From an optimization exercise on the open Yosys and OpenROAD flow, aimed at small area; shortcuts taken in it are not production practice. RTL that was checked went through simulation tests only; none was proved equivalent to the original. Not every run is shown, and edits may drop behaviour that the tests do not exercise. For runs 3 to 5, only the layout was checked, not whether the RTL still works.

==> flow/design.v <==
module fft_8point(
    input clk,
    input rst,
    input  signed [15:0] x_real_0, input signed [15:0] x_imag_0,
    input  signed [15:0] x_real_1, input signed [15:0] x_imag_1,
    input  signed [15:0] x_real_2, input signed [15:0] x_imag_2,
    input  signed [15:0] x_real_3, input signed [15:0] x_imag_3,
    input  signed [15:0] x_real_4, input signed [15:0] x_imag_4,
    input  signed [15:0] x_real_5, input signed [15:0] x_imag_5,
    input  signed [15:0] x_real_6, input signed [15:0] x_imag_6,
    input  signed [15:0] x_real_7, input signed [15:0] x_imag_7,
    output signed [15:0] X_real_0, output signed [15:0] X_imag_0,
    output signed [15:0] X_real_1, output signed [15:0] X_imag_1,
    output signed [15:0] X_real_2, output signed [15:0] X_imag_2,
    output signed [15:0] X_real_3, output signed [15:0] X_imag_3,
    output signed [15:0] X_real_4, output signed [15:0] X_imag_4,
    output signed [15:0] X_real_5, output signed [15:0] X_imag_5,
    output signed [15:0] X_real_6, output signed [15:0] X_imag_6,
    output signed [15:0] X_real_7, output signed [15:0] X_imag_7
);
  wire n1 = ~x_real_0[0];
  wire n2 = ~x_real_4[0];
  wire n3 = ~(n1 ^ n2);
  wire n4 = n1 | n2;
  wire n5 = ~x_real_0[1];
  wire n6 = ~x_real_4[1];
  wire n7, n8;
  fa u_n7(.a(n5), .b(n6), .c(n4), .s(n7), .co(n8));
  wire n9 = ~x_real_0[2];
  wire n10 = ~x_real_4[2];
  wire n11, n12;
  fa u_n11(.a(n9), .b(n10), .c(n8), .s(n11), .co(n12));
  wire n13 = ~x_real_0[3];
  wire n14 = ~x_real_4[3];
  wire n15, n16;
  fa u_n15(.a(n13), .b(n14), .c(n12), .s(n15), .co(n16));
  wire n17 = ~x_real_0[4];
  wire n18 = ~x_real_4[4];
  wire n19, n20;
  fa u_n19(.a(n17), .b(n18), .c(n16), .s(n19), .co(n20));
  wire n21 = ~x_real_0[5];
  wire n22 = ~x_real_4[5];
  wire n23, n24;
  fa u_n23(.a(n21), .b(n22), .c(n20), .s(n23), .co(n24));
  wire n25 = ~x_real_0[6];
  wire n26 = ~x_real_4[6];
  wire n27, n28;
  fa u_n27(.a(n25), .b(n26), .c(n24), .s(n27), .co(n28));
  wire n29 = ~x_real_0[7];
  wire n30 = ~x_real_4[7];
  wire n31, n32;
  fa u_n31(.a(n29), .b(n30), .c(n28), .s(n31), .co(n32));
  wire n33 = ~x_real_0[8];
  wire n34 = ~x_real_4[8];
  wire n35, n36;
  fa u_n35(.a(n33), .b(n34), .c(n32), .s(n35), .co(n36));
  wire n37 = ~x_real_0[9];
  wire n38 = ~x_real_4[9];
  wire n39, n40;
  fa u_n39(.a(n37), .b(n38), .c(n36), .s(n39), .co(n40));
  wire n41 = ~x_real_0[10];
  wire n42 = ~x_real_4[10];
  wire n43, n44;
  fa u_n43(.a(n41), .b(n42), .c(n40), .s(n43), .co(n44));
  wire n45 = ~x_real_0[11];
  wire n46 = ~x_real_4[11];
  wire n47, n48;
  fa u_n47(.a(n45), .b(n46), .c(n44), .s(n47), .co(n48));
  wire n49 = ~x_real_0[12];
  wire n50 = ~x_real_4[12];
  wire n51, n52;
  fa u_n51(.a(n49), .b(n50), .c(n48), .s(n51), .co(n52));
  wire n53 = ~x_real_0[13];
  wire n54 = ~x_real_4[13];
  wire n55, n56;
  fa u_n55(.a(n53), .b(n54), .c(n52), .s(n55), .co(n56));
  wire n57 = ~x_real_0[14];
  wire n58 = ~x_real_4[14];
  wire n59, n60;
  fa u_n59(.a(n57), .b(n58), .c(n56), .s(n59), .co(n60));
  wire n61 = ~x_real_0[15];
  wire n62 = ~x_real_4[15];
  wire n63 = n61 ^ n62 ^ n60;
  wire n64 = n1 ^ x_real_4[0];
  wire n65 = n1 & x_real_4[0];
  wire n66, n67;
  fa u_n66(.a(n5), .b(x_real_4[1]), .c(n65), .s(n66), .co(n67));
  wire n68, n69;
  fa u_n68(.a(n9), .b(x_real_4[2]), .c(n67), .s(n68), .co(n69));
  wire n70, n71;
  fa u_n70(.a(n13), .b(x_real_4[3]), .c(n69), .s(n70), .co(n71));
  wire n72, n73;
  fa u_n72(.a(n17), .b(x_real_4[4]), .c(n71), .s(n72), .co(n73));
  wire n74, n75;
  fa u_n74(.a(n21), .b(x_real_4[5]), .c(n73), .s(n74), .co(n75));
  wire n76, n77;
  fa u_n76(.a(n25), .b(x_real_4[6]), .c(n75), .s(n76), .co(n77));
  wire n78, n79;
  fa u_n78(.a(n29), .b(x_real_4[7]), .c(n77), .s(n78), .co(n79));
  wire n80, n81;
  fa u_n80(.a(n33), .b(x_real_4[8]), .c(n79), .s(n80), .co(n81));
  wire n82, n83;
  fa u_n82(.a(n37), .b(x_real_4[9]), .c(n81), .s(n82), .co(n83));
  wire n84, n85;
  fa u_n84(.a(n41), .b(x_real_4[10]), .c(n83), .s(n84), .co(n85));
  wire n86, n87;
  fa u_n86(.a(n45), .b(x_real_4[11]), .c(n85), .s(n86), .co(n87));
  wire n88, n89;
  fa u_n88(.a(n49), .b(x_real_4[12]), .c(n87), .s(n88), .co(n89));
  wire n90, n91;
  fa u_n90(.a(n53), .b(x_real_4[13]), .c(n89), .s(n90), .co(n91));
  wire n92, n93;
  fa u_n92(.a(n57), .b(x_real_4[14]), .c(n91), .s(n92), .co(n93));
  wire n94 = n61 ^ x_real_4[15] ^ n93;
  reg [30:0] r1r0;
  wire n95 = ~x_imag_0[0];
  wire n96 = ~x_imag_4[0];
  wire n97 = ~(n95 ^ n96);
  wire n98 = n95 | n96;
  wire n99 = ~x_imag_0[1];
  wire n100 = ~x_imag_4[1];
  wire n101, n102;
  fa u_n101(.a(n99), .b(n100), .c(n98), .s(n101), .co(n102));
  wire n103 = ~x_imag_0[2];
  wire n104 = ~x_imag_4[2];
  wire n105, n106;
  fa u_n105(.a(n103), .b(n104), .c(n102), .s(n105), .co(n106));
  wire n107 = ~x_imag_0[3];
  wire n108 = ~x_imag_4[3];
  wire n109, n110;
  fa u_n109(.a(n107), .b(n108), .c(n106), .s(n109), .co(n110));
  wire n111 = ~x_imag_0[4];
  wire n112 = ~x_imag_4[4];
  wire n113, n114;
  fa u_n113(.a(n111), .b(n112), .c(n110), .s(n113), .co(n114));
  wire n115 = ~x_imag_0[5];
  wire n116 = ~x_imag_4[5];
  wire n117, n118;
  fa u_n117(.a(n115), .b(n116), .c(n114), .s(n117), .co(n118));
  wire n119 = ~x_imag_0[6];
  wire n120 = ~x_imag_4[6];
  wire n121, n122;
  fa u_n121(.a(n119), .b(n120), .c(n118), .s(n121), .co(n122));
  wire n123 = ~x_imag_0[7];
  wire n124 = ~x_imag_4[7];
  wire n125, n126;
  fa u_n125(.a(n123), .b(n124), .c(n122), .s(n125), .co(n126));
  wire n127 = ~x_imag_0[8];
  wire n128 = ~x_imag_4[8];
  wire n129, n130;
  fa u_n129(.a(n127), .b(n128), .c(n126), .s(n129), .co(n130));
  wire n131 = ~x_imag_0[9];
  wire n132 = ~x_imag_4[9];
  wire n133, n134;
  fa u_n133(.a(n131), .b(n132), .c(n130), .s(n133), .co(n134));
  wire n135 = ~x_imag_0[10];
  wire n136 = ~x_imag_4[10];
  wire n137, n138;
  fa u_n137(.a(n135), .b(n136), .c(n134), .s(n137), .co(n138));
  wire n139 = ~x_imag_0[11];
  wire n140 = ~x_imag_4[11];
  wire n141, n142;
  fa u_n141(.a(n139), .b(n140), .c(n138), .s(n141), .co(n142));
  wire n143 = ~x_imag_0[12];
  wire n144 = ~x_imag_4[12];
  wire n145, n146;
  fa u_n145(.a(n143), .b(n144), .c(n142), .s(n145), .co(n146));
  wire n147 = ~x_imag_0[13];
  wire n148 = ~x_imag_4[13];
  wire n149, n150;
  fa u_n149(.a(n147), .b(n148), .c(n146), .s(n149), .co(n150));
  wire n151 = ~x_imag_0[14];
  wire n152 = ~x_imag_4[14];
  wire n153, n154;
  fa u_n153(.a(n151), .b(n152), .c(n150), .s(n153), .co(n154));
  wire n155 = ~x_imag_0[15];
  wire n156 = ~x_imag_4[15];
  wire n157 = n155 ^ n156 ^ n154;
  wire n158 = n95 ^ x_imag_4[0];
  wire n159 = n95 & x_imag_4[0];
  wire n160, n161;
  fa u_n160(.a(n99), .b(x_imag_4[1]), .c(n159), .s(n160), .co(n161));
  wire n162, n163;
  fa u_n162(.a(n103), .b(x_imag_4[2]), .c(n161), .s(n162), .co(n163));
  wire n164, n165;
  fa u_n164(.a(n107), .b(x_imag_4[3]), .c(n163), .s(n164), .co(n165));
  wire n166, n167;
  fa u_n166(.a(n111), .b(x_imag_4[4]), .c(n165), .s(n166), .co(n167));
  wire n168, n169;
  fa u_n168(.a(n115), .b(x_imag_4[5]), .c(n167), .s(n168), .co(n169));
  wire n170, n171;
  fa u_n170(.a(n119), .b(x_imag_4[6]), .c(n169), .s(n170), .co(n171));
  wire n172, n173;
  fa u_n172(.a(n123), .b(x_imag_4[7]), .c(n171), .s(n172), .co(n173));
  wire n174, n175;
  fa u_n174(.a(n127), .b(x_imag_4[8]), .c(n173), .s(n174), .co(n175));
  wire n176, n177;
  fa u_n176(.a(n131), .b(x_imag_4[9]), .c(n175), .s(n176), .co(n177));
  wire n178, n179;
  fa u_n178(.a(n135), .b(x_imag_4[10]), .c(n177), .s(n178), .co(n179));
  wire n180, n181;
  fa u_n180(.a(n139), .b(x_imag_4[11]), .c(n179), .s(n180), .co(n181));
  wire n182, n183;
  fa u_n182(.a(n143), .b(x_imag_4[12]), .c(n181), .s(n182), .co(n183));
  wire n184, n185;
  fa u_n184(.a(n147), .b(x_imag_4[13]), .c(n183), .s(n184), .co(n185));
  wire n186, n187;
  fa u_n186(.a(n151), .b(x_imag_4[14]), .c(n185), .s(n186), .co(n187));
  wire n188 = n155 ^ x_imag_4[15] ^ n187;
  reg [30:0] r1i0;
  wire n189, n190;
  ha u_n189(.a(x_real_1[0]), .b(x_real_5[0]), .s(n189), .co(n190));
  wire n191, n192;
  fa u_n191(.a(x_real_1[1]), .b(x_real_5[1]), .c(n190), .s(n191), .co(n192));
  wire n193, n194;
  fa u_n193(.a(x_real_1[2]), .b(x_real_5[2]), .c(n192), .s(n193), .co(n194));
  wire n195, n196;
  fa u_n195(.a(x_real_1[3]), .b(x_real_5[3]), .c(n194), .s(n195), .co(n196));
  wire n197, n198;
  fa u_n197(.a(x_real_1[4]), .b(x_real_5[4]), .c(n196), .s(n197), .co(n198));
  wire n199, n200;
  fa u_n199(.a(x_real_1[5]), .b(x_real_5[5]), .c(n198), .s(n199), .co(n200));
  wire n201, n202;
  fa u_n201(.a(x_real_1[6]), .b(x_real_5[6]), .c(n200), .s(n201), .co(n202));
  wire n203, n204;
  fa u_n203(.a(x_real_1[7]), .b(x_real_5[7]), .c(n202), .s(n203), .co(n204));
  wire n205, n206;
  fa u_n205(.a(x_real_1[8]), .b(x_real_5[8]), .c(n204), .s(n205), .co(n206));
  wire n207, n208;
  fa u_n207(.a(x_real_1[9]), .b(x_real_5[9]), .c(n206), .s(n207), .co(n208));
  wire n209, n210;
  fa u_n209(.a(x_real_1[10]), .b(x_real_5[10]), .c(n208), .s(n209), .co(n210));
  wire n211, n212;
  fa u_n211(.a(x_real_1[11]), .b(x_real_5[11]), .c(n210), .s(n211), .co(n212));
  wire n213, n214;
  fa u_n213(.a(x_real_1[12]), .b(x_real_5[12]), .c(n212), .s(n213), .co(n214));
  wire n215, n216;
  fa u_n215(.a(x_real_1[13]), .b(x_real_5[13]), .c(n214), .s(n215), .co(n216));
  wire n217, n218;
  fa u_n217(.a(x_real_1[14]), .b(x_real_5[14]), .c(n216), .s(n217), .co(n218));
  wire n219 = x_real_1[15] ^ x_real_5[15] ^ n218;
  wire n220 = ~x_real_5[0];
  wire n221 = ~(x_real_1[0] ^ n220);
  wire n222 = x_real_1[0] | n220;
  wire n223 = ~x_real_5[1];
  wire n224, n225;
  fa u_n224(.a(x_real_1[1]), .b(n223), .c(n222), .s(n224), .co(n225));
  wire n226 = ~x_real_5[2];
  wire n227, n228;
  fa u_n227(.a(x_real_1[2]), .b(n226), .c(n225), .s(n227), .co(n228));
  wire n229 = ~x_real_5[3];
  wire n230, n231;
  fa u_n230(.a(x_real_1[3]), .b(n229), .c(n228), .s(n230), .co(n231));
  wire n232 = ~x_real_5[4];
  wire n233, n234;
  fa u_n233(.a(x_real_1[4]), .b(n232), .c(n231), .s(n233), .co(n234));
  wire n235 = ~x_real_5[5];
  wire n236, n237;
  fa u_n236(.a(x_real_1[5]), .b(n235), .c(n234), .s(n236), .co(n237));
  wire n238 = ~x_real_5[6];
  wire n239, n240;
  fa u_n239(.a(x_real_1[6]), .b(n238), .c(n237), .s(n239), .co(n240));
  wire n241 = ~x_real_5[7];
  wire n242, n243;
  fa u_n242(.a(x_real_1[7]), .b(n241), .c(n240), .s(n242), .co(n243));
  wire n244 = ~x_real_5[8];
  wire n245, n246;
  fa u_n245(.a(x_real_1[8]), .b(n244), .c(n243), .s(n245), .co(n246));
  wire n247 = ~x_real_5[9];
  wire n248, n249;
  fa u_n248(.a(x_real_1[9]), .b(n247), .c(n246), .s(n248), .co(n249));
  wire n250 = ~x_real_5[10];
  wire n251, n252;
  fa u_n251(.a(x_real_1[10]), .b(n250), .c(n249), .s(n251), .co(n252));
  wire n253 = ~x_real_5[11];
  wire n254, n255;
  fa u_n254(.a(x_real_1[11]), .b(n253), .c(n252), .s(n254), .co(n255));
  wire n256 = ~x_real_5[12];
  wire n257, n258;
  fa u_n257(.a(x_real_1[12]), .b(n256), .c(n255), .s(n257), .co(n258));
  wire n259 = ~x_real_5[13];
  wire n260, n261;
  fa u_n260(.a(x_real_1[13]), .b(n259), .c(n258), .s(n260), .co(n261));
  wire n262 = ~x_real_5[14];
  wire n263, n264;
  fa u_n263(.a(x_real_1[14]), .b(n262), .c(n261), .s(n263), .co(n264));
  wire n265 = ~x_real_5[15];
  wire n266 = x_real_1[15] ^ n265 ^ n264;
  reg [30:0] r1r1;
  wire n267, n268;
  ha u_n267(.a(x_imag_1[0]), .b(x_imag_5[0]), .s(n267), .co(n268));
  wire n269, n270;
  fa u_n269(.a(x_imag_1[1]), .b(x_imag_5[1]), .c(n268), .s(n269), .co(n270));
  wire n271, n272;
  fa u_n271(.a(x_imag_1[2]), .b(x_imag_5[2]), .c(n270), .s(n271), .co(n272));
  wire n273, n274;
  fa u_n273(.a(x_imag_1[3]), .b(x_imag_5[3]), .c(n272), .s(n273), .co(n274));
  wire n275, n276;
  fa u_n275(.a(x_imag_1[4]), .b(x_imag_5[4]), .c(n274), .s(n275), .co(n276));
  wire n277, n278;
  fa u_n277(.a(x_imag_1[5]), .b(x_imag_5[5]), .c(n276), .s(n277), .co(n278));
  wire n279, n280;
  fa u_n279(.a(x_imag_1[6]), .b(x_imag_5[6]), .c(n278), .s(n279), .co(n280));
  wire n281, n282;
  fa u_n281(.a(x_imag_1[7]), .b(x_imag_5[7]), .c(n280), .s(n281), .co(n282));
  wire n283, n284;
  fa u_n283(.a(x_imag_1[8]), .b(x_imag_5[8]), .c(n282), .s(n283), .co(n284));
  wire n285, n286;
  fa u_n285(.a(x_imag_1[9]), .b(x_imag_5[9]), .c(n284), .s(n285), .co(n286));
  wire n287, n288;
  fa u_n287(.a(x_imag_1[10]), .b(x_imag_5[10]), .c(n286), .s(n287), .co(n288));
  wire n289, n290;
  fa u_n289(.a(x_imag_1[11]), .b(x_imag_5[11]), .c(n288), .s(n289), .co(n290));
  wire n291, n292;
  fa u_n291(.a(x_imag_1[12]), .b(x_imag_5[12]), .c(n290), .s(n291), .co(n292));
  wire n293, n294;
  fa u_n293(.a(x_imag_1[13]), .b(x_imag_5[13]), .c(n292), .s(n293), .co(n294));
  wire n295, n296;
  fa u_n295(.a(x_imag_1[14]), .b(x_imag_5[14]), .c(n294), .s(n295), .co(n296));
  wire n297 = x_imag_1[15] ^ x_imag_5[15] ^ n296;
  wire n298 = ~x_imag_5[0];
  wire n299 = ~(x_imag_1[0] ^ n298);
  wire n300 = x_imag_1[0] | n298;
  wire n301 = ~x_imag_5[1];
  wire n302, n303;
  fa u_n302(.a(x_imag_1[1]), .b(n301), .c(n300), .s(n302), .co(n303));
  wire n304 = ~x_imag_5[2];
  wire n305, n306;
  fa u_n305(.a(x_imag_1[2]), .b(n304), .c(n303), .s(n305), .co(n306));
  wire n307 = ~x_imag_5[3];
  wire n308, n309;
  fa u_n308(.a(x_imag_1[3]), .b(n307), .c(n306), .s(n308), .co(n309));
  wire n310 = ~x_imag_5[4];
  wire n311, n312;
  fa u_n311(.a(x_imag_1[4]), .b(n310), .c(n309), .s(n311), .co(n312));
  wire n313 = ~x_imag_5[5];
  wire n314, n315;
  fa u_n314(.a(x_imag_1[5]), .b(n313), .c(n312), .s(n314), .co(n315));
  wire n316 = ~x_imag_5[6];
  wire n317, n318;
  fa u_n317(.a(x_imag_1[6]), .b(n316), .c(n315), .s(n317), .co(n318));
  wire n319 = ~x_imag_5[7];
  wire n320, n321;
  fa u_n320(.a(x_imag_1[7]), .b(n319), .c(n318), .s(n320), .co(n321));
  wire n322 = ~x_imag_5[8];
  wire n323, n324;
  fa u_n323(.a(x_imag_1[8]), .b(n322), .c(n321), .s(n323), .co(n324));
  wire n325 = ~x_imag_5[9];
  wire n326, n327;
  fa u_n326(.a(x_imag_1[9]), .b(n325), .c(n324), .s(n326), .co(n327));
  wire n328 = ~x_imag_5[10];
  wire n329, n330;
  fa u_n329(.a(x_imag_1[10]), .b(n328), .c(n327), .s(n329), .co(n330));
  wire n331 = ~x_imag_5[11];
  wire n332, n333;
  fa u_n332(.a(x_imag_1[11]), .b(n331), .c(n330), .s(n332), .co(n333));
  wire n334 = ~x_imag_5[12];
  wire n335, n336;
  fa u_n335(.a(x_imag_1[12]), .b(n334), .c(n333), .s(n335), .co(n336));
  wire n337 = ~x_imag_5[13];
  wire n338, n339;
  fa u_n338(.a(x_imag_1[13]), .b(n337), .c(n336), .s(n338), .co(n339));
  wire n340 = ~x_imag_5[14];
  wire n341, n342;
  fa u_n341(.a(x_imag_1[14]), .b(n340), .c(n339), .s(n341), .co(n342));
  wire n343 = ~x_imag_5[15];
  wire n344 = x_imag_1[15] ^ n343 ^ n342;
  reg [30:0] r1i1;
  wire n345, n346;
  ha u_n345(.a(x_real_2[0]), .b(x_real_6[0]), .s(n345), .co(n346));
  wire n347, n348;
  fa u_n347(.a(x_real_2[1]), .b(x_real_6[1]), .c(n346), .s(n347), .co(n348));
  wire n349, n350;
  fa u_n349(.a(x_real_2[2]), .b(x_real_6[2]), .c(n348), .s(n349), .co(n350));
  wire n351, n352;
  fa u_n351(.a(x_real_2[3]), .b(x_real_6[3]), .c(n350), .s(n351), .co(n352));
  wire n353, n354;
  fa u_n353(.a(x_real_2[4]), .b(x_real_6[4]), .c(n352), .s(n353), .co(n354));
  wire n355, n356;
  fa u_n355(.a(x_real_2[5]), .b(x_real_6[5]), .c(n354), .s(n355), .co(n356));
  wire n357, n358;
  fa u_n357(.a(x_real_2[6]), .b(x_real_6[6]), .c(n356), .s(n357), .co(n358));
  wire n359, n360;
  fa u_n359(.a(x_real_2[7]), .b(x_real_6[7]), .c(n358), .s(n359), .co(n360));
  wire n361, n362;
  fa u_n361(.a(x_real_2[8]), .b(x_real_6[8]), .c(n360), .s(n361), .co(n362));
  wire n363, n364;
  fa u_n363(.a(x_real_2[9]), .b(x_real_6[9]), .c(n362), .s(n363), .co(n364));
  wire n365, n366;
  fa u_n365(.a(x_real_2[10]), .b(x_real_6[10]), .c(n364), .s(n365), .co(n366));
  wire n367, n368;
  fa u_n367(.a(x_real_2[11]), .b(x_real_6[11]), .c(n366), .s(n367), .co(n368));
  wire n369, n370;
  fa u_n369(.a(x_real_2[12]), .b(x_real_6[12]), .c(n368), .s(n369), .co(n370));
  wire n371, n372;
  fa u_n371(.a(x_real_2[13]), .b(x_real_6[13]), .c(n370), .s(n371), .co(n372));
  wire n373, n374;
  fa u_n373(.a(x_real_2[14]), .b(x_real_6[14]), .c(n372), .s(n373), .co(n374));
  wire n375 = x_real_2[15] ^ x_real_6[15] ^ n374;
  wire n376 = ~x_real_6[0];
  wire n377 = ~(x_real_2[0] ^ n376);
  wire n378 = x_real_2[0] | n376;
  wire n379 = ~x_real_6[1];
  wire n380, n381;
  fa u_n380(.a(x_real_2[1]), .b(n379), .c(n378), .s(n380), .co(n381));
  wire n382 = ~x_real_6[2];
  wire n383, n384;
  fa u_n383(.a(x_real_2[2]), .b(n382), .c(n381), .s(n383), .co(n384));
  wire n385 = ~x_real_6[3];
  wire n386, n387;
  fa u_n386(.a(x_real_2[3]), .b(n385), .c(n384), .s(n386), .co(n387));
  wire n388 = ~x_real_6[4];
  wire n389, n390;
  fa u_n389(.a(x_real_2[4]), .b(n388), .c(n387), .s(n389), .co(n390));
  wire n391 = ~x_real_6[5];
  wire n392, n393;
  fa u_n392(.a(x_real_2[5]), .b(n391), .c(n390), .s(n392), .co(n393));
  wire n394 = ~x_real_6[6];
  wire n395, n396;
  fa u_n395(.a(x_real_2[6]), .b(n394), .c(n393), .s(n395), .co(n396));
  wire n397 = ~x_real_6[7];
  wire n398, n399;
  fa u_n398(.a(x_real_2[7]), .b(n397), .c(n396), .s(n398), .co(n399));
  wire n400 = ~x_real_6[8];
  wire n401, n402;
  fa u_n401(.a(x_real_2[8]), .b(n400), .c(n399), .s(n401), .co(n402));
  wire n403 = ~x_real_6[9];
  wire n404, n405;
  fa u_n404(.a(x_real_2[9]), .b(n403), .c(n402), .s(n404), .co(n405));
  wire n406 = ~x_real_6[10];
  wire n407, n408;
  fa u_n407(.a(x_real_2[10]), .b(n406), .c(n405), .s(n407), .co(n408));
  wire n409 = ~x_real_6[11];
  wire n410, n411;
  fa u_n410(.a(x_real_2[11]), .b(n409), .c(n408), .s(n410), .co(n411));
  wire n412 = ~x_real_6[12];
  wire n413, n414;
  fa u_n413(.a(x_real_2[12]), .b(n412), .c(n411), .s(n413), .co(n414));
  wire n415 = ~x_real_6[13];
  wire n416, n417;
  fa u_n416(.a(x_real_2[13]), .b(n415), .c(n414), .s(n416), .co(n417));
  wire n418 = ~x_real_6[14];
  wire n419, n420;
  fa u_n419(.a(x_real_2[14]), .b(n418), .c(n417), .s(n419), .co(n420));
  wire n421 = ~x_real_6[15];
  wire n422 = x_real_2[15] ^ n421 ^ n420;
  reg [30:0] r1r2;
  wire n423, n424;
  ha u_n423(.a(x_imag_2[0]), .b(x_imag_6[0]), .s(n423), .co(n424));
  wire n425, n426;
  fa u_n425(.a(x_imag_2[1]), .b(x_imag_6[1]), .c(n424), .s(n425), .co(n426));
  wire n427, n428;
  fa u_n427(.a(x_imag_2[2]), .b(x_imag_6[2]), .c(n426), .s(n427), .co(n428));
  wire n429, n430;
  fa u_n429(.a(x_imag_2[3]), .b(x_imag_6[3]), .c(n428), .s(n429), .co(n430));
  wire n431, n432;
  fa u_n431(.a(x_imag_2[4]), .b(x_imag_6[4]), .c(n430), .s(n431), .co(n432));
  wire n433, n434;
  fa u_n433(.a(x_imag_2[5]), .b(x_imag_6[5]), .c(n432), .s(n433), .co(n434));
  wire n435, n436;
  fa u_n435(.a(x_imag_2[6]), .b(x_imag_6[6]), .c(n434), .s(n435), .co(n436));
  wire n437, n438;
  fa u_n437(.a(x_imag_2[7]), .b(x_imag_6[7]), .c(n436), .s(n437), .co(n438));
  wire n439, n440;
  fa u_n439(.a(x_imag_2[8]), .b(x_imag_6[8]), .c(n438), .s(n439), .co(n440));
  wire n441, n442;
  fa u_n441(.a(x_imag_2[9]), .b(x_imag_6[9]), .c(n440), .s(n441), .co(n442));
  wire n443, n444;
  fa u_n443(.a(x_imag_2[10]), .b(x_imag_6[10]), .c(n442), .s(n443), .co(n444));
  wire n445, n446;
  fa u_n445(.a(x_imag_2[11]), .b(x_imag_6[11]), .c(n444), .s(n445), .co(n446));
  wire n447, n448;
  fa u_n447(.a(x_imag_2[12]), .b(x_imag_6[12]), .c(n446), .s(n447), .co(n448));
  wire n449, n450;
  fa u_n449(.a(x_imag_2[13]), .b(x_imag_6[13]), .c(n448), .s(n449), .co(n450));
  wire n451, n452;
  fa u_n451(.a(x_imag_2[14]), .b(x_imag_6[14]), .c(n450), .s(n451), .co(n452));
  wire n453 = x_imag_2[15] ^ x_imag_6[15] ^ n452;
  wire n454 = ~x_imag_6[0];
  wire n455 = ~(x_imag_2[0] ^ n454);
  wire n456 = x_imag_2[0] | n454;
  wire n457 = ~x_imag_6[1];
  wire n458, n459;
  fa u_n458(.a(x_imag_2[1]), .b(n457), .c(n456), .s(n458), .co(n459));
  wire n460 = ~x_imag_6[2];
  wire n461, n462;
  fa u_n461(.a(x_imag_2[2]), .b(n460), .c(n459), .s(n461), .co(n462));
  wire n463 = ~x_imag_6[3];
  wire n464, n465;
  fa u_n464(.a(x_imag_2[3]), .b(n463), .c(n462), .s(n464), .co(n465));
  wire n466 = ~x_imag_6[4];
  wire n467, n468;
  fa u_n467(.a(x_imag_2[4]), .b(n466), .c(n465), .s(n467), .co(n468));
  wire n469 = ~x_imag_6[5];
  wire n470, n471;
  fa u_n470(.a(x_imag_2[5]), .b(n469), .c(n468), .s(n470), .co(n471));
  wire n472 = ~x_imag_6[6];
  wire n473, n474;
  fa u_n473(.a(x_imag_2[6]), .b(n472), .c(n471), .s(n473), .co(n474));
  wire n475 = ~x_imag_6[7];
  wire n476, n477;
  fa u_n476(.a(x_imag_2[7]), .b(n475), .c(n474), .s(n476), .co(n477));
  wire n478 = ~x_imag_6[8];
  wire n479, n480;
  fa u_n479(.a(x_imag_2[8]), .b(n478), .c(n477), .s(n479), .co(n480));
  wire n481 = ~x_imag_6[9];
  wire n482, n483;
  fa u_n482(.a(x_imag_2[9]), .b(n481), .c(n480), .s(n482), .co(n483));
  wire n484 = ~x_imag_6[10];
  wire n485, n486;
  fa u_n485(.a(x_imag_2[10]), .b(n484), .c(n483), .s(n485), .co(n486));
  wire n487 = ~x_imag_6[11];
  wire n488, n489;
  fa u_n488(.a(x_imag_2[11]), .b(n487), .c(n486), .s(n488), .co(n489));
  wire n490 = ~x_imag_6[12];
  wire n491, n492;
  fa u_n491(.a(x_imag_2[12]), .b(n490), .c(n489), .s(n491), .co(n492));
  wire n493 = ~x_imag_6[13];
  wire n494, n495;
  fa u_n494(.a(x_imag_2[13]), .b(n493), .c(n492), .s(n494), .co(n495));
  wire n496 = ~x_imag_6[14];
  wire n497, n498;
  fa u_n497(.a(x_imag_2[14]), .b(n496), .c(n495), .s(n497), .co(n498));
  wire n499 = ~x_imag_6[15];
  wire n500 = x_imag_2[15] ^ n499 ^ n498;
  reg [30:0] r1i2;
  wire n501, n502;
  ha u_n501(.a(x_real_3[0]), .b(x_real_7[0]), .s(n501), .co(n502));
  wire n503, n504;
  fa u_n503(.a(x_real_3[1]), .b(x_real_7[1]), .c(n502), .s(n503), .co(n504));
  wire n505, n506;
  fa u_n505(.a(x_real_3[2]), .b(x_real_7[2]), .c(n504), .s(n505), .co(n506));
  wire n507, n508;
  fa u_n507(.a(x_real_3[3]), .b(x_real_7[3]), .c(n506), .s(n507), .co(n508));
  wire n509, n510;
  fa u_n509(.a(x_real_3[4]), .b(x_real_7[4]), .c(n508), .s(n509), .co(n510));
  wire n511, n512;
  fa u_n511(.a(x_real_3[5]), .b(x_real_7[5]), .c(n510), .s(n511), .co(n512));
  wire n513, n514;
  fa u_n513(.a(x_real_3[6]), .b(x_real_7[6]), .c(n512), .s(n513), .co(n514));
  wire n515, n516;
  fa u_n515(.a(x_real_3[7]), .b(x_real_7[7]), .c(n514), .s(n515), .co(n516));
  wire n517, n518;
  fa u_n517(.a(x_real_3[8]), .b(x_real_7[8]), .c(n516), .s(n517), .co(n518));
  wire n519, n520;
  fa u_n519(.a(x_real_3[9]), .b(x_real_7[9]), .c(n518), .s(n519), .co(n520));
  wire n521, n522;
  fa u_n521(.a(x_real_3[10]), .b(x_real_7[10]), .c(n520), .s(n521), .co(n522));
  wire n523, n524;
  fa u_n523(.a(x_real_3[11]), .b(x_real_7[11]), .c(n522), .s(n523), .co(n524));
  wire n525, n526;
  fa u_n525(.a(x_real_3[12]), .b(x_real_7[12]), .c(n524), .s(n525), .co(n526));
  wire n527, n528;
  fa u_n527(.a(x_real_3[13]), .b(x_real_7[13]), .c(n526), .s(n527), .co(n528));
  wire n529, n530;
  fa u_n529(.a(x_real_3[14]), .b(x_real_7[14]), .c(n528), .s(n529), .co(n530));
  wire n531 = x_real_3[15] ^ x_real_7[15] ^ n530;
  wire n532 = ~x_real_7[0];
  wire n533 = ~(x_real_3[0] ^ n532);
  wire n534 = x_real_3[0] | n532;
  wire n535 = ~x_real_7[1];
  wire n536, n537;
  fa u_n536(.a(x_real_3[1]), .b(n535), .c(n534), .s(n536), .co(n537));
  wire n538 = ~x_real_7[2];
  wire n539, n540;
  fa u_n539(.a(x_real_3[2]), .b(n538), .c(n537), .s(n539), .co(n540));
  wire n541 = ~x_real_7[3];
  wire n542, n543;
  fa u_n542(.a(x_real_3[3]), .b(n541), .c(n540), .s(n542), .co(n543));
  wire n544 = ~x_real_7[4];
  wire n545, n546;
  fa u_n545(.a(x_real_3[4]), .b(n544), .c(n543), .s(n545), .co(n546));
  wire n547 = ~x_real_7[5];
  wire n548, n549;
  fa u_n548(.a(x_real_3[5]), .b(n547), .c(n546), .s(n548), .co(n549));
  wire n550 = ~x_real_7[6];
  wire n551, n552;
  fa u_n551(.a(x_real_3[6]), .b(n550), .c(n549), .s(n551), .co(n552));
  wire n553 = ~x_real_7[7];
  wire n554, n555;
  fa u_n554(.a(x_real_3[7]), .b(n553), .c(n552), .s(n554), .co(n555));
  wire n556 = ~x_real_7[8];
  wire n557, n558;
  fa u_n557(.a(x_real_3[8]), .b(n556), .c(n555), .s(n557), .co(n558));
  wire n559 = ~x_real_7[9];
  wire n560, n561;
  fa u_n560(.a(x_real_3[9]), .b(n559), .c(n558), .s(n560), .co(n561));
  wire n562 = ~x_real_7[10];
  wire n563, n564;
  fa u_n563(.a(x_real_3[10]), .b(n562), .c(n561), .s(n563), .co(n564));
  wire n565 = ~x_real_7[11];
  wire n566, n567;
  fa u_n566(.a(x_real_3[11]), .b(n565), .c(n564), .s(n566), .co(n567));
  wire n568 = ~x_real_7[12];
  wire n569, n570;
  fa u_n569(.a(x_real_3[12]), .b(n568), .c(n567), .s(n569), .co(n570));
  wire n571 = ~x_real_7[13];
  wire n572, n573;
  fa u_n572(.a(x_real_3[13]), .b(n571), .c(n570), .s(n572), .co(n573));
  wire n574 = ~x_real_7[14];
  wire n575, n576;
  fa u_n575(.a(x_real_3[14]), .b(n574), .c(n573), .s(n575), .co(n576));
  wire n577 = ~x_real_7[15];
  wire n578 = x_real_3[15] ^ n577 ^ n576;
  reg [30:0] r1r3;
  wire n579, n580;
  ha u_n579(.a(x_imag_3[0]), .b(x_imag_7[0]), .s(n579), .co(n580));
  wire n581, n582;
  fa u_n581(.a(x_imag_3[1]), .b(x_imag_7[1]), .c(n580), .s(n581), .co(n582));
  wire n583, n584;
  fa u_n583(.a(x_imag_3[2]), .b(x_imag_7[2]), .c(n582), .s(n583), .co(n584));
  wire n585, n586;
  fa u_n585(.a(x_imag_3[3]), .b(x_imag_7[3]), .c(n584), .s(n585), .co(n586));
  wire n587, n588;
  fa u_n587(.a(x_imag_3[4]), .b(x_imag_7[4]), .c(n586), .s(n587), .co(n588));
  wire n589, n590;
  fa u_n589(.a(x_imag_3[5]), .b(x_imag_7[5]), .c(n588), .s(n589), .co(n590));
  wire n591, n592;
  fa u_n591(.a(x_imag_3[6]), .b(x_imag_7[6]), .c(n590), .s(n591), .co(n592));
  wire n593, n594;
  fa u_n593(.a(x_imag_3[7]), .b(x_imag_7[7]), .c(n592), .s(n593), .co(n594));
  wire n595, n596;
  fa u_n595(.a(x_imag_3[8]), .b(x_imag_7[8]), .c(n594), .s(n595), .co(n596));
  wire n597, n598;
  fa u_n597(.a(x_imag_3[9]), .b(x_imag_7[9]), .c(n596), .s(n597), .co(n598));
  wire n599, n600;
  fa u_n599(.a(x_imag_3[10]), .b(x_imag_7[10]), .c(n598), .s(n599), .co(n600));
  wire n601, n602;
  fa u_n601(.a(x_imag_3[11]), .b(x_imag_7[11]), .c(n600), .s(n601), .co(n602));
  wire n603, n604;
  fa u_n603(.a(x_imag_3[12]), .b(x_imag_7[12]), .c(n602), .s(n603), .co(n604));
  wire n605, n606;
  fa u_n605(.a(x_imag_3[13]), .b(x_imag_7[13]), .c(n604), .s(n605), .co(n606));
  wire n607, n608;
  fa u_n607(.a(x_imag_3[14]), .b(x_imag_7[14]), .c(n606), .s(n607), .co(n608));
  wire n609 = x_imag_3[15] ^ x_imag_7[15] ^ n608;
  wire n610 = ~x_imag_7[0];
  wire n611 = ~(x_imag_3[0] ^ n610);
  wire n612 = x_imag_3[0] | n610;
  wire n613 = ~x_imag_7[1];
  wire n614, n615;
  fa u_n614(.a(x_imag_3[1]), .b(n613), .c(n612), .s(n614), .co(n615));
  wire n616 = ~x_imag_7[2];
  wire n617, n618;
  fa u_n617(.a(x_imag_3[2]), .b(n616), .c(n615), .s(n617), .co(n618));
  wire n619 = ~x_imag_7[3];
  wire n620, n621;
  fa u_n620(.a(x_imag_3[3]), .b(n619), .c(n618), .s(n620), .co(n621));
  wire n622 = ~x_imag_7[4];
  wire n623, n624;
  fa u_n623(.a(x_imag_3[4]), .b(n622), .c(n621), .s(n623), .co(n624));
  wire n625 = ~x_imag_7[5];
  wire n626, n627;
  fa u_n626(.a(x_imag_3[5]), .b(n625), .c(n624), .s(n626), .co(n627));
  wire n628 = ~x_imag_7[6];
  wire n629, n630;
  fa u_n629(.a(x_imag_3[6]), .b(n628), .c(n627), .s(n629), .co(n630));
  wire n631 = ~x_imag_7[7];
  wire n632, n633;
  fa u_n632(.a(x_imag_3[7]), .b(n631), .c(n630), .s(n632), .co(n633));
  wire n634 = ~x_imag_7[8];
  wire n635, n636;
  fa u_n635(.a(x_imag_3[8]), .b(n634), .c(n633), .s(n635), .co(n636));
  wire n637 = ~x_imag_7[9];
  wire n638, n639;
  fa u_n638(.a(x_imag_3[9]), .b(n637), .c(n636), .s(n638), .co(n639));
  wire n640 = ~x_imag_7[10];
  wire n641, n642;
  fa u_n641(.a(x_imag_3[10]), .b(n640), .c(n639), .s(n641), .co(n642));
  wire n643 = ~x_imag_7[11];
  wire n644, n645;
  fa u_n644(.a(x_imag_3[11]), .b(n643), .c(n642), .s(n644), .co(n645));
  wire n646 = ~x_imag_7[12];
  wire n647, n648;
  fa u_n647(.a(x_imag_3[12]), .b(n646), .c(n645), .s(n647), .co(n648));
  wire n649 = ~x_imag_7[13];
  wire n650, n651;
  fa u_n650(.a(x_imag_3[13]), .b(n649), .c(n648), .s(n650), .co(n651));
  wire n652 = ~x_imag_7[14];
  wire n653, n654;
  fa u_n653(.a(x_imag_3[14]), .b(n652), .c(n651), .s(n653), .co(n654));
  wire n655 = ~x_imag_7[15];
  wire n656 = x_imag_3[15] ^ n655 ^ n654;
  reg [30:0] r1i3;
  wire n657 = ~r1r2[0];
  wire n658 = ~(r1r0[0] ^ n657);
  wire n659 = r1r0[0] | n657;
  wire n660 = ~r1r2[1];
  wire n661, n662;
  fa u_n661(.a(r1r0[1]), .b(n660), .c(n659), .s(n661), .co(n662));
  wire n663 = ~r1r2[2];
  wire n664, n665;
  fa u_n664(.a(r1r0[2]), .b(n663), .c(n662), .s(n664), .co(n665));
  wire n666 = ~r1r2[3];
  wire n667, n668;
  fa u_n667(.a(r1r0[3]), .b(n666), .c(n665), .s(n667), .co(n668));
  wire n669 = ~r1r2[4];
  wire n670, n671;
  fa u_n670(.a(r1r0[4]), .b(n669), .c(n668), .s(n670), .co(n671));
  wire n672 = ~r1r2[5];
  wire n673, n674;
  fa u_n673(.a(r1r0[5]), .b(n672), .c(n671), .s(n673), .co(n674));
  wire n675 = ~r1r2[6];
  wire n676, n677;
  fa u_n676(.a(r1r0[6]), .b(n675), .c(n674), .s(n676), .co(n677));
  wire n678 = ~r1r2[7];
  wire n679, n680;
  fa u_n679(.a(r1r0[7]), .b(n678), .c(n677), .s(n679), .co(n680));
  wire n681 = ~r1r2[8];
  wire n682, n683;
  fa u_n682(.a(r1r0[8]), .b(n681), .c(n680), .s(n682), .co(n683));
  wire n684 = ~r1r2[9];
  wire n685, n686;
  fa u_n685(.a(r1r0[9]), .b(n684), .c(n683), .s(n685), .co(n686));
  wire n687 = ~r1r2[10];
  wire n688, n689;
  fa u_n688(.a(r1r0[10]), .b(n687), .c(n686), .s(n688), .co(n689));
  wire n690 = ~r1r2[11];
  wire n691, n692;
  fa u_n691(.a(r1r0[11]), .b(n690), .c(n689), .s(n691), .co(n692));
  wire n693 = ~r1r2[12];
  wire n694, n695;
  fa u_n694(.a(r1r0[12]), .b(n693), .c(n692), .s(n694), .co(n695));
  wire n696 = ~r1r2[13];
  wire n697, n698;
  fa u_n697(.a(r1r0[13]), .b(n696), .c(n695), .s(n697), .co(n698));
  wire n699 = ~r1r2[14];
  wire n700, n701;
  fa u_n700(.a(r1r0[14]), .b(n699), .c(n698), .s(n700), .co(n701));
  wire n702 = ~r1r2[15];
  wire n703 = r1r0[15] ^ n702 ^ n701;
  wire n704, n705;
  ha u_n704(.a(r1r0[0]), .b(r1r2[0]), .s(n704), .co(n705));
  wire n706, n707;
  fa u_n706(.a(r1r0[1]), .b(r1r2[1]), .c(n705), .s(n706), .co(n707));
  wire n708, n709;
  fa u_n708(.a(r1r0[2]), .b(r1r2[2]), .c(n707), .s(n708), .co(n709));
  wire n710, n711;
  fa u_n710(.a(r1r0[3]), .b(r1r2[3]), .c(n709), .s(n710), .co(n711));
  wire n712, n713;
  fa u_n712(.a(r1r0[4]), .b(r1r2[4]), .c(n711), .s(n712), .co(n713));
  wire n714, n715;
  fa u_n714(.a(r1r0[5]), .b(r1r2[5]), .c(n713), .s(n714), .co(n715));
  wire n716, n717;
  fa u_n716(.a(r1r0[6]), .b(r1r2[6]), .c(n715), .s(n716), .co(n717));
  wire n718, n719;
  fa u_n718(.a(r1r0[7]), .b(r1r2[7]), .c(n717), .s(n718), .co(n719));
  wire n720, n721;
  fa u_n720(.a(r1r0[8]), .b(r1r2[8]), .c(n719), .s(n720), .co(n721));
  wire n722, n723;
  fa u_n722(.a(r1r0[9]), .b(r1r2[9]), .c(n721), .s(n722), .co(n723));
  wire n724, n725;
  fa u_n724(.a(r1r0[10]), .b(r1r2[10]), .c(n723), .s(n724), .co(n725));
  wire n726, n727;
  fa u_n726(.a(r1r0[11]), .b(r1r2[11]), .c(n725), .s(n726), .co(n727));
  wire n728, n729;
  fa u_n728(.a(r1r0[12]), .b(r1r2[12]), .c(n727), .s(n728), .co(n729));
  wire n730, n731;
  fa u_n730(.a(r1r0[13]), .b(r1r2[13]), .c(n729), .s(n730), .co(n731));
  wire n732, n733;
  fa u_n732(.a(r1r0[14]), .b(r1r2[14]), .c(n731), .s(n732), .co(n733));
  wire n734 = r1r0[15] ^ r1r2[15] ^ n733;
  wire n735 = ~r1i2[0];
  wire n736 = ~(r1i0[0] ^ n735);
  wire n737 = r1i0[0] | n735;
  wire n738 = ~r1i2[1];
  wire n739, n740;
  fa u_n739(.a(r1i0[1]), .b(n738), .c(n737), .s(n739), .co(n740));
  wire n741 = ~r1i2[2];
  wire n742, n743;
  fa u_n742(.a(r1i0[2]), .b(n741), .c(n740), .s(n742), .co(n743));
  wire n744 = ~r1i2[3];
  wire n745, n746;
  fa u_n745(.a(r1i0[3]), .b(n744), .c(n743), .s(n745), .co(n746));
  wire n747 = ~r1i2[4];
  wire n748, n749;
  fa u_n748(.a(r1i0[4]), .b(n747), .c(n746), .s(n748), .co(n749));
  wire n750 = ~r1i2[5];
  wire n751, n752;
  fa u_n751(.a(r1i0[5]), .b(n750), .c(n749), .s(n751), .co(n752));
  wire n753 = ~r1i2[6];
  wire n754, n755;
  fa u_n754(.a(r1i0[6]), .b(n753), .c(n752), .s(n754), .co(n755));
  wire n756 = ~r1i2[7];
  wire n757, n758;
  fa u_n757(.a(r1i0[7]), .b(n756), .c(n755), .s(n757), .co(n758));
  wire n759 = ~r1i2[8];
  wire n760, n761;
  fa u_n760(.a(r1i0[8]), .b(n759), .c(n758), .s(n760), .co(n761));
  wire n762 = ~r1i2[9];
  wire n763, n764;
  fa u_n763(.a(r1i0[9]), .b(n762), .c(n761), .s(n763), .co(n764));
  wire n765 = ~r1i2[10];
  wire n766, n767;
  fa u_n766(.a(r1i0[10]), .b(n765), .c(n764), .s(n766), .co(n767));
  wire n768 = ~r1i2[11];
  wire n769, n770;
  fa u_n769(.a(r1i0[11]), .b(n768), .c(n767), .s(n769), .co(n770));
  wire n771 = ~r1i2[12];
  wire n772, n773;
  fa u_n772(.a(r1i0[12]), .b(n771), .c(n770), .s(n772), .co(n773));
  wire n774 = ~r1i2[13];
  wire n775, n776;
  fa u_n775(.a(r1i0[13]), .b(n774), .c(n773), .s(n775), .co(n776));
  wire n777 = ~r1i2[14];
  wire n778, n779;
  fa u_n778(.a(r1i0[14]), .b(n777), .c(n776), .s(n778), .co(n779));
  wire n780 = ~r1i2[15];
  wire n781 = r1i0[15] ^ n780 ^ n779;
  wire n782, n783;
  ha u_n782(.a(r1i0[0]), .b(r1i2[0]), .s(n782), .co(n783));
  wire n784, n785;
  fa u_n784(.a(r1i0[1]), .b(r1i2[1]), .c(n783), .s(n784), .co(n785));
  wire n786, n787;
  fa u_n786(.a(r1i0[2]), .b(r1i2[2]), .c(n785), .s(n786), .co(n787));
  wire n788, n789;
  fa u_n788(.a(r1i0[3]), .b(r1i2[3]), .c(n787), .s(n788), .co(n789));
  wire n790, n791;
  fa u_n790(.a(r1i0[4]), .b(r1i2[4]), .c(n789), .s(n790), .co(n791));
  wire n792, n793;
  fa u_n792(.a(r1i0[5]), .b(r1i2[5]), .c(n791), .s(n792), .co(n793));
  wire n794, n795;
  fa u_n794(.a(r1i0[6]), .b(r1i2[6]), .c(n793), .s(n794), .co(n795));
  wire n796, n797;
  fa u_n796(.a(r1i0[7]), .b(r1i2[7]), .c(n795), .s(n796), .co(n797));
  wire n798, n799;
  fa u_n798(.a(r1i0[8]), .b(r1i2[8]), .c(n797), .s(n798), .co(n799));
  wire n800, n801;
  fa u_n800(.a(r1i0[9]), .b(r1i2[9]), .c(n799), .s(n800), .co(n801));
  wire n802, n803;
  fa u_n802(.a(r1i0[10]), .b(r1i2[10]), .c(n801), .s(n802), .co(n803));
  wire n804, n805;
  fa u_n804(.a(r1i0[11]), .b(r1i2[11]), .c(n803), .s(n804), .co(n805));
  wire n806, n807;
  fa u_n806(.a(r1i0[12]), .b(r1i2[12]), .c(n805), .s(n806), .co(n807));
  wire n808, n809;
  fa u_n808(.a(r1i0[13]), .b(r1i2[13]), .c(n807), .s(n808), .co(n809));
  wire n810, n811;
  fa u_n810(.a(r1i0[14]), .b(r1i2[14]), .c(n809), .s(n810), .co(n811));
  wire n812 = r1i0[15] ^ r1i2[15] ^ n811;
  wire n813, n814;
  ha u_n813(.a(r1r1[0]), .b(r1r3[0]), .s(n813), .co(n814));
  wire n815, n816;
  fa u_n815(.a(r1r1[1]), .b(r1r3[1]), .c(n814), .s(n815), .co(n816));
  wire n817, n818;
  fa u_n817(.a(r1r1[2]), .b(r1r3[2]), .c(n816), .s(n817), .co(n818));
  wire n819, n820;
  fa u_n819(.a(r1r1[3]), .b(r1r3[3]), .c(n818), .s(n819), .co(n820));
  wire n821, n822;
  fa u_n821(.a(r1r1[4]), .b(r1r3[4]), .c(n820), .s(n821), .co(n822));
  wire n823, n824;
  fa u_n823(.a(r1r1[5]), .b(r1r3[5]), .c(n822), .s(n823), .co(n824));
  wire n825, n826;
  fa u_n825(.a(r1r1[6]), .b(r1r3[6]), .c(n824), .s(n825), .co(n826));
  wire n827, n828;
  fa u_n827(.a(r1r1[7]), .b(r1r3[7]), .c(n826), .s(n827), .co(n828));
  wire n829, n830;
  fa u_n829(.a(r1r1[8]), .b(r1r3[8]), .c(n828), .s(n829), .co(n830));
  wire n831, n832;
  fa u_n831(.a(r1r1[9]), .b(r1r3[9]), .c(n830), .s(n831), .co(n832));
  wire n833, n834;
  fa u_n833(.a(r1r1[10]), .b(r1r3[10]), .c(n832), .s(n833), .co(n834));
  wire n835, n836;
  fa u_n835(.a(r1r1[11]), .b(r1r3[11]), .c(n834), .s(n835), .co(n836));
  wire n837, n838;
  fa u_n837(.a(r1r1[12]), .b(r1r3[12]), .c(n836), .s(n837), .co(n838));
  wire n839, n840;
  fa u_n839(.a(r1r1[13]), .b(r1r3[13]), .c(n838), .s(n839), .co(n840));
  wire n841, n842;
  fa u_n841(.a(r1r1[14]), .b(r1r3[14]), .c(n840), .s(n841), .co(n842));
  wire n843 = r1r1[15] ^ r1r3[15] ^ n842;
  wire n844 = ~r1r3[0];
  wire n845 = ~(r1r1[0] ^ n844);
  wire n846 = r1r1[0] | n844;
  wire n847 = ~r1r3[1];
  wire n848, n849;
  fa u_n848(.a(r1r1[1]), .b(n847), .c(n846), .s(n848), .co(n849));
  wire n850 = ~r1r3[2];
  wire n851, n852;
  fa u_n851(.a(r1r1[2]), .b(n850), .c(n849), .s(n851), .co(n852));
  wire n853 = ~r1r3[3];
  wire n854, n855;
  fa u_n854(.a(r1r1[3]), .b(n853), .c(n852), .s(n854), .co(n855));
  wire n856 = ~r1r3[4];
  wire n857, n858;
  fa u_n857(.a(r1r1[4]), .b(n856), .c(n855), .s(n857), .co(n858));
  wire n859 = ~r1r3[5];
  wire n860, n861;
  fa u_n860(.a(r1r1[5]), .b(n859), .c(n858), .s(n860), .co(n861));
  wire n862 = ~r1r3[6];
  wire n863, n864;
  fa u_n863(.a(r1r1[6]), .b(n862), .c(n861), .s(n863), .co(n864));
  wire n865 = ~r1r3[7];
  wire n866, n867;
  fa u_n866(.a(r1r1[7]), .b(n865), .c(n864), .s(n866), .co(n867));
  wire n868 = ~r1r3[8];
  wire n869, n870;
  fa u_n869(.a(r1r1[8]), .b(n868), .c(n867), .s(n869), .co(n870));
  wire n871 = ~r1r3[9];
  wire n872, n873;
  fa u_n872(.a(r1r1[9]), .b(n871), .c(n870), .s(n872), .co(n873));
  wire n874 = ~r1r3[10];
  wire n875, n876;
  fa u_n875(.a(r1r1[10]), .b(n874), .c(n873), .s(n875), .co(n876));
  wire n877 = ~r1r3[11];
  wire n878, n879;
  fa u_n878(.a(r1r1[11]), .b(n877), .c(n876), .s(n878), .co(n879));
  wire n880 = ~r1r3[12];
  wire n881, n882;
  fa u_n881(.a(r1r1[12]), .b(n880), .c(n879), .s(n881), .co(n882));
  wire n883 = ~r1r3[13];
  wire n884, n885;
  fa u_n884(.a(r1r1[13]), .b(n883), .c(n882), .s(n884), .co(n885));
  wire n886 = ~r1r3[14];
  wire n887, n888;
  fa u_n887(.a(r1r1[14]), .b(n886), .c(n885), .s(n887), .co(n888));
  wire n889 = ~r1r3[15];
  wire n890 = r1r1[15] ^ n889 ^ n888;
  wire n891, n892;
  ha u_n891(.a(r1i1[0]), .b(r1i3[0]), .s(n891), .co(n892));
  wire n893, n894;
  fa u_n893(.a(r1i1[1]), .b(r1i3[1]), .c(n892), .s(n893), .co(n894));
  wire n895, n896;
  fa u_n895(.a(r1i1[2]), .b(r1i3[2]), .c(n894), .s(n895), .co(n896));
  wire n897, n898;
  fa u_n897(.a(r1i1[3]), .b(r1i3[3]), .c(n896), .s(n897), .co(n898));
  wire n899, n900;
  fa u_n899(.a(r1i1[4]), .b(r1i3[4]), .c(n898), .s(n899), .co(n900));
  wire n901, n902;
  fa u_n901(.a(r1i1[5]), .b(r1i3[5]), .c(n900), .s(n901), .co(n902));
  wire n903, n904;
  fa u_n903(.a(r1i1[6]), .b(r1i3[6]), .c(n902), .s(n903), .co(n904));
  wire n905, n906;
  fa u_n905(.a(r1i1[7]), .b(r1i3[7]), .c(n904), .s(n905), .co(n906));
  wire n907, n908;
  fa u_n907(.a(r1i1[8]), .b(r1i3[8]), .c(n906), .s(n907), .co(n908));
  wire n909, n910;
  fa u_n909(.a(r1i1[9]), .b(r1i3[9]), .c(n908), .s(n909), .co(n910));
  wire n911, n912;
  fa u_n911(.a(r1i1[10]), .b(r1i3[10]), .c(n910), .s(n911), .co(n912));
  wire n913, n914;
  fa u_n913(.a(r1i1[11]), .b(r1i3[11]), .c(n912), .s(n913), .co(n914));
  wire n915, n916;
  fa u_n915(.a(r1i1[12]), .b(r1i3[12]), .c(n914), .s(n915), .co(n916));
  wire n917, n918;
  fa u_n917(.a(r1i1[13]), .b(r1i3[13]), .c(n916), .s(n917), .co(n918));
  wire n919, n920;
  fa u_n919(.a(r1i1[14]), .b(r1i3[14]), .c(n918), .s(n919), .co(n920));
  wire n921 = r1i1[15] ^ r1i3[15] ^ n920;
  wire n922 = ~r1i3[0];
  wire n923 = ~(r1i1[0] ^ n922);
  wire n924 = r1i1[0] | n922;
  wire n925 = ~r1i3[1];
  wire n926, n927;
  fa u_n926(.a(r1i1[1]), .b(n925), .c(n924), .s(n926), .co(n927));
  wire n928 = ~r1i3[2];
  wire n929, n930;
  fa u_n929(.a(r1i1[2]), .b(n928), .c(n927), .s(n929), .co(n930));
  wire n931 = ~r1i3[3];
  wire n932, n933;
  fa u_n932(.a(r1i1[3]), .b(n931), .c(n930), .s(n932), .co(n933));
  wire n934 = ~r1i3[4];
  wire n935, n936;
  fa u_n935(.a(r1i1[4]), .b(n934), .c(n933), .s(n935), .co(n936));
  wire n937 = ~r1i3[5];
  wire n938, n939;
  fa u_n938(.a(r1i1[5]), .b(n937), .c(n936), .s(n938), .co(n939));
  wire n940 = ~r1i3[6];
  wire n941, n942;
  fa u_n941(.a(r1i1[6]), .b(n940), .c(n939), .s(n941), .co(n942));
  wire n943 = ~r1i3[7];
  wire n944, n945;
  fa u_n944(.a(r1i1[7]), .b(n943), .c(n942), .s(n944), .co(n945));
  wire n946 = ~r1i3[8];
  wire n947, n948;
  fa u_n947(.a(r1i1[8]), .b(n946), .c(n945), .s(n947), .co(n948));
  wire n949 = ~r1i3[9];
  wire n950, n951;
  fa u_n950(.a(r1i1[9]), .b(n949), .c(n948), .s(n950), .co(n951));
  wire n952 = ~r1i3[10];
  wire n953, n954;
  fa u_n953(.a(r1i1[10]), .b(n952), .c(n951), .s(n953), .co(n954));
  wire n955 = ~r1i3[11];
  wire n956, n957;
  fa u_n956(.a(r1i1[11]), .b(n955), .c(n954), .s(n956), .co(n957));
  wire n958 = ~r1i3[12];
  wire n959, n960;
  fa u_n959(.a(r1i1[12]), .b(n958), .c(n957), .s(n959), .co(n960));
  wire n961 = ~r1i3[13];
  wire n962, n963;
  fa u_n962(.a(r1i1[13]), .b(n961), .c(n960), .s(n962), .co(n963));
  wire n964 = ~r1i3[14];
  wire n965, n966;
  fa u_n965(.a(r1i1[14]), .b(n964), .c(n963), .s(n965), .co(n966));
  wire n967 = ~r1i3[15];
  wire n968 = r1i1[15] ^ n967 ^ n966;
  wire n969 = ~(r1r0[0] ^ n735);
  wire n970 = r1r0[0] | n735;
  wire n971 = ~r1i2[16];
  wire n972, n973;
  fa u_n972(.a(r1r0[16]), .b(n971), .c(n970), .s(n972), .co(n973));
  wire n974 = ~r1i2[17];
  wire n975, n976;
  fa u_n975(.a(r1r0[17]), .b(n974), .c(n973), .s(n975), .co(n976));
  wire n977 = ~r1i2[18];
  wire n978, n979;
  fa u_n978(.a(r1r0[18]), .b(n977), .c(n976), .s(n978), .co(n979));
  wire n980 = ~r1i2[19];
  wire n981, n982;
  fa u_n981(.a(r1r0[19]), .b(n980), .c(n979), .s(n981), .co(n982));
  wire n983 = ~r1i2[20];
  wire n984, n985;
  fa u_n984(.a(r1r0[20]), .b(n983), .c(n982), .s(n984), .co(n985));
  wire n986 = ~r1i2[21];
  wire n987, n988;
  fa u_n987(.a(r1r0[21]), .b(n986), .c(n985), .s(n987), .co(n988));
  wire n989 = ~r1i2[22];
  wire n990, n991;
  fa u_n990(.a(r1r0[22]), .b(n989), .c(n988), .s(n990), .co(n991));
  wire n992 = ~r1i2[23];
  wire n993, n994;
  fa u_n993(.a(r1r0[23]), .b(n992), .c(n991), .s(n993), .co(n994));
  wire n995 = ~r1i2[24];
  wire n996, n997;
  fa u_n996(.a(r1r0[24]), .b(n995), .c(n994), .s(n996), .co(n997));
  wire n998 = ~r1i2[25];
  wire n999, n1000;
  fa u_n999(.a(r1r0[25]), .b(n998), .c(n997), .s(n999), .co(n1000));
  wire n1001 = ~r1i2[26];
  wire n1002, n1003;
  fa u_n1002(.a(r1r0[26]), .b(n1001), .c(n1000), .s(n1002), .co(n1003));
  wire n1004 = ~r1i2[27];
  wire n1005, n1006;
  fa u_n1005(.a(r1r0[27]), .b(n1004), .c(n1003), .s(n1005), .co(n1006));
  wire n1007 = ~r1i2[28];
  wire n1008, n1009;
  fa u_n1008(.a(r1r0[28]), .b(n1007), .c(n1006), .s(n1008), .co(n1009));
  wire n1010 = ~r1i2[29];
  wire n1011, n1012;
  fa u_n1011(.a(r1r0[29]), .b(n1010), .c(n1009), .s(n1011), .co(n1012));
  wire n1013 = ~r1i2[30];
  wire n1014 = r1r0[30] ^ n1013 ^ n1012;
  wire n1015, n1016;
  ha u_n1015(.a(r1r0[0]), .b(r1i2[0]), .s(n1015), .co(n1016));
  wire n1017, n1018;
  fa u_n1017(.a(r1r0[16]), .b(r1i2[16]), .c(n1016), .s(n1017), .co(n1018));
  wire n1019, n1020;
  fa u_n1019(.a(r1r0[17]), .b(r1i2[17]), .c(n1018), .s(n1019), .co(n1020));
  wire n1021, n1022;
  fa u_n1021(.a(r1r0[18]), .b(r1i2[18]), .c(n1020), .s(n1021), .co(n1022));
  wire n1023, n1024;
  fa u_n1023(.a(r1r0[19]), .b(r1i2[19]), .c(n1022), .s(n1023), .co(n1024));
  wire n1025, n1026;
  fa u_n1025(.a(r1r0[20]), .b(r1i2[20]), .c(n1024), .s(n1025), .co(n1026));
  wire n1027, n1028;
  fa u_n1027(.a(r1r0[21]), .b(r1i2[21]), .c(n1026), .s(n1027), .co(n1028));
  wire n1029, n1030;
  fa u_n1029(.a(r1r0[22]), .b(r1i2[22]), .c(n1028), .s(n1029), .co(n1030));
  wire n1031, n1032;
  fa u_n1031(.a(r1r0[23]), .b(r1i2[23]), .c(n1030), .s(n1031), .co(n1032));
  wire n1033, n1034;
  fa u_n1033(.a(r1r0[24]), .b(r1i2[24]), .c(n1032), .s(n1033), .co(n1034));
  wire n1035, n1036;
  fa u_n1035(.a(r1r0[25]), .b(r1i2[25]), .c(n1034), .s(n1035), .co(n1036));
  wire n1037, n1038;
  fa u_n1037(.a(r1r0[26]), .b(r1i2[26]), .c(n1036), .s(n1037), .co(n1038));
  wire n1039, n1040;
  fa u_n1039(.a(r1r0[27]), .b(r1i2[27]), .c(n1038), .s(n1039), .co(n1040));
  wire n1041, n1042;
  fa u_n1041(.a(r1r0[28]), .b(r1i2[28]), .c(n1040), .s(n1041), .co(n1042));
  wire n1043, n1044;
  fa u_n1043(.a(r1r0[29]), .b(r1i2[29]), .c(n1042), .s(n1043), .co(n1044));
  wire n1045 = r1r0[30] ^ r1i2[30] ^ n1044;
  wire n1046 = ~(r1i0[0] ^ n657);
  wire n1047 = r1i0[0] | n657;
  wire n1048 = ~r1r2[16];
  wire n1049, n1050;
  fa u_n1049(.a(r1i0[16]), .b(n1048), .c(n1047), .s(n1049), .co(n1050));
  wire n1051 = ~r1r2[17];
  wire n1052, n1053;
  fa u_n1052(.a(r1i0[17]), .b(n1051), .c(n1050), .s(n1052), .co(n1053));
  wire n1054 = ~r1r2[18];
  wire n1055, n1056;
  fa u_n1055(.a(r1i0[18]), .b(n1054), .c(n1053), .s(n1055), .co(n1056));
  wire n1057 = ~r1r2[19];
  wire n1058, n1059;
  fa u_n1058(.a(r1i0[19]), .b(n1057), .c(n1056), .s(n1058), .co(n1059));
  wire n1060 = ~r1r2[20];
  wire n1061, n1062;
  fa u_n1061(.a(r1i0[20]), .b(n1060), .c(n1059), .s(n1061), .co(n1062));
  wire n1063 = ~r1r2[21];
  wire n1064, n1065;
  fa u_n1064(.a(r1i0[21]), .b(n1063), .c(n1062), .s(n1064), .co(n1065));
  wire n1066 = ~r1r2[22];
  wire n1067, n1068;
  fa u_n1067(.a(r1i0[22]), .b(n1066), .c(n1065), .s(n1067), .co(n1068));
  wire n1069 = ~r1r2[23];
  wire n1070, n1071;
  fa u_n1070(.a(r1i0[23]), .b(n1069), .c(n1068), .s(n1070), .co(n1071));
  wire n1072 = ~r1r2[24];
  wire n1073, n1074;
  fa u_n1073(.a(r1i0[24]), .b(n1072), .c(n1071), .s(n1073), .co(n1074));
  wire n1075 = ~r1r2[25];
  wire n1076, n1077;
  fa u_n1076(.a(r1i0[25]), .b(n1075), .c(n1074), .s(n1076), .co(n1077));
  wire n1078 = ~r1r2[26];
  wire n1079, n1080;
  fa u_n1079(.a(r1i0[26]), .b(n1078), .c(n1077), .s(n1079), .co(n1080));
  wire n1081 = ~r1r2[27];
  wire n1082, n1083;
  fa u_n1082(.a(r1i0[27]), .b(n1081), .c(n1080), .s(n1082), .co(n1083));
  wire n1084 = ~r1r2[28];
  wire n1085, n1086;
  fa u_n1085(.a(r1i0[28]), .b(n1084), .c(n1083), .s(n1085), .co(n1086));
  wire n1087 = ~r1r2[29];
  wire n1088, n1089;
  fa u_n1088(.a(r1i0[29]), .b(n1087), .c(n1086), .s(n1088), .co(n1089));
  wire n1090 = ~r1r2[30];
  wire n1091 = r1i0[30] ^ n1090 ^ n1089;
  wire n1092, n1093;
  ha u_n1092(.a(r1i0[0]), .b(r1r2[0]), .s(n1092), .co(n1093));
  wire n1094, n1095;
  fa u_n1094(.a(r1i0[16]), .b(r1r2[16]), .c(n1093), .s(n1094), .co(n1095));
  wire n1096, n1097;
  fa u_n1096(.a(r1i0[17]), .b(r1r2[17]), .c(n1095), .s(n1096), .co(n1097));
  wire n1098, n1099;
  fa u_n1098(.a(r1i0[18]), .b(r1r2[18]), .c(n1097), .s(n1098), .co(n1099));
  wire n1100, n1101;
  fa u_n1100(.a(r1i0[19]), .b(r1r2[19]), .c(n1099), .s(n1100), .co(n1101));
  wire n1102, n1103;
  fa u_n1102(.a(r1i0[20]), .b(r1r2[20]), .c(n1101), .s(n1102), .co(n1103));
  wire n1104, n1105;
  fa u_n1104(.a(r1i0[21]), .b(r1r2[21]), .c(n1103), .s(n1104), .co(n1105));
  wire n1106, n1107;
  fa u_n1106(.a(r1i0[22]), .b(r1r2[22]), .c(n1105), .s(n1106), .co(n1107));
  wire n1108, n1109;
  fa u_n1108(.a(r1i0[23]), .b(r1r2[23]), .c(n1107), .s(n1108), .co(n1109));
  wire n1110, n1111;
  fa u_n1110(.a(r1i0[24]), .b(r1r2[24]), .c(n1109), .s(n1110), .co(n1111));
  wire n1112, n1113;
  fa u_n1112(.a(r1i0[25]), .b(r1r2[25]), .c(n1111), .s(n1112), .co(n1113));
  wire n1114, n1115;
  fa u_n1114(.a(r1i0[26]), .b(r1r2[26]), .c(n1113), .s(n1114), .co(n1115));
  wire n1116, n1117;
  fa u_n1116(.a(r1i0[27]), .b(r1r2[27]), .c(n1115), .s(n1116), .co(n1117));
  wire n1118, n1119;
  fa u_n1118(.a(r1i0[28]), .b(r1r2[28]), .c(n1117), .s(n1118), .co(n1119));
  wire n1120, n1121;
  fa u_n1120(.a(r1i0[29]), .b(r1r2[29]), .c(n1119), .s(n1120), .co(n1121));
  wire n1122 = r1i0[30] ^ r1r2[30] ^ n1121;
  wire n1123, n1124;
  ha u_n1123(.a(r1r1[0]), .b(r1i3[0]), .s(n1123), .co(n1124));
  wire n1125, n1126;
  fa u_n1125(.a(r1r1[16]), .b(r1i3[16]), .c(n1124), .s(n1125), .co(n1126));
  wire n1127, n1128;
  fa u_n1127(.a(r1r1[17]), .b(r1i3[17]), .c(n1126), .s(n1127), .co(n1128));
  wire n1129, n1130;
  fa u_n1129(.a(r1r1[18]), .b(r1i3[18]), .c(n1128), .s(n1129), .co(n1130));
  wire n1131, n1132;
  fa u_n1131(.a(r1r1[19]), .b(r1i3[19]), .c(n1130), .s(n1131), .co(n1132));
  wire n1133, n1134;
  fa u_n1133(.a(r1r1[20]), .b(r1i3[20]), .c(n1132), .s(n1133), .co(n1134));
  wire n1135, n1136;
  fa u_n1135(.a(r1r1[21]), .b(r1i3[21]), .c(n1134), .s(n1135), .co(n1136));
  wire n1137, n1138;
  fa u_n1137(.a(r1r1[22]), .b(r1i3[22]), .c(n1136), .s(n1137), .co(n1138));
  wire n1139, n1140;
  fa u_n1139(.a(r1r1[23]), .b(r1i3[23]), .c(n1138), .s(n1139), .co(n1140));
  wire n1141, n1142;
  fa u_n1141(.a(r1r1[24]), .b(r1i3[24]), .c(n1140), .s(n1141), .co(n1142));
  wire n1143, n1144;
  fa u_n1143(.a(r1r1[25]), .b(r1i3[25]), .c(n1142), .s(n1143), .co(n1144));
  wire n1145, n1146;
  fa u_n1145(.a(r1r1[26]), .b(r1i3[26]), .c(n1144), .s(n1145), .co(n1146));
  wire n1147, n1148;
  fa u_n1147(.a(r1r1[27]), .b(r1i3[27]), .c(n1146), .s(n1147), .co(n1148));
  wire n1149, n1150;
  fa u_n1149(.a(r1r1[28]), .b(r1i3[28]), .c(n1148), .s(n1149), .co(n1150));
  wire n1151, n1152;
  fa u_n1151(.a(r1r1[29]), .b(r1i3[29]), .c(n1150), .s(n1151), .co(n1152));
  wire n1153 = r1r1[30] ^ r1i3[30] ^ n1152;
  wire n1154 = ~(r1r1[0] ^ n922);
  wire n1155 = r1r1[0] | n922;
  wire n1156 = ~r1i3[16];
  wire n1157, n1158;
  fa u_n1157(.a(r1r1[16]), .b(n1156), .c(n1155), .s(n1157), .co(n1158));
  wire n1159 = ~r1i3[17];
  wire n1160, n1161;
  fa u_n1160(.a(r1r1[17]), .b(n1159), .c(n1158), .s(n1160), .co(n1161));
  wire n1162 = ~r1i3[18];
  wire n1163, n1164;
  fa u_n1163(.a(r1r1[18]), .b(n1162), .c(n1161), .s(n1163), .co(n1164));
  wire n1165 = ~r1i3[19];
  wire n1166, n1167;
  fa u_n1166(.a(r1r1[19]), .b(n1165), .c(n1164), .s(n1166), .co(n1167));
  wire n1168 = ~r1i3[20];
  wire n1169, n1170;
  fa u_n1169(.a(r1r1[20]), .b(n1168), .c(n1167), .s(n1169), .co(n1170));
  wire n1171 = ~r1i3[21];
  wire n1172, n1173;
  fa u_n1172(.a(r1r1[21]), .b(n1171), .c(n1170), .s(n1172), .co(n1173));
  wire n1174 = ~r1i3[22];
  wire n1175, n1176;
  fa u_n1175(.a(r1r1[22]), .b(n1174), .c(n1173), .s(n1175), .co(n1176));
  wire n1177 = ~r1i3[23];
  wire n1178, n1179;
  fa u_n1178(.a(r1r1[23]), .b(n1177), .c(n1176), .s(n1178), .co(n1179));
  wire n1180 = ~r1i3[24];
  wire n1181, n1182;
  fa u_n1181(.a(r1r1[24]), .b(n1180), .c(n1179), .s(n1181), .co(n1182));
  wire n1183 = ~r1i3[25];
  wire n1184, n1185;
  fa u_n1184(.a(r1r1[25]), .b(n1183), .c(n1182), .s(n1184), .co(n1185));
  wire n1186 = ~r1i3[26];
  wire n1187, n1188;
  fa u_n1187(.a(r1r1[26]), .b(n1186), .c(n1185), .s(n1187), .co(n1188));
  wire n1189 = ~r1i3[27];
  wire n1190, n1191;
  fa u_n1190(.a(r1r1[27]), .b(n1189), .c(n1188), .s(n1190), .co(n1191));
  wire n1192 = ~r1i3[28];
  wire n1193, n1194;
  fa u_n1193(.a(r1r1[28]), .b(n1192), .c(n1191), .s(n1193), .co(n1194));
  wire n1195 = ~r1i3[29];
  wire n1196, n1197;
  fa u_n1196(.a(r1r1[29]), .b(n1195), .c(n1194), .s(n1196), .co(n1197));
  wire n1198 = ~r1i3[30];
  wire n1199 = r1r1[30] ^ n1198 ^ n1197;
  wire n1200, n1201;
  ha u_n1200(.a(r1i1[0]), .b(r1r3[0]), .s(n1200), .co(n1201));
  wire n1202, n1203;
  fa u_n1202(.a(r1i1[16]), .b(r1r3[16]), .c(n1201), .s(n1202), .co(n1203));
  wire n1204, n1205;
  fa u_n1204(.a(r1i1[17]), .b(r1r3[17]), .c(n1203), .s(n1204), .co(n1205));
  wire n1206, n1207;
  fa u_n1206(.a(r1i1[18]), .b(r1r3[18]), .c(n1205), .s(n1206), .co(n1207));
  wire n1208, n1209;
  fa u_n1208(.a(r1i1[19]), .b(r1r3[19]), .c(n1207), .s(n1208), .co(n1209));
  wire n1210, n1211;
  fa u_n1210(.a(r1i1[20]), .b(r1r3[20]), .c(n1209), .s(n1210), .co(n1211));
  wire n1212, n1213;
  fa u_n1212(.a(r1i1[21]), .b(r1r3[21]), .c(n1211), .s(n1212), .co(n1213));
  wire n1214, n1215;
  fa u_n1214(.a(r1i1[22]), .b(r1r3[22]), .c(n1213), .s(n1214), .co(n1215));
  wire n1216, n1217;
  fa u_n1216(.a(r1i1[23]), .b(r1r3[23]), .c(n1215), .s(n1216), .co(n1217));
  wire n1218, n1219;
  fa u_n1218(.a(r1i1[24]), .b(r1r3[24]), .c(n1217), .s(n1218), .co(n1219));
  wire n1220, n1221;
  fa u_n1220(.a(r1i1[25]), .b(r1r3[25]), .c(n1219), .s(n1220), .co(n1221));
  wire n1222, n1223;
  fa u_n1222(.a(r1i1[26]), .b(r1r3[26]), .c(n1221), .s(n1222), .co(n1223));
  wire n1224, n1225;
  fa u_n1224(.a(r1i1[27]), .b(r1r3[27]), .c(n1223), .s(n1224), .co(n1225));
  wire n1226, n1227;
  fa u_n1226(.a(r1i1[28]), .b(r1r3[28]), .c(n1225), .s(n1226), .co(n1227));
  wire n1228, n1229;
  fa u_n1228(.a(r1i1[29]), .b(r1r3[29]), .c(n1227), .s(n1228), .co(n1229));
  wire n1230 = r1i1[30] ^ r1r3[30] ^ n1229;
  wire n1231 = ~(r1i1[0] ^ n844);
  wire n1232 = r1i1[0] | n844;
  wire n1233 = ~r1r3[16];
  wire n1234, n1235;
  fa u_n1234(.a(r1i1[16]), .b(n1233), .c(n1232), .s(n1234), .co(n1235));
  wire n1236 = ~r1r3[17];
  wire n1237, n1238;
  fa u_n1237(.a(r1i1[17]), .b(n1236), .c(n1235), .s(n1237), .co(n1238));
  wire n1239 = ~r1r3[18];
  wire n1240, n1241;
  fa u_n1240(.a(r1i1[18]), .b(n1239), .c(n1238), .s(n1240), .co(n1241));
  wire n1242 = ~r1r3[19];
  wire n1243, n1244;
  fa u_n1243(.a(r1i1[19]), .b(n1242), .c(n1241), .s(n1243), .co(n1244));
  wire n1245 = ~r1r3[20];
  wire n1246, n1247;
  fa u_n1246(.a(r1i1[20]), .b(n1245), .c(n1244), .s(n1246), .co(n1247));
  wire n1248 = ~r1r3[21];
  wire n1249, n1250;
  fa u_n1249(.a(r1i1[21]), .b(n1248), .c(n1247), .s(n1249), .co(n1250));
  wire n1251 = ~r1r3[22];
  wire n1252, n1253;
  fa u_n1252(.a(r1i1[22]), .b(n1251), .c(n1250), .s(n1252), .co(n1253));
  wire n1254 = ~r1r3[23];
  wire n1255, n1256;
  fa u_n1255(.a(r1i1[23]), .b(n1254), .c(n1253), .s(n1255), .co(n1256));
  wire n1257 = ~r1r3[24];
  wire n1258, n1259;
  fa u_n1258(.a(r1i1[24]), .b(n1257), .c(n1256), .s(n1258), .co(n1259));
  wire n1260 = ~r1r3[25];
  wire n1261, n1262;
  fa u_n1261(.a(r1i1[25]), .b(n1260), .c(n1259), .s(n1261), .co(n1262));
  wire n1263 = ~r1r3[26];
  wire n1264, n1265;
  fa u_n1264(.a(r1i1[26]), .b(n1263), .c(n1262), .s(n1264), .co(n1265));
  wire n1266 = ~r1r3[27];
  wire n1267, n1268;
  fa u_n1267(.a(r1i1[27]), .b(n1266), .c(n1265), .s(n1267), .co(n1268));
  wire n1269 = ~r1r3[28];
  wire n1270, n1271;
  fa u_n1270(.a(r1i1[28]), .b(n1269), .c(n1268), .s(n1270), .co(n1271));
  wire n1272 = ~r1r3[29];
  wire n1273, n1274;
  fa u_n1273(.a(r1i1[29]), .b(n1272), .c(n1271), .s(n1273), .co(n1274));
  wire n1275 = ~r1r3[30];
  wire n1276 = r1i1[30] ^ n1275 ^ n1274;
  reg [30:0] r2_02r;
  reg [30:0] r2_02i;
  reg [30:0] r2_13r;
  reg [30:0] r2_13i;
  reg [30:0] r2_46r;
  reg [30:0] r2_46i;
  wire n1277, n1278;
  ha u_n1277(.a(n1123), .b(n1231), .s(n1277), .co(n1278));
  wire n1279, n1280;
  fa u_n1279(.a(n1125), .b(n1234), .c(n1278), .s(n1279), .co(n1280));
  wire n1281, n1282;
  fa u_n1281(.a(n1127), .b(n1237), .c(n1280), .s(n1281), .co(n1282));
  wire n1283, n1284;
  fa u_n1283(.a(n1129), .b(n1240), .c(n1282), .s(n1283), .co(n1284));
  wire n1285, n1286;
  fa u_n1285(.a(n1131), .b(n1243), .c(n1284), .s(n1285), .co(n1286));
  wire n1287, n1288;
  fa u_n1287(.a(n1133), .b(n1246), .c(n1286), .s(n1287), .co(n1288));
  wire n1289, n1290;
  fa u_n1289(.a(n1135), .b(n1249), .c(n1288), .s(n1289), .co(n1290));
  wire n1291, n1292;
  fa u_n1291(.a(n1137), .b(n1252), .c(n1290), .s(n1291), .co(n1292));
  wire n1293, n1294;
  fa u_n1293(.a(n1139), .b(n1255), .c(n1292), .s(n1293), .co(n1294));
  wire n1295, n1296;
  fa u_n1295(.a(n1141), .b(n1258), .c(n1294), .s(n1295), .co(n1296));
  wire n1297, n1298;
  fa u_n1297(.a(n1143), .b(n1261), .c(n1296), .s(n1297), .co(n1298));
  wire n1299, n1300;
  fa u_n1299(.a(n1145), .b(n1264), .c(n1298), .s(n1299), .co(n1300));
  wire n1301, n1302;
  fa u_n1301(.a(n1147), .b(n1267), .c(n1300), .s(n1301), .co(n1302));
  wire n1303, n1304;
  fa u_n1303(.a(n1149), .b(n1270), .c(n1302), .s(n1303), .co(n1304));
  wire n1305, n1306;
  fa u_n1305(.a(n1151), .b(n1273), .c(n1304), .s(n1305), .co(n1306));
  wire n1307, n1308;
  fa u_n1307(.a(n1153), .b(n1276), .c(n1306), .s(n1307), .co(n1308));
  wire n1309 = n1153 ^ n1276 ^ n1308;
  wire n1310 = ~n1123;
  wire n1311 = ~(n1231 ^ n1310);
  wire n1312 = n1231 | n1310;
  wire n1313 = ~n1125;
  wire n1314, n1315;
  fa u_n1314(.a(n1234), .b(n1313), .c(n1312), .s(n1314), .co(n1315));
  wire n1316 = ~n1127;
  wire n1317, n1318;
  fa u_n1317(.a(n1237), .b(n1316), .c(n1315), .s(n1317), .co(n1318));
  wire n1319 = ~n1129;
  wire n1320, n1321;
  fa u_n1320(.a(n1240), .b(n1319), .c(n1318), .s(n1320), .co(n1321));
  wire n1322 = ~n1131;
  wire n1323, n1324;
  fa u_n1323(.a(n1243), .b(n1322), .c(n1321), .s(n1323), .co(n1324));
  wire n1325 = ~n1133;
  wire n1326, n1327;
  fa u_n1326(.a(n1246), .b(n1325), .c(n1324), .s(n1326), .co(n1327));
  wire n1328 = ~n1135;
  wire n1329, n1330;
  fa u_n1329(.a(n1249), .b(n1328), .c(n1327), .s(n1329), .co(n1330));
  wire n1331 = ~n1137;
  wire n1332, n1333;
  fa u_n1332(.a(n1252), .b(n1331), .c(n1330), .s(n1332), .co(n1333));
  wire n1334 = ~n1139;
  wire n1335, n1336;
  fa u_n1335(.a(n1255), .b(n1334), .c(n1333), .s(n1335), .co(n1336));
  wire n1337 = ~n1141;
  wire n1338, n1339;
  fa u_n1338(.a(n1258), .b(n1337), .c(n1336), .s(n1338), .co(n1339));
  wire n1340 = ~n1143;
  wire n1341, n1342;
  fa u_n1341(.a(n1261), .b(n1340), .c(n1339), .s(n1341), .co(n1342));
  wire n1343 = ~n1145;
  wire n1344, n1345;
  fa u_n1344(.a(n1264), .b(n1343), .c(n1342), .s(n1344), .co(n1345));
  wire n1346 = ~n1147;
  wire n1347, n1348;
  fa u_n1347(.a(n1267), .b(n1346), .c(n1345), .s(n1347), .co(n1348));
  wire n1349 = ~n1149;
  wire n1350, n1351;
  fa u_n1350(.a(n1270), .b(n1349), .c(n1348), .s(n1350), .co(n1351));
  wire n1352 = ~n1151;
  wire n1353, n1354;
  fa u_n1353(.a(n1273), .b(n1352), .c(n1351), .s(n1353), .co(n1354));
  wire n1355 = ~n1153;
  wire n1356, n1357;
  fa u_n1356(.a(n1276), .b(n1355), .c(n1354), .s(n1356), .co(n1357));
  wire n1358 = n1276 ^ n1355 ^ n1357;
  wire n1359, n1360;
  ha u_n1359(.a(n1154), .b(n1200), .s(n1359), .co(n1360));
  wire n1361, n1362;
  fa u_n1361(.a(n1157), .b(n1202), .c(n1360), .s(n1361), .co(n1362));
  wire n1363, n1364;
  fa u_n1363(.a(n1160), .b(n1204), .c(n1362), .s(n1363), .co(n1364));
  wire n1365, n1366;
  fa u_n1365(.a(n1163), .b(n1206), .c(n1364), .s(n1365), .co(n1366));
  wire n1367, n1368;
  fa u_n1367(.a(n1166), .b(n1208), .c(n1366), .s(n1367), .co(n1368));
  wire n1369, n1370;
  fa u_n1369(.a(n1169), .b(n1210), .c(n1368), .s(n1369), .co(n1370));
  wire n1371, n1372;
  fa u_n1371(.a(n1172), .b(n1212), .c(n1370), .s(n1371), .co(n1372));
  wire n1373, n1374;
  fa u_n1373(.a(n1175), .b(n1214), .c(n1372), .s(n1373), .co(n1374));
  wire n1375, n1376;
  fa u_n1375(.a(n1178), .b(n1216), .c(n1374), .s(n1375), .co(n1376));
  wire n1377, n1378;
  fa u_n1377(.a(n1181), .b(n1218), .c(n1376), .s(n1377), .co(n1378));
  wire n1379, n1380;
  fa u_n1379(.a(n1184), .b(n1220), .c(n1378), .s(n1379), .co(n1380));
  wire n1381, n1382;
  fa u_n1381(.a(n1187), .b(n1222), .c(n1380), .s(n1381), .co(n1382));
  wire n1383, n1384;
  fa u_n1383(.a(n1190), .b(n1224), .c(n1382), .s(n1383), .co(n1384));
  wire n1385, n1386;
  fa u_n1385(.a(n1193), .b(n1226), .c(n1384), .s(n1385), .co(n1386));
  wire n1387, n1388;
  fa u_n1387(.a(n1196), .b(n1228), .c(n1386), .s(n1387), .co(n1388));
  wire n1389, n1390;
  fa u_n1389(.a(n1199), .b(n1230), .c(n1388), .s(n1389), .co(n1390));
  wire n1391 = n1199 ^ n1230 ^ n1390;
  wire n1392 = ~n1154;
  wire n1393 = ~(n1200 ^ n1392);
  wire n1394 = n1200 | n1392;
  wire n1395 = ~n1157;
  wire n1396, n1397;
  fa u_n1396(.a(n1202), .b(n1395), .c(n1394), .s(n1396), .co(n1397));
  wire n1398 = ~n1160;
  wire n1399, n1400;
  fa u_n1399(.a(n1204), .b(n1398), .c(n1397), .s(n1399), .co(n1400));
  wire n1401 = ~n1163;
  wire n1402, n1403;
  fa u_n1402(.a(n1206), .b(n1401), .c(n1400), .s(n1402), .co(n1403));
  wire n1404 = ~n1166;
  wire n1405, n1406;
  fa u_n1405(.a(n1208), .b(n1404), .c(n1403), .s(n1405), .co(n1406));
  wire n1407 = ~n1169;
  wire n1408, n1409;
  fa u_n1408(.a(n1210), .b(n1407), .c(n1406), .s(n1408), .co(n1409));
  wire n1410 = ~n1172;
  wire n1411, n1412;
  fa u_n1411(.a(n1212), .b(n1410), .c(n1409), .s(n1411), .co(n1412));
  wire n1413 = ~n1175;
  wire n1414, n1415;
  fa u_n1414(.a(n1214), .b(n1413), .c(n1412), .s(n1414), .co(n1415));
  wire n1416 = ~n1178;
  wire n1417, n1418;
  fa u_n1417(.a(n1216), .b(n1416), .c(n1415), .s(n1417), .co(n1418));
  wire n1419 = ~n1181;
  wire n1420, n1421;
  fa u_n1420(.a(n1218), .b(n1419), .c(n1418), .s(n1420), .co(n1421));
  wire n1422 = ~n1184;
  wire n1423, n1424;
  fa u_n1423(.a(n1220), .b(n1422), .c(n1421), .s(n1423), .co(n1424));
  wire n1425 = ~n1187;
  wire n1426, n1427;
  fa u_n1426(.a(n1222), .b(n1425), .c(n1424), .s(n1426), .co(n1427));
  wire n1428 = ~n1190;
  wire n1429, n1430;
  fa u_n1429(.a(n1224), .b(n1428), .c(n1427), .s(n1429), .co(n1430));
  wire n1431 = ~n1193;
  wire n1432, n1433;
  fa u_n1432(.a(n1226), .b(n1431), .c(n1430), .s(n1432), .co(n1433));
  wire n1434 = ~n1196;
  wire n1435, n1436;
  fa u_n1435(.a(n1228), .b(n1434), .c(n1433), .s(n1435), .co(n1436));
  wire n1437 = ~n1199;
  wire n1438, n1439;
  fa u_n1438(.a(n1230), .b(n1437), .c(n1436), .s(n1438), .co(n1439));
  wire n1440 = n1230 ^ n1437 ^ n1439;
  reg [32:0] r2_sd1;
  reg [32:0] r2_sd3;
  wire n1441 = ~r2_13r[0];
  wire n1442 = ~r2_13r[1];
  wire n1443 = n1441 & n1442;
  wire n1444 = ~r2_13r[2];
  wire n1445 = n1443 & n1444;
  wire n1446 = ~r2_13r[3];
  wire n1447 = n1445 & n1446;
  wire n1448 = ~r2_13r[4];
  wire n1449 = n1447 & n1448;
  wire n1450 = ~r2_13r[5];
  wire n1451 = n1449 & n1450;
  wire n1452 = ~r2_13r[6];
  wire n1453 = n1451 & n1452;
  wire n1454 = ~r2_13r[7];
  wire n1455 = n1453 & n1454;
  wire n1456 = ~r2_13r[8];
  wire n1457 = n1455 & n1456;
  wire n1458 = ~r2_13r[9];
  wire n1459 = n1457 & n1458;
  wire n1460 = ~r2_13r[10];
  wire n1461 = n1459 & n1460;
  wire n1462 = ~r2_13r[11];
  wire n1463 = n1461 & n1462;
  wire n1464 = ~r2_13r[12];
  wire n1465 = n1463 & n1464;
  wire n1466 = ~r2_13r[13];
  wire n1467 = n1465 & n1466;
  wire n1468 = ~r2_13r[14];
  wire n1469 = n1467 & n1468;
  wire n1470 = ~r2_13r[15];
  wire n1471 = ~n1469;
  wire n1472 = n1470 & n1471;
  wire n1473 = r2_13r[0] ^ n1472;
  wire n1474 = n1472 & n1441;
  wire n1475 = r2_13r[1] ^ n1474;
  wire n1476 = n1472 & n1443;
  wire n1477 = r2_13r[2] ^ n1476;
  wire n1478 = n1472 & n1445;
  wire n1479 = r2_13r[3] ^ n1478;
  wire n1480 = n1472 & n1447;
  wire n1481 = r2_13r[4] ^ n1480;
  wire n1482 = n1472 & n1449;
  wire n1483 = r2_13r[5] ^ n1482;
  wire n1484 = n1472 & n1451;
  wire n1485 = r2_13r[6] ^ n1484;
  wire n1486 = n1472 & n1453;
  wire n1487 = r2_13r[7] ^ n1486;
  wire n1488 = n1472 & n1455;
  wire n1489 = r2_13r[8] ^ n1488;
  wire n1490 = n1472 & n1457;
  wire n1491 = r2_13r[9] ^ n1490;
  wire n1492 = n1472 & n1459;
  wire n1493 = r2_13r[10] ^ n1492;
  wire n1494 = n1472 & n1461;
  wire n1495 = r2_13r[11] ^ n1494;
  wire n1496 = n1472 & n1463;
  wire n1497 = r2_13r[12] ^ n1496;
  wire n1498 = n1472 & n1465;
  wire n1499 = r2_13r[13] ^ n1498;
  wire n1500 = n1472 & n1467;
  wire n1501 = r2_13r[14] ^ n1500;
  wire n1502 = r2_13r[15] & n1469;
  wire n1503 = n1473 | n1502;
  wire n1504 = ~r2_13i[0];
  wire n1505 = ~r2_13i[1];
  wire n1506 = n1504 & n1505;
  wire n1507 = ~r2_13i[2];
  wire n1508 = n1506 & n1507;
  wire n1509 = ~r2_13i[3];
  wire n1510 = n1508 & n1509;
  wire n1511 = ~r2_13i[4];
  wire n1512 = n1510 & n1511;
  wire n1513 = ~r2_13i[5];
  wire n1514 = n1512 & n1513;
  wire n1515 = ~r2_13i[6];
  wire n1516 = n1514 & n1515;
  wire n1517 = ~r2_13i[7];
  wire n1518 = n1516 & n1517;
  wire n1519 = ~r2_13i[8];
  wire n1520 = n1518 & n1519;
  wire n1521 = ~r2_13i[9];
  wire n1522 = n1520 & n1521;
  wire n1523 = ~r2_13i[10];
  wire n1524 = n1522 & n1523;
  wire n1525 = ~r2_13i[11];
  wire n1526 = n1524 & n1525;
  wire n1527 = ~r2_13i[12];
  wire n1528 = n1526 & n1527;
  wire n1529 = ~r2_13i[13];
  wire n1530 = n1528 & n1529;
  wire n1531 = ~r2_13i[14];
  wire n1532 = n1530 & n1531;
  wire n1533 = ~r2_13i[15];
  wire n1534 = ~n1532;
  wire n1535 = n1533 & n1534;
  wire n1536 = r2_13i[0] ^ n1535;
  wire n1537 = n1535 & n1504;
  wire n1538 = r2_13i[1] ^ n1537;
  wire n1539 = n1535 & n1506;
  wire n1540 = r2_13i[2] ^ n1539;
  wire n1541 = n1535 & n1508;
  wire n1542 = r2_13i[3] ^ n1541;
  wire n1543 = n1535 & n1510;
  wire n1544 = r2_13i[4] ^ n1543;
  wire n1545 = n1535 & n1512;
  wire n1546 = r2_13i[5] ^ n1545;
  wire n1547 = n1535 & n1514;
  wire n1548 = r2_13i[6] ^ n1547;
  wire n1549 = n1535 & n1516;
  wire n1550 = r2_13i[7] ^ n1549;
  wire n1551 = n1535 & n1518;
  wire n1552 = r2_13i[8] ^ n1551;
  wire n1553 = n1535 & n1520;
  wire n1554 = r2_13i[9] ^ n1553;
  wire n1555 = n1535 & n1522;
  wire n1556 = r2_13i[10] ^ n1555;
  wire n1557 = n1535 & n1524;
  wire n1558 = r2_13i[11] ^ n1557;
  wire n1559 = n1535 & n1526;
  wire n1560 = r2_13i[12] ^ n1559;
  wire n1561 = n1535 & n1528;
  wire n1562 = r2_13i[13] ^ n1561;
  wire n1563 = n1535 & n1530;
  wire n1564 = r2_13i[14] ^ n1563;
  wire n1565 = r2_13i[15] & n1532;
  wire n1566 = n1536 | n1565;
  wire n1567, n1568;
  ha u_n1567(.a(r2_sd1[2]), .b(r2_sd1[0]), .s(n1567), .co(n1568));
  wire n1569, n1570;
  fa u_n1569(.a(r2_sd1[3]), .b(r2_sd1[1]), .c(n1568), .s(n1569), .co(n1570));
  wire n1571, n1572;
  fa u_n1571(.a(r2_sd1[4]), .b(r2_sd1[2]), .c(n1570), .s(n1571), .co(n1572));
  wire n1573, n1574;
  fa u_n1573(.a(r2_sd1[5]), .b(r2_sd1[3]), .c(n1572), .s(n1573), .co(n1574));
  wire n1575, n1576;
  fa u_n1575(.a(r2_sd1[6]), .b(r2_sd1[4]), .c(n1574), .s(n1575), .co(n1576));
  wire n1577, n1578;
  fa u_n1577(.a(r2_sd1[7]), .b(r2_sd1[5]), .c(n1576), .s(n1577), .co(n1578));
  wire n1579, n1580;
  fa u_n1579(.a(r2_sd1[8]), .b(r2_sd1[6]), .c(n1578), .s(n1579), .co(n1580));
  wire n1581, n1582;
  fa u_n1581(.a(r2_sd1[9]), .b(r2_sd1[7]), .c(n1580), .s(n1581), .co(n1582));
  wire n1583, n1584;
  fa u_n1583(.a(r2_sd1[10]), .b(r2_sd1[8]), .c(n1582), .s(n1583), .co(n1584));
  wire n1585, n1586;
  fa u_n1585(.a(r2_sd1[11]), .b(r2_sd1[9]), .c(n1584), .s(n1585), .co(n1586));
  wire n1587, n1588;
  fa u_n1587(.a(r2_sd1[12]), .b(r2_sd1[10]), .c(n1586), .s(n1587), .co(n1588));
  wire n1589, n1590;
  fa u_n1589(.a(r2_sd1[13]), .b(r2_sd1[11]), .c(n1588), .s(n1589), .co(n1590));
  wire n1591, n1592;
  fa u_n1591(.a(r2_sd1[14]), .b(r2_sd1[12]), .c(n1590), .s(n1591), .co(n1592));
  wire n1593, n1594;
  fa u_n1593(.a(r2_sd1[15]), .b(r2_sd1[13]), .c(n1592), .s(n1593), .co(n1594));
  wire n1595, n1596;
  fa u_n1595(.a(r2_sd1[16]), .b(r2_sd1[14]), .c(n1594), .s(n1595), .co(n1596));
  wire n1597, n1598;
  fa u_n1597(.a(r2_sd1[16]), .b(r2_sd1[15]), .c(n1596), .s(n1597), .co(n1598));
  wire n1599, n1600;
  fa u_n1599(.a(r2_sd1[16]), .b(r2_sd1[16]), .c(n1598), .s(n1599), .co(n1600));
  wire n1601 = r2_sd1[16] ^ r2_sd1[16] ^ n1600;
  wire n1602 = ~r2_sd1[16];
  wire n1603 = ~n1601;
  wire n1604 = ~(n1602);
  wire n1605 = ~(r2_sd1[11]);
  wire n1606 = ~(r2_sd1[12]);
  wire n1607 = ~(r2_sd1[13]);
  wire n1608 = ~(r2_sd1[14]);
  wire n1609 = ~(r2_sd1[15]);
  wire n1610, n1611;
  ha u_n1610(.a(r2_sd1[11]), .b(r2_sd1[5]), .s(n1610), .co(n1611));
  wire n1612, n1613;
  fa u_n1612(.a(r2_sd1[12]), .b(r2_sd1[6]), .c(n1571), .s(n1612), .co(n1613));
  wire n1614, n1615;
  fa u_n1614(.a(r2_sd1[13]), .b(r2_sd1[7]), .c(n1573), .s(n1614), .co(n1615));
  wire n1616, n1617;
  fa u_n1616(.a(r2_sd1[14]), .b(r2_sd1[8]), .c(n1575), .s(n1616), .co(n1617));
  wire n1618, n1619;
  fa u_n1618(.a(r2_sd1[15]), .b(r2_sd1[9]), .c(n1577), .s(n1618), .co(n1619));
  wire n1620, n1621;
  fa u_n1620(.a(r2_sd1[10]), .b(n1579), .c(n1573), .s(n1620), .co(n1621));
  wire n1622, n1623;
  fa u_n1622(.a(n1581), .b(n1575), .c(n1602), .s(n1622), .co(n1623));
  wire n1624, n1625;
  fa u_n1624(.a(n1583), .b(n1577), .c(r2_sd1[11]), .s(n1624), .co(n1625));
  wire n1626, n1627;
  fa u_n1626(.a(n1585), .b(n1579), .c(r2_sd1[12]), .s(n1626), .co(n1627));
  wire n1628, n1629;
  fa u_n1628(.a(n1587), .b(n1581), .c(r2_sd1[13]), .s(n1628), .co(n1629));
  wire n1630, n1631;
  fa u_n1630(.a(n1589), .b(n1583), .c(r2_sd1[14]), .s(n1630), .co(n1631));
  wire n1632, n1633;
  fa u_n1632(.a(n1602), .b(n1591), .c(n1585), .s(n1632), .co(n1633));
  wire n1634 = ~(n1593);
  wire n1635 = ~(n1595);
  wire n1636 = ~(n1597);
  wire n1637 = ~(n1599);
  wire n1638, n1639;
  ha u_n1638(.a(r2_sd1[8]), .b(r2_sd1[2]), .s(n1638), .co(n1639));
  wire n1640, n1641;
  fa u_n1640(.a(r2_sd1[9]), .b(r2_sd1[3]), .c(r2_sd1[1]), .s(n1640), .co(n1641));
  wire n1642, n1643;
  fa u_n1642(.a(r2_sd1[10]), .b(r2_sd1[4]), .c(n1567), .s(n1642), .co(n1643));
  wire n1644, n1645;
  fa u_n1644(.a(n1569), .b(r2_sd1[0]), .c(n1610), .s(n1644), .co(n1645));
  wire n1646, n1647;
  fa u_n1646(.a(r2_sd1[1]), .b(n1611), .c(n1612), .s(n1646), .co(n1647));
  wire n1648, n1649;
  fa u_n1648(.a(n1567), .b(n1613), .c(n1614), .s(n1648), .co(n1649));
  wire n1650, n1651;
  fa u_n1650(.a(n1569), .b(n1615), .c(n1616), .s(n1650), .co(n1651));
  wire n1652, n1653;
  fa u_n1652(.a(n1571), .b(n1617), .c(n1618), .s(n1652), .co(n1653));
  wire n1654, n1655;
  fa u_n1654(.a(n1604), .b(n1619), .c(n1620), .s(n1654), .co(n1655));
  wire n1656, n1657;
  fa u_n1656(.a(n1605), .b(n1621), .c(n1622), .s(n1656), .co(n1657));
  wire n1658, n1659;
  fa u_n1658(.a(n1606), .b(n1623), .c(n1624), .s(n1658), .co(n1659));
  wire n1660, n1661;
  fa u_n1660(.a(n1607), .b(n1625), .c(n1626), .s(n1660), .co(n1661));
  wire n1662, n1663;
  fa u_n1662(.a(n1608), .b(n1627), .c(n1628), .s(n1662), .co(n1663));
  wire n1664, n1665;
  fa u_n1664(.a(n1609), .b(n1629), .c(n1630), .s(n1664), .co(n1665));
  wire n1666, n1667;
  fa u_n1666(.a(r2_sd1[15]), .b(n1631), .c(n1632), .s(n1666), .co(n1667));
  wire n1668, n1669;
  fa u_n1668(.a(n1587), .b(n1633), .c(n1634), .s(n1668), .co(n1669));
  wire n1670, n1671;
  fa u_n1670(.a(n1589), .b(n1593), .c(n1635), .s(n1670), .co(n1671));
  wire n1672, n1673;
  fa u_n1672(.a(n1591), .b(n1595), .c(n1636), .s(n1672), .co(n1673));
  wire n1674, n1675;
  fa u_n1674(.a(n1593), .b(n1597), .c(n1637), .s(n1674), .co(n1675));
  wire n1676, n1677;
  fa u_n1676(.a(n1603), .b(n1595), .c(n1599), .s(n1676), .co(n1677));
  wire n1678 = ~(n1597);
  wire n1679 = ~(n1599);
  wire n1680 = r2_sd1[6] & r2_sd1[0];
  wire n1681 = (r2_sd1[7] & r2_sd1[1]) | (r2_sd1[7] & n1680) | (r2_sd1[1] & n1680);
  wire n1682 = (r2_sd1[0] & n1638) | (r2_sd1[0] & n1681) | (n1638 & n1681);
  wire n1683 = (n1639 & n1640) | (n1639 & n1682) | (n1640 & n1682);
  wire n1684 = (n1641 & n1642) | (n1641 & n1683) | (n1642 & n1683);
  wire n1685 = (n1643 & n1644) | (n1643 & n1684) | (n1644 & n1684);
  wire n1686 = (n1645 & n1646) | (n1645 & n1685) | (n1646 & n1685);
  wire n1687 = (n1647 & n1648) | (n1647 & n1686) | (n1648 & n1686);
  wire n1688, n1689;
  fa u_n1688(.a(n1649), .b(n1650), .c(n1687), .s(n1688), .co(n1689));
  wire n1690, n1691;
  fa u_n1690(.a(n1651), .b(n1652), .c(n1689), .s(n1690), .co(n1691));
  wire n1692, n1693;
  fa u_n1692(.a(n1653), .b(n1654), .c(n1691), .s(n1692), .co(n1693));
  wire n1694, n1695;
  fa u_n1694(.a(n1655), .b(n1656), .c(n1693), .s(n1694), .co(n1695));
  wire n1696, n1697;
  fa u_n1696(.a(n1657), .b(n1658), .c(n1695), .s(n1696), .co(n1697));
  wire n1698, n1699;
  fa u_n1698(.a(n1659), .b(n1660), .c(n1697), .s(n1698), .co(n1699));
  wire n1700, n1701;
  fa u_n1700(.a(n1661), .b(n1662), .c(n1699), .s(n1700), .co(n1701));
  wire n1702, n1703;
  fa u_n1702(.a(n1663), .b(n1664), .c(n1701), .s(n1702), .co(n1703));
  wire n1704, n1705;
  fa u_n1704(.a(n1665), .b(n1666), .c(n1703), .s(n1704), .co(n1705));
  wire n1706, n1707;
  fa u_n1706(.a(n1667), .b(n1668), .c(n1705), .s(n1706), .co(n1707));
  wire n1708, n1709;
  fa u_n1708(.a(n1669), .b(n1670), .c(n1707), .s(n1708), .co(n1709));
  wire n1710, n1711;
  fa u_n1710(.a(n1671), .b(n1672), .c(n1709), .s(n1710), .co(n1711));
  wire n1712, n1713;
  fa u_n1712(.a(n1673), .b(n1674), .c(n1711), .s(n1712), .co(n1713));
  wire n1714, n1715;
  fa u_n1714(.a(n1675), .b(n1676), .c(n1713), .s(n1714), .co(n1715));
  wire n1716, n1717;
  fa u_n1716(.a(n1677), .b(n1678), .c(n1715), .s(n1716), .co(n1717));
  wire n1718 = n1597 ^ n1679 ^ n1717;
  wire n1719, n1720;
  ha u_n1719(.a(r2_sd1[18]), .b(r2_sd1[0]), .s(n1719), .co(n1720));
  wire n1721, n1722;
  fa u_n1721(.a(r2_sd1[19]), .b(r2_sd1[17]), .c(n1720), .s(n1721), .co(n1722));
  wire n1723, n1724;
  fa u_n1723(.a(r2_sd1[20]), .b(r2_sd1[18]), .c(n1722), .s(n1723), .co(n1724));
  wire n1725, n1726;
  fa u_n1725(.a(r2_sd1[21]), .b(r2_sd1[19]), .c(n1724), .s(n1725), .co(n1726));
  wire n1727, n1728;
  fa u_n1727(.a(r2_sd1[22]), .b(r2_sd1[20]), .c(n1726), .s(n1727), .co(n1728));
  wire n1729, n1730;
  fa u_n1729(.a(r2_sd1[23]), .b(r2_sd1[21]), .c(n1728), .s(n1729), .co(n1730));
  wire n1731, n1732;
  fa u_n1731(.a(r2_sd1[24]), .b(r2_sd1[22]), .c(n1730), .s(n1731), .co(n1732));
  wire n1733, n1734;
  fa u_n1733(.a(r2_sd1[25]), .b(r2_sd1[23]), .c(n1732), .s(n1733), .co(n1734));
  wire n1735, n1736;
  fa u_n1735(.a(r2_sd1[26]), .b(r2_sd1[24]), .c(n1734), .s(n1735), .co(n1736));
  wire n1737, n1738;
  fa u_n1737(.a(r2_sd1[27]), .b(r2_sd1[25]), .c(n1736), .s(n1737), .co(n1738));
  wire n1739, n1740;
  fa u_n1739(.a(r2_sd1[28]), .b(r2_sd1[26]), .c(n1738), .s(n1739), .co(n1740));
  wire n1741, n1742;
  fa u_n1741(.a(r2_sd1[29]), .b(r2_sd1[27]), .c(n1740), .s(n1741), .co(n1742));
  wire n1743, n1744;
  fa u_n1743(.a(r2_sd1[30]), .b(r2_sd1[28]), .c(n1742), .s(n1743), .co(n1744));
  wire n1745, n1746;
  fa u_n1745(.a(r2_sd1[31]), .b(r2_sd1[29]), .c(n1744), .s(n1745), .co(n1746));
  wire n1747, n1748;
  fa u_n1747(.a(r2_sd1[32]), .b(r2_sd1[30]), .c(n1746), .s(n1747), .co(n1748));
  wire n1749, n1750;
  fa u_n1749(.a(r2_sd1[32]), .b(r2_sd1[31]), .c(n1748), .s(n1749), .co(n1750));
  wire n1751, n1752;
  fa u_n1751(.a(r2_sd1[32]), .b(r2_sd1[32]), .c(n1750), .s(n1751), .co(n1752));
  wire n1753 = r2_sd1[32] ^ r2_sd1[32] ^ n1752;
  wire n1754 = ~r2_sd1[32];
  wire n1755 = ~n1753;
  wire n1756 = ~(n1754);
  wire n1757 = ~(r2_sd1[27]);
  wire n1758 = ~(r2_sd1[28]);
  wire n1759 = ~(r2_sd1[29]);
  wire n1760 = ~(r2_sd1[30]);
  wire n1761 = ~(r2_sd1[31]);
  wire n1762, n1763;
  ha u_n1762(.a(r2_sd1[27]), .b(r2_sd1[21]), .s(n1762), .co(n1763));
  wire n1764, n1765;
  fa u_n1764(.a(r2_sd1[28]), .b(r2_sd1[22]), .c(n1723), .s(n1764), .co(n1765));
  wire n1766, n1767;
  fa u_n1766(.a(r2_sd1[29]), .b(r2_sd1[23]), .c(n1725), .s(n1766), .co(n1767));
  wire n1768, n1769;
  fa u_n1768(.a(r2_sd1[30]), .b(r2_sd1[24]), .c(n1727), .s(n1768), .co(n1769));
  wire n1770, n1771;
  fa u_n1770(.a(r2_sd1[31]), .b(r2_sd1[25]), .c(n1729), .s(n1770), .co(n1771));
  wire n1772, n1773;
  fa u_n1772(.a(r2_sd1[26]), .b(n1731), .c(n1725), .s(n1772), .co(n1773));
  wire n1774, n1775;
  fa u_n1774(.a(n1733), .b(n1727), .c(n1754), .s(n1774), .co(n1775));
  wire n1776, n1777;
  fa u_n1776(.a(n1735), .b(n1729), .c(r2_sd1[27]), .s(n1776), .co(n1777));
  wire n1778, n1779;
  fa u_n1778(.a(n1737), .b(n1731), .c(r2_sd1[28]), .s(n1778), .co(n1779));
  wire n1780, n1781;
  fa u_n1780(.a(n1739), .b(n1733), .c(r2_sd1[29]), .s(n1780), .co(n1781));
  wire n1782, n1783;
  fa u_n1782(.a(n1741), .b(n1735), .c(r2_sd1[30]), .s(n1782), .co(n1783));
  wire n1784, n1785;
  fa u_n1784(.a(n1754), .b(n1743), .c(n1737), .s(n1784), .co(n1785));
  wire n1786 = ~(n1745);
  wire n1787 = ~(n1747);
  wire n1788 = ~(n1749);
  wire n1789 = ~(n1751);
  wire n1790, n1791;
  ha u_n1790(.a(r2_sd1[24]), .b(r2_sd1[18]), .s(n1790), .co(n1791));
  wire n1792, n1793;
  fa u_n1792(.a(r2_sd1[25]), .b(r2_sd1[19]), .c(r2_sd1[17]), .s(n1792), .co(n1793));
  wire n1794, n1795;
  fa u_n1794(.a(r2_sd1[26]), .b(r2_sd1[20]), .c(n1719), .s(n1794), .co(n1795));
  wire n1796, n1797;
  fa u_n1796(.a(n1721), .b(r2_sd1[0]), .c(n1762), .s(n1796), .co(n1797));
  wire n1798, n1799;
  fa u_n1798(.a(r2_sd1[17]), .b(n1763), .c(n1764), .s(n1798), .co(n1799));
  wire n1800, n1801;
  fa u_n1800(.a(n1719), .b(n1765), .c(n1766), .s(n1800), .co(n1801));
  wire n1802, n1803;
  fa u_n1802(.a(n1721), .b(n1767), .c(n1768), .s(n1802), .co(n1803));
  wire n1804, n1805;
  fa u_n1804(.a(n1723), .b(n1769), .c(n1770), .s(n1804), .co(n1805));
  wire n1806, n1807;
  fa u_n1806(.a(n1756), .b(n1771), .c(n1772), .s(n1806), .co(n1807));
  wire n1808, n1809;
  fa u_n1808(.a(n1757), .b(n1773), .c(n1774), .s(n1808), .co(n1809));
  wire n1810, n1811;
  fa u_n1810(.a(n1758), .b(n1775), .c(n1776), .s(n1810), .co(n1811));
  wire n1812, n1813;
  fa u_n1812(.a(n1759), .b(n1777), .c(n1778), .s(n1812), .co(n1813));
  wire n1814, n1815;
  fa u_n1814(.a(n1760), .b(n1779), .c(n1780), .s(n1814), .co(n1815));
  wire n1816, n1817;
  fa u_n1816(.a(n1761), .b(n1781), .c(n1782), .s(n1816), .co(n1817));
  wire n1818, n1819;
  fa u_n1818(.a(r2_sd1[31]), .b(n1783), .c(n1784), .s(n1818), .co(n1819));
  wire n1820, n1821;
  fa u_n1820(.a(n1739), .b(n1785), .c(n1786), .s(n1820), .co(n1821));
  wire n1822, n1823;
  fa u_n1822(.a(n1741), .b(n1745), .c(n1787), .s(n1822), .co(n1823));
  wire n1824, n1825;
  fa u_n1824(.a(n1743), .b(n1747), .c(n1788), .s(n1824), .co(n1825));
  wire n1826, n1827;
  fa u_n1826(.a(n1745), .b(n1749), .c(n1789), .s(n1826), .co(n1827));
  wire n1828, n1829;
  fa u_n1828(.a(n1755), .b(n1747), .c(n1751), .s(n1828), .co(n1829));
  wire n1830 = ~(n1749);
  wire n1831 = ~(n1751);
  wire n1832 = r2_sd1[22] & r2_sd1[0];
  wire n1833 = (r2_sd1[23] & r2_sd1[17]) | (r2_sd1[23] & n1832) | (r2_sd1[17] & n1832);
  wire n1834 = (r2_sd1[0] & n1790) | (r2_sd1[0] & n1833) | (n1790 & n1833);
  wire n1835 = (n1791 & n1792) | (n1791 & n1834) | (n1792 & n1834);
  wire n1836 = (n1793 & n1794) | (n1793 & n1835) | (n1794 & n1835);
  wire n1837 = (n1795 & n1796) | (n1795 & n1836) | (n1796 & n1836);
  wire n1838 = (n1797 & n1798) | (n1797 & n1837) | (n1798 & n1837);
  wire n1839 = (n1799 & n1800) | (n1799 & n1838) | (n1800 & n1838);
  wire n1840, n1841;
  fa u_n1840(.a(n1801), .b(n1802), .c(n1839), .s(n1840), .co(n1841));
  wire n1842, n1843;
  fa u_n1842(.a(n1803), .b(n1804), .c(n1841), .s(n1842), .co(n1843));
  wire n1844, n1845;
  fa u_n1844(.a(n1805), .b(n1806), .c(n1843), .s(n1844), .co(n1845));
  wire n1846, n1847;
  fa u_n1846(.a(n1807), .b(n1808), .c(n1845), .s(n1846), .co(n1847));
  wire n1848, n1849;
  fa u_n1848(.a(n1809), .b(n1810), .c(n1847), .s(n1848), .co(n1849));
  wire n1850, n1851;
  fa u_n1850(.a(n1811), .b(n1812), .c(n1849), .s(n1850), .co(n1851));
  wire n1852, n1853;
  fa u_n1852(.a(n1813), .b(n1814), .c(n1851), .s(n1852), .co(n1853));
  wire n1854, n1855;
  fa u_n1854(.a(n1815), .b(n1816), .c(n1853), .s(n1854), .co(n1855));
  wire n1856, n1857;
  fa u_n1856(.a(n1817), .b(n1818), .c(n1855), .s(n1856), .co(n1857));
  wire n1858, n1859;
  fa u_n1858(.a(n1819), .b(n1820), .c(n1857), .s(n1858), .co(n1859));
  wire n1860, n1861;
  fa u_n1860(.a(n1821), .b(n1822), .c(n1859), .s(n1860), .co(n1861));
  wire n1862, n1863;
  fa u_n1862(.a(n1823), .b(n1824), .c(n1861), .s(n1862), .co(n1863));
  wire n1864, n1865;
  fa u_n1864(.a(n1825), .b(n1826), .c(n1863), .s(n1864), .co(n1865));
  wire n1866, n1867;
  fa u_n1866(.a(n1827), .b(n1828), .c(n1865), .s(n1866), .co(n1867));
  wire n1868, n1869;
  fa u_n1868(.a(n1829), .b(n1830), .c(n1867), .s(n1868), .co(n1869));
  wire n1870 = n1749 ^ n1831 ^ n1869;
  wire n1871, n1872;
  ha u_n1871(.a(r2_sd3[18]), .b(r2_sd3[0]), .s(n1871), .co(n1872));
  wire n1873, n1874;
  fa u_n1873(.a(r2_sd3[19]), .b(r2_sd3[17]), .c(n1872), .s(n1873), .co(n1874));
  wire n1875, n1876;
  fa u_n1875(.a(r2_sd3[20]), .b(r2_sd3[18]), .c(n1874), .s(n1875), .co(n1876));
  wire n1877, n1878;
  fa u_n1877(.a(r2_sd3[21]), .b(r2_sd3[19]), .c(n1876), .s(n1877), .co(n1878));
  wire n1879, n1880;
  fa u_n1879(.a(r2_sd3[22]), .b(r2_sd3[20]), .c(n1878), .s(n1879), .co(n1880));
  wire n1881, n1882;
  fa u_n1881(.a(r2_sd3[23]), .b(r2_sd3[21]), .c(n1880), .s(n1881), .co(n1882));
  wire n1883, n1884;
  fa u_n1883(.a(r2_sd3[24]), .b(r2_sd3[22]), .c(n1882), .s(n1883), .co(n1884));
  wire n1885, n1886;
  fa u_n1885(.a(r2_sd3[25]), .b(r2_sd3[23]), .c(n1884), .s(n1885), .co(n1886));
  wire n1887, n1888;
  fa u_n1887(.a(r2_sd3[26]), .b(r2_sd3[24]), .c(n1886), .s(n1887), .co(n1888));
  wire n1889, n1890;
  fa u_n1889(.a(r2_sd3[27]), .b(r2_sd3[25]), .c(n1888), .s(n1889), .co(n1890));
  wire n1891, n1892;
  fa u_n1891(.a(r2_sd3[28]), .b(r2_sd3[26]), .c(n1890), .s(n1891), .co(n1892));
  wire n1893, n1894;
  fa u_n1893(.a(r2_sd3[29]), .b(r2_sd3[27]), .c(n1892), .s(n1893), .co(n1894));
  wire n1895, n1896;
  fa u_n1895(.a(r2_sd3[30]), .b(r2_sd3[28]), .c(n1894), .s(n1895), .co(n1896));
  wire n1897, n1898;
  fa u_n1897(.a(r2_sd3[31]), .b(r2_sd3[29]), .c(n1896), .s(n1897), .co(n1898));
  wire n1899, n1900;
  fa u_n1899(.a(r2_sd3[32]), .b(r2_sd3[30]), .c(n1898), .s(n1899), .co(n1900));
  wire n1901, n1902;
  fa u_n1901(.a(r2_sd3[32]), .b(r2_sd3[31]), .c(n1900), .s(n1901), .co(n1902));
  wire n1903, n1904;
  fa u_n1903(.a(r2_sd3[32]), .b(r2_sd3[32]), .c(n1902), .s(n1903), .co(n1904));
  wire n1905 = r2_sd3[32] ^ r2_sd3[32] ^ n1904;
  wire n1906 = ~r2_sd3[32];
  wire n1907 = ~n1905;
  wire n1908 = ~(n1906);
  wire n1909 = ~(r2_sd3[27]);
  wire n1910 = ~(r2_sd3[28]);
  wire n1911 = ~(r2_sd3[29]);
  wire n1912 = ~(r2_sd3[30]);
  wire n1913 = ~(r2_sd3[31]);
  wire n1914, n1915;
  ha u_n1914(.a(r2_sd3[27]), .b(r2_sd3[21]), .s(n1914), .co(n1915));
  wire n1916, n1917;
  fa u_n1916(.a(r2_sd3[28]), .b(r2_sd3[22]), .c(n1875), .s(n1916), .co(n1917));
  wire n1918, n1919;
  fa u_n1918(.a(r2_sd3[29]), .b(r2_sd3[23]), .c(n1877), .s(n1918), .co(n1919));
  wire n1920, n1921;
  fa u_n1920(.a(r2_sd3[30]), .b(r2_sd3[24]), .c(n1879), .s(n1920), .co(n1921));
  wire n1922, n1923;
  fa u_n1922(.a(r2_sd3[31]), .b(r2_sd3[25]), .c(n1881), .s(n1922), .co(n1923));
  wire n1924, n1925;
  fa u_n1924(.a(r2_sd3[26]), .b(n1883), .c(n1877), .s(n1924), .co(n1925));
  wire n1926, n1927;
  fa u_n1926(.a(n1885), .b(n1879), .c(n1906), .s(n1926), .co(n1927));
  wire n1928, n1929;
  fa u_n1928(.a(n1887), .b(n1881), .c(r2_sd3[27]), .s(n1928), .co(n1929));
  wire n1930, n1931;
  fa u_n1930(.a(n1889), .b(n1883), .c(r2_sd3[28]), .s(n1930), .co(n1931));
  wire n1932, n1933;
  fa u_n1932(.a(n1891), .b(n1885), .c(r2_sd3[29]), .s(n1932), .co(n1933));
  wire n1934, n1935;
  fa u_n1934(.a(n1893), .b(n1887), .c(r2_sd3[30]), .s(n1934), .co(n1935));
  wire n1936, n1937;
  fa u_n1936(.a(n1906), .b(n1895), .c(n1889), .s(n1936), .co(n1937));
  wire n1938 = ~(n1897);
  wire n1939 = ~(n1899);
  wire n1940 = ~(n1901);
  wire n1941 = ~(n1903);
  wire n1942, n1943;
  ha u_n1942(.a(r2_sd3[24]), .b(r2_sd3[18]), .s(n1942), .co(n1943));
  wire n1944, n1945;
  fa u_n1944(.a(r2_sd3[25]), .b(r2_sd3[19]), .c(r2_sd3[17]), .s(n1944), .co(n1945));
  wire n1946, n1947;
  fa u_n1946(.a(r2_sd3[26]), .b(r2_sd3[20]), .c(n1871), .s(n1946), .co(n1947));
  wire n1948, n1949;
  fa u_n1948(.a(n1873), .b(r2_sd3[0]), .c(n1914), .s(n1948), .co(n1949));
  wire n1950, n1951;
  fa u_n1950(.a(r2_sd3[17]), .b(n1915), .c(n1916), .s(n1950), .co(n1951));
  wire n1952, n1953;
  fa u_n1952(.a(n1871), .b(n1917), .c(n1918), .s(n1952), .co(n1953));
  wire n1954, n1955;
  fa u_n1954(.a(n1873), .b(n1919), .c(n1920), .s(n1954), .co(n1955));
  wire n1956, n1957;
  fa u_n1956(.a(n1875), .b(n1921), .c(n1922), .s(n1956), .co(n1957));
  wire n1958, n1959;
  fa u_n1958(.a(n1908), .b(n1923), .c(n1924), .s(n1958), .co(n1959));
  wire n1960, n1961;
  fa u_n1960(.a(n1909), .b(n1925), .c(n1926), .s(n1960), .co(n1961));
  wire n1962, n1963;
  fa u_n1962(.a(n1910), .b(n1927), .c(n1928), .s(n1962), .co(n1963));
  wire n1964, n1965;
  fa u_n1964(.a(n1911), .b(n1929), .c(n1930), .s(n1964), .co(n1965));
  wire n1966, n1967;
  fa u_n1966(.a(n1912), .b(n1931), .c(n1932), .s(n1966), .co(n1967));
  wire n1968, n1969;
  fa u_n1968(.a(n1913), .b(n1933), .c(n1934), .s(n1968), .co(n1969));
  wire n1970, n1971;
  fa u_n1970(.a(r2_sd3[31]), .b(n1935), .c(n1936), .s(n1970), .co(n1971));
  wire n1972, n1973;
  fa u_n1972(.a(n1891), .b(n1937), .c(n1938), .s(n1972), .co(n1973));
  wire n1974, n1975;
  fa u_n1974(.a(n1893), .b(n1897), .c(n1939), .s(n1974), .co(n1975));
  wire n1976, n1977;
  fa u_n1976(.a(n1895), .b(n1899), .c(n1940), .s(n1976), .co(n1977));
  wire n1978, n1979;
  fa u_n1978(.a(n1897), .b(n1901), .c(n1941), .s(n1978), .co(n1979));
  wire n1980, n1981;
  fa u_n1980(.a(n1907), .b(n1899), .c(n1903), .s(n1980), .co(n1981));
  wire n1982 = ~(n1901);
  wire n1983 = ~(n1903);
  wire n1984 = r2_sd3[22] & r2_sd3[0];
  wire n1985 = (r2_sd3[23] & r2_sd3[17]) | (r2_sd3[23] & n1984) | (r2_sd3[17] & n1984);
  wire n1986 = (r2_sd3[0] & n1942) | (r2_sd3[0] & n1985) | (n1942 & n1985);
  wire n1987 = (n1943 & n1944) | (n1943 & n1986) | (n1944 & n1986);
  wire n1988 = (n1945 & n1946) | (n1945 & n1987) | (n1946 & n1987);
  wire n1989 = (n1947 & n1948) | (n1947 & n1988) | (n1948 & n1988);
  wire n1990 = (n1949 & n1950) | (n1949 & n1989) | (n1950 & n1989);
  wire n1991 = (n1951 & n1952) | (n1951 & n1990) | (n1952 & n1990);
  wire n1992, n1993;
  fa u_n1992(.a(n1953), .b(n1954), .c(n1991), .s(n1992), .co(n1993));
  wire n1994, n1995;
  fa u_n1994(.a(n1955), .b(n1956), .c(n1993), .s(n1994), .co(n1995));
  wire n1996, n1997;
  fa u_n1996(.a(n1957), .b(n1958), .c(n1995), .s(n1996), .co(n1997));
  wire n1998, n1999;
  fa u_n1998(.a(n1959), .b(n1960), .c(n1997), .s(n1998), .co(n1999));
  wire n2000, n2001;
  fa u_n2000(.a(n1961), .b(n1962), .c(n1999), .s(n2000), .co(n2001));
  wire n2002, n2003;
  fa u_n2002(.a(n1963), .b(n1964), .c(n2001), .s(n2002), .co(n2003));
  wire n2004, n2005;
  fa u_n2004(.a(n1965), .b(n1966), .c(n2003), .s(n2004), .co(n2005));
  wire n2006, n2007;
  fa u_n2006(.a(n1967), .b(n1968), .c(n2005), .s(n2006), .co(n2007));
  wire n2008, n2009;
  fa u_n2008(.a(n1969), .b(n1970), .c(n2007), .s(n2008), .co(n2009));
  wire n2010, n2011;
  fa u_n2010(.a(n1971), .b(n1972), .c(n2009), .s(n2010), .co(n2011));
  wire n2012, n2013;
  fa u_n2012(.a(n1973), .b(n1974), .c(n2011), .s(n2012), .co(n2013));
  wire n2014, n2015;
  fa u_n2014(.a(n1975), .b(n1976), .c(n2013), .s(n2014), .co(n2015));
  wire n2016, n2017;
  fa u_n2016(.a(n1977), .b(n1978), .c(n2015), .s(n2016), .co(n2017));
  wire n2018, n2019;
  fa u_n2018(.a(n1979), .b(n1980), .c(n2017), .s(n2018), .co(n2019));
  wire n2020, n2021;
  fa u_n2020(.a(n1981), .b(n1982), .c(n2019), .s(n2020), .co(n2021));
  wire n2022 = n1901 ^ n1983 ^ n2021;
  wire n2023, n2024;
  ha u_n2023(.a(r2_sd3[2]), .b(r2_sd3[0]), .s(n2023), .co(n2024));
  wire n2025, n2026;
  fa u_n2025(.a(r2_sd3[3]), .b(r2_sd3[1]), .c(n2024), .s(n2025), .co(n2026));
  wire n2027, n2028;
  fa u_n2027(.a(r2_sd3[4]), .b(r2_sd3[2]), .c(n2026), .s(n2027), .co(n2028));
  wire n2029, n2030;
  fa u_n2029(.a(r2_sd3[5]), .b(r2_sd3[3]), .c(n2028), .s(n2029), .co(n2030));
  wire n2031, n2032;
  fa u_n2031(.a(r2_sd3[6]), .b(r2_sd3[4]), .c(n2030), .s(n2031), .co(n2032));
  wire n2033, n2034;
  fa u_n2033(.a(r2_sd3[7]), .b(r2_sd3[5]), .c(n2032), .s(n2033), .co(n2034));
  wire n2035, n2036;
  fa u_n2035(.a(r2_sd3[8]), .b(r2_sd3[6]), .c(n2034), .s(n2035), .co(n2036));
  wire n2037, n2038;
  fa u_n2037(.a(r2_sd3[9]), .b(r2_sd3[7]), .c(n2036), .s(n2037), .co(n2038));
  wire n2039, n2040;
  fa u_n2039(.a(r2_sd3[10]), .b(r2_sd3[8]), .c(n2038), .s(n2039), .co(n2040));
  wire n2041, n2042;
  fa u_n2041(.a(r2_sd3[11]), .b(r2_sd3[9]), .c(n2040), .s(n2041), .co(n2042));
  wire n2043, n2044;
  fa u_n2043(.a(r2_sd3[12]), .b(r2_sd3[10]), .c(n2042), .s(n2043), .co(n2044));
  wire n2045, n2046;
  fa u_n2045(.a(r2_sd3[13]), .b(r2_sd3[11]), .c(n2044), .s(n2045), .co(n2046));
  wire n2047, n2048;
  fa u_n2047(.a(r2_sd3[14]), .b(r2_sd3[12]), .c(n2046), .s(n2047), .co(n2048));
  wire n2049, n2050;
  fa u_n2049(.a(r2_sd3[15]), .b(r2_sd3[13]), .c(n2048), .s(n2049), .co(n2050));
  wire n2051, n2052;
  fa u_n2051(.a(r2_sd3[16]), .b(r2_sd3[14]), .c(n2050), .s(n2051), .co(n2052));
  wire n2053, n2054;
  fa u_n2053(.a(r2_sd3[16]), .b(r2_sd3[15]), .c(n2052), .s(n2053), .co(n2054));
  wire n2055, n2056;
  fa u_n2055(.a(r2_sd3[16]), .b(r2_sd3[16]), .c(n2054), .s(n2055), .co(n2056));
  wire n2057 = r2_sd3[16] ^ r2_sd3[16] ^ n2056;
  wire n2058 = ~r2_sd3[16];
  wire n2059 = ~n2057;
  wire n2060 = ~(n2058);
  wire n2061 = ~(r2_sd3[11]);
  wire n2062 = ~(r2_sd3[12]);
  wire n2063 = ~(r2_sd3[13]);
  wire n2064 = ~(r2_sd3[14]);
  wire n2065 = ~(r2_sd3[15]);
  wire n2066, n2067;
  ha u_n2066(.a(r2_sd3[11]), .b(r2_sd3[5]), .s(n2066), .co(n2067));
  wire n2068, n2069;
  fa u_n2068(.a(r2_sd3[12]), .b(r2_sd3[6]), .c(n2027), .s(n2068), .co(n2069));
  wire n2070, n2071;
  fa u_n2070(.a(r2_sd3[13]), .b(r2_sd3[7]), .c(n2029), .s(n2070), .co(n2071));
  wire n2072, n2073;
  fa u_n2072(.a(r2_sd3[14]), .b(r2_sd3[8]), .c(n2031), .s(n2072), .co(n2073));
  wire n2074, n2075;
  fa u_n2074(.a(r2_sd3[15]), .b(r2_sd3[9]), .c(n2033), .s(n2074), .co(n2075));
  wire n2076, n2077;
  fa u_n2076(.a(r2_sd3[10]), .b(n2035), .c(n2029), .s(n2076), .co(n2077));
  wire n2078, n2079;
  fa u_n2078(.a(n2037), .b(n2031), .c(n2058), .s(n2078), .co(n2079));
  wire n2080, n2081;
  fa u_n2080(.a(n2039), .b(n2033), .c(r2_sd3[11]), .s(n2080), .co(n2081));
  wire n2082, n2083;
  fa u_n2082(.a(n2041), .b(n2035), .c(r2_sd3[12]), .s(n2082), .co(n2083));
  wire n2084, n2085;
  fa u_n2084(.a(n2043), .b(n2037), .c(r2_sd3[13]), .s(n2084), .co(n2085));
  wire n2086, n2087;
  fa u_n2086(.a(n2045), .b(n2039), .c(r2_sd3[14]), .s(n2086), .co(n2087));
  wire n2088, n2089;
  fa u_n2088(.a(n2058), .b(n2047), .c(n2041), .s(n2088), .co(n2089));
  wire n2090 = ~(n2049);
  wire n2091 = ~(n2051);
  wire n2092 = ~(n2053);
  wire n2093 = ~(n2055);
  wire n2094, n2095;
  ha u_n2094(.a(r2_sd3[8]), .b(r2_sd3[2]), .s(n2094), .co(n2095));
  wire n2096, n2097;
  fa u_n2096(.a(r2_sd3[9]), .b(r2_sd3[3]), .c(r2_sd3[1]), .s(n2096), .co(n2097));
  wire n2098, n2099;
  fa u_n2098(.a(r2_sd3[10]), .b(r2_sd3[4]), .c(n2023), .s(n2098), .co(n2099));
  wire n2100, n2101;
  fa u_n2100(.a(n2025), .b(r2_sd3[0]), .c(n2066), .s(n2100), .co(n2101));
  wire n2102, n2103;
  fa u_n2102(.a(r2_sd3[1]), .b(n2067), .c(n2068), .s(n2102), .co(n2103));
  wire n2104, n2105;
  fa u_n2104(.a(n2023), .b(n2069), .c(n2070), .s(n2104), .co(n2105));
  wire n2106, n2107;
  fa u_n2106(.a(n2025), .b(n2071), .c(n2072), .s(n2106), .co(n2107));
  wire n2108, n2109;
  fa u_n2108(.a(n2027), .b(n2073), .c(n2074), .s(n2108), .co(n2109));
  wire n2110, n2111;
  fa u_n2110(.a(n2060), .b(n2075), .c(n2076), .s(n2110), .co(n2111));
  wire n2112, n2113;
  fa u_n2112(.a(n2061), .b(n2077), .c(n2078), .s(n2112), .co(n2113));
  wire n2114, n2115;
  fa u_n2114(.a(n2062), .b(n2079), .c(n2080), .s(n2114), .co(n2115));
  wire n2116, n2117;
  fa u_n2116(.a(n2063), .b(n2081), .c(n2082), .s(n2116), .co(n2117));
  wire n2118, n2119;
  fa u_n2118(.a(n2064), .b(n2083), .c(n2084), .s(n2118), .co(n2119));
  wire n2120, n2121;
  fa u_n2120(.a(n2065), .b(n2085), .c(n2086), .s(n2120), .co(n2121));
  wire n2122, n2123;
  fa u_n2122(.a(r2_sd3[15]), .b(n2087), .c(n2088), .s(n2122), .co(n2123));
  wire n2124, n2125;
  fa u_n2124(.a(n2043), .b(n2089), .c(n2090), .s(n2124), .co(n2125));
  wire n2126, n2127;
  fa u_n2126(.a(n2045), .b(n2049), .c(n2091), .s(n2126), .co(n2127));
  wire n2128, n2129;
  fa u_n2128(.a(n2047), .b(n2051), .c(n2092), .s(n2128), .co(n2129));
  wire n2130, n2131;
  fa u_n2130(.a(n2049), .b(n2053), .c(n2093), .s(n2130), .co(n2131));
  wire n2132, n2133;
  fa u_n2132(.a(n2059), .b(n2051), .c(n2055), .s(n2132), .co(n2133));
  wire n2134 = ~(n2053);
  wire n2135 = ~(n2055);
  wire n2136 = r2_sd3[6] & r2_sd3[0];
  wire n2137 = (r2_sd3[7] & r2_sd3[1]) | (r2_sd3[7] & n2136) | (r2_sd3[1] & n2136);
  wire n2138 = (r2_sd3[0] & n2094) | (r2_sd3[0] & n2137) | (n2094 & n2137);
  wire n2139 = (n2095 & n2096) | (n2095 & n2138) | (n2096 & n2138);
  wire n2140 = (n2097 & n2098) | (n2097 & n2139) | (n2098 & n2139);
  wire n2141 = (n2099 & n2100) | (n2099 & n2140) | (n2100 & n2140);
  wire n2142 = (n2101 & n2102) | (n2101 & n2141) | (n2102 & n2141);
  wire n2143 = (n2103 & n2104) | (n2103 & n2142) | (n2104 & n2142);
  wire n2144, n2145;
  fa u_n2144(.a(n2105), .b(n2106), .c(n2143), .s(n2144), .co(n2145));
  wire n2146, n2147;
  fa u_n2146(.a(n2107), .b(n2108), .c(n2145), .s(n2146), .co(n2147));
  wire n2148, n2149;
  fa u_n2148(.a(n2109), .b(n2110), .c(n2147), .s(n2148), .co(n2149));
  wire n2150, n2151;
  fa u_n2150(.a(n2111), .b(n2112), .c(n2149), .s(n2150), .co(n2151));
  wire n2152, n2153;
  fa u_n2152(.a(n2113), .b(n2114), .c(n2151), .s(n2152), .co(n2153));
  wire n2154, n2155;
  fa u_n2154(.a(n2115), .b(n2116), .c(n2153), .s(n2154), .co(n2155));
  wire n2156, n2157;
  fa u_n2156(.a(n2117), .b(n2118), .c(n2155), .s(n2156), .co(n2157));
  wire n2158, n2159;
  fa u_n2158(.a(n2119), .b(n2120), .c(n2157), .s(n2158), .co(n2159));
  wire n2160, n2161;
  fa u_n2160(.a(n2121), .b(n2122), .c(n2159), .s(n2160), .co(n2161));
  wire n2162, n2163;
  fa u_n2162(.a(n2123), .b(n2124), .c(n2161), .s(n2162), .co(n2163));
  wire n2164, n2165;
  fa u_n2164(.a(n2125), .b(n2126), .c(n2163), .s(n2164), .co(n2165));
  wire n2166, n2167;
  fa u_n2166(.a(n2127), .b(n2128), .c(n2165), .s(n2166), .co(n2167));
  wire n2168, n2169;
  fa u_n2168(.a(n2129), .b(n2130), .c(n2167), .s(n2168), .co(n2169));
  wire n2170, n2171;
  fa u_n2170(.a(n2131), .b(n2132), .c(n2169), .s(n2170), .co(n2171));
  wire n2172, n2173;
  fa u_n2172(.a(n2133), .b(n2134), .c(n2171), .s(n2172), .co(n2173));
  wire n2174 = n2053 ^ n2135 ^ n2173;
  wire n2175 = r2_sd3[0] | r2_sd3[1];
  wire n2176 = n2175 | r2_sd3[2];
  wire n2177 = n2176 | r2_sd3[3];
  wire n2178 = n2177 | r2_sd3[4];
  wire n2179 = n2178 | r2_sd3[5];
  wire n2180 = n2179 | r2_sd3[6];
  wire n2181 = n2180 | r2_sd3[7];
  wire n2182 = n2181 | r2_sd3[8];
  wire n2183 = n2182 | r2_sd3[9];
  wire n2184 = n2183 | r2_sd3[10];
  wire n2185 = n2184 | r2_sd3[11];
  wire n2186 = n2185 | r2_sd3[12];
  wire n2187 = n2186 | r2_sd3[13];
  reg [30:0] r3_02r;
  reg [30:0] r3_02i;
  reg [30:0] r3_46r;
  reg [30:0] r3_46i;
  reg [15:0] r3_u0r;
  reg [15:0] r3_u0i;
  reg [15:0] r3_u1r;
  reg [15:0] r3_u1i;
  reg [15:0] r3_b3i;
  reg [15:0] r3_b3r;
  reg [15:0] r3_u3r;
  reg [16:0] r3_m3i;
  wire n2188 = ~r3_u0r[0];
  wire n2189 = ~(r3_02r[0] ^ n2188);
  wire n2190 = r3_02r[0] | n2188;
  wire n2191 = ~r3_u0r[1];
  wire n2192, n2193;
  fa u_n2192(.a(r3_02r[1]), .b(n2191), .c(n2190), .s(n2192), .co(n2193));
  wire n2194 = ~r3_u0r[2];
  wire n2195, n2196;
  fa u_n2195(.a(r3_02r[2]), .b(n2194), .c(n2193), .s(n2195), .co(n2196));
  wire n2197 = ~r3_u0r[3];
  wire n2198, n2199;
  fa u_n2198(.a(r3_02r[3]), .b(n2197), .c(n2196), .s(n2198), .co(n2199));
  wire n2200 = ~r3_u0r[4];
  wire n2201, n2202;
  fa u_n2201(.a(r3_02r[4]), .b(n2200), .c(n2199), .s(n2201), .co(n2202));
  wire n2203 = ~r3_u0r[5];
  wire n2204, n2205;
  fa u_n2204(.a(r3_02r[5]), .b(n2203), .c(n2202), .s(n2204), .co(n2205));
  wire n2206 = ~r3_u0r[6];
  wire n2207, n2208;
  fa u_n2207(.a(r3_02r[6]), .b(n2206), .c(n2205), .s(n2207), .co(n2208));
  wire n2209 = ~r3_u0r[7];
  wire n2210, n2211;
  fa u_n2210(.a(r3_02r[7]), .b(n2209), .c(n2208), .s(n2210), .co(n2211));
  wire n2212 = ~r3_u0r[8];
  wire n2213, n2214;
  fa u_n2213(.a(r3_02r[8]), .b(n2212), .c(n2211), .s(n2213), .co(n2214));
  wire n2215 = ~r3_u0r[9];
  wire n2216, n2217;
  fa u_n2216(.a(r3_02r[9]), .b(n2215), .c(n2214), .s(n2216), .co(n2217));
  wire n2218 = ~r3_u0r[10];
  wire n2219, n2220;
  fa u_n2219(.a(r3_02r[10]), .b(n2218), .c(n2217), .s(n2219), .co(n2220));
  wire n2221 = ~r3_u0r[11];
  wire n2222, n2223;
  fa u_n2222(.a(r3_02r[11]), .b(n2221), .c(n2220), .s(n2222), .co(n2223));
  wire n2224 = ~r3_u0r[12];
  wire n2225, n2226;
  fa u_n2225(.a(r3_02r[12]), .b(n2224), .c(n2223), .s(n2225), .co(n2226));
  wire n2227 = ~r3_u0r[13];
  wire n2228, n2229;
  fa u_n2228(.a(r3_02r[13]), .b(n2227), .c(n2226), .s(n2228), .co(n2229));
  wire n2230 = ~r3_u0r[14];
  wire n2231, n2232;
  fa u_n2231(.a(r3_02r[14]), .b(n2230), .c(n2229), .s(n2231), .co(n2232));
  wire n2233 = ~r3_u0r[15];
  wire n2234 = r3_02r[15] ^ n2233 ^ n2232;
  wire n2235, n2236;
  ha u_n2235(.a(r3_02r[0]), .b(r3_u0r[0]), .s(n2235), .co(n2236));
  wire n2237, n2238;
  fa u_n2237(.a(r3_02r[1]), .b(r3_u0r[1]), .c(n2236), .s(n2237), .co(n2238));
  wire n2239, n2240;
  fa u_n2239(.a(r3_02r[2]), .b(r3_u0r[2]), .c(n2238), .s(n2239), .co(n2240));
  wire n2241, n2242;
  fa u_n2241(.a(r3_02r[3]), .b(r3_u0r[3]), .c(n2240), .s(n2241), .co(n2242));
  wire n2243, n2244;
  fa u_n2243(.a(r3_02r[4]), .b(r3_u0r[4]), .c(n2242), .s(n2243), .co(n2244));
  wire n2245, n2246;
  fa u_n2245(.a(r3_02r[5]), .b(r3_u0r[5]), .c(n2244), .s(n2245), .co(n2246));
  wire n2247, n2248;
  fa u_n2247(.a(r3_02r[6]), .b(r3_u0r[6]), .c(n2246), .s(n2247), .co(n2248));
  wire n2249, n2250;
  fa u_n2249(.a(r3_02r[7]), .b(r3_u0r[7]), .c(n2248), .s(n2249), .co(n2250));
  wire n2251, n2252;
  fa u_n2251(.a(r3_02r[8]), .b(r3_u0r[8]), .c(n2250), .s(n2251), .co(n2252));
  wire n2253, n2254;
  fa u_n2253(.a(r3_02r[9]), .b(r3_u0r[9]), .c(n2252), .s(n2253), .co(n2254));
  wire n2255, n2256;
  fa u_n2255(.a(r3_02r[10]), .b(r3_u0r[10]), .c(n2254), .s(n2255), .co(n2256));
  wire n2257, n2258;
  fa u_n2257(.a(r3_02r[11]), .b(r3_u0r[11]), .c(n2256), .s(n2257), .co(n2258));
  wire n2259, n2260;
  fa u_n2259(.a(r3_02r[12]), .b(r3_u0r[12]), .c(n2258), .s(n2259), .co(n2260));
  wire n2261, n2262;
  fa u_n2261(.a(r3_02r[13]), .b(r3_u0r[13]), .c(n2260), .s(n2261), .co(n2262));
  wire n2263, n2264;
  fa u_n2263(.a(r3_02r[14]), .b(r3_u0r[14]), .c(n2262), .s(n2263), .co(n2264));
  wire n2265 = r3_02r[15] ^ r3_u0r[15] ^ n2264;
  wire n2266 = ~r3_u0i[0];
  wire n2267 = ~(r3_02i[0] ^ n2266);
  wire n2268 = r3_02i[0] | n2266;
  wire n2269 = ~r3_u0i[1];
  wire n2270, n2271;
  fa u_n2270(.a(r3_02i[1]), .b(n2269), .c(n2268), .s(n2270), .co(n2271));
  wire n2272 = ~r3_u0i[2];
  wire n2273, n2274;
  fa u_n2273(.a(r3_02i[2]), .b(n2272), .c(n2271), .s(n2273), .co(n2274));
  wire n2275 = ~r3_u0i[3];
  wire n2276, n2277;
  fa u_n2276(.a(r3_02i[3]), .b(n2275), .c(n2274), .s(n2276), .co(n2277));
  wire n2278 = ~r3_u0i[4];
  wire n2279, n2280;
  fa u_n2279(.a(r3_02i[4]), .b(n2278), .c(n2277), .s(n2279), .co(n2280));
  wire n2281 = ~r3_u0i[5];
  wire n2282, n2283;
  fa u_n2282(.a(r3_02i[5]), .b(n2281), .c(n2280), .s(n2282), .co(n2283));
  wire n2284 = ~r3_u0i[6];
  wire n2285, n2286;
  fa u_n2285(.a(r3_02i[6]), .b(n2284), .c(n2283), .s(n2285), .co(n2286));
  wire n2287 = ~r3_u0i[7];
  wire n2288, n2289;
  fa u_n2288(.a(r3_02i[7]), .b(n2287), .c(n2286), .s(n2288), .co(n2289));
  wire n2290 = ~r3_u0i[8];
  wire n2291, n2292;
  fa u_n2291(.a(r3_02i[8]), .b(n2290), .c(n2289), .s(n2291), .co(n2292));
  wire n2293 = ~r3_u0i[9];
  wire n2294, n2295;
  fa u_n2294(.a(r3_02i[9]), .b(n2293), .c(n2292), .s(n2294), .co(n2295));
  wire n2296 = ~r3_u0i[10];
  wire n2297, n2298;
  fa u_n2297(.a(r3_02i[10]), .b(n2296), .c(n2295), .s(n2297), .co(n2298));
  wire n2299 = ~r3_u0i[11];
  wire n2300, n2301;
  fa u_n2300(.a(r3_02i[11]), .b(n2299), .c(n2298), .s(n2300), .co(n2301));
  wire n2302 = ~r3_u0i[12];
  wire n2303, n2304;
  fa u_n2303(.a(r3_02i[12]), .b(n2302), .c(n2301), .s(n2303), .co(n2304));
  wire n2305 = ~r3_u0i[13];
  wire n2306, n2307;
  fa u_n2306(.a(r3_02i[13]), .b(n2305), .c(n2304), .s(n2306), .co(n2307));
  wire n2308 = ~r3_u0i[14];
  wire n2309, n2310;
  fa u_n2309(.a(r3_02i[14]), .b(n2308), .c(n2307), .s(n2309), .co(n2310));
  wire n2311 = ~r3_u0i[15];
  wire n2312 = r3_02i[15] ^ n2311 ^ n2310;
  wire n2313, n2314;
  ha u_n2313(.a(r3_02i[0]), .b(r3_u0i[0]), .s(n2313), .co(n2314));
  wire n2315, n2316;
  fa u_n2315(.a(r3_02i[1]), .b(r3_u0i[1]), .c(n2314), .s(n2315), .co(n2316));
  wire n2317, n2318;
  fa u_n2317(.a(r3_02i[2]), .b(r3_u0i[2]), .c(n2316), .s(n2317), .co(n2318));
  wire n2319, n2320;
  fa u_n2319(.a(r3_02i[3]), .b(r3_u0i[3]), .c(n2318), .s(n2319), .co(n2320));
  wire n2321, n2322;
  fa u_n2321(.a(r3_02i[4]), .b(r3_u0i[4]), .c(n2320), .s(n2321), .co(n2322));
  wire n2323, n2324;
  fa u_n2323(.a(r3_02i[5]), .b(r3_u0i[5]), .c(n2322), .s(n2323), .co(n2324));
  wire n2325, n2326;
  fa u_n2325(.a(r3_02i[6]), .b(r3_u0i[6]), .c(n2324), .s(n2325), .co(n2326));
  wire n2327, n2328;
  fa u_n2327(.a(r3_02i[7]), .b(r3_u0i[7]), .c(n2326), .s(n2327), .co(n2328));
  wire n2329, n2330;
  fa u_n2329(.a(r3_02i[8]), .b(r3_u0i[8]), .c(n2328), .s(n2329), .co(n2330));
  wire n2331, n2332;
  fa u_n2331(.a(r3_02i[9]), .b(r3_u0i[9]), .c(n2330), .s(n2331), .co(n2332));
  wire n2333, n2334;
  fa u_n2333(.a(r3_02i[10]), .b(r3_u0i[10]), .c(n2332), .s(n2333), .co(n2334));
  wire n2335, n2336;
  fa u_n2335(.a(r3_02i[11]), .b(r3_u0i[11]), .c(n2334), .s(n2335), .co(n2336));
  wire n2337, n2338;
  fa u_n2337(.a(r3_02i[12]), .b(r3_u0i[12]), .c(n2336), .s(n2337), .co(n2338));
  wire n2339, n2340;
  fa u_n2339(.a(r3_02i[13]), .b(r3_u0i[13]), .c(n2338), .s(n2339), .co(n2340));
  wire n2341, n2342;
  fa u_n2341(.a(r3_02i[14]), .b(r3_u0i[14]), .c(n2340), .s(n2341), .co(n2342));
  wire n2343 = r3_02i[15] ^ r3_u0i[15] ^ n2342;
  wire n2344 = ~r3_u1r[0];
  wire n2345 = ~(r3_46r[0] ^ n2344);
  wire n2346 = r3_46r[0] | n2344;
  wire n2347 = ~r3_u1r[1];
  wire n2348, n2349;
  fa u_n2348(.a(r3_46r[1]), .b(n2347), .c(n2346), .s(n2348), .co(n2349));
  wire n2350 = ~r3_u1r[2];
  wire n2351, n2352;
  fa u_n2351(.a(r3_46r[2]), .b(n2350), .c(n2349), .s(n2351), .co(n2352));
  wire n2353 = ~r3_u1r[3];
  wire n2354, n2355;
  fa u_n2354(.a(r3_46r[3]), .b(n2353), .c(n2352), .s(n2354), .co(n2355));
  wire n2356 = ~r3_u1r[4];
  wire n2357, n2358;
  fa u_n2357(.a(r3_46r[4]), .b(n2356), .c(n2355), .s(n2357), .co(n2358));
  wire n2359 = ~r3_u1r[5];
  wire n2360, n2361;
  fa u_n2360(.a(r3_46r[5]), .b(n2359), .c(n2358), .s(n2360), .co(n2361));
  wire n2362 = ~r3_u1r[6];
  wire n2363, n2364;
  fa u_n2363(.a(r3_46r[6]), .b(n2362), .c(n2361), .s(n2363), .co(n2364));
  wire n2365 = ~r3_u1r[7];
  wire n2366, n2367;
  fa u_n2366(.a(r3_46r[7]), .b(n2365), .c(n2364), .s(n2366), .co(n2367));
  wire n2368 = ~r3_u1r[8];
  wire n2369, n2370;
  fa u_n2369(.a(r3_46r[8]), .b(n2368), .c(n2367), .s(n2369), .co(n2370));
  wire n2371 = ~r3_u1r[9];
  wire n2372, n2373;
  fa u_n2372(.a(r3_46r[9]), .b(n2371), .c(n2370), .s(n2372), .co(n2373));
  wire n2374 = ~r3_u1r[10];
  wire n2375, n2376;
  fa u_n2375(.a(r3_46r[10]), .b(n2374), .c(n2373), .s(n2375), .co(n2376));
  wire n2377 = ~r3_u1r[11];
  wire n2378, n2379;
  fa u_n2378(.a(r3_46r[11]), .b(n2377), .c(n2376), .s(n2378), .co(n2379));
  wire n2380 = ~r3_u1r[12];
  wire n2381, n2382;
  fa u_n2381(.a(r3_46r[12]), .b(n2380), .c(n2379), .s(n2381), .co(n2382));
  wire n2383 = ~r3_u1r[13];
  wire n2384, n2385;
  fa u_n2384(.a(r3_46r[13]), .b(n2383), .c(n2382), .s(n2384), .co(n2385));
  wire n2386 = ~r3_u1r[14];
  wire n2387, n2388;
  fa u_n2387(.a(r3_46r[14]), .b(n2386), .c(n2385), .s(n2387), .co(n2388));
  wire n2389 = ~r3_u1r[15];
  wire n2390 = r3_46r[15] ^ n2389 ^ n2388;
  wire n2391, n2392;
  ha u_n2391(.a(r3_46r[0]), .b(r3_u1r[0]), .s(n2391), .co(n2392));
  wire n2393, n2394;
  fa u_n2393(.a(r3_46r[1]), .b(r3_u1r[1]), .c(n2392), .s(n2393), .co(n2394));
  wire n2395, n2396;
  fa u_n2395(.a(r3_46r[2]), .b(r3_u1r[2]), .c(n2394), .s(n2395), .co(n2396));
  wire n2397, n2398;
  fa u_n2397(.a(r3_46r[3]), .b(r3_u1r[3]), .c(n2396), .s(n2397), .co(n2398));
  wire n2399, n2400;
  fa u_n2399(.a(r3_46r[4]), .b(r3_u1r[4]), .c(n2398), .s(n2399), .co(n2400));
  wire n2401, n2402;
  fa u_n2401(.a(r3_46r[5]), .b(r3_u1r[5]), .c(n2400), .s(n2401), .co(n2402));
  wire n2403, n2404;
  fa u_n2403(.a(r3_46r[6]), .b(r3_u1r[6]), .c(n2402), .s(n2403), .co(n2404));
  wire n2405, n2406;
  fa u_n2405(.a(r3_46r[7]), .b(r3_u1r[7]), .c(n2404), .s(n2405), .co(n2406));
  wire n2407, n2408;
  fa u_n2407(.a(r3_46r[8]), .b(r3_u1r[8]), .c(n2406), .s(n2407), .co(n2408));
  wire n2409, n2410;
  fa u_n2409(.a(r3_46r[9]), .b(r3_u1r[9]), .c(n2408), .s(n2409), .co(n2410));
  wire n2411, n2412;
  fa u_n2411(.a(r3_46r[10]), .b(r3_u1r[10]), .c(n2410), .s(n2411), .co(n2412));
  wire n2413, n2414;
  fa u_n2413(.a(r3_46r[11]), .b(r3_u1r[11]), .c(n2412), .s(n2413), .co(n2414));
  wire n2415, n2416;
  fa u_n2415(.a(r3_46r[12]), .b(r3_u1r[12]), .c(n2414), .s(n2415), .co(n2416));
  wire n2417, n2418;
  fa u_n2417(.a(r3_46r[13]), .b(r3_u1r[13]), .c(n2416), .s(n2417), .co(n2418));
  wire n2419, n2420;
  fa u_n2419(.a(r3_46r[14]), .b(r3_u1r[14]), .c(n2418), .s(n2419), .co(n2420));
  wire n2421 = r3_46r[15] ^ r3_u1r[15] ^ n2420;
  wire n2422 = ~r3_u1i[0];
  wire n2423 = ~(r3_46i[0] ^ n2422);
  wire n2424 = r3_46i[0] | n2422;
  wire n2425 = ~r3_u1i[1];
  wire n2426, n2427;
  fa u_n2426(.a(r3_46i[16]), .b(n2425), .c(n2424), .s(n2426), .co(n2427));
  wire n2428 = ~r3_u1i[2];
  wire n2429, n2430;
  fa u_n2429(.a(r3_46i[17]), .b(n2428), .c(n2427), .s(n2429), .co(n2430));
  wire n2431 = ~r3_u1i[3];
  wire n2432, n2433;
  fa u_n2432(.a(r3_46i[18]), .b(n2431), .c(n2430), .s(n2432), .co(n2433));
  wire n2434 = ~r3_u1i[4];
  wire n2435, n2436;
  fa u_n2435(.a(r3_46i[19]), .b(n2434), .c(n2433), .s(n2435), .co(n2436));
  wire n2437 = ~r3_u1i[5];
  wire n2438, n2439;
  fa u_n2438(.a(r3_46i[20]), .b(n2437), .c(n2436), .s(n2438), .co(n2439));
  wire n2440 = ~r3_u1i[6];
  wire n2441, n2442;
  fa u_n2441(.a(r3_46i[21]), .b(n2440), .c(n2439), .s(n2441), .co(n2442));
  wire n2443 = ~r3_u1i[7];
  wire n2444, n2445;
  fa u_n2444(.a(r3_46i[22]), .b(n2443), .c(n2442), .s(n2444), .co(n2445));
  wire n2446 = ~r3_u1i[8];
  wire n2447, n2448;
  fa u_n2447(.a(r3_46i[23]), .b(n2446), .c(n2445), .s(n2447), .co(n2448));
  wire n2449 = ~r3_u1i[9];
  wire n2450, n2451;
  fa u_n2450(.a(r3_46i[24]), .b(n2449), .c(n2448), .s(n2450), .co(n2451));
  wire n2452 = ~r3_u1i[10];
  wire n2453, n2454;
  fa u_n2453(.a(r3_46i[25]), .b(n2452), .c(n2451), .s(n2453), .co(n2454));
  wire n2455 = ~r3_u1i[11];
  wire n2456, n2457;
  fa u_n2456(.a(r3_46i[26]), .b(n2455), .c(n2454), .s(n2456), .co(n2457));
  wire n2458 = ~r3_u1i[12];
  wire n2459, n2460;
  fa u_n2459(.a(r3_46i[27]), .b(n2458), .c(n2457), .s(n2459), .co(n2460));
  wire n2461 = ~r3_u1i[13];
  wire n2462, n2463;
  fa u_n2462(.a(r3_46i[28]), .b(n2461), .c(n2460), .s(n2462), .co(n2463));
  wire n2464 = ~r3_u1i[14];
  wire n2465, n2466;
  fa u_n2465(.a(r3_46i[29]), .b(n2464), .c(n2463), .s(n2465), .co(n2466));
  wire n2467 = ~r3_u1i[15];
  wire n2468 = r3_46i[30] ^ n2467 ^ n2466;
  wire n2469, n2470;
  ha u_n2469(.a(r3_46i[0]), .b(r3_u1i[0]), .s(n2469), .co(n2470));
  wire n2471, n2472;
  fa u_n2471(.a(r3_46i[16]), .b(r3_u1i[1]), .c(n2470), .s(n2471), .co(n2472));
  wire n2473, n2474;
  fa u_n2473(.a(r3_46i[17]), .b(r3_u1i[2]), .c(n2472), .s(n2473), .co(n2474));
  wire n2475, n2476;
  fa u_n2475(.a(r3_46i[18]), .b(r3_u1i[3]), .c(n2474), .s(n2475), .co(n2476));
  wire n2477, n2478;
  fa u_n2477(.a(r3_46i[19]), .b(r3_u1i[4]), .c(n2476), .s(n2477), .co(n2478));
  wire n2479, n2480;
  fa u_n2479(.a(r3_46i[20]), .b(r3_u1i[5]), .c(n2478), .s(n2479), .co(n2480));
  wire n2481, n2482;
  fa u_n2481(.a(r3_46i[21]), .b(r3_u1i[6]), .c(n2480), .s(n2481), .co(n2482));
  wire n2483, n2484;
  fa u_n2483(.a(r3_46i[22]), .b(r3_u1i[7]), .c(n2482), .s(n2483), .co(n2484));
  wire n2485, n2486;
  fa u_n2485(.a(r3_46i[23]), .b(r3_u1i[8]), .c(n2484), .s(n2485), .co(n2486));
  wire n2487, n2488;
  fa u_n2487(.a(r3_46i[24]), .b(r3_u1i[9]), .c(n2486), .s(n2487), .co(n2488));
  wire n2489, n2490;
  fa u_n2489(.a(r3_46i[25]), .b(r3_u1i[10]), .c(n2488), .s(n2489), .co(n2490));
  wire n2491, n2492;
  fa u_n2491(.a(r3_46i[26]), .b(r3_u1i[11]), .c(n2490), .s(n2491), .co(n2492));
  wire n2493, n2494;
  fa u_n2493(.a(r3_46i[27]), .b(r3_u1i[12]), .c(n2492), .s(n2493), .co(n2494));
  wire n2495, n2496;
  fa u_n2495(.a(r3_46i[28]), .b(r3_u1i[13]), .c(n2494), .s(n2495), .co(n2496));
  wire n2497, n2498;
  fa u_n2497(.a(r3_46i[29]), .b(r3_u1i[14]), .c(n2496), .s(n2497), .co(n2498));
  wire n2499 = r3_46i[30] ^ r3_u1i[15] ^ n2498;
  wire n2500 = ~r3_b3i[0];
  wire n2501 = ~(r3_02r[0] ^ n2500);
  wire n2502 = r3_02r[0] | n2500;
  wire n2503 = ~r3_b3i[1];
  wire n2504, n2505;
  fa u_n2504(.a(r3_02r[16]), .b(n2503), .c(n2502), .s(n2504), .co(n2505));
  wire n2506 = ~r3_b3i[2];
  wire n2507, n2508;
  fa u_n2507(.a(r3_02r[17]), .b(n2506), .c(n2505), .s(n2507), .co(n2508));
  wire n2509 = ~r3_b3i[3];
  wire n2510, n2511;
  fa u_n2510(.a(r3_02r[18]), .b(n2509), .c(n2508), .s(n2510), .co(n2511));
  wire n2512 = ~r3_b3i[4];
  wire n2513, n2514;
  fa u_n2513(.a(r3_02r[19]), .b(n2512), .c(n2511), .s(n2513), .co(n2514));
  wire n2515 = ~r3_b3i[5];
  wire n2516, n2517;
  fa u_n2516(.a(r3_02r[20]), .b(n2515), .c(n2514), .s(n2516), .co(n2517));
  wire n2518 = ~r3_b3i[6];
  wire n2519, n2520;
  fa u_n2519(.a(r3_02r[21]), .b(n2518), .c(n2517), .s(n2519), .co(n2520));
  wire n2521 = ~r3_b3i[7];
  wire n2522, n2523;
  fa u_n2522(.a(r3_02r[22]), .b(n2521), .c(n2520), .s(n2522), .co(n2523));
  wire n2524 = ~r3_b3i[8];
  wire n2525, n2526;
  fa u_n2525(.a(r3_02r[23]), .b(n2524), .c(n2523), .s(n2525), .co(n2526));
  wire n2527 = ~r3_b3i[9];
  wire n2528, n2529;
  fa u_n2528(.a(r3_02r[24]), .b(n2527), .c(n2526), .s(n2528), .co(n2529));
  wire n2530 = ~r3_b3i[10];
  wire n2531, n2532;
  fa u_n2531(.a(r3_02r[25]), .b(n2530), .c(n2529), .s(n2531), .co(n2532));
  wire n2533 = ~r3_b3i[11];
  wire n2534, n2535;
  fa u_n2534(.a(r3_02r[26]), .b(n2533), .c(n2532), .s(n2534), .co(n2535));
  wire n2536 = ~r3_b3i[12];
  wire n2537, n2538;
  fa u_n2537(.a(r3_02r[27]), .b(n2536), .c(n2535), .s(n2537), .co(n2538));
  wire n2539 = ~r3_b3i[13];
  wire n2540, n2541;
  fa u_n2540(.a(r3_02r[28]), .b(n2539), .c(n2538), .s(n2540), .co(n2541));
  wire n2542 = ~r3_b3i[14];
  wire n2543, n2544;
  fa u_n2543(.a(r3_02r[29]), .b(n2542), .c(n2541), .s(n2543), .co(n2544));
  wire n2545 = ~r3_b3i[15];
  wire n2546 = r3_02r[30] ^ n2545 ^ n2544;
  wire n2547, n2548;
  ha u_n2547(.a(r3_02r[0]), .b(r3_b3i[0]), .s(n2547), .co(n2548));
  wire n2549, n2550;
  fa u_n2549(.a(r3_02r[16]), .b(r3_b3i[1]), .c(n2548), .s(n2549), .co(n2550));
  wire n2551, n2552;
  fa u_n2551(.a(r3_02r[17]), .b(r3_b3i[2]), .c(n2550), .s(n2551), .co(n2552));
  wire n2553, n2554;
  fa u_n2553(.a(r3_02r[18]), .b(r3_b3i[3]), .c(n2552), .s(n2553), .co(n2554));
  wire n2555, n2556;
  fa u_n2555(.a(r3_02r[19]), .b(r3_b3i[4]), .c(n2554), .s(n2555), .co(n2556));
  wire n2557, n2558;
  fa u_n2557(.a(r3_02r[20]), .b(r3_b3i[5]), .c(n2556), .s(n2557), .co(n2558));
  wire n2559, n2560;
  fa u_n2559(.a(r3_02r[21]), .b(r3_b3i[6]), .c(n2558), .s(n2559), .co(n2560));
  wire n2561, n2562;
  fa u_n2561(.a(r3_02r[22]), .b(r3_b3i[7]), .c(n2560), .s(n2561), .co(n2562));
  wire n2563, n2564;
  fa u_n2563(.a(r3_02r[23]), .b(r3_b3i[8]), .c(n2562), .s(n2563), .co(n2564));
  wire n2565, n2566;
  fa u_n2565(.a(r3_02r[24]), .b(r3_b3i[9]), .c(n2564), .s(n2565), .co(n2566));
  wire n2567, n2568;
  fa u_n2567(.a(r3_02r[25]), .b(r3_b3i[10]), .c(n2566), .s(n2567), .co(n2568));
  wire n2569, n2570;
  fa u_n2569(.a(r3_02r[26]), .b(r3_b3i[11]), .c(n2568), .s(n2569), .co(n2570));
  wire n2571, n2572;
  fa u_n2571(.a(r3_02r[27]), .b(r3_b3i[12]), .c(n2570), .s(n2571), .co(n2572));
  wire n2573, n2574;
  fa u_n2573(.a(r3_02r[28]), .b(r3_b3i[13]), .c(n2572), .s(n2573), .co(n2574));
  wire n2575, n2576;
  fa u_n2575(.a(r3_02r[29]), .b(r3_b3i[14]), .c(n2574), .s(n2575), .co(n2576));
  wire n2577 = r3_02r[30] ^ r3_b3i[15] ^ n2576;
  wire n2578 = ~r3_b3r[0];
  wire n2579 = ~(r3_02i[0] ^ n2578);
  wire n2580 = r3_02i[0] | n2578;
  wire n2581 = ~r3_b3r[1];
  wire n2582, n2583;
  fa u_n2582(.a(r3_02i[16]), .b(n2581), .c(n2580), .s(n2582), .co(n2583));
  wire n2584 = ~r3_b3r[2];
  wire n2585, n2586;
  fa u_n2585(.a(r3_02i[17]), .b(n2584), .c(n2583), .s(n2585), .co(n2586));
  wire n2587 = ~r3_b3r[3];
  wire n2588, n2589;
  fa u_n2588(.a(r3_02i[18]), .b(n2587), .c(n2586), .s(n2588), .co(n2589));
  wire n2590 = ~r3_b3r[4];
  wire n2591, n2592;
  fa u_n2591(.a(r3_02i[19]), .b(n2590), .c(n2589), .s(n2591), .co(n2592));
  wire n2593 = ~r3_b3r[5];
  wire n2594, n2595;
  fa u_n2594(.a(r3_02i[20]), .b(n2593), .c(n2592), .s(n2594), .co(n2595));
  wire n2596 = ~r3_b3r[6];
  wire n2597, n2598;
  fa u_n2597(.a(r3_02i[21]), .b(n2596), .c(n2595), .s(n2597), .co(n2598));
  wire n2599 = ~r3_b3r[7];
  wire n2600, n2601;
  fa u_n2600(.a(r3_02i[22]), .b(n2599), .c(n2598), .s(n2600), .co(n2601));
  wire n2602 = ~r3_b3r[8];
  wire n2603, n2604;
  fa u_n2603(.a(r3_02i[23]), .b(n2602), .c(n2601), .s(n2603), .co(n2604));
  wire n2605 = ~r3_b3r[9];
  wire n2606, n2607;
  fa u_n2606(.a(r3_02i[24]), .b(n2605), .c(n2604), .s(n2606), .co(n2607));
  wire n2608 = ~r3_b3r[10];
  wire n2609, n2610;
  fa u_n2609(.a(r3_02i[25]), .b(n2608), .c(n2607), .s(n2609), .co(n2610));
  wire n2611 = ~r3_b3r[11];
  wire n2612, n2613;
  fa u_n2612(.a(r3_02i[26]), .b(n2611), .c(n2610), .s(n2612), .co(n2613));
  wire n2614 = ~r3_b3r[12];
  wire n2615, n2616;
  fa u_n2615(.a(r3_02i[27]), .b(n2614), .c(n2613), .s(n2615), .co(n2616));
  wire n2617 = ~r3_b3r[13];
  wire n2618, n2619;
  fa u_n2618(.a(r3_02i[28]), .b(n2617), .c(n2616), .s(n2618), .co(n2619));
  wire n2620 = ~r3_b3r[14];
  wire n2621, n2622;
  fa u_n2621(.a(r3_02i[29]), .b(n2620), .c(n2619), .s(n2621), .co(n2622));
  wire n2623 = ~r3_b3r[15];
  wire n2624 = r3_02i[30] ^ n2623 ^ n2622;
  wire n2625, n2626;
  ha u_n2625(.a(r3_02i[0]), .b(r3_b3r[0]), .s(n2625), .co(n2626));
  wire n2627, n2628;
  fa u_n2627(.a(r3_02i[16]), .b(r3_b3r[1]), .c(n2626), .s(n2627), .co(n2628));
  wire n2629, n2630;
  fa u_n2629(.a(r3_02i[17]), .b(r3_b3r[2]), .c(n2628), .s(n2629), .co(n2630));
  wire n2631, n2632;
  fa u_n2631(.a(r3_02i[18]), .b(r3_b3r[3]), .c(n2630), .s(n2631), .co(n2632));
  wire n2633, n2634;
  fa u_n2633(.a(r3_02i[19]), .b(r3_b3r[4]), .c(n2632), .s(n2633), .co(n2634));
  wire n2635, n2636;
  fa u_n2635(.a(r3_02i[20]), .b(r3_b3r[5]), .c(n2634), .s(n2635), .co(n2636));
  wire n2637, n2638;
  fa u_n2637(.a(r3_02i[21]), .b(r3_b3r[6]), .c(n2636), .s(n2637), .co(n2638));
  wire n2639, n2640;
  fa u_n2639(.a(r3_02i[22]), .b(r3_b3r[7]), .c(n2638), .s(n2639), .co(n2640));
  wire n2641, n2642;
  fa u_n2641(.a(r3_02i[23]), .b(r3_b3r[8]), .c(n2640), .s(n2641), .co(n2642));
  wire n2643, n2644;
  fa u_n2643(.a(r3_02i[24]), .b(r3_b3r[9]), .c(n2642), .s(n2643), .co(n2644));
  wire n2645, n2646;
  fa u_n2645(.a(r3_02i[25]), .b(r3_b3r[10]), .c(n2644), .s(n2645), .co(n2646));
  wire n2647, n2648;
  fa u_n2647(.a(r3_02i[26]), .b(r3_b3r[11]), .c(n2646), .s(n2647), .co(n2648));
  wire n2649, n2650;
  fa u_n2649(.a(r3_02i[27]), .b(r3_b3r[12]), .c(n2648), .s(n2649), .co(n2650));
  wire n2651, n2652;
  fa u_n2651(.a(r3_02i[28]), .b(r3_b3r[13]), .c(n2650), .s(n2651), .co(n2652));
  wire n2653, n2654;
  fa u_n2653(.a(r3_02i[29]), .b(r3_b3r[14]), .c(n2652), .s(n2653), .co(n2654));
  wire n2655 = r3_02i[30] ^ r3_b3r[15] ^ n2654;
  wire n2656 = ~r3_u3r[0];
  wire n2657 = ~(r3_46r[0] ^ n2656);
  wire n2658 = r3_46r[0] | n2656;
  wire n2659 = ~r3_u3r[1];
  wire n2660, n2661;
  fa u_n2660(.a(r3_46r[16]), .b(n2659), .c(n2658), .s(n2660), .co(n2661));
  wire n2662 = ~r3_u3r[2];
  wire n2663, n2664;
  fa u_n2663(.a(r3_46r[17]), .b(n2662), .c(n2661), .s(n2663), .co(n2664));
  wire n2665 = ~r3_u3r[3];
  wire n2666, n2667;
  fa u_n2666(.a(r3_46r[18]), .b(n2665), .c(n2664), .s(n2666), .co(n2667));
  wire n2668 = ~r3_u3r[4];
  wire n2669, n2670;
  fa u_n2669(.a(r3_46r[19]), .b(n2668), .c(n2667), .s(n2669), .co(n2670));
  wire n2671 = ~r3_u3r[5];
  wire n2672, n2673;
  fa u_n2672(.a(r3_46r[20]), .b(n2671), .c(n2670), .s(n2672), .co(n2673));
  wire n2674 = ~r3_u3r[6];
  wire n2675, n2676;
  fa u_n2675(.a(r3_46r[21]), .b(n2674), .c(n2673), .s(n2675), .co(n2676));
  wire n2677 = ~r3_u3r[7];
  wire n2678, n2679;
  fa u_n2678(.a(r3_46r[22]), .b(n2677), .c(n2676), .s(n2678), .co(n2679));
  wire n2680 = ~r3_u3r[8];
  wire n2681, n2682;
  fa u_n2681(.a(r3_46r[23]), .b(n2680), .c(n2679), .s(n2681), .co(n2682));
  wire n2683 = ~r3_u3r[9];
  wire n2684, n2685;
  fa u_n2684(.a(r3_46r[24]), .b(n2683), .c(n2682), .s(n2684), .co(n2685));
  wire n2686 = ~r3_u3r[10];
  wire n2687, n2688;
  fa u_n2687(.a(r3_46r[25]), .b(n2686), .c(n2685), .s(n2687), .co(n2688));
  wire n2689 = ~r3_u3r[11];
  wire n2690, n2691;
  fa u_n2690(.a(r3_46r[26]), .b(n2689), .c(n2688), .s(n2690), .co(n2691));
  wire n2692 = ~r3_u3r[12];
  wire n2693, n2694;
  fa u_n2693(.a(r3_46r[27]), .b(n2692), .c(n2691), .s(n2693), .co(n2694));
  wire n2695 = ~r3_u3r[13];
  wire n2696, n2697;
  fa u_n2696(.a(r3_46r[28]), .b(n2695), .c(n2694), .s(n2696), .co(n2697));
  wire n2698 = ~r3_u3r[14];
  wire n2699, n2700;
  fa u_n2699(.a(r3_46r[29]), .b(n2698), .c(n2697), .s(n2699), .co(n2700));
  wire n2701 = ~r3_u3r[15];
  wire n2702 = r3_46r[30] ^ n2701 ^ n2700;
  wire n2703, n2704;
  ha u_n2703(.a(r3_46r[0]), .b(r3_u3r[0]), .s(n2703), .co(n2704));
  wire n2705, n2706;
  fa u_n2705(.a(r3_46r[16]), .b(r3_u3r[1]), .c(n2704), .s(n2705), .co(n2706));
  wire n2707, n2708;
  fa u_n2707(.a(r3_46r[17]), .b(r3_u3r[2]), .c(n2706), .s(n2707), .co(n2708));
  wire n2709, n2710;
  fa u_n2709(.a(r3_46r[18]), .b(r3_u3r[3]), .c(n2708), .s(n2709), .co(n2710));
  wire n2711, n2712;
  fa u_n2711(.a(r3_46r[19]), .b(r3_u3r[4]), .c(n2710), .s(n2711), .co(n2712));
  wire n2713, n2714;
  fa u_n2713(.a(r3_46r[20]), .b(r3_u3r[5]), .c(n2712), .s(n2713), .co(n2714));
  wire n2715, n2716;
  fa u_n2715(.a(r3_46r[21]), .b(r3_u3r[6]), .c(n2714), .s(n2715), .co(n2716));
  wire n2717, n2718;
  fa u_n2717(.a(r3_46r[22]), .b(r3_u3r[7]), .c(n2716), .s(n2717), .co(n2718));
  wire n2719, n2720;
  fa u_n2719(.a(r3_46r[23]), .b(r3_u3r[8]), .c(n2718), .s(n2719), .co(n2720));
  wire n2721, n2722;
  fa u_n2721(.a(r3_46r[24]), .b(r3_u3r[9]), .c(n2720), .s(n2721), .co(n2722));
  wire n2723, n2724;
  fa u_n2723(.a(r3_46r[25]), .b(r3_u3r[10]), .c(n2722), .s(n2723), .co(n2724));
  wire n2725, n2726;
  fa u_n2725(.a(r3_46r[26]), .b(r3_u3r[11]), .c(n2724), .s(n2725), .co(n2726));
  wire n2727, n2728;
  fa u_n2727(.a(r3_46r[27]), .b(r3_u3r[12]), .c(n2726), .s(n2727), .co(n2728));
  wire n2729, n2730;
  fa u_n2729(.a(r3_46r[28]), .b(r3_u3r[13]), .c(n2728), .s(n2729), .co(n2730));
  wire n2731, n2732;
  fa u_n2731(.a(r3_46r[29]), .b(r3_u3r[14]), .c(n2730), .s(n2731), .co(n2732));
  wire n2733 = r3_46r[30] ^ r3_u3r[15] ^ n2732;
  wire n2734 = ~r3_m3i[16];
  wire n2735 = ~r3_m3i[0];
  wire n2736, n2737;
  fa u_n2736(.a(r3_46i[0]), .b(n2735), .c(n2734), .s(n2736), .co(n2737));
  wire n2738 = ~r3_m3i[1];
  wire n2739, n2740;
  fa u_n2739(.a(r3_46i[1]), .b(n2738), .c(n2737), .s(n2739), .co(n2740));
  wire n2741 = ~r3_m3i[2];
  wire n2742, n2743;
  fa u_n2742(.a(r3_46i[2]), .b(n2741), .c(n2740), .s(n2742), .co(n2743));
  wire n2744 = ~r3_m3i[3];
  wire n2745, n2746;
  fa u_n2745(.a(r3_46i[3]), .b(n2744), .c(n2743), .s(n2745), .co(n2746));
  wire n2747 = ~r3_m3i[4];
  wire n2748, n2749;
  fa u_n2748(.a(r3_46i[4]), .b(n2747), .c(n2746), .s(n2748), .co(n2749));
  wire n2750 = ~r3_m3i[5];
  wire n2751, n2752;
  fa u_n2751(.a(r3_46i[5]), .b(n2750), .c(n2749), .s(n2751), .co(n2752));
  wire n2753 = ~r3_m3i[6];
  wire n2754, n2755;
  fa u_n2754(.a(r3_46i[6]), .b(n2753), .c(n2752), .s(n2754), .co(n2755));
  wire n2756 = ~r3_m3i[7];
  wire n2757, n2758;
  fa u_n2757(.a(r3_46i[7]), .b(n2756), .c(n2755), .s(n2757), .co(n2758));
  wire n2759 = ~r3_m3i[8];
  wire n2760, n2761;
  fa u_n2760(.a(r3_46i[8]), .b(n2759), .c(n2758), .s(n2760), .co(n2761));
  wire n2762 = ~r3_m3i[9];
  wire n2763, n2764;
  fa u_n2763(.a(r3_46i[9]), .b(n2762), .c(n2761), .s(n2763), .co(n2764));
  wire n2765 = ~r3_m3i[10];
  wire n2766, n2767;
  fa u_n2766(.a(r3_46i[10]), .b(n2765), .c(n2764), .s(n2766), .co(n2767));
  wire n2768 = ~r3_m3i[11];
  wire n2769, n2770;
  fa u_n2769(.a(r3_46i[11]), .b(n2768), .c(n2767), .s(n2769), .co(n2770));
  wire n2771 = ~r3_m3i[12];
  wire n2772, n2773;
  fa u_n2772(.a(r3_46i[12]), .b(n2771), .c(n2770), .s(n2772), .co(n2773));
  wire n2774 = ~r3_m3i[13];
  wire n2775, n2776;
  fa u_n2775(.a(r3_46i[13]), .b(n2774), .c(n2773), .s(n2775), .co(n2776));
  wire n2777 = ~r3_m3i[14];
  wire n2778, n2779;
  fa u_n2778(.a(r3_46i[14]), .b(n2777), .c(n2776), .s(n2778), .co(n2779));
  wire n2780 = ~r3_m3i[15];
  wire n2781 = r3_46i[15] ^ n2780 ^ n2779;
  wire n2782, n2783;
  fa u_n2782(.a(r3_46i[0]), .b(r3_m3i[0]), .c(r3_m3i[16]), .s(n2782), .co(n2783));
  wire n2784, n2785;
  fa u_n2784(.a(r3_46i[1]), .b(r3_m3i[1]), .c(n2783), .s(n2784), .co(n2785));
  wire n2786, n2787;
  fa u_n2786(.a(r3_46i[2]), .b(r3_m3i[2]), .c(n2785), .s(n2786), .co(n2787));
  wire n2788, n2789;
  fa u_n2788(.a(r3_46i[3]), .b(r3_m3i[3]), .c(n2787), .s(n2788), .co(n2789));
  wire n2790, n2791;
  fa u_n2790(.a(r3_46i[4]), .b(r3_m3i[4]), .c(n2789), .s(n2790), .co(n2791));
  wire n2792, n2793;
  fa u_n2792(.a(r3_46i[5]), .b(r3_m3i[5]), .c(n2791), .s(n2792), .co(n2793));
  wire n2794, n2795;
  fa u_n2794(.a(r3_46i[6]), .b(r3_m3i[6]), .c(n2793), .s(n2794), .co(n2795));
  wire n2796, n2797;
  fa u_n2796(.a(r3_46i[7]), .b(r3_m3i[7]), .c(n2795), .s(n2796), .co(n2797));
  wire n2798, n2799;
  fa u_n2798(.a(r3_46i[8]), .b(r3_m3i[8]), .c(n2797), .s(n2798), .co(n2799));
  wire n2800, n2801;
  fa u_n2800(.a(r3_46i[9]), .b(r3_m3i[9]), .c(n2799), .s(n2800), .co(n2801));
  wire n2802, n2803;
  fa u_n2802(.a(r3_46i[10]), .b(r3_m3i[10]), .c(n2801), .s(n2802), .co(n2803));
  wire n2804, n2805;
  fa u_n2804(.a(r3_46i[11]), .b(r3_m3i[11]), .c(n2803), .s(n2804), .co(n2805));
  wire n2806, n2807;
  fa u_n2806(.a(r3_46i[12]), .b(r3_m3i[12]), .c(n2805), .s(n2806), .co(n2807));
  wire n2808, n2809;
  fa u_n2808(.a(r3_46i[13]), .b(r3_m3i[13]), .c(n2807), .s(n2808), .co(n2809));
  wire n2810, n2811;
  fa u_n2810(.a(r3_46i[14]), .b(r3_m3i[14]), .c(n2809), .s(n2810), .co(n2811));
  wire n2812 = r3_46i[15] ^ r3_m3i[15] ^ n2811;
  always @(posedge clk)
    r1r0 <= {n94, n92, n90, n88, n86, n84, n82, n80, n78, n76, n74, n72, n70, n68, n66, n63, n59, n55, n51, n47, n43, n39, n35, n31, n27, n23, n19, n15, n11, n7, n3};
  always @(posedge clk)
    r1i0 <= {n188, n186, n184, n182, n180, n178, n176, n174, n172, n170, n168, n166, n164, n162, n160, n157, n153, n149, n145, n141, n137, n133, n129, n125, n121, n117, n113, n109, n105, n101, n97};
  always @(posedge clk)
    r1r1 <= {n266, n263, n260, n257, n254, n251, n248, n245, n242, n239, n236, n233, n230, n227, n224, n219, n217, n215, n213, n211, n209, n207, n205, n203, n201, n199, n197, n195, n193, n191, n189};
  always @(posedge clk)
    r1i1 <= {n344, n341, n338, n335, n332, n329, n326, n323, n320, n317, n314, n311, n308, n305, n302, n297, n295, n293, n291, n289, n287, n285, n283, n281, n279, n277, n275, n273, n271, n269, n267};
  always @(posedge clk)
    r1r2 <= {n422, n419, n416, n413, n410, n407, n404, n401, n398, n395, n392, n389, n386, n383, n380, n375, n373, n371, n369, n367, n365, n363, n361, n359, n357, n355, n353, n351, n349, n347, n345};
  always @(posedge clk)
    r1i2 <= {n500, n497, n494, n491, n488, n485, n482, n479, n476, n473, n470, n467, n464, n461, n458, n453, n451, n449, n447, n445, n443, n441, n439, n437, n435, n433, n431, n429, n427, n425, n423};
  always @(posedge clk)
    r1r3 <= {n578, n575, n572, n569, n566, n563, n560, n557, n554, n551, n548, n545, n542, n539, n536, n531, n529, n527, n525, n523, n521, n519, n517, n515, n513, n511, n509, n507, n505, n503, n501};
  always @(posedge clk)
    r1i3 <= {n656, n653, n650, n647, n644, n641, n638, n635, n632, n629, n626, n623, n620, n617, n614, n609, n607, n605, n603, n601, n599, n597, n595, n593, n591, n589, n587, n585, n583, n581, n579};
  always @(posedge clk)
    r2_02r <= {n734, n732, n730, n728, n726, n724, n722, n720, n718, n716, n714, n712, n710, n708, n706, n703, n700, n697, n694, n691, n688, n685, n682, n679, n676, n673, n670, n667, n664, n661, n658};
  always @(posedge clk)
    r2_02i <= {n812, n810, n808, n806, n804, n802, n800, n798, n796, n794, n792, n790, n788, n786, n784, n781, n778, n775, n772, n769, n766, n763, n760, n757, n754, n751, n748, n745, n742, n739, n736};
  always @(posedge clk)
    r2_13r <= {n890, n887, n884, n881, n878, n875, n872, n869, n866, n863, n860, n857, n854, n851, n848, n843, n841, n839, n837, n835, n833, n831, n829, n827, n825, n823, n821, n819, n817, n815, n813};
  always @(posedge clk)
    r2_13i <= {n968, n965, n962, n959, n956, n953, n950, n947, n944, n941, n938, n935, n932, n929, n926, n921, n919, n917, n915, n913, n911, n909, n907, n905, n903, n901, n899, n897, n895, n893, n891};
  always @(posedge clk)
    r2_46r <= {n1045, n1043, n1041, n1039, n1037, n1035, n1033, n1031, n1029, n1027, n1025, n1023, n1021, n1019, n1017, n1014, n1011, n1008, n1005, n1002, n999, n996, n993, n990, n987, n984, n981, n978, n975, n972, n969};
  always @(posedge clk)
    r2_46i <= {n1122, n1120, n1118, n1116, n1114, n1112, n1110, n1108, n1106, n1104, n1102, n1100, n1098, n1096, n1094, n1091, n1088, n1085, n1082, n1079, n1076, n1073, n1070, n1067, n1064, n1061, n1058, n1055, n1052, n1049, n1046};
  always @(posedge clk)
    r2_sd1 <= {n1358, n1356, n1353, n1350, n1347, n1344, n1341, n1338, n1335, n1332, n1329, n1326, n1323, n1320, n1317, n1314, n1309, n1307, n1305, n1303, n1301, n1299, n1297, n1295, n1293, n1291, n1289, n1287, n1285, n1283, n1281, n1279, n1277};
  always @(posedge clk)
    r2_sd3 <= {n1440, n1438, n1435, n1432, n1429, n1426, n1423, n1420, n1417, n1414, n1411, n1408, n1405, n1402, n1399, n1396, n1391, n1389, n1387, n1385, n1383, n1381, n1379, n1377, n1375, n1373, n1371, n1369, n1367, n1365, n1363, n1361, n1359};
  always @(posedge clk)
    r3_02r <= {r2_02r[30], r2_02r[29], r2_02r[28], r2_02r[27], r2_02r[26], r2_02r[25], r2_02r[24], r2_02r[23], r2_02r[22], r2_02r[21], r2_02r[20], r2_02r[19], r2_02r[18], r2_02r[17], r2_02r[16], r2_02r[15], r2_02r[14], r2_02r[13], r2_02r[12], r2_02r[11], r2_02r[10], r2_02r[9], r2_02r[8], r2_02r[7], r2_02r[6], r2_02r[5], r2_02r[4], r2_02r[3], r2_02r[2], r2_02r[1], r2_02r[0]};
  always @(posedge clk)
    r3_02i <= {r2_02i[30], r2_02i[29], r2_02i[28], r2_02i[27], r2_02i[26], r2_02i[25], r2_02i[24], r2_02i[23], r2_02i[22], r2_02i[21], r2_02i[20], r2_02i[19], r2_02i[18], r2_02i[17], r2_02i[16], r2_02i[15], r2_02i[14], r2_02i[13], r2_02i[12], r2_02i[11], r2_02i[10], r2_02i[9], r2_02i[8], r2_02i[7], r2_02i[6], r2_02i[5], r2_02i[4], r2_02i[3], r2_02i[2], r2_02i[1], r2_02i[0]};
  always @(posedge clk)
    r3_46r <= {r2_46r[30], r2_46r[29], r2_46r[28], r2_46r[27], r2_46r[26], r2_46r[25], r2_46r[24], r2_46r[23], r2_46r[22], r2_46r[21], r2_46r[20], r2_46r[19], r2_46r[18], r2_46r[17], r2_46r[16], r2_46r[15], r2_46r[14], r2_46r[13], r2_46r[12], r2_46r[11], r2_46r[10], r2_46r[9], r2_46r[8], r2_46r[7], r2_46r[6], r2_46r[5], r2_46r[4], r2_46r[3], r2_46r[2], r2_46r[1], r2_46r[0]};
  always @(posedge clk)
    r3_46i <= {r2_46i[30], r2_46i[29], r2_46i[28], r2_46i[27], r2_46i[26], r2_46i[25], r2_46i[24], r2_46i[23], r2_46i[22], r2_46i[21], r2_46i[20], r2_46i[19], r2_46i[18], r2_46i[17], r2_46i[16], r2_46i[15], r2_46i[14], r2_46i[13], r2_46i[12], r2_46i[11], r2_46i[10], r2_46i[9], r2_46i[8], r2_46i[7], r2_46i[6], r2_46i[5], r2_46i[4], r2_46i[3], r2_46i[2], r2_46i[1], r2_46i[0]};
  always @(posedge clk)
    r3_u0r <= {r2_13r[15], n1501, n1499, n1497, n1495, n1493, n1491, n1489, n1487, n1485, n1483, n1481, n1479, n1477, n1475, n1503};
  always @(posedge clk)
    r3_u0i <= {r2_13i[15], n1564, n1562, n1560, n1558, n1556, n1554, n1552, n1550, n1548, n1546, n1544, n1542, n1540, n1538, n1566};
  always @(posedge clk)
    r3_u1r <= {n1718, n1716, n1714, n1712, n1710, n1708, n1706, n1704, n1702, n1700, n1698, n1696, n1694, n1692, n1690, n1688};
  always @(posedge clk)
    r3_u1i <= {n1870, n1868, n1866, n1864, n1862, n1860, n1858, n1856, n1854, n1852, n1850, n1848, n1846, n1844, n1842, n1840};
  always @(posedge clk)
    r3_b3i <= {r2_13i[30], r2_13i[29], r2_13i[28], r2_13i[27], r2_13i[26], r2_13i[25], r2_13i[24], r2_13i[23], r2_13i[22], r2_13i[21], r2_13i[20], r2_13i[19], r2_13i[18], r2_13i[17], r2_13i[16], r2_13i[0]};
  always @(posedge clk)
    r3_b3r <= {r2_13r[30], r2_13r[29], r2_13r[28], r2_13r[27], r2_13r[26], r2_13r[25], r2_13r[24], r2_13r[23], r2_13r[22], r2_13r[21], r2_13r[20], r2_13r[19], r2_13r[18], r2_13r[17], r2_13r[16], r2_13r[0]};
  always @(posedge clk)
    r3_u3r <= {n2022, n2020, n2018, n2016, n2014, n2012, n2010, n2008, n2006, n2004, n2002, n2000, n1998, n1996, n1994, n1992};
  always @(posedge clk)
    r3_m3i <= {n2187, n2174, n2172, n2170, n2168, n2166, n2164, n2162, n2160, n2158, n2156, n2154, n2152, n2150, n2148, n2146, n2144};
  reg v1, v2, nv3;
  always @(posedge clk or posedge rst)
    if (rst) begin v1 <= 1'b0; v2 <= 1'b0; nv3 <= 1'b1; end
    else begin v1 <= 1'b1; v2 <= v1; nv3 <= ~v2; end
  assign X_real_0 = {~(nv3 | n2234), ~(nv3 | n2231), ~(nv3 | n2228), ~(nv3 | n2225), ~(nv3 | n2222), ~(nv3 | n2219), ~(nv3 | n2216), ~(nv3 | n2213), ~(nv3 | n2210), ~(nv3 | n2207), ~(nv3 | n2204), ~(nv3 | n2201), ~(nv3 | n2198), ~(nv3 | n2195), ~(nv3 | n2192), ~(nv3 | n2189)};
  assign X_imag_0 = {~(nv3 | n2312), ~(nv3 | n2309), ~(nv3 | n2306), ~(nv3 | n2303), ~(nv3 | n2300), ~(nv3 | n2297), ~(nv3 | n2294), ~(nv3 | n2291), ~(nv3 | n2288), ~(nv3 | n2285), ~(nv3 | n2282), ~(nv3 | n2279), ~(nv3 | n2276), ~(nv3 | n2273), ~(nv3 | n2270), ~(nv3 | n2267)};
  assign X_real_1 = {~(nv3 | n2390), ~(nv3 | n2387), ~(nv3 | n2384), ~(nv3 | n2381), ~(nv3 | n2378), ~(nv3 | n2375), ~(nv3 | n2372), ~(nv3 | n2369), ~(nv3 | n2366), ~(nv3 | n2363), ~(nv3 | n2360), ~(nv3 | n2357), ~(nv3 | n2354), ~(nv3 | n2351), ~(nv3 | n2348), ~(nv3 | n2345)};
  assign X_imag_1 = {~(nv3 | n2468), ~(nv3 | n2465), ~(nv3 | n2462), ~(nv3 | n2459), ~(nv3 | n2456), ~(nv3 | n2453), ~(nv3 | n2450), ~(nv3 | n2447), ~(nv3 | n2444), ~(nv3 | n2441), ~(nv3 | n2438), ~(nv3 | n2435), ~(nv3 | n2432), ~(nv3 | n2429), ~(nv3 | n2426), ~(nv3 | n2423)};
  assign X_real_2 = {~(nv3 | n2546), ~(nv3 | n2543), ~(nv3 | n2540), ~(nv3 | n2537), ~(nv3 | n2534), ~(nv3 | n2531), ~(nv3 | n2528), ~(nv3 | n2525), ~(nv3 | n2522), ~(nv3 | n2519), ~(nv3 | n2516), ~(nv3 | n2513), ~(nv3 | n2510), ~(nv3 | n2507), ~(nv3 | n2504), ~(nv3 | n2501)};
  assign X_imag_2 = {~(nv3 | n2655), ~(nv3 | n2653), ~(nv3 | n2651), ~(nv3 | n2649), ~(nv3 | n2647), ~(nv3 | n2645), ~(nv3 | n2643), ~(nv3 | n2641), ~(nv3 | n2639), ~(nv3 | n2637), ~(nv3 | n2635), ~(nv3 | n2633), ~(nv3 | n2631), ~(nv3 | n2629), ~(nv3 | n2627), ~(nv3 | n2625)};
  assign X_real_3 = {~(nv3 | n2702), ~(nv3 | n2699), ~(nv3 | n2696), ~(nv3 | n2693), ~(nv3 | n2690), ~(nv3 | n2687), ~(nv3 | n2684), ~(nv3 | n2681), ~(nv3 | n2678), ~(nv3 | n2675), ~(nv3 | n2672), ~(nv3 | n2669), ~(nv3 | n2666), ~(nv3 | n2663), ~(nv3 | n2660), ~(nv3 | n2657)};
  assign X_imag_3 = {~(nv3 | n2812), ~(nv3 | n2810), ~(nv3 | n2808), ~(nv3 | n2806), ~(nv3 | n2804), ~(nv3 | n2802), ~(nv3 | n2800), ~(nv3 | n2798), ~(nv3 | n2796), ~(nv3 | n2794), ~(nv3 | n2792), ~(nv3 | n2790), ~(nv3 | n2788), ~(nv3 | n2786), ~(nv3 | n2784), ~(nv3 | n2782)};
  assign X_real_4 = {~(nv3 | n2265), ~(nv3 | n2263), ~(nv3 | n2261), ~(nv3 | n2259), ~(nv3 | n2257), ~(nv3 | n2255), ~(nv3 | n2253), ~(nv3 | n2251), ~(nv3 | n2249), ~(nv3 | n2247), ~(nv3 | n2245), ~(nv3 | n2243), ~(nv3 | n2241), ~(nv3 | n2239), ~(nv3 | n2237), ~(nv3 | n2235)};
  assign X_imag_4 = {~(nv3 | n2343), ~(nv3 | n2341), ~(nv3 | n2339), ~(nv3 | n2337), ~(nv3 | n2335), ~(nv3 | n2333), ~(nv3 | n2331), ~(nv3 | n2329), ~(nv3 | n2327), ~(nv3 | n2325), ~(nv3 | n2323), ~(nv3 | n2321), ~(nv3 | n2319), ~(nv3 | n2317), ~(nv3 | n2315), ~(nv3 | n2313)};
  assign X_real_5 = {~(nv3 | n2421), ~(nv3 | n2419), ~(nv3 | n2417), ~(nv3 | n2415), ~(nv3 | n2413), ~(nv3 | n2411), ~(nv3 | n2409), ~(nv3 | n2407), ~(nv3 | n2405), ~(nv3 | n2403), ~(nv3 | n2401), ~(nv3 | n2399), ~(nv3 | n2397), ~(nv3 | n2395), ~(nv3 | n2393), ~(nv3 | n2391)};
  assign X_imag_5 = {~(nv3 | n2499), ~(nv3 | n2497), ~(nv3 | n2495), ~(nv3 | n2493), ~(nv3 | n2491), ~(nv3 | n2489), ~(nv3 | n2487), ~(nv3 | n2485), ~(nv3 | n2483), ~(nv3 | n2481), ~(nv3 | n2479), ~(nv3 | n2477), ~(nv3 | n2475), ~(nv3 | n2473), ~(nv3 | n2471), ~(nv3 | n2469)};
  assign X_real_6 = {~(nv3 | n2577), ~(nv3 | n2575), ~(nv3 | n2573), ~(nv3 | n2571), ~(nv3 | n2569), ~(nv3 | n2567), ~(nv3 | n2565), ~(nv3 | n2563), ~(nv3 | n2561), ~(nv3 | n2559), ~(nv3 | n2557), ~(nv3 | n2555), ~(nv3 | n2553), ~(nv3 | n2551), ~(nv3 | n2549), ~(nv3 | n2547)};
  assign X_imag_6 = {~(nv3 | n2624), ~(nv3 | n2621), ~(nv3 | n2618), ~(nv3 | n2615), ~(nv3 | n2612), ~(nv3 | n2609), ~(nv3 | n2606), ~(nv3 | n2603), ~(nv3 | n2600), ~(nv3 | n2597), ~(nv3 | n2594), ~(nv3 | n2591), ~(nv3 | n2588), ~(nv3 | n2585), ~(nv3 | n2582), ~(nv3 | n2579)};
  assign X_real_7 = {~(nv3 | n2733), ~(nv3 | n2731), ~(nv3 | n2729), ~(nv3 | n2727), ~(nv3 | n2725), ~(nv3 | n2723), ~(nv3 | n2721), ~(nv3 | n2719), ~(nv3 | n2717), ~(nv3 | n2715), ~(nv3 | n2713), ~(nv3 | n2711), ~(nv3 | n2709), ~(nv3 | n2707), ~(nv3 | n2705), ~(nv3 | n2703)};
  assign X_imag_7 = {~(nv3 | n2781), ~(nv3 | n2778), ~(nv3 | n2775), ~(nv3 | n2772), ~(nv3 | n2769), ~(nv3 | n2766), ~(nv3 | n2763), ~(nv3 | n2760), ~(nv3 | n2757), ~(nv3 | n2754), ~(nv3 | n2751), ~(nv3 | n2748), ~(nv3 | n2745), ~(nv3 | n2742), ~(nv3 | n2739), ~(nv3 | n2736)};
endmodule
module fa(input a, input b, input c, output s, output co);
  assign s = a ^ b ^ c;
  assign co = (a & b) | (a & c) | (b & c);
endmodule
module ha(input a, input b, output s, output co);
  assign s = a ^ b;
  assign co = a & b;
endmodule
==> flow/flow/run.sh <==
#!/bin/bash
# The standard layout (standard.sh, unchanged synthesis and steps); the only
# difference is the cell used for the port buffers: buf_1 instead of the default.
export BUFFER_PORTS_ARGS="-buffer_cell sky130_fd_sc_hd__buf_1"
bash standard.sh > standard.log 2>&1
==> flow/standard.sh <==
#!/bin/bash
# synth_recipe.tcl (not shown) runs the flow's synth.tcl, then flattens the netlist and writes it again
# the make line also repeats each setting of config.mk as NAME=value (left out here)
make -C /OpenROAD-flow-scripts/flow DESIGN_CONFIG=/design/flow/config.mk WORK_HOME=/design/flow/orfs CLKGATE_MAP_FILE= SYNTH_SCRIPT=/design/flow/synth_recipe.tcl "${@:-finish}"
==> flow/config.mk <==
export PLATFORM = sky130hd
export DESIGN_NAME = fft_8point
export DESIGN_NICKNAME = fft_8point
export VERILOG_FILES = /design/flow/design.v
export SDC_FILE = /design/flow/constraint.sdc
export NUM_CORES = 4
export LEC_CHECK = 0
export CAP_MARGIN = 20
export CORE_MARGIN = 2
export CORE_UTILIZATION = 60
export CTS_BUF_LIST = sky130_fd_sc_hd__clkbuf_16
export CTS_CLUSTER_DIAMETER = 120
export CTS_CLUSTER_SIZE = 24
export SLEW_MARGIN = 20
export SYNTH_HIERARCHICAL = 1
export SYNTH_MINIMUM_KEEP_SIZE = 0
==> flow/constraint.sdc <==
create_clock -name core_clock -period 10.0 [get_ports {clk}]
set_input_delay 2.0000 -clock core_clock [delete_from_list [all_inputs] [get_ports {clk}]]
set_output_delay 2.0000 -clock core_clock [all_outputs]
set_load 0.01 [all_outputs]
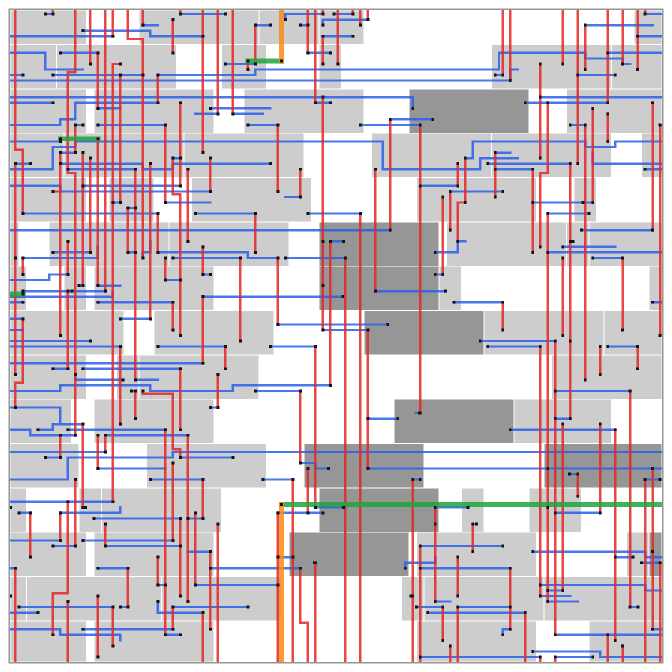
**Above:** run 1 (close-up of the layout).
Region (177, 177) to (217, 217) um. Cells in gray, sequential cells in the stronger gray; small squares are vias.
M2 -> red
M1 -> blue
M4 -> orange
M3 -> green
sequential cells in the window = 9
cells with their middle in the window = 69
netlist names of flops here include = r3_m3i (4), r2_sd3 (3)
most frequent = fa_1 (39), inv_1 (11), dfxtp_1 (9)

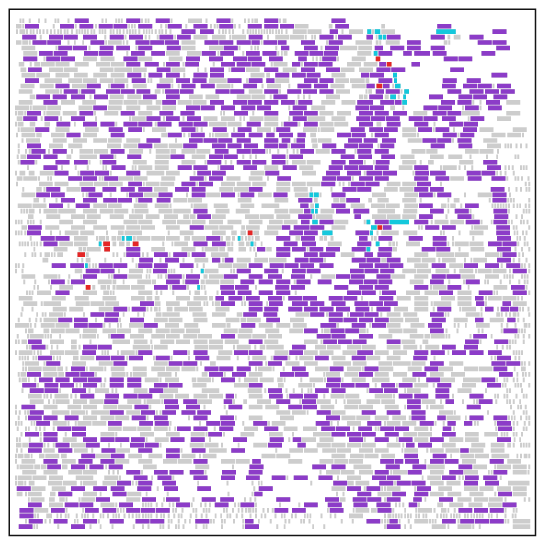
**Above:** run 1 (gate-type map).
Scale: 2 px per um.
fa/ha/maj cells -> purple  # cells 1038, most used fa_1, where spread over the die
aoi and oai cells -> cyan  # cells 34, most used o21ai_0
non-inverting ao/oa cells -> red  # cells 10, most used a21o_1

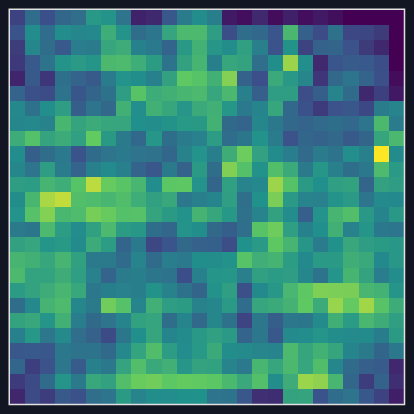
**Above:** run 1 (signal metal coverage by tile).
Scale: 1.5 px per um. The die is cut into 26 by 26 equal tiles; dark purple is low, yellow is high, scaled to the fullest tile. Values are wire area over tile area, all layers added.
mean over tiles = 0.23
tiles over half the peak = 44%
nearly empty tiles = 1.0%
fullest tile = 0.49
emptiest ninth of the die = upper right

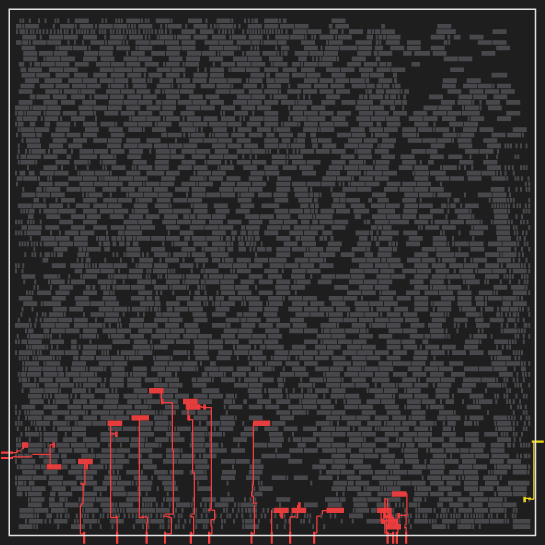
**Above:** run 1 (port wiring).
Scale: 2 px per um.
rst -> yellow  # bits 1, direction input, edge right, end cells 1, buffers 1, wire 35.7 um
x_real_6 -> red  # bits 16, direction input, edge 14 bottom, 2 left, end cells 31, buffers 16, wire 684 um

==> summary.txt, run 1 <==
status=finished clean; total gr overflow=0; Core Rows=94; Slew @ Worst Pin=905 ps; Crit. Startpoint=r2_sd1[0]; post-synthesis mux area share=0.000281; Setup Skew=18.2 ps; initial core utilization=0.607; antenna violations before repair=6; max-cap violations=0; post-synthesis sequential area ratio=0.378; CP endpoint kind=flop; share of cells above drive strength 1=0.0240; die span in y=262 um; CP Buf/Inv Count=0; Final TNS setup=0 ps; Mapped Nets=about 4100; Synth Area in Compound Gates=0.00768; detailed-route vias per instance=roughly 5.1; DP Area=roughly 43000 sq um; routability cong.=roughly 0.97; Worst Hold Path EP=r3_02i[11]; Worst-path clk slew=about 90 ps; Rel. slew slack=0.397; Hold Buf Count CTS=0; CTS Buffer Depth=3; Worst setup SP type=flop; worst hold-check path type=reg -> reg; setup bufs post-CTS=0; gr busiest metal=met2; cells on worst reg2reg path=26; Final setup viols=0; design area=approximately 44000 sq um; RSZ-0062 raised after global routing=no; Yosys reg bits=approximately 760; Final Slew Violations=0; area of the multi-input gates=between 20000 and 25000 sq um; commonest non-fill, non-tap cell in the layout=fa_1; die area=between 60000 and 70000 sq um; Total Routing Usage GR=0.305; Period minus WS final=around 9700 ps; met2 Resource Use GR=0.542; Yosys Warn Count=7; GR Util met3=0.0525; launching point of the worst reg2reg path=r2_sd1[0]; 1st-iter DRT viols=1305; CTS tree=built; met2 WL=52.5 mm; crit share post-route=0.968; Hold Crit Depth=0; worst slack, placed=~28 ps; XOR/XNOR Fraction of Synth Area=0.0219; worst r2r dst=r3_u1r[15]; routed len/inst=approximately 24 um; Most Frequent Cell on Critical Path=fa_1; critical path peak fanout=7; Core ar.=between 60000 and 70000 sq um; Met3 Wirelength=roughly 5.6 mm; cell area after synthesis=40100 sq um; met1 global-route usage=0.398; Post-Syn Instances=between 2000 and 3000; delay-heaviest family, CP=adder cells; Largest regs=r2_sd1 (33), r2_sd3 (33); # DRC=0; port bufs=about 510; number of gates resized after CTS=0; Max Clk Rate=roughly 100 MHz; CP endpoint=r3_u1r[15]; CTS buffer count=37; DP Cell Count=~4200; CTS sink cnt=approximately 760; H-Tree Depth=2; io pins=514; largest family of logic cells by synthesized area=adder cells; classification of the worst setup path=reg -> reg; hold_sp=r2_02i[11]; crit-path max cell delay=530 ps; CP arrival=a little over 10000 ps; Post-Layout Cell Count=4202; Clock Tree Root=clkbuf_16; Worst path depth=26; leading cell types in the layout, fill and taps excluded=fa_1, dfxtp_1, buf_1; final worst setup slack=318 ps; top_reg_cell synth=dfxtp_1; syn_area_per_cell=roughly 14 sq um; async set-reset flop share out of synthesis=0.00397; Post-synth EDFFs=0; Distinct cells, synth=47; Synth Area in Adders=0.507; Final Hold Viols=0; Reg2Reg Setup Slack=320 ps; CP required=around 10000 ps; # fillers=a little under 5000; critical path's slowest cell=fa_1; largest net degree at the start of global routing=approximately 100; nets@finish=4624; first-pass GRT wire length=about 150 mm; ANT nets after route=0; total routed wirelength=roughly 100 mm; TritonRoute pass-1 iters=5; Synth Area in Simple Gates=0.0376; area grow syn2layout=10.1%; vias in the first global route=roughly 25000; uppermost layer routed=met5; Final Util=0.669
run 1: final cells by class:
cell class / count / share of cell area
flip-flops and latches: 756 / 0.344
well taps: 864 / 0.0245
multi-input cells: 1541 / 0.524
clock buffers: 38 / 0.0216
repair buffers: 520 / 0.0448
clock inverters: 4 / 0.000907
inverters: 478 / 0.0407
diodes: 1 / 0.0000567
run 1: cells in the mapped netlist (3+ instances only):
cell,number,share of area
a21oi_1,3,0.00037
nand3_1,4,0.00050
xnor2_1,51,0.011
a2111oi_0,3,0.00066
o21ai_0,10,0.0012
a21o_1,5,0.00094
or3_1,5,0.00078
nand2b_1,6,0.00094
dfxtp_1,753,0.38
nor4_1,10,0.0016
o22ai_1,3,0.00047
ha_1,54,0.017
inv_1,478,0.045
buf_1,3,0.00028
fa_1,978,0.49
nor2_1,268,0.025
a31oi_1,6,0.00094
clkbuf_1,25,0.0023
or2_2,4,0.00062
nand2_1,23,0.0022
xor2_1,49,0.011
nor2b_1,8,0.0012
maj3_1,6,0.0015
and2_1,4,0.00062
nor3_1,13,0.0016
o311ai_0,3,0.00066
or4_1,4,0.00075
## Run 2: what changed since run 1
==> flow/run.sh (new file) <==
#!/bin/bash
# synth_recipe.tcl (not shown) runs the flow's synth.tcl, then flattens the netlist and writes it again
# the make line also repeats each setting of config.mk as NAME=value (left out here)
make -C /OpenROAD-flow-scripts/flow DESIGN_CONFIG=/design/flow/config.mk WORK_HOME=/design/flow/orfs CLKGATE_MAP_FILE= SYNTH_SCRIPT=/design/flow/synth_recipe.tcl finish
--- a/flow/config.mk
+++ b/flow/config.mk
@@ -9,8 +9,8 @@
 export CORE_MARGIN = 2
 export CORE_UTILIZATION = 60
 export CTS_BUF_LIST = sky130_fd_sc_hd__clkbuf_16
-export CTS_CLUSTER_DIAMETER = 120
-export CTS_CLUSTER_SIZE = 24
+export CTS_CLUSTER_DIAMETER = 140
+export CTS_CLUSTER_SIZE = 30
 export SLEW_MARGIN = 20
 export SYNTH_HIERARCHICAL = 1
 export SYNTH_MINIMUM_KEEP_SIZE = 0
removed: flow/flow/run.sh
removed: flow/standard.sh
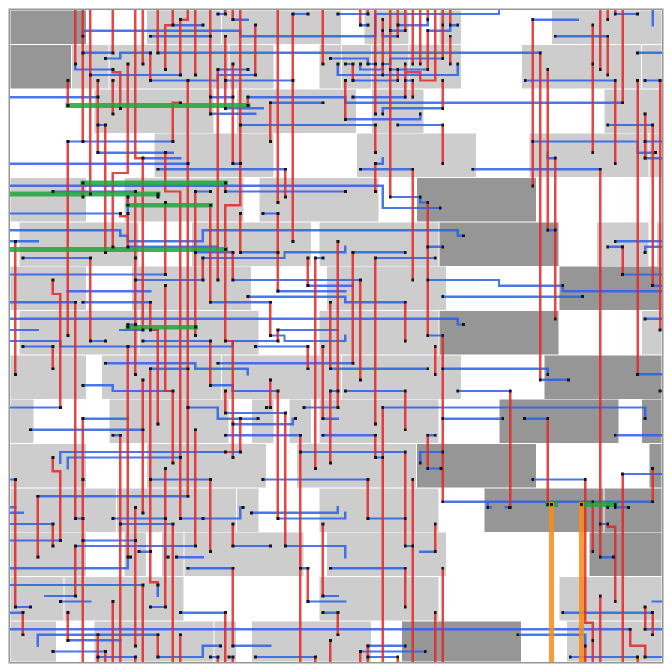
**Above:** run 2 (close-up of the layout).
Region (177, 177) to (217, 217) um. Cells in gray, sequential cells in the stronger gray; small squares are vias.
M1 -> blue
M2 -> red
M3 -> green
M4 -> orange
sequential cells in the window = 12
netlist names of flops here include = r2_sd3 (5), r3_m3i (5)
most frequent = fa_1 (42), dfxtp_1 (12), inv_1 (7)
cells with their middle in the window = 72

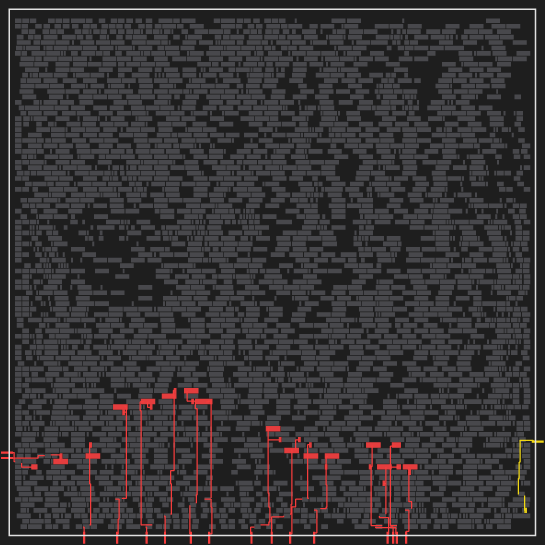
**Above:** run 2 (port wiring).
Scale: 2 px per um.
x_real_6 -> red  # bits 16, direction input, edge 14 bottom, 2 left, end cells 31, buffers 16, wire 870 um
rst -> yellow  # bits 1, direction input, edge right, end cells 1, buffers 1, wire 42.6 um

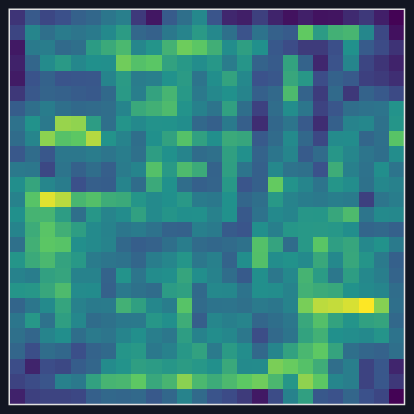
**Above:** run 2 (signal metal coverage by tile).
Scale: 1.5 px per um. The die is cut into 26 by 26 equal tiles; dark purple is low, yellow is high, scaled to the fullest tile. Values are wire area over tile area, all layers added.
nearly empty tiles = 0.30%
emptiest ninth of the die = upper right
tiles over half the peak = 30%
fullest tile = 0.54

==> run 2 against run 1 <==
Net effect:
- sequential share of layout area is 2.2 points lower
- synthesized cell count did not move
- die area is the same
- register-to-register slack worse by 70 ps
- critical path depth is 7 lower
- non-clock buffer count rose by 1
- global-route usage up 0.44 points
- sequential cell count is the same
- critical path type is now reg -> out
- largest cell class unchanged
- highest routed layer unchanged
==> summary.txt, run 2 <==
status=finished clean; Crit. Startpoint=r3_02r[0]; syn_area_per_cell=14.3 sq um; # DRC=0; Worst path depth=19; CP endpoint=X_real_0[14]; classification of the worst setup path=reg -> out; leading cell types in the layout, fill and taps excluded=fa_1, dfxtp_1, clkdlybuf4s50_1; Post-Layout Cell Count=~4200; Reg2Reg Setup Slack=approximately 250 ps; CTS sink cnt=~760; critical path peak fanout=3; Yosys top cell area share=0.489; Distinct cells, synth=47; # fillers=between 4000 and 5000; max-cap violations=0; Final setup viols=0; CP required=about 8000 ps; Largest regs=r2_sd1 (33), r2_sd3 (33); first-pass GRT wire length=~150 mm; RSZ-0062 raised after global routing=yes; Hold Crit Depth=0; largest family of logic cells by synthesized area=adder cells; Rel. slew slack=0.434; routed len/inst=~24 um; crit-path max cell delay=about 600 ps; top-count cell post-synth=fa_1; Yosys Warn Count=7; initial core utilization=0.607; Post-Syn Instances=~2800; Hold Buf Count CTS=0; Synth Area in Compound Gates=0.00768; Setup Skew=roughly 29 ps; leading area contributor after synthesis=fa_1; met1 global-route usage=0.408; port bufs=around 510; Worst setup SP type=flop; top cells by count, synth=fa_1, dfxtp_1, inv_1; cells on worst reg2reg path=26; die area=a little under 70000 sq um; total routed wirelength=roughly 100 mm; post-synthesis mux area share=0.000281; Period minus WS final=9780 ps; CP endpoint kind=output pin; Met3 Wirelength=between 5 and 6 mm; CP Buf/Inv Count=3; Final Slew Violations=0; Max Clk Rate=102 MHz; GR Util met3=0.0397; gr busiest metal=met2; antenna violations before repair=9; Core Rows=94; Core ar.=66000 sq um; share of cells above drive strength 1=0.0219; crit share post-route=0.978; delay-heaviest family, CP=adder cells; launching point of the worst reg2reg path=r2_sd3[18]; hold_sp=r2_02i[10]; DP Cell Count=4155
## run 2: metrics by stage
step	hold WS [ps]	cell area, sq um	utilization	setup slack [ps]	TNS [ps]
6_report	313	47100	0.714	221	0
5_1_grt	304	47100	0.714	-94.8	-94.8
4_1_cts	313	47000	0.712	22.1	0
3_5_place_dp	312	46200	0.700	19.5	0
3_3_place_gp	311	46200	0.700	235	0
2_1_floorplan	310	40100	-	570	0
## run 2: cell type report
cell class	instances	area (sq um)	share of cell area
tap	864	1080	0.0229
inverter	478	1790	0.0381
sequential	756	15200	0.322
antenna	2	5.00	0.000106
clock inverter	3	42.5	0.000903
timing repair buffer	521	5210	0.111
multi-input combinational	1541	23100	0.490
clock buffer	29	726	0.0154
## run 2: cells by family after synthesis
group,after synthesis
adders and majority gates,1038
muxes,1
xor gates and xnor gates,100
buffers and inverters,506
AOI/OAI and AO/OA,44
other,1
and+or+nand+nor,357
DFF,756
## run 2: what timing repair did
| action | CTS | global route |
|---|---|---|
| pin swaps | 0 | 4 |
| resized for setup | 2 | 30 |
| endpoints found under the hold margin | 0 | 0 |
| setup endpoints to repair | 3 | 11 |
| buffers inserted | 0 | 5 |
**Run 2: gate-type map**

Scale: 2 px per um.
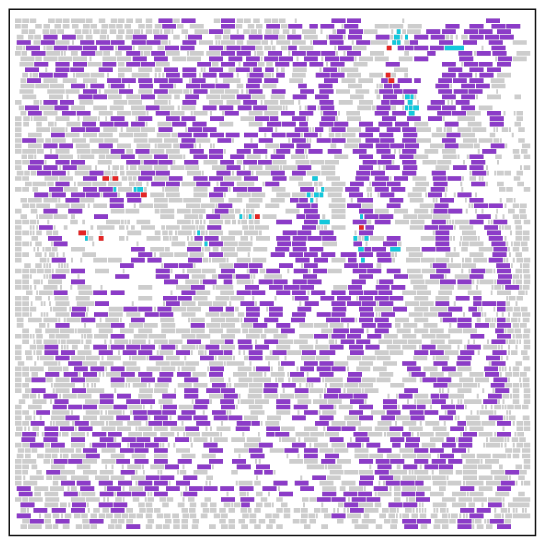

## Run 3: large edit since run 2, in outline
flow/design.v: 2945 -> 2935 lines; modules unchanged: 2
  fft_8point: edited, 2937 -> 2927 lines
==> flow/flow/run.sh (new file) <==
#!/bin/bash
# The standard layout (standard.sh, unchanged synthesis and steps); the only
# difference is the cell used for the port buffers: buf_1 instead of the default.
export BUFFER_PORTS_ARGS="-buffer_cell sky130_fd_sc_hd__buf_1"
bash standard.sh > standard.log 2>&1
==> flow/standard.sh (new file) <==
#!/bin/bash
# synth_recipe.tcl (not shown) runs the flow's synth.tcl, then flattens the netlist and writes it again
# the make line also repeats each setting of config.mk as NAME=value (left out here)
make -C /OpenROAD-flow-scripts/flow DESIGN_CONFIG=/design/flow/config.mk WORK_HOME=/design/flow/orfs CLKGATE_MAP_FILE= SYNTH_SCRIPT=/design/flow/synth_recipe.tcl "${@:-finish}"
--- a/flow/config.mk
+++ b/flow/config.mk
@@ -10,6 +10,6 @@
 export CORE_UTILIZATION = 60
 export CTS_BUF_LIST = sky130_fd_sc_hd__clkbuf_16
-export CTS_CLUSTER_DIAMETER = 140
-export CTS_CLUSTER_SIZE = 30
+export CTS_CLUSTER_DIAMETER = 120
+export CTS_CLUSTER_SIZE = 24
 export SLEW_MARGIN = 20
 export SYNTH_HIERARCHICAL = 1
removed: flow/run.sh
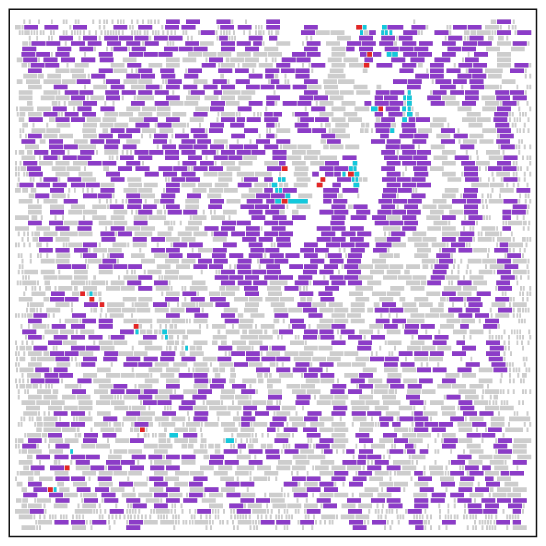
**Above:** run 3 (gate-type map).
Scale: 2 px per um.
fa/ha/maj cells -> purple  # cells 1038, most used fa_1, where spread over the die
aoi and oai cells -> cyan  # cells 43, most used o21ai_0
non-inverting ao/oa cells -> red  # cells 16, most used a21o_1

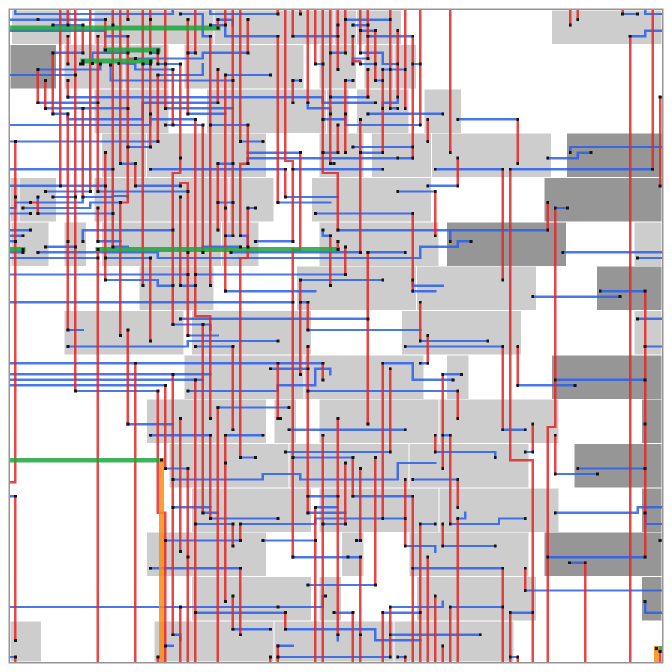
**Above:** run 3 (close-up of the layout).
Region (177, 177) to (217, 217) um. Cells in gray, sequential cells in the stronger gray; small squares are vias.
M1 -> blue
M3 -> green
M2 -> red
M4 -> orange
netlist names of flops here include = r3_m3i (5)
cells with their middle in the window = 67
most frequent = fa_1 (33), dfxtp_1 (7), inv_1 (4)
sequential cells in the window = 7

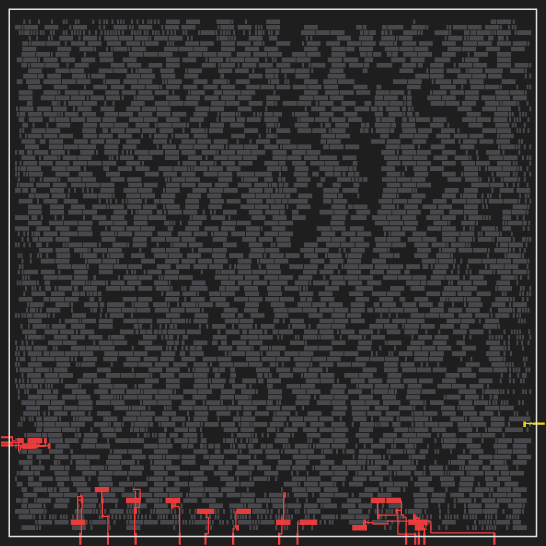
**Above:** run 3 (port wiring).
Scale: 2 px per um.
x_real_6 -> red  # bits 16, direction input, edge 13 bottom, 3 left, end cells 31, buffers 16, wire 413 um
rst -> yellow  # bits 1, direction input, edge right, end cells 1, buffers 1, wire 7.20 um

==> run 3 against run 2 <==
Net effect:
- via count decreased by 2.6%
- hold slack improved by 17 ps
- sequential share of layout area increased by 2.0 points
- cell count increased by 0.41%
- largest cell class unchanged
- first-iteration DRC count decreased by 10%
- utilization decreased by 4.5 points
- area after synthesis increased by 0.39%
- still clean on timing, DRC and antenna
- die area increased by 0.38%
- critical path type is now reg -> reg
- register-to-register slack improved by 40 ps
==> summary.txt, run 3 <==
status=finished clean; io pins=a little over 500; Post-Syn Instances=about 2800; Final setup viols=0; antenna violations before repair=15; top_reg_cell synth=dfxtp_1; crit-path max cell delay=around 580 ps; Crit. Startpoint=r2_sd3[0]; Reg2Reg Setup Slack=290 ps; async set-reset flop share out of synthesis=0.00398; Hold WS=approximately 330 ps; share of cells above drive strength 1=0.0291; Final Slew Violations=0; #MultiIn Comb=between 1500 and 2000; routability cong.=between 0.9 and 1; area grow syn2layout=10.0%; Post-Layout Cell Count=approximately 4200; critical path peak fanout=7; Yosys top cell area share=0.487; DP Area=43100 sq um; CTS sink cnt=about 750; launching point of the worst reg2reg path=r2_sd3[0]; initial core utilization=0.609; worst slack, placed=93.1 ps; hold_sp=r2_46i[3]; Yosys Warn Count=7; # Taps=roughly 860; CTS buffer count=37; Most Frequent Cell on Critical Path=fa_1; nets@finish=about 4600; final worst setup slack=286 ps; max-cap violations=0; design area=about 44000 sq um; leading cell types in the layout, fill and taps excluded=fa_1, dfxtp_1, buf_1; die span in y=around 260 um; Inserted Diodes=9; Core ar.=around 66000 sq um; Total Routing Usage GR=0.295; TritonRoute pass-1 iters=5; Largest cell class=multi-input combinational cells; commonest non-fill, non-tap cell in the layout=fa_1; CP arrival=10200 ps; Mapped Nets=4095; Setup Skew=approximately 25 ps; cells on worst reg2reg path=25; area of the multi-input gates=about 23000 sq um; number of gates resized after CTS=0; worst hold-check path type=reg -> reg; top-count cell post-synth=fa_1; Synth area leaders=fa_1, dfxtp_1, inv_1; die area=slightly below 70000 sq um; leading area contributor after synthesis=fa_1; port bufs=around 500; Final TNS setup=0 ps; Hold Crit Depth=0; Period minus WS final=9710 ps; Buffers, non-clock=between 500 and 600; routed len/inst=23.2 um; ANT nets after route=0; inverters=approximately 460; Distinct cells, synth=55; Final Util=0.670; top cells by count, synth=fa_1, dfxtp_1, inv_1; Largest regs=r2_sd1 (33), r2_sd3 (33); critical path's slowest cell=fa_1; Worst-path clk slew=around 100 ps; CP required=~10000 ps; total routed wirelength=around 98 mm; Hold Buf Count CTS=0; largest net degree at the start of global routing=a little under 100; Layout non-clock buf frac=0.0460; clk tree area frac=0.0222; cell area after synthesis=~40000 sq um; FFs & Latches=about 750; CP endpoint kind=flop; syn_area_per_cell=14.3 sq um; Core Rows=94; Post-synth EDFFs=0; first-pass GRT wire length=147 mm; classification of the worst setup path=reg -> reg; CTS tree=built; Max Clk Rate=around 100 MHz
-- run 3: metal layers --
metal	share of wire	GRT usage	vias to the layer above	wire (um)
met5	0.00093	0	-	91
met4	0.024	0.0683	14	2340
met3	0.056	0.0559	105	5500
met2	0.52	0.519	521	50800
met1	0.40	0.382	11260	39200
li1	-	-	9228	-
-- run 3: worst max-delay path, delay by kind of cell (launching register included) --
kind | cells | cell delay, ps
xor gates and xnor gates | 2 | 280
adders and majority gates | 22 | 8670
DFF | 1 | 390
and+or+nand+nor | 1 | 280
-- run 3: final timing paths --
kind | endpoint
setup / recovery | r3_m3i[15]
hold / removal | r3_46i[3]
setup reg to reg | r3_m3i[15]
hold reg to reg | r3_46i[3]
max in group asynchronous | nv3
min in group asynchronous | v1
-- run 3: cell families (layout without fill, tap and decap cells) --
group	count (synthesis)	after routing	share of synthesized area
fa+ha+maj	1038	1038	0.505
flops	754	754	0.376
buf+inv	500	1032	0.0476
simple gates	334	334	0.0350
xor+xnor	113	113	0.0246
compound gates	59	59	0.0101
mux	7	7	0.00199
other cells	1	10	0.0000932
**Run 3: signal metal coverage by tile**

Scale: 1.5 px per um. The die is cut into 26 by 26 equal tiles; dark purple is low, yellow is high, scaled to the fullest tile. Values are wire area over tile area, all layers added.
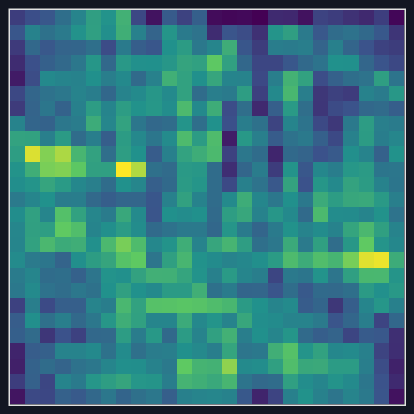

## Run 4: what changed since run 3
--- a/flow/config.mk
+++ b/flow/config.mk
@@ -9,8 +9,8 @@
 export CORE_MARGIN = 2
 export CORE_UTILIZATION = 60
 export CTS_BUF_LIST = sky130_fd_sc_hd__clkbuf_16
-export CTS_CLUSTER_DIAMETER = 120
-export CTS_CLUSTER_SIZE = 24
+export CTS_CLUSTER_DIAMETER = 100
+export CTS_CLUSTER_SIZE = 27
 export SLEW_MARGIN = 20
 export SYNTH_HIERARCHICAL = 1
 export SYNTH_MINIMUM_KEEP_SIZE = 0
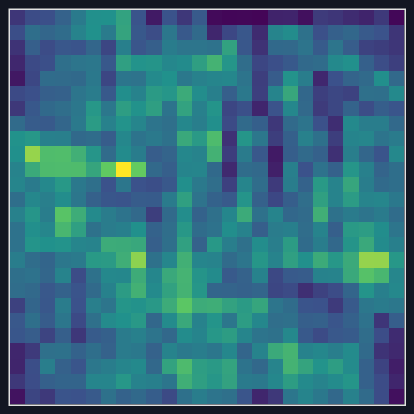
**Above:** run 4 (signal metal coverage by tile).
Scale: 1.5 px per um. The die is cut into 26 by 26 equal tiles; dark purple is low, yellow is high, scaled to the fullest tile. Values are wire area over tile area, all layers added.
emptiest ninth of the die = upper right
nearly empty tiles = 0.60%
mean over tiles = 0.23

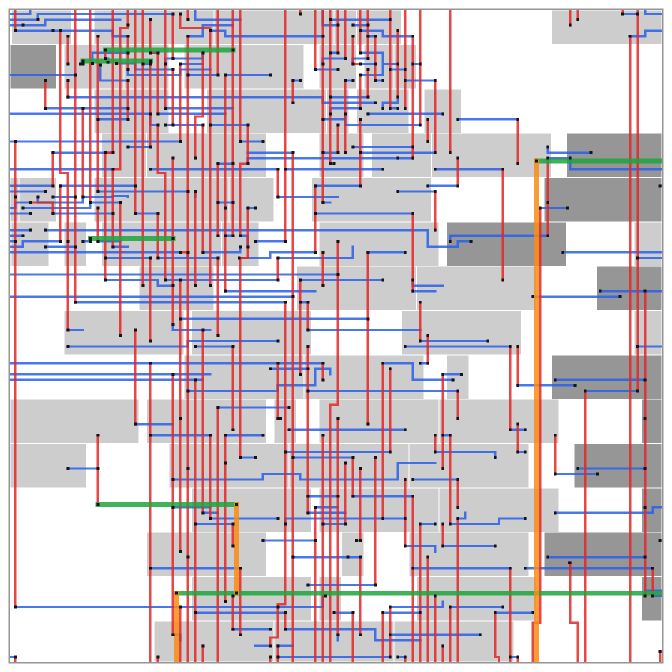
**Above:** run 4 (close-up of the layout).
Region (177, 177) to (217, 217) um. Cells in gray, sequential cells in the stronger gray; small squares are vias.
M1 -> blue
M3 -> green
M2 -> red
M4 -> orange
sequential cells in the window = 7
netlist names of flops here include = r3_m3i (5)
cells with their middle in the window = 68
most frequent = fa_1 (33), dfxtp_1 (7), inv_1 (4)

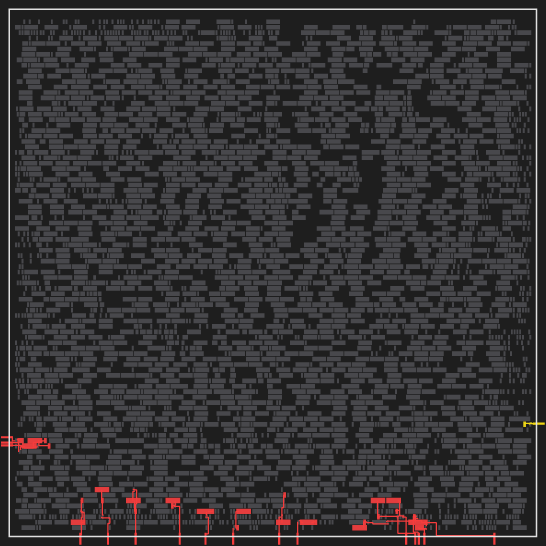
**Above:** run 4 (port wiring).
Scale: 2 px per um.
rst -> yellow  # bits 1, direction input, edge right, end cells 1, buffers 1, wire 7.20 um
x_real_6 -> red  # bits 16, direction input, edge 13 bottom, 3 left, end cells 31, buffers 16, wire 401 um

==> run 4 against run 3 <==
Net effect:
- synthesized cell count unchanged
- critical path depth did not move
- register-to-register slack improved by 20 ps
- sequential share of layout area is essentially flat
- first-iteration DRC count down 2.4%
- global-route usage about the same
- design area about the same
- clock skew rose by 6.9 ps
- utilization about the same
==> summary.txt, run 4 <==
status=finished clean; crit-path max cell delay=580 ps; worst hold-check path type=reg -> reg; post-synthesis sequential area ratio=0.376; Worst path depth=25; Final Hold Viols=0; top cells by count, synth=fa_1, dfxtp_1, inv_1; Period minus WS final=9690 ps; CTS Buffer Depth=3; CP endpoint kind=flop; CP Buf/Inv Count=0; Synth Area in Adders=0.505; Synth Area in Compound Gates=0.0101; launching point of the worst reg2reg path=r2_sd3[0]; design area=between 40000 and 50000 sq um; die area=about 69000 sq um; Final setup viols=0; initial core utilization=0.609; CP endpoint=r3_m3i[15]; total gr overflow=0; CTS tree=built; Post-Layout Cell Count=approximately 4200; Worst setup SP type=flop; DIE WIDTH=263 um; Synth Area in Simple Gates=0.0350; classification of the worst setup path=reg -> reg; max-cap violations=0; Worst Hold Path EP=r3_46r[21]; CP required=10470 ps; leading area contributor after synthesis=fa_1; worst slack, placed=between 90 and 100 ps; routability cong.=about 0.97; vias in the first global route=around 25000; antenna violations before repair=16; Post-synth EDFFs=0; Yosys Warn Count=7; nets@finish=between 4000 and 5000; worst r2r dst=r3_m3i[15]; Hold WS=roughly 330 ps; ANT nets after route=0; XOR/XNOR Fraction of Synth Area=0.0246; Rel. slew slack=0.388; Post-Syn Instances=between 2000 and 3000; met2 WL=around 50 mm; Post-DP HPWL=roughly 88 mm; largest net degree at the start of global routing=99; Slew @ Worst Pin=just over 900 ps; worst skew pair latency=approximately 600 ps; Synth area leaders=fa_1, dfxtp_1, inv_1; Worst-path clk slew=90 ps; Mapped Nets=4095; Total Routing Usage GR=0.295; port bufs=roughly 500; Core ar.=between 60000 and 70000 sq um; critical path's slowest cell=fa_1; Final TNS setup=0 ps; CTS sink cnt=754; Crit. Startpoint=r2_sd3[0]; Yosys top cell area share=0.487; Core Rows=94; Most Frequent Cell on Critical Path=fa_1; crit share post-route=0.969; syn_area_per_cell=14.3 sq um; Hold Buf Count CTS=0; cells on worst reg2reg path=25; DP Area=~43000 sq um; Yosys reg bits=around 750; largest family of logic cells by synthesized area=adder cells; Clock Tree Root=clkbuf_16; M1 WL=roughly 40 mm; Setup Skew=about 32 ps; first-pass GRT wire length=approximately 150 mm; TritonRoute pass-1 iters=7; die span in y=between 200 and 300 um; hold_sp=r2_46r[21]; top_reg_cell synth=dfxtp_1; commonest non-fill, non-tap cell in the layout=fa_1; CTS buffer count=36; detailed-route vias per instance=just over 5; area grow syn2layout=10.1%; H-Tree Depth=2; delay-heaviest family, CP=adder cells; total routed wirelength=a little under 100 mm; share of cells above drive strength 1=0.0275; top-count cell post-synth=fa_1; Hold Crit Depth=0; uppermost layer routed=met5; Reg2Reg Setup Slack=between 300 and 400 ps; routed len/inst=23.2 um; 1st-iter DRT viols=1137; CP arrival=10160 ps; DP Cell Count=4149; Largest regs=r2_sd1 (33), r2_sd3 (33); io pins=just over 500; via count=21211; Final Slew Violations=0; Max Clk Rate=103 MHz; # DRC=0; Final Util=0.670; cell area after synthesis=40200 sq um; post-synthesis mux area share=0.00199; async set-reset flop share out of synthesis=0.00398; critical path peak fanout=7; Met3 Wirelength=between 5 and 6 mm; Distinct cells, synth=55; final worst setup slack=about 310 ps; leading cell types in the layout, fill and taps excluded=fa_1, dfxtp_1, buf_1
[run 4: per-layer routing]
layer | vias to the layer above | GRT usage
li1 | 9233 | -
met1 | 11299 | 0.381
met2 | 542 | 0.518
met3 | 121 | 0.0593
met4 | 16 | 0.0715
met5 | - | 0
[run 4: area by class of cell]
| cell class | instances | area [sq um] |
|---|---|---|
| fillers | 5059 | 21800 |
| flip-flops and latches | 754 | 15100 |
| clock inverters | 14 | 141 |
| repair buffers | 525 | 2020 |
| multi-input cells | 1552 | 23300 |
| diodes | 6 | 15.0 |
| well taps | 864 | 1080 |
| inverters | 462 | 1730 |
| clock buffers | 36 | 901 |
[run 4: timing repair]
| action | 4_1_cts | 5_1_grt |
|---|---|---|
| gates resized for setup | 0 | 21 |
| setup endpoints to repair | 0 | 6 |
| buffers inserted | 0 | 8 |
## Run 5: files that changed since run 4, shown whole
removed: flow/flow/run.sh
removed: flow/standard.sh
==> flow/design.v <==
module fft_8point(
    input clk,
    input rst,
    input  signed [15:0] x_real_0, input signed [15:0] x_imag_0,
    input  signed [15:0] x_real_1, input signed [15:0] x_imag_1,
    input  signed [15:0] x_real_2, input signed [15:0] x_imag_2,
    input  signed [15:0] x_real_3, input signed [15:0] x_imag_3,
    input  signed [15:0] x_real_4, input signed [15:0] x_imag_4,
    input  signed [15:0] x_real_5, input signed [15:0] x_imag_5,
    input  signed [15:0] x_real_6, input signed [15:0] x_imag_6,
    input  signed [15:0] x_real_7, input signed [15:0] x_imag_7,
    output signed [15:0] X_real_0, output signed [15:0] X_imag_0,
    output signed [15:0] X_real_1, output signed [15:0] X_imag_1,
    output signed [15:0] X_real_2, output signed [15:0] X_imag_2,
    output signed [15:0] X_real_3, output signed [15:0] X_imag_3,
    output signed [15:0] X_real_4, output signed [15:0] X_imag_4,
    output signed [15:0] X_real_5, output signed [15:0] X_imag_5,
    output signed [15:0] X_real_6, output signed [15:0] X_imag_6,
    output signed [15:0] X_real_7, output signed [15:0] X_imag_7
);
    reg signed [15:0] stage1_real [7:0], stage1_imag [7:0];
    reg signed [15:0] stage2_real [7:0], stage2_imag [7:0];
    reg signed [15:0] stage3_real [7:0], stage3_imag [7:0];
    wire signed [15:0] W_real_0, W_real_1, W_real_2, W_real_3;
    wire signed [15:0] W_imag_0, W_imag_1, W_imag_2, W_imag_3;
    twiddle_rom tw_rom(
        .W_real_0(W_real_0), .W_real_1(W_real_1), .W_real_2(W_real_2), .W_real_3(W_real_3),
        .W_imag_0(W_imag_0), .W_imag_1(W_imag_1), .W_imag_2(W_imag_2), .W_imag_3(W_imag_3)
    );
    integer i;
    wire signed [15:0] x_real [7:0];
    wire signed [15:0] x_imag [7:0];
    assign x_real[0] = x_real_0; assign x_imag[0] = x_imag_0;
    assign x_real[1] = x_real_1; assign x_imag[1] = x_imag_1;
    assign x_real[2] = x_real_2; assign x_imag[2] = x_imag_2;
    assign x_real[3] = x_real_3; assign x_imag[3] = x_imag_3;
    assign x_real[4] = x_real_4; assign x_imag[4] = x_imag_4;
    assign x_real[5] = x_real_5; assign x_imag[5] = x_imag_5;
    assign x_real[6] = x_real_6; assign x_imag[6] = x_imag_6;
    assign x_real[7] = x_real_7; assign x_imag[7] = x_imag_7;
    always @(posedge clk or posedge rst) begin
        if (rst) begin
            for (i = 0; i < 8; i = i + 1) begin
                stage1_real[i] <= 0;
                stage1_imag[i] <= 0;
            end
        end else begin
            for (i = 0; i < 4; i = i + 1) begin
                stage1_real[i]     <= x_real[i] + x_real[i+4];
                stage1_imag[i]     <= x_imag[i] + x_imag[i+4];
                stage1_real[i+4]   <= x_real[i] - x_real[i+4];
                stage1_imag[i+4]   <= x_imag[i] - x_imag[i+4];
            end
        end
    end
    wire signed [15:0] mult2_out_real [1:0], mult2_out_imag [1:0];
    genvar g;
    generate
        for (g = 0; g < 2; g = g + 1) begin : g_stage2_mult
            complex_mult u_mult2(
                .a_real(stage1_real[g+6]), .a_imag(stage1_imag[g+6]),
                .b_real(W_real_2), .b_imag(W_imag_2),
                .out_real(mult2_out_real[g]), .out_imag(mult2_out_imag[g])
            );
        end
    endgenerate
    always @(posedge clk or posedge rst) begin
        if (rst) begin
            for (i = 0; i < 8; i = i + 1) begin
                stage2_real[i] <= 0;
                stage2_imag[i] <= 0;
            end
        end else begin
            for (i = 0; i < 2; i = i + 1) begin
                stage2_real[i]     <= stage1_real[i] + stage1_real[i+2];
                stage2_imag[i]     <= stage1_imag[i] + stage1_imag[i+2];
                stage2_real[i+2]   <= stage1_real[i] - stage1_real[i+2];
                stage2_imag[i+2]   <= stage1_imag[i] - stage1_imag[i+2];
                stage2_real[i+4]   <= stage1_real[i+4] + mult2_out_real[i];
                stage2_imag[i+4]   <= stage1_imag[i+4] + mult2_out_imag[i];
                stage2_real[i+6]   <= stage1_real[i+4] - mult2_out_real[i];
                stage2_imag[i+6]   <= stage1_imag[i+4] - mult2_out_imag[i];
            end
        end
    end
    wire signed [15:0] E_real [3:0], E_imag [3:0];
    wire signed [15:0] O_real [3:0], O_imag [3:0];
    assign E_real[0] = stage2_real[0]; assign E_imag[0] = stage2_imag[0];
    assign E_real[1] = stage2_real[4]; assign E_imag[1] = stage2_imag[4];
    assign E_real[2] = stage2_real[2]; assign E_imag[2] = stage2_imag[2];
    assign E_real[3] = stage2_real[6]; assign E_imag[3] = stage2_imag[6];
    assign O_real[0] = stage2_real[1]; assign O_imag[0] = stage2_imag[1];
    assign O_real[1] = stage2_real[5]; assign O_imag[1] = stage2_imag[5];
    assign O_real[2] = stage2_real[3]; assign O_imag[2] = stage2_imag[3];
    assign O_real[3] = stage2_real[7]; assign O_imag[3] = stage2_imag[7];
    wire signed [15:0] Wr [3:0], Wi [3:0];
    assign Wr[0] = W_real_0; assign Wi[0] = W_imag_0;
    assign Wr[1] = W_real_1; assign Wi[1] = W_imag_1;
    assign Wr[2] = W_real_2; assign Wi[2] = W_imag_2;
    assign Wr[3] = W_real_3; assign Wi[3] = W_imag_3;
    wire signed [15:0] mult3_out_real [3:0], mult3_out_imag [3:0];
    generate
        for (g = 0; g < 4; g = g + 1) begin : g_stage3_mult
            complex_mult u_mult3(
                .a_real(O_real[g]), .a_imag(O_imag[g]),
                .b_real(Wr[g]), .b_imag(Wi[g]),
                .out_real(mult3_out_real[g]), .out_imag(mult3_out_imag[g])
            );
        end
    endgenerate
    always @(posedge clk or posedge rst) begin
        if (rst) begin
            for (i = 0; i < 8; i = i + 1) begin
                stage3_real[i] <= 0;
                stage3_imag[i] <= 0;
            end
        end else begin
            for (i = 0; i < 4; i = i + 1) begin
                stage3_real[i]     <= E_real[i] + mult3_out_real[i];
                stage3_imag[i]     <= E_imag[i] + mult3_out_imag[i];
                stage3_real[i+4]   <= E_real[i] - mult3_out_real[i];
                stage3_imag[i+4]   <= E_imag[i] - mult3_out_imag[i];
            end
        end
    end
    assign X_real_0 = stage3_real[0]; assign X_imag_0 = stage3_imag[0];
    assign X_real_1 = stage3_real[1]; assign X_imag_1 = stage3_imag[1];
    assign X_real_2 = stage3_real[2]; assign X_imag_2 = stage3_imag[2];
    assign X_real_3 = stage3_real[3]; assign X_imag_3 = stage3_imag[3];
    assign X_real_4 = stage3_real[4]; assign X_imag_4 = stage3_imag[4];
    assign X_real_5 = stage3_real[5]; assign X_imag_5 = stage3_imag[5];
    assign X_real_6 = stage3_real[6]; assign X_imag_6 = stage3_imag[6];
    assign X_real_7 = stage3_real[7]; assign X_imag_7 = stage3_imag[7];
endmodule
module twiddle_rom(
    output signed [15:0] W_real_0, W_real_1, W_real_2, W_real_3,
    output signed [15:0] W_imag_0, W_imag_1, W_imag_2, W_imag_3
);
    assign W_real_0 = 16'sh7FFF; assign W_imag_0 = 16'sh0000;  
    assign W_real_1 = 16'sh5A82; assign W_imag_1 = 16'shA57E;  
    assign W_real_2 = 16'sh0000; assign W_imag_2 = 16'sh8000;  
    assign W_real_3 = 16'shA57E; assign W_imag_3 = 16'shA57E;  
endmodule
module complex_mult(
    input signed [15:0] a_real, a_imag, b_real, b_imag,
    output signed [15:0] out_real, out_imag
);
    wire signed [31:0] real_part, imag_part;
    assign real_part = (a_real * b_real - a_imag * b_imag) >>> 15;
    assign imag_part = (a_real * b_imag + a_imag * b_real) >>> 15;
    assign out_real = real_part[15:0];
    assign out_imag = imag_part[15:0];
endmodule
==> flow/run.sh <==
#!/bin/bash
# synth_recipe.tcl (not shown) runs the flow's synth.tcl, then flattens the netlist and writes it again
# the make line also repeats each setting of config.mk as NAME=value (left out here)
make -C /OpenROAD-flow-scripts/flow DESIGN_CONFIG=/design/flow/config.mk WORK_HOME=/design/flow/orfs CLKGATE_MAP_FILE= SYNTH_SCRIPT=/design/flow/synth_recipe.tcl finish
==> flow/config.mk <==
export PLATFORM = sky130hd
export DESIGN_NAME = fft_8point
export DESIGN_NICKNAME = fft_8point
export VERILOG_FILES = /design/flow/design.v
export SDC_FILE = /design/flow/constraint.sdc
export NUM_CORES = 4
export LEC_CHECK = 0
export CAP_MARGIN = 20
export CORE_MARGIN = 2
export CORE_UTILIZATION = 40
export SLEW_MARGIN = 20
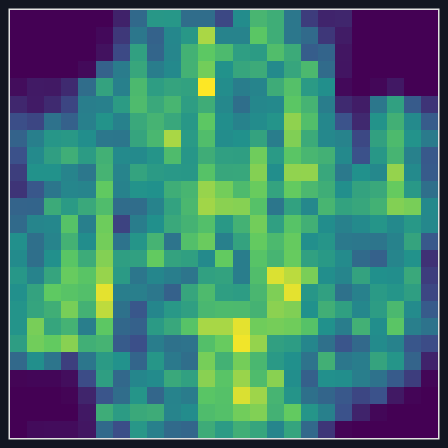
**Above:** run 5 (signal metal coverage by tile).
The die is cut into 25 by 25 equal tiles; dark purple is low, yellow is high, scaled to the fullest tile. Values are wire area over tile area, all layers added.
nearly empty tiles = 11%
mean over tiles = 0.20
tiles over half the peak = 47%
fullest tile = 0.44

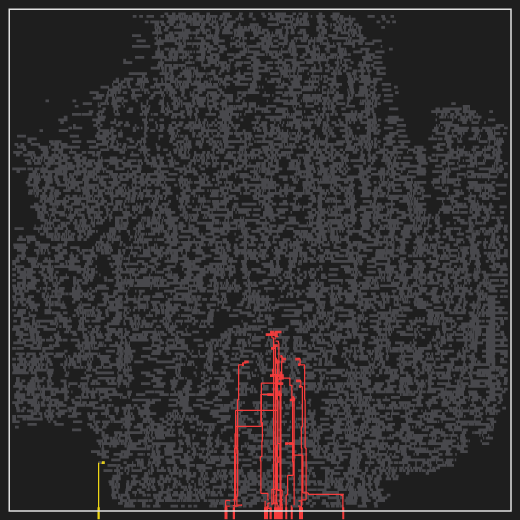
**Above:** run 5 (port wiring).
Scale: 1 px per um.
rst -> yellow  # bits 1, direction input, edge bottom, end cells 1, buffers 1, wire 47.6 um
x_real_6 -> red  # bits 16, direction input, edge bottom, end cells 33, buffers 16, wire 2530 um

==> run 5 against run 4 <==
Net effect:
- critical path depth rose by 12
- highest routed layer unchanged
- synthesized cell count rose to 3.8 times the previous value
- global-route usage fell by 4.6 points
- critical path type unchanged
- cell count rose to 3.4 times the previous value
- sequential cell count fell by 10
- still clean on timing, DRC and antenna
==> summary.txt, run 5 <==
routed len/inst=21.7 um; critical path peak fanout=9; CP endpoint=stage3_imag[5][14]; M1 WL=around 140 mm; met2 WL=about 140 mm; CTS sink cnt=approximately 740; Post-Layout Cell Count=roughly 14000; worst r2r dst=stage3_imag[5][14]; initial core utilization=0.402; crit share post-route=0.936; classification of the worst setup path=reg -> reg; total gr overflow=0; Synth Area in Adders=0.410; status=finished clean; routability cong.=about 1; first-pass GRT wire length=roughly 470 mm; antenna violations before repair=56; vias in the first global route=75785; worst skew pair latency=roughly 790 ps; Core Rows=182; max-cap violations=0; cell area after synthesis=between 90000 and 100000 sq um; met1 global-route usage=0.345; Final setup viols=0; die area=250000 sq um; detailed-route vias per instance=~5; top_reg_cell synth=dfrtp_1; leading area contributor after synthesis=ha_1; Most Frequent Cell on Critical Path=fa_1; Clock Tree Root=clkbuf_16; share of cell area taken by multi-input logic gates=0.636; io pins=514; top-count cell post-synth=inv_1; CTS buffer count=roughly 100; #MultiIn Comb=about 7400; Synth Area in Compound Gates=0.116; register area=about 19000 sq um; launching point of the worst reg2reg path=stage2_real[5][14]; Max Clk Rate=107 MHz; Post-Syn Instances=about 11000; TritonRoute pass-1 iters=8; area of the multi-input gates=about 71000 sq um; delay-heaviest family, CP=adder cells; XOR/XNOR Fraction of Synth Area=0.0951; Crit. Startpoint=stage2_real[5][14]; Synth Area in Simple Gates=0.0963; Reg2Reg Setup Slack=~640 ps; uppermost layer routed=met5; Synth area leaders=ha_1, dfrtp_1, fa_1; Slew @ Worst Pin=roughly 1100 ps; syn_area_per_cell=9.34 sq um; clk tree area frac=0.0328; inverters=between 2000 and 2500; gr busiest metal=met2; Total Routing Usage GR=0.249; Rel. slew slack=0.260; DIE WIDTH=between 500 and 600 um; commonest non-fill, non-tap cell in the layout=inv_1; CTS Buffer Depth=3; largest family of logic cells by synthesized area=adder cells; GR Util met3=0.0266; FFs & Latches=around 740; Inserted Diodes=43; via count=73971; Period minus WS final=approximately 9400 ps; CP endpoint kind=flop; Setup Skew=around 60 ps; Buffers, non-clock=about 590; Final Util=0.455; CP Buf/Inv Count=5; Distinct cells, synth=around 90; Layout non-clock buf frac=0.0521; Post-synth EDFFs=0
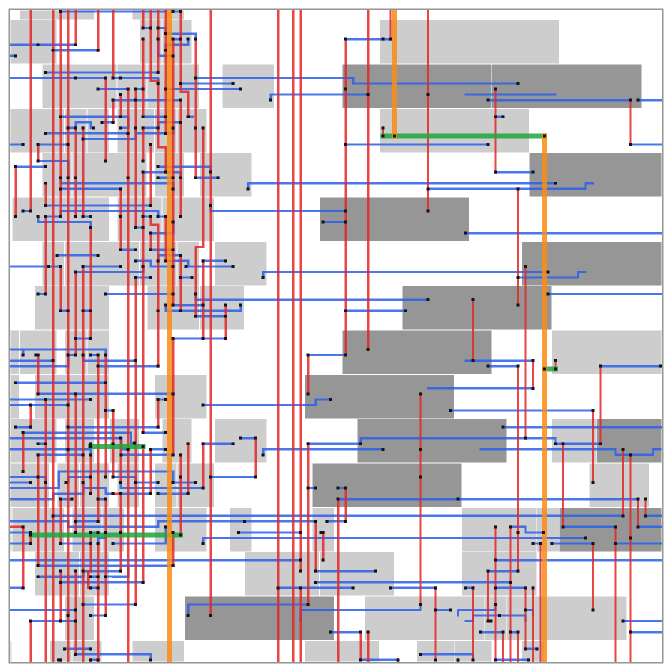
**Above:** run 5 (close-up of the layout).
Region (355, 355) to (395, 395) um. Cells in gray, sequential cells in the stronger gray; small squares are vias.
M2 -> red
M3 -> green
M1 -> blue
M4 -> orange
netlist names of flops here include = stage3_imag (9), stage1_real (2)
most frequent = ha_1 (12), dfrtp_1 (12)
cells with their middle in the window = 78
sequential cells in the window = 12

## run 5: metrics by stage
step                      setup TNS (ps)  cell area, sq um  hold WS (ps)
after global placement                 0            108000           653
after CTS                              0            111000           676
after global routing                   0            111000           713
final                                  0            112000           686
after floorplan                 -1634890             98500           596
after detailed placement               0            108000           660
## run 5: worst min-delay path by stage
stage                             from                  to  slack, ps  depth (start not counted)
floorplan            stage1_real[6][0]   stage2_imag[6][0]        600                          2
global placement    stage1_imag[1][15]  stage2_imag[3][15]        650                          2
detailed placement   stage2_real[0][4]   stage3_real[0][4]        660                          2
CTS                 stage1_imag[1][15]  stage2_imag[3][15]        680                          2
global route        stage1_imag[1][15]  stage2_imag[3][15]        710                          2
finish               stage2_real[0][4]   stage3_real[0][4]        690                          2
## run 5: timing repair
action,4_1_cts,5_1_grt
hold buffers,0,0
setup endpoints to repair,0,13
resized for setup,0,16
hold endpoints to repair,0,0
--- run 6: outline of the changes from run 5 ---
flow/design.v: 153 -> 2855 lines; modules unchanged: 0
  fft_8point: edited, 134 -> 2847 lines
  fa: new, 4 lines
  ha: new, 4 lines
  removed: twiddle_rom, complex_mult
==> module ha as of run 6 <==
module ha(input a, input b, output s, output co);
  assign s = a ^ b;
  assign co = a & b;
endmodule
==> module fa as of run 6 <==
module fa(input a, input b, input c, output s, output co);
  assign s = a ^ b ^ c;
  assign co = (a & b) | (a & c) | (b & c);
endmodule
==> flow/flow/run.sh (new file) <==
#!/bin/bash
# The standard layout (standard.sh, unchanged synthesis and steps); the only
# difference is the cell used for the port buffers: buf_1 instead of the default.
export BUFFER_PORTS_ARGS="-buffer_cell sky130_fd_sc_hd__buf_1"
bash standard.sh > standard.log 2>&1
==> flow/standard.sh (new file) <==
#!/bin/bash
# synth_recipe.tcl (not shown) runs the flow's synth.tcl, then flattens the netlist and writes it again
# the make line also repeats each setting of config.mk as NAME=value (left out here)
make -C /OpenROAD-flow-scripts/flow DESIGN_CONFIG=/design/flow/config.mk WORK_HOME=/design/flow/orfs CLKGATE_MAP_FILE= SYNTH_SCRIPT=/design/flow/synth_recipe.tcl "${@:-finish}"
--- a/flow/config.mk
+++ b/flow/config.mk
@@ -8,4 +8,9 @@
 export CAP_MARGIN = 20
 export CORE_MARGIN = 2
-export CORE_UTILIZATION = 40
+export CORE_UTILIZATION = 60
+export CTS_BUF_LIST = sky130_fd_sc_hd__clkbuf_16
+export CTS_CLUSTER_DIAMETER = 120
+export CTS_CLUSTER_SIZE = 24
 export SLEW_MARGIN = 20
+export SYNTH_HIERARCHICAL = 1
+export SYNTH_MINIMUM_KEEP_SIZE = 0
removed: flow/run.sh
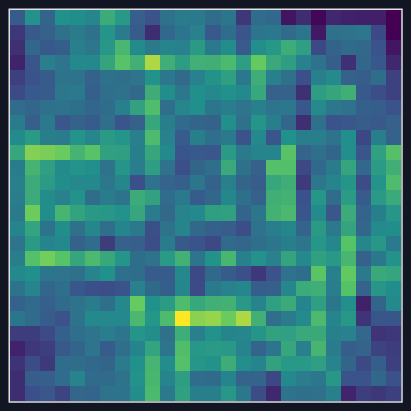
**Above:** run 6 (signal metal coverage by tile).
Scale: 1.5 px per um. The die is cut into 26 by 26 equal tiles; dark purple is low, yellow is high, scaled to the fullest tile. Values are wire area over tile area, all layers added.
nearly empty tiles = 0.40%
fullest tile = 0.53
tiles over half the peak = 27%
mean over tiles = 0.22

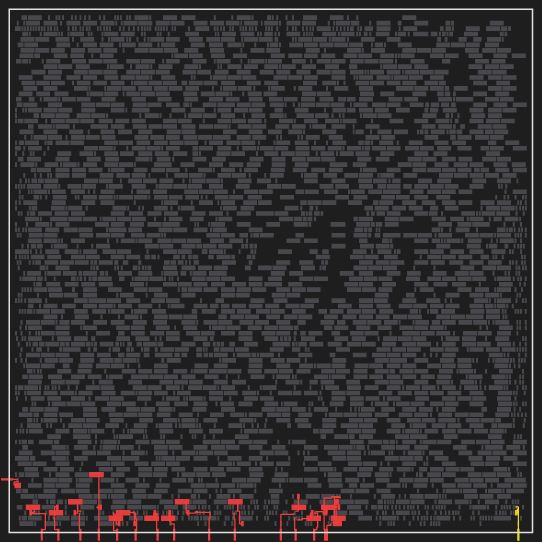
**Above:** run 6 (port wiring).
Scale: 2 px per um.
rst -> yellow  # bits 1, direction input, edge bottom, end cells 1, buffers 1, wire 16.1 um
x_real_6 -> red  # bits 16, direction input, edge 15 bottom, 1 left, end cells 31, buffers 16, wire 337 um

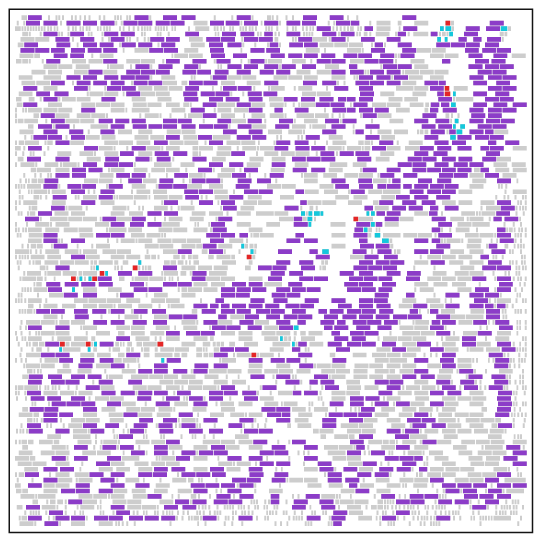
**Above:** run 6 (gate-type map).
Scale: 2 px per um.
fa/ha/maj cells -> purple  # cells 1025, most used fa_1, where spread over the die
aoi and oai cells -> cyan  # cells 41, most used o21ai_0
non-inverting ao/oa cells -> red  # cells 13, most used a21o_1

==> run 6 against run 5 <==
Net effect:
- non-clock buffer count fell by 79
- clock skew shrank 40 ps
- count of clock-buffer cells in the layout fell by 73
- utilization up 21 points
- setup slack worse by 320 ps
- cell count decreased by 71%
- critical path type unchanged
==> summary.txt, run 6 <==
share of cell area taken by multi-input logic gates=0.523; commonest non-fill, non-tap cell in the layout=fa_1; Synth Area in Compound Gates=0.00901; syn_area_per_cell=roughly 14 sq um; Final TNS setup=0 ps; first-pass GRT wire length=between 100 and 150 mm; number of gates resized after CTS=0; Synth area leaders=fa_1, dfxtp_1, inv_1; Post-DP HPWL=approximately 85 mm; ANT nets after route=0; Yosys reg bits=about 750; Post-Syn Instances=~2700; #MultiIn Comb=roughly 1500; gr busiest metal=met2; DP Cell Count=roughly 4000; Clock Tree Root=clkbuf_16; launching point of the worst reg2reg path=r2_sd3[0]; Yosys top cell area share=0.480; FFs & Latches=754; initial core utilization=0.604; Worst Hold Path EP=r3_46i[29]; worst skew pair latency=about 600 ps; CP arrival=10170 ps; Post-Layout Cell Count=between 4000 and 5000; design area=43400 sq um; routed len/inst=roughly 23 um; Reg2Reg Setup Slack=approximately 320 ps; worst hold-check path type=reg -> reg; io pins=a little over 500; Synth Area in Simple Gates=0.0373; post-synthesis sequential area ratio=0.382; area of the multi-input gates=22700 sq um; via count=about 21000; CP required=10490 ps; largest net degree at the start of global routing=between 150 and 200; DIE WIDTH=261 um; met2 Resource Use GR=0.514; worst slack, placed=between 200 and 250 ps; Core ar.=roughly 66000 sq um; critical path peak fanout=9; Buffers, non-clock=about 500; Hold Buf Count CTS=0; Final Slew Violations=0; clk tree area frac=0.0227; largest family of logic cells by synthesized area=adder cells; total routed wirelength=around 95 mm; M1 WL=36.5 mm; post-synthesis mux area share=0.00171; # fillers=around 4900; status=finished clean; Max Clk Rate=103 MHz; CTS tree=built; leading area contributor after synthesis=fa_1; top_reg_cell synth=dfxtp_1; Period minus WS final=slightly below 10000 ps; top-count cell post-synth=fa_1; vias in the first global route=23586; area grow syn2layout=9.70%; top cells by count, synth=fa_1, dfxtp_1, inv_1; TritonRoute pass-1 iters=5; Largest regs=r2_sd1 (33), r2_sd3 (33); Worst setup SP type=flop; # Taps=around 860; die span in y=about 260 um; Rel. slew slack=0.420; Seq area share=0.348; 1st-iter DRT viols=roughly 1100; nets@finish=between 4000 and 5000; antenna violations before repair=5; Distinct cells, synth=50; register area=roughly 15000 sq um; Final setup viols=0; CP endpoint=r3_u3r[15]; async set-reset flop share out of synthesis=0.00398; classification of the worst setup path=reg -> reg; Crit. Startpoint=r2_sd3[0]; leading cell types in the layout, fill and taps excluded=fa_1, dfxtp_1, buf_1; met1 global-route usage=0.366; detailed-route vias per instance=between 4 and 5; hold_sp=r2_46i[29]; H-Tree Depth=2; setup bufs post-CTS=0; RSZ-0062 raised after global routing=no; Synth Area in Adders=0.504; cell area after synthesis=39600 sq um; Slew @ Worst Pin=869 ps; final worst setup slack=between 300 and 400 ps; CTS sink cnt=between 700 and 800; Core Rows=94; Mapped Nets=a little over 4000; clock buf count=37; uppermost layer routed=met4; Worst-path clk slew=~100 ps; Final Hold Viols=0; Hold Crit Depth=0; GR Util met3=0.0432; DP Area=between 40000 and 50000 sq um; # DRC=0; inverters=roughly 420; Setup Skew=approximately 19 ps; die area=slightly below 70000 sq um; Largest cell class=multi-input combinational cells; CP endpoint kind=flop; crit share post-route=0.968; total gr overflow=0; Final Util=0.663; met2 WL=around 50 mm; port bufs=around 510; CTS Buffer Depth=3; Met3 Wirelength=approximately 5 mm; worst r2r dst=r3_u3r[15]; max-cap violations=0; share of cells above drive strength 1=0.0162; CTS buffer count=37; Post-synth EDFFs=0; Total Routing Usage GR=0.291; routability cong.=0.928; Hold WS=approximately 320 ps; cells on worst reg2reg path=25; Layout non-clock buf frac=0.0448; XOR/XNOR Fraction of Synth Area=0.0223; Inserted Diodes=0; Yosys Warn Count=7
run 6: critical path, stage by stage, from the launching register on:
cell and delay, ps:
dfxtp_2 400, ha_1 210, fa_1 380, fa_1 390, fa_1 560, fa_1 440, fa_1 450, and2_1 160
a2111oi_1 360, nor3_1 110, fa_1 390, fa_1 400, fa_1 400, fa_1 390, fa_1 390, fa_1 410
fa_1 410, fa_1 390, fa_1 390, fa_1 390, fa_1 410, fa_1 400, fa_1 400, fa_1 390
fa_1 380, xor2_1 170
run 6: cell families after synthesis:
kind of cell	Yosys count
AOI/OAI and AO/OA	54
xor gates and xnor gates	101
adders and majority gates	1025
buffers and inverters	456
DFF	754
muxes	6
other	1
and+or+nand+nor	352
run 6: Yosys stat by module (local to each module, per instance):
module,flip-flops and latches,cells inside
fft_8point,754,1748
ha,0,1
fa,0,1
**Run 6: close-up of the layout**

Region (176, 176) to (216, 216) um. Cells in gray, sequential cells in the stronger gray; small squares are vias.
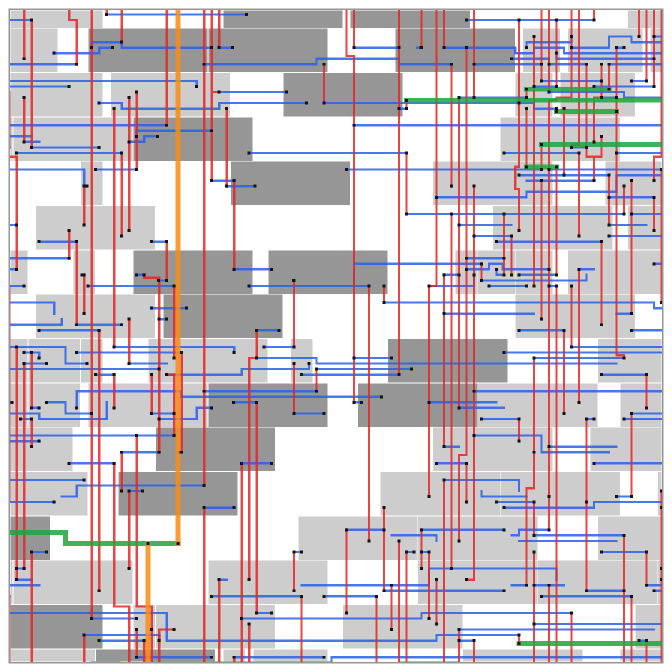

## Run 7: what changed since run 6
--- a/flow/config.mk
+++ b/flow/config.mk
@@ -9,8 +9,8 @@
 export CORE_MARGIN = 2
 export CORE_UTILIZATION = 60
 export CTS_BUF_LIST = sky130_fd_sc_hd__clkbuf_16
-export CTS_CLUSTER_DIAMETER = 120
-export CTS_CLUSTER_SIZE = 24
+export CTS_CLUSTER_DIAMETER = 70
+export CTS_CLUSTER_SIZE = 36
 export SLEW_MARGIN = 20
 export SYNTH_HIERARCHICAL = 1
 export SYNTH_MINIMUM_KEEP_SIZE = 0
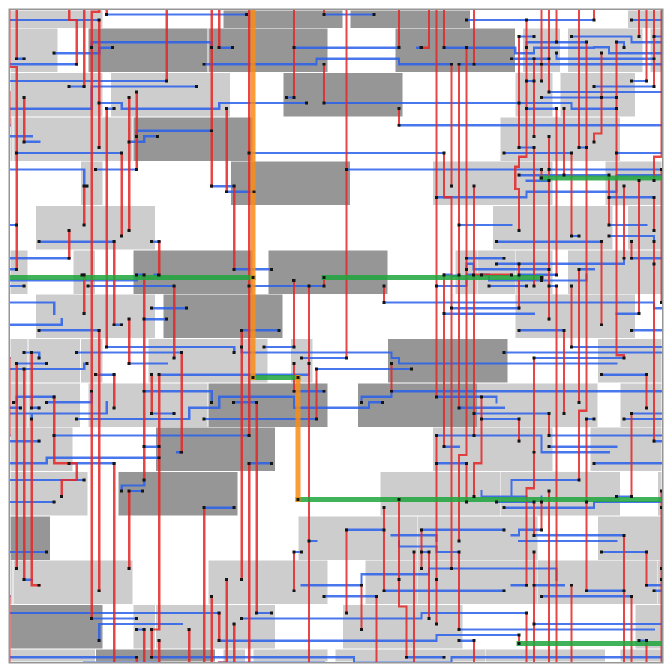
**Above:** run 7 (close-up of the layout).
Region (176, 176) to (216, 216) um. Cells in gray, sequential cells in the stronger gray; small squares are vias.
M4 -> orange
M1 -> blue
M2 -> red
M3 -> green
netlist names of flops here include = r2_sd3 (13)
most frequent = fa_1 (29), dfxtp_1 (15), inv_1 (4)
sequential cells in the window = 15
cells with their middle in the window = 60

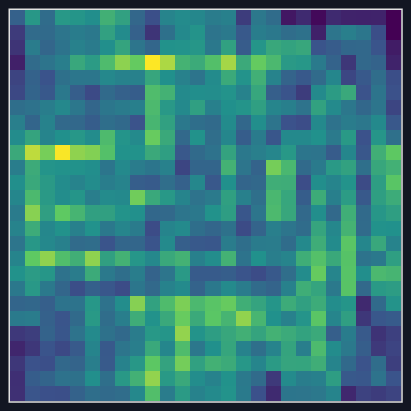
**Above:** run 7 (signal metal coverage by tile).
Scale: 1.5 px per um. The die is cut into 26 by 26 equal tiles; dark purple is low, yellow is high, scaled to the fullest tile. Values are wire area over tile area, all layers added.
fullest tile = 0.50
mean over tiles = 0.22
nearly empty tiles = 0.30%

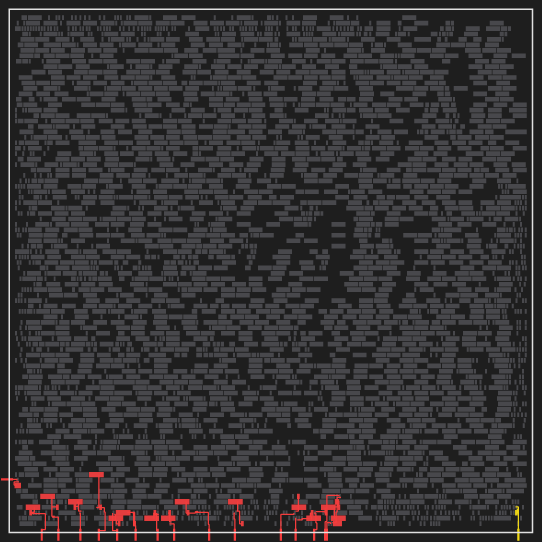
**Above:** run 7 (port wiring).
Scale: 2 px per um.
x_real_6 -> red  # bits 16, direction input, edge 15 bottom, 1 left, end cells 31, buffers 16, wire 348 um
rst -> yellow  # bits 1, direction input, edge bottom, end cells 1, buffers 1, wire 16.1 um

==> run 7 against run 6 <==
Net effect:
- still clean on timing, DRC and antenna
- first-iteration DRC count grew 3.1%
- register-to-register slack lost 20 ps
- die area is the same
- critical path depth is the same
- routed wire length grew 0.12%
- sequential cell count is the same
- critical endpoint unchanged
==> summary.txt, run 7 <==
CTS buffer count=40; Largest regs=r2_sd1 (33), r2_sd3 (33); Yosys top cell area share=0.480; Most Frequent Cell on Critical Path=fa_1; io pins=514; async set-reset flop share out of synthesis=0.00398; max-cap violations=0; routed len/inst=22.9 um; uppermost layer routed=met4; port bufs=slightly above 500; Period minus WS final=9700 ps; met2 Resource Use GR=0.513; critical path's slowest cell=fa_2; Worst-path clk slew=approximately 120 ps; post-synthesis mux area share=0.00171; detailed-route vias per instance=around 5; met1 global-route usage=0.369; die area=~68000 sq um; first-pass GRT wire length=139 mm; Slew @ Worst Pin=approximately 900 ps; GR Util met3=0.0416; classification of the worst setup path=reg -> reg; CP Buf/Inv Count=0; Core ar.=roughly 66000 sq um; 1st-iter DRT viols=1123; Clock Tree Root=clkbuf_16; Setup Skew=51.2 ps; Rel. slew slack=0.416; Synth area leaders=fa_1, dfxtp_1, inv_1; worst skew pair latency=630 ps; CTS Buffer Depth=3; worst slack, placed=around 220 ps; Final Hold Viols=0; Post-DP HPWL=85.1 mm; Core Rows=94; gr busiest metal=met2; Final Slew Violations=0; Post-synth EDFFs=0; Yosys Warn Count=7; via count=20829; status=finished clean; Hold Buf Count CTS=0; largest family of logic cells by synthesized area=adder cells; initial core utilization=0.604; area grow syn2layout=11.0%; Synth Area in Adders=0.504; number of gates resized after CTS=0; delay-heaviest family, CP=adder cells; routability cong.=~0.93; post-synthesis sequential area ratio=0.382; Synth Area in Compound Gates=0.00901; design area=44000 sq um; # DRC=0; total gr overflow=0; Hold WS=roughly 330 ps; critical path peak fanout=9; CTS tree=built; share of cells above drive strength 1=0.0252; H-Tree Depth=2; nets@finish=between 4000 and 5000
[run 7: path summary, 6_finish.rpt]
check	startpoint	end	slack (ps)	cells after the start
min in group asynchronous	rst	v1	1220	2
min reg2reg	r2_46r[9]	r3_46r[9]	330	0
max	r2_sd3[0]	r3_u3r[15]	300	25
max in group asynchronous	rst	nv3	8570	2
min	r2_46r[9]	r3_46r[9]	330	0
max reg2reg	r2_sd3[0]	r3_u3r[15]	300	25
[run 7: cell type report]
class                   instances  area [sq um]
repair buffers                514          1950
clock inverters                32           507
multi-input cells            1539         22700
inverters                     418          1570
fillers                      4857         21600
clock buffers                  40          1000
flip-flops and latches        754         15100
well taps                     864          1080
[run 7: per-stage QoR]
step / utilization / std cells
final: 0.671 / 4161
after global routing: 0.671 / 4161
after CTS: 0.671 / 4161
after detailed placement: 0.648 / 4089
after global placement: 0.648 / 4089
after floorplan: - / 2749
[run 7: Yosys stat by module (local to each module, per instance)]
module / flops+latches / copies in the design / cells inside / area, sq um
fft_8point: 754 / 1 / 1748 / 19900
fa: 0 / 950 / 1 / 20.0
ha: 0 / 51 / 1 / 12.5
**Run 7: gate-type map**

Scale: 2 px per um.
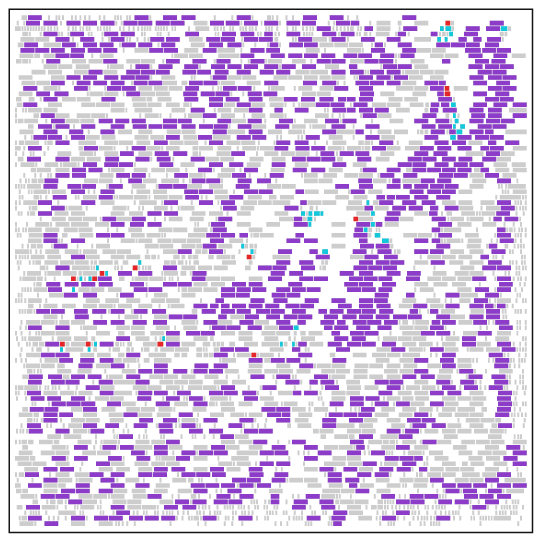

## Run 8: what changed since run 7
--- a/flow/config.mk
+++ b/flow/config.mk
@@ -9,8 +9,8 @@
 export CORE_MARGIN = 2
 export CORE_UTILIZATION = 60
 export CTS_BUF_LIST = sky130_fd_sc_hd__clkbuf_16
-export CTS_CLUSTER_DIAMETER = 70
-export CTS_CLUSTER_SIZE = 36
+export CTS_CLUSTER_DIAMETER = 80
+export CTS_CLUSTER_SIZE = 32
 export SLEW_MARGIN = 20
 export SYNTH_HIERARCHICAL = 1
 export SYNTH_MINIMUM_KEEP_SIZE = 0
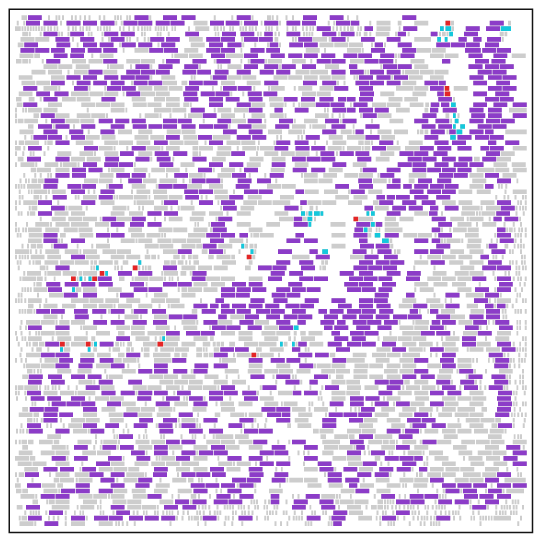
**Above:** run 8 (gate-type map).
Scale: 2 px per um.
aoi and oai cells -> cyan  # cells 41, most used o21ai_0
non-inverting ao/oa cells -> red  # cells 13, most used a21o_1
fa/ha/maj cells -> purple  # cells 1025, most used fa_1, where spread over the die

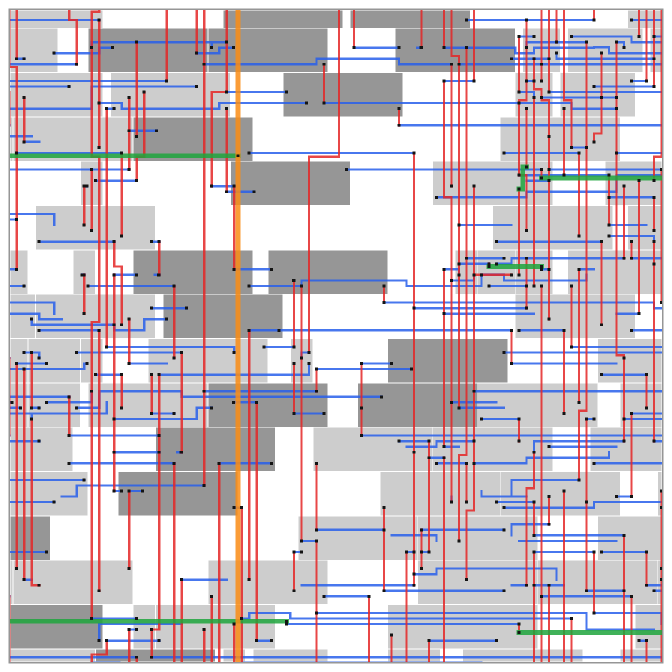
**Above:** run 8 (close-up of the layout).
Region (176, 176) to (216, 216) um. Cells in gray, sequential cells in the stronger gray; small squares are vias.
M2 -> red
M1 -> blue
M3 -> green
M4 -> orange
most frequent = fa_1 (29), dfxtp_1 (15), inv_1 (4)
sequential cells in the window = 15
cells with their middle in the window = 60
netlist names of flops here include = r2_sd3 (13)

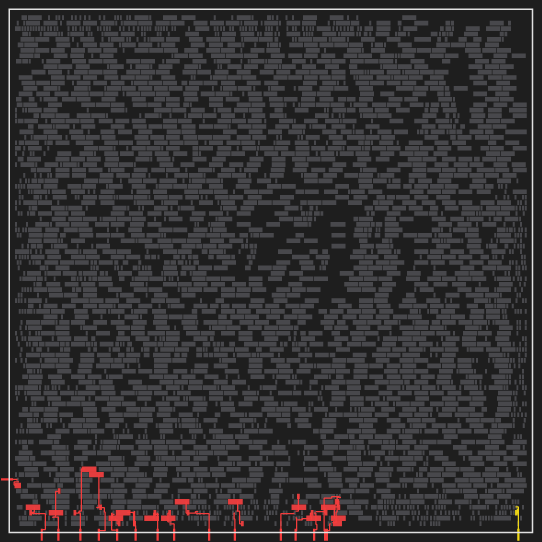
**Above:** run 8 (port wiring).
Scale: 2 px per um.
rst -> yellow  # bits 1, direction input, edge bottom, end cells 1, buffers 1, wire 16.1 um
x_real_6 -> red  # bits 16, direction input, edge 15 bottom, 1 left, end cells 31, buffers 16, wire 370 um

==> run 8 against run 7 <==
Net effect:
- still clean
- count of clock-buffer cells in the layout down 3
- cell count down 0.26%
- maximum frequency up 0.21%
- highest routed layer unchanged
==> summary.txt, run 8 <==
largest family of logic cells by synthesized area=adder cells; Distinct cells, synth=50; H-Tree Depth=2; leading cell types in the layout, fill and taps excluded=fa_1, dfxtp_1, buf_1; Rel. slew slack=0.416; worst skew pair latency=between 600 and 700 ps; Final TNS setup=0 ps; initial core utilization=0.604; commonest non-fill, non-tap cell in the layout=fa_1; gr busiest metal=met2; cell area after synthesis=about 40000 sq um; first-pass GRT wire length=between 100 and 150 mm; leading area contributor after synthesis=fa_1; Final setup viols=0; met1 global-route usage=0.368; setup bufs post-CTS=0; register area=15100 sq um; uppermost layer routed=met4; nets@finish=4540; Worst-path clk slew=between 100 and 150 ps; classification of the worst setup path=reg -> reg; Slew @ Worst Pin=876 ps; CTS buffer count=36; met2 WL=a little over 50 mm; Post-synth EDFFs=0; syn_area_per_cell=between 10 and 15 sq um; io pins=around 500; antenna violations before repair=6; DIE WIDTH=roughly 260 um; status=finished clean; Final Slew Violations=0; Worst setup SP type=flop; total routed wirelength=95.3 mm; Core Rows=between 90 and 100; critical path peak fanout=9; delay-heaviest family, CP=adder cells; met2 Resource Use GR=0.520; post-synthesis mux area share=0.00171; Hold Buf Count CTS=0; Most Frequent Cell on Critical Path=fa_1; die area=68100 sq um; Core ar.=approximately 66000 sq um; CP endpoint kind=flop; Yosys top cell area share=0.480; die span in y=between 200 and 300 um; Post-Syn Instances=between 2000 and 3000; largest net degree at the start of global routing=between 150 and 200; Largest regs=r2_sd1 (33), r2_sd3 (33); top_reg_cell synth=dfxtp_1; CTS sink cnt=754; Yosys reg bits=~750; Mapped Nets=4026; total gr overflow=0
run 8: cell counts after synthesis:
Identical to the previous run, type by type.
run 8: layout make-up:
cell class / count / area share
repair buffers: 514 / 0.0445
clock inverters: 23 / 0.00707
clock buffers: 37 / 0.0212
diodes: 1 / 0.0000573
multi-input cells: 1539 / 0.520
inverters: 418 / 0.0359
flip-flops and latches: 754 / 0.346
well taps: 864 / 0.0247
run 8: path summary, 6_finish.rpt:
path | from | end | slack, ps | cells past startpoint
min in group asynchronous | rst | v1 | 1230 | 2
max in group asynchronous | rst | nv3 | 8560 | 2
max | r2_sd3[0] | r3_u3r[15] | 320 | 25
max reg2reg | r2_sd3[0] | r3_u3r[15] | 320 | 25
min reg2reg | r2_46r[9] | r3_46r[9] | 330 | 0
min | r2_46r[9] | r3_46r[9] | 330 | 0
run 8: per-stage QoR:
step,utilization,setup slack (ps),cells,hold WS (ps),area [sq um]
global placement,0.648,349,4089,311,42400
global route,0.667,39.4,4149,336,43700
CTS,0.667,169,4149,332,43700
floorplan,-,670,2749,310,39600
detailed placement,0.648,223,4089,312,42400
finish,0.667,321,4150,329,43700

## port drivers added, routing unchanged
How much do the figures lean on ideal ports? The routed layouts below were timed once more, with nothing changed but the port constraints. Step 1, drivers: a clkbuf_16 drives clk and a buf_2 each remaining input, both assumed. Step 2 also shifts input and output timing later by t, the mid clock arrival at the registers, as if the neighbouring blocks saw the same clock. Slacks: ideal / step 1 / step 2; pairs: ideal / step 1.
run | t (ns) | setup slack, ns | latest minus earliest clock arrival (ns) | pins driven straight from the clock port
run 1 | 0.655 | 0.318 / 0.275 / 0.318 | 0.022 / 0.023 | 1
run 2 | 0.692 | 0.221 / 0.153 / 0.250 | 0.033 / 0.034 | 1
run 3 | 0.661 | 0.286 / 0.286 / 0.286 | 0.029 / 0.029 | 1
run 4 | 0.657 | 0.306 / 0.306 / 0.306 | 0.033 / 0.034 | 1
run 5 | 0.853 | 0.635 / 0.635 / 0.635 | 0.067 / 0.067 | 1
run 6 | 0.657 | 0.320 / 0.320 / 0.320 | 0.020 / 0.020 | 1
run 7 | 0.669 | 0.301 / 0.301 / 0.301 | 0.059 / 0.059 | 1
run 8 | 0.655 | 0.321 / 0.321 / 0.321 | 0.052 / 0.051 | 1
After both steps every run listed still meets setup and hold.
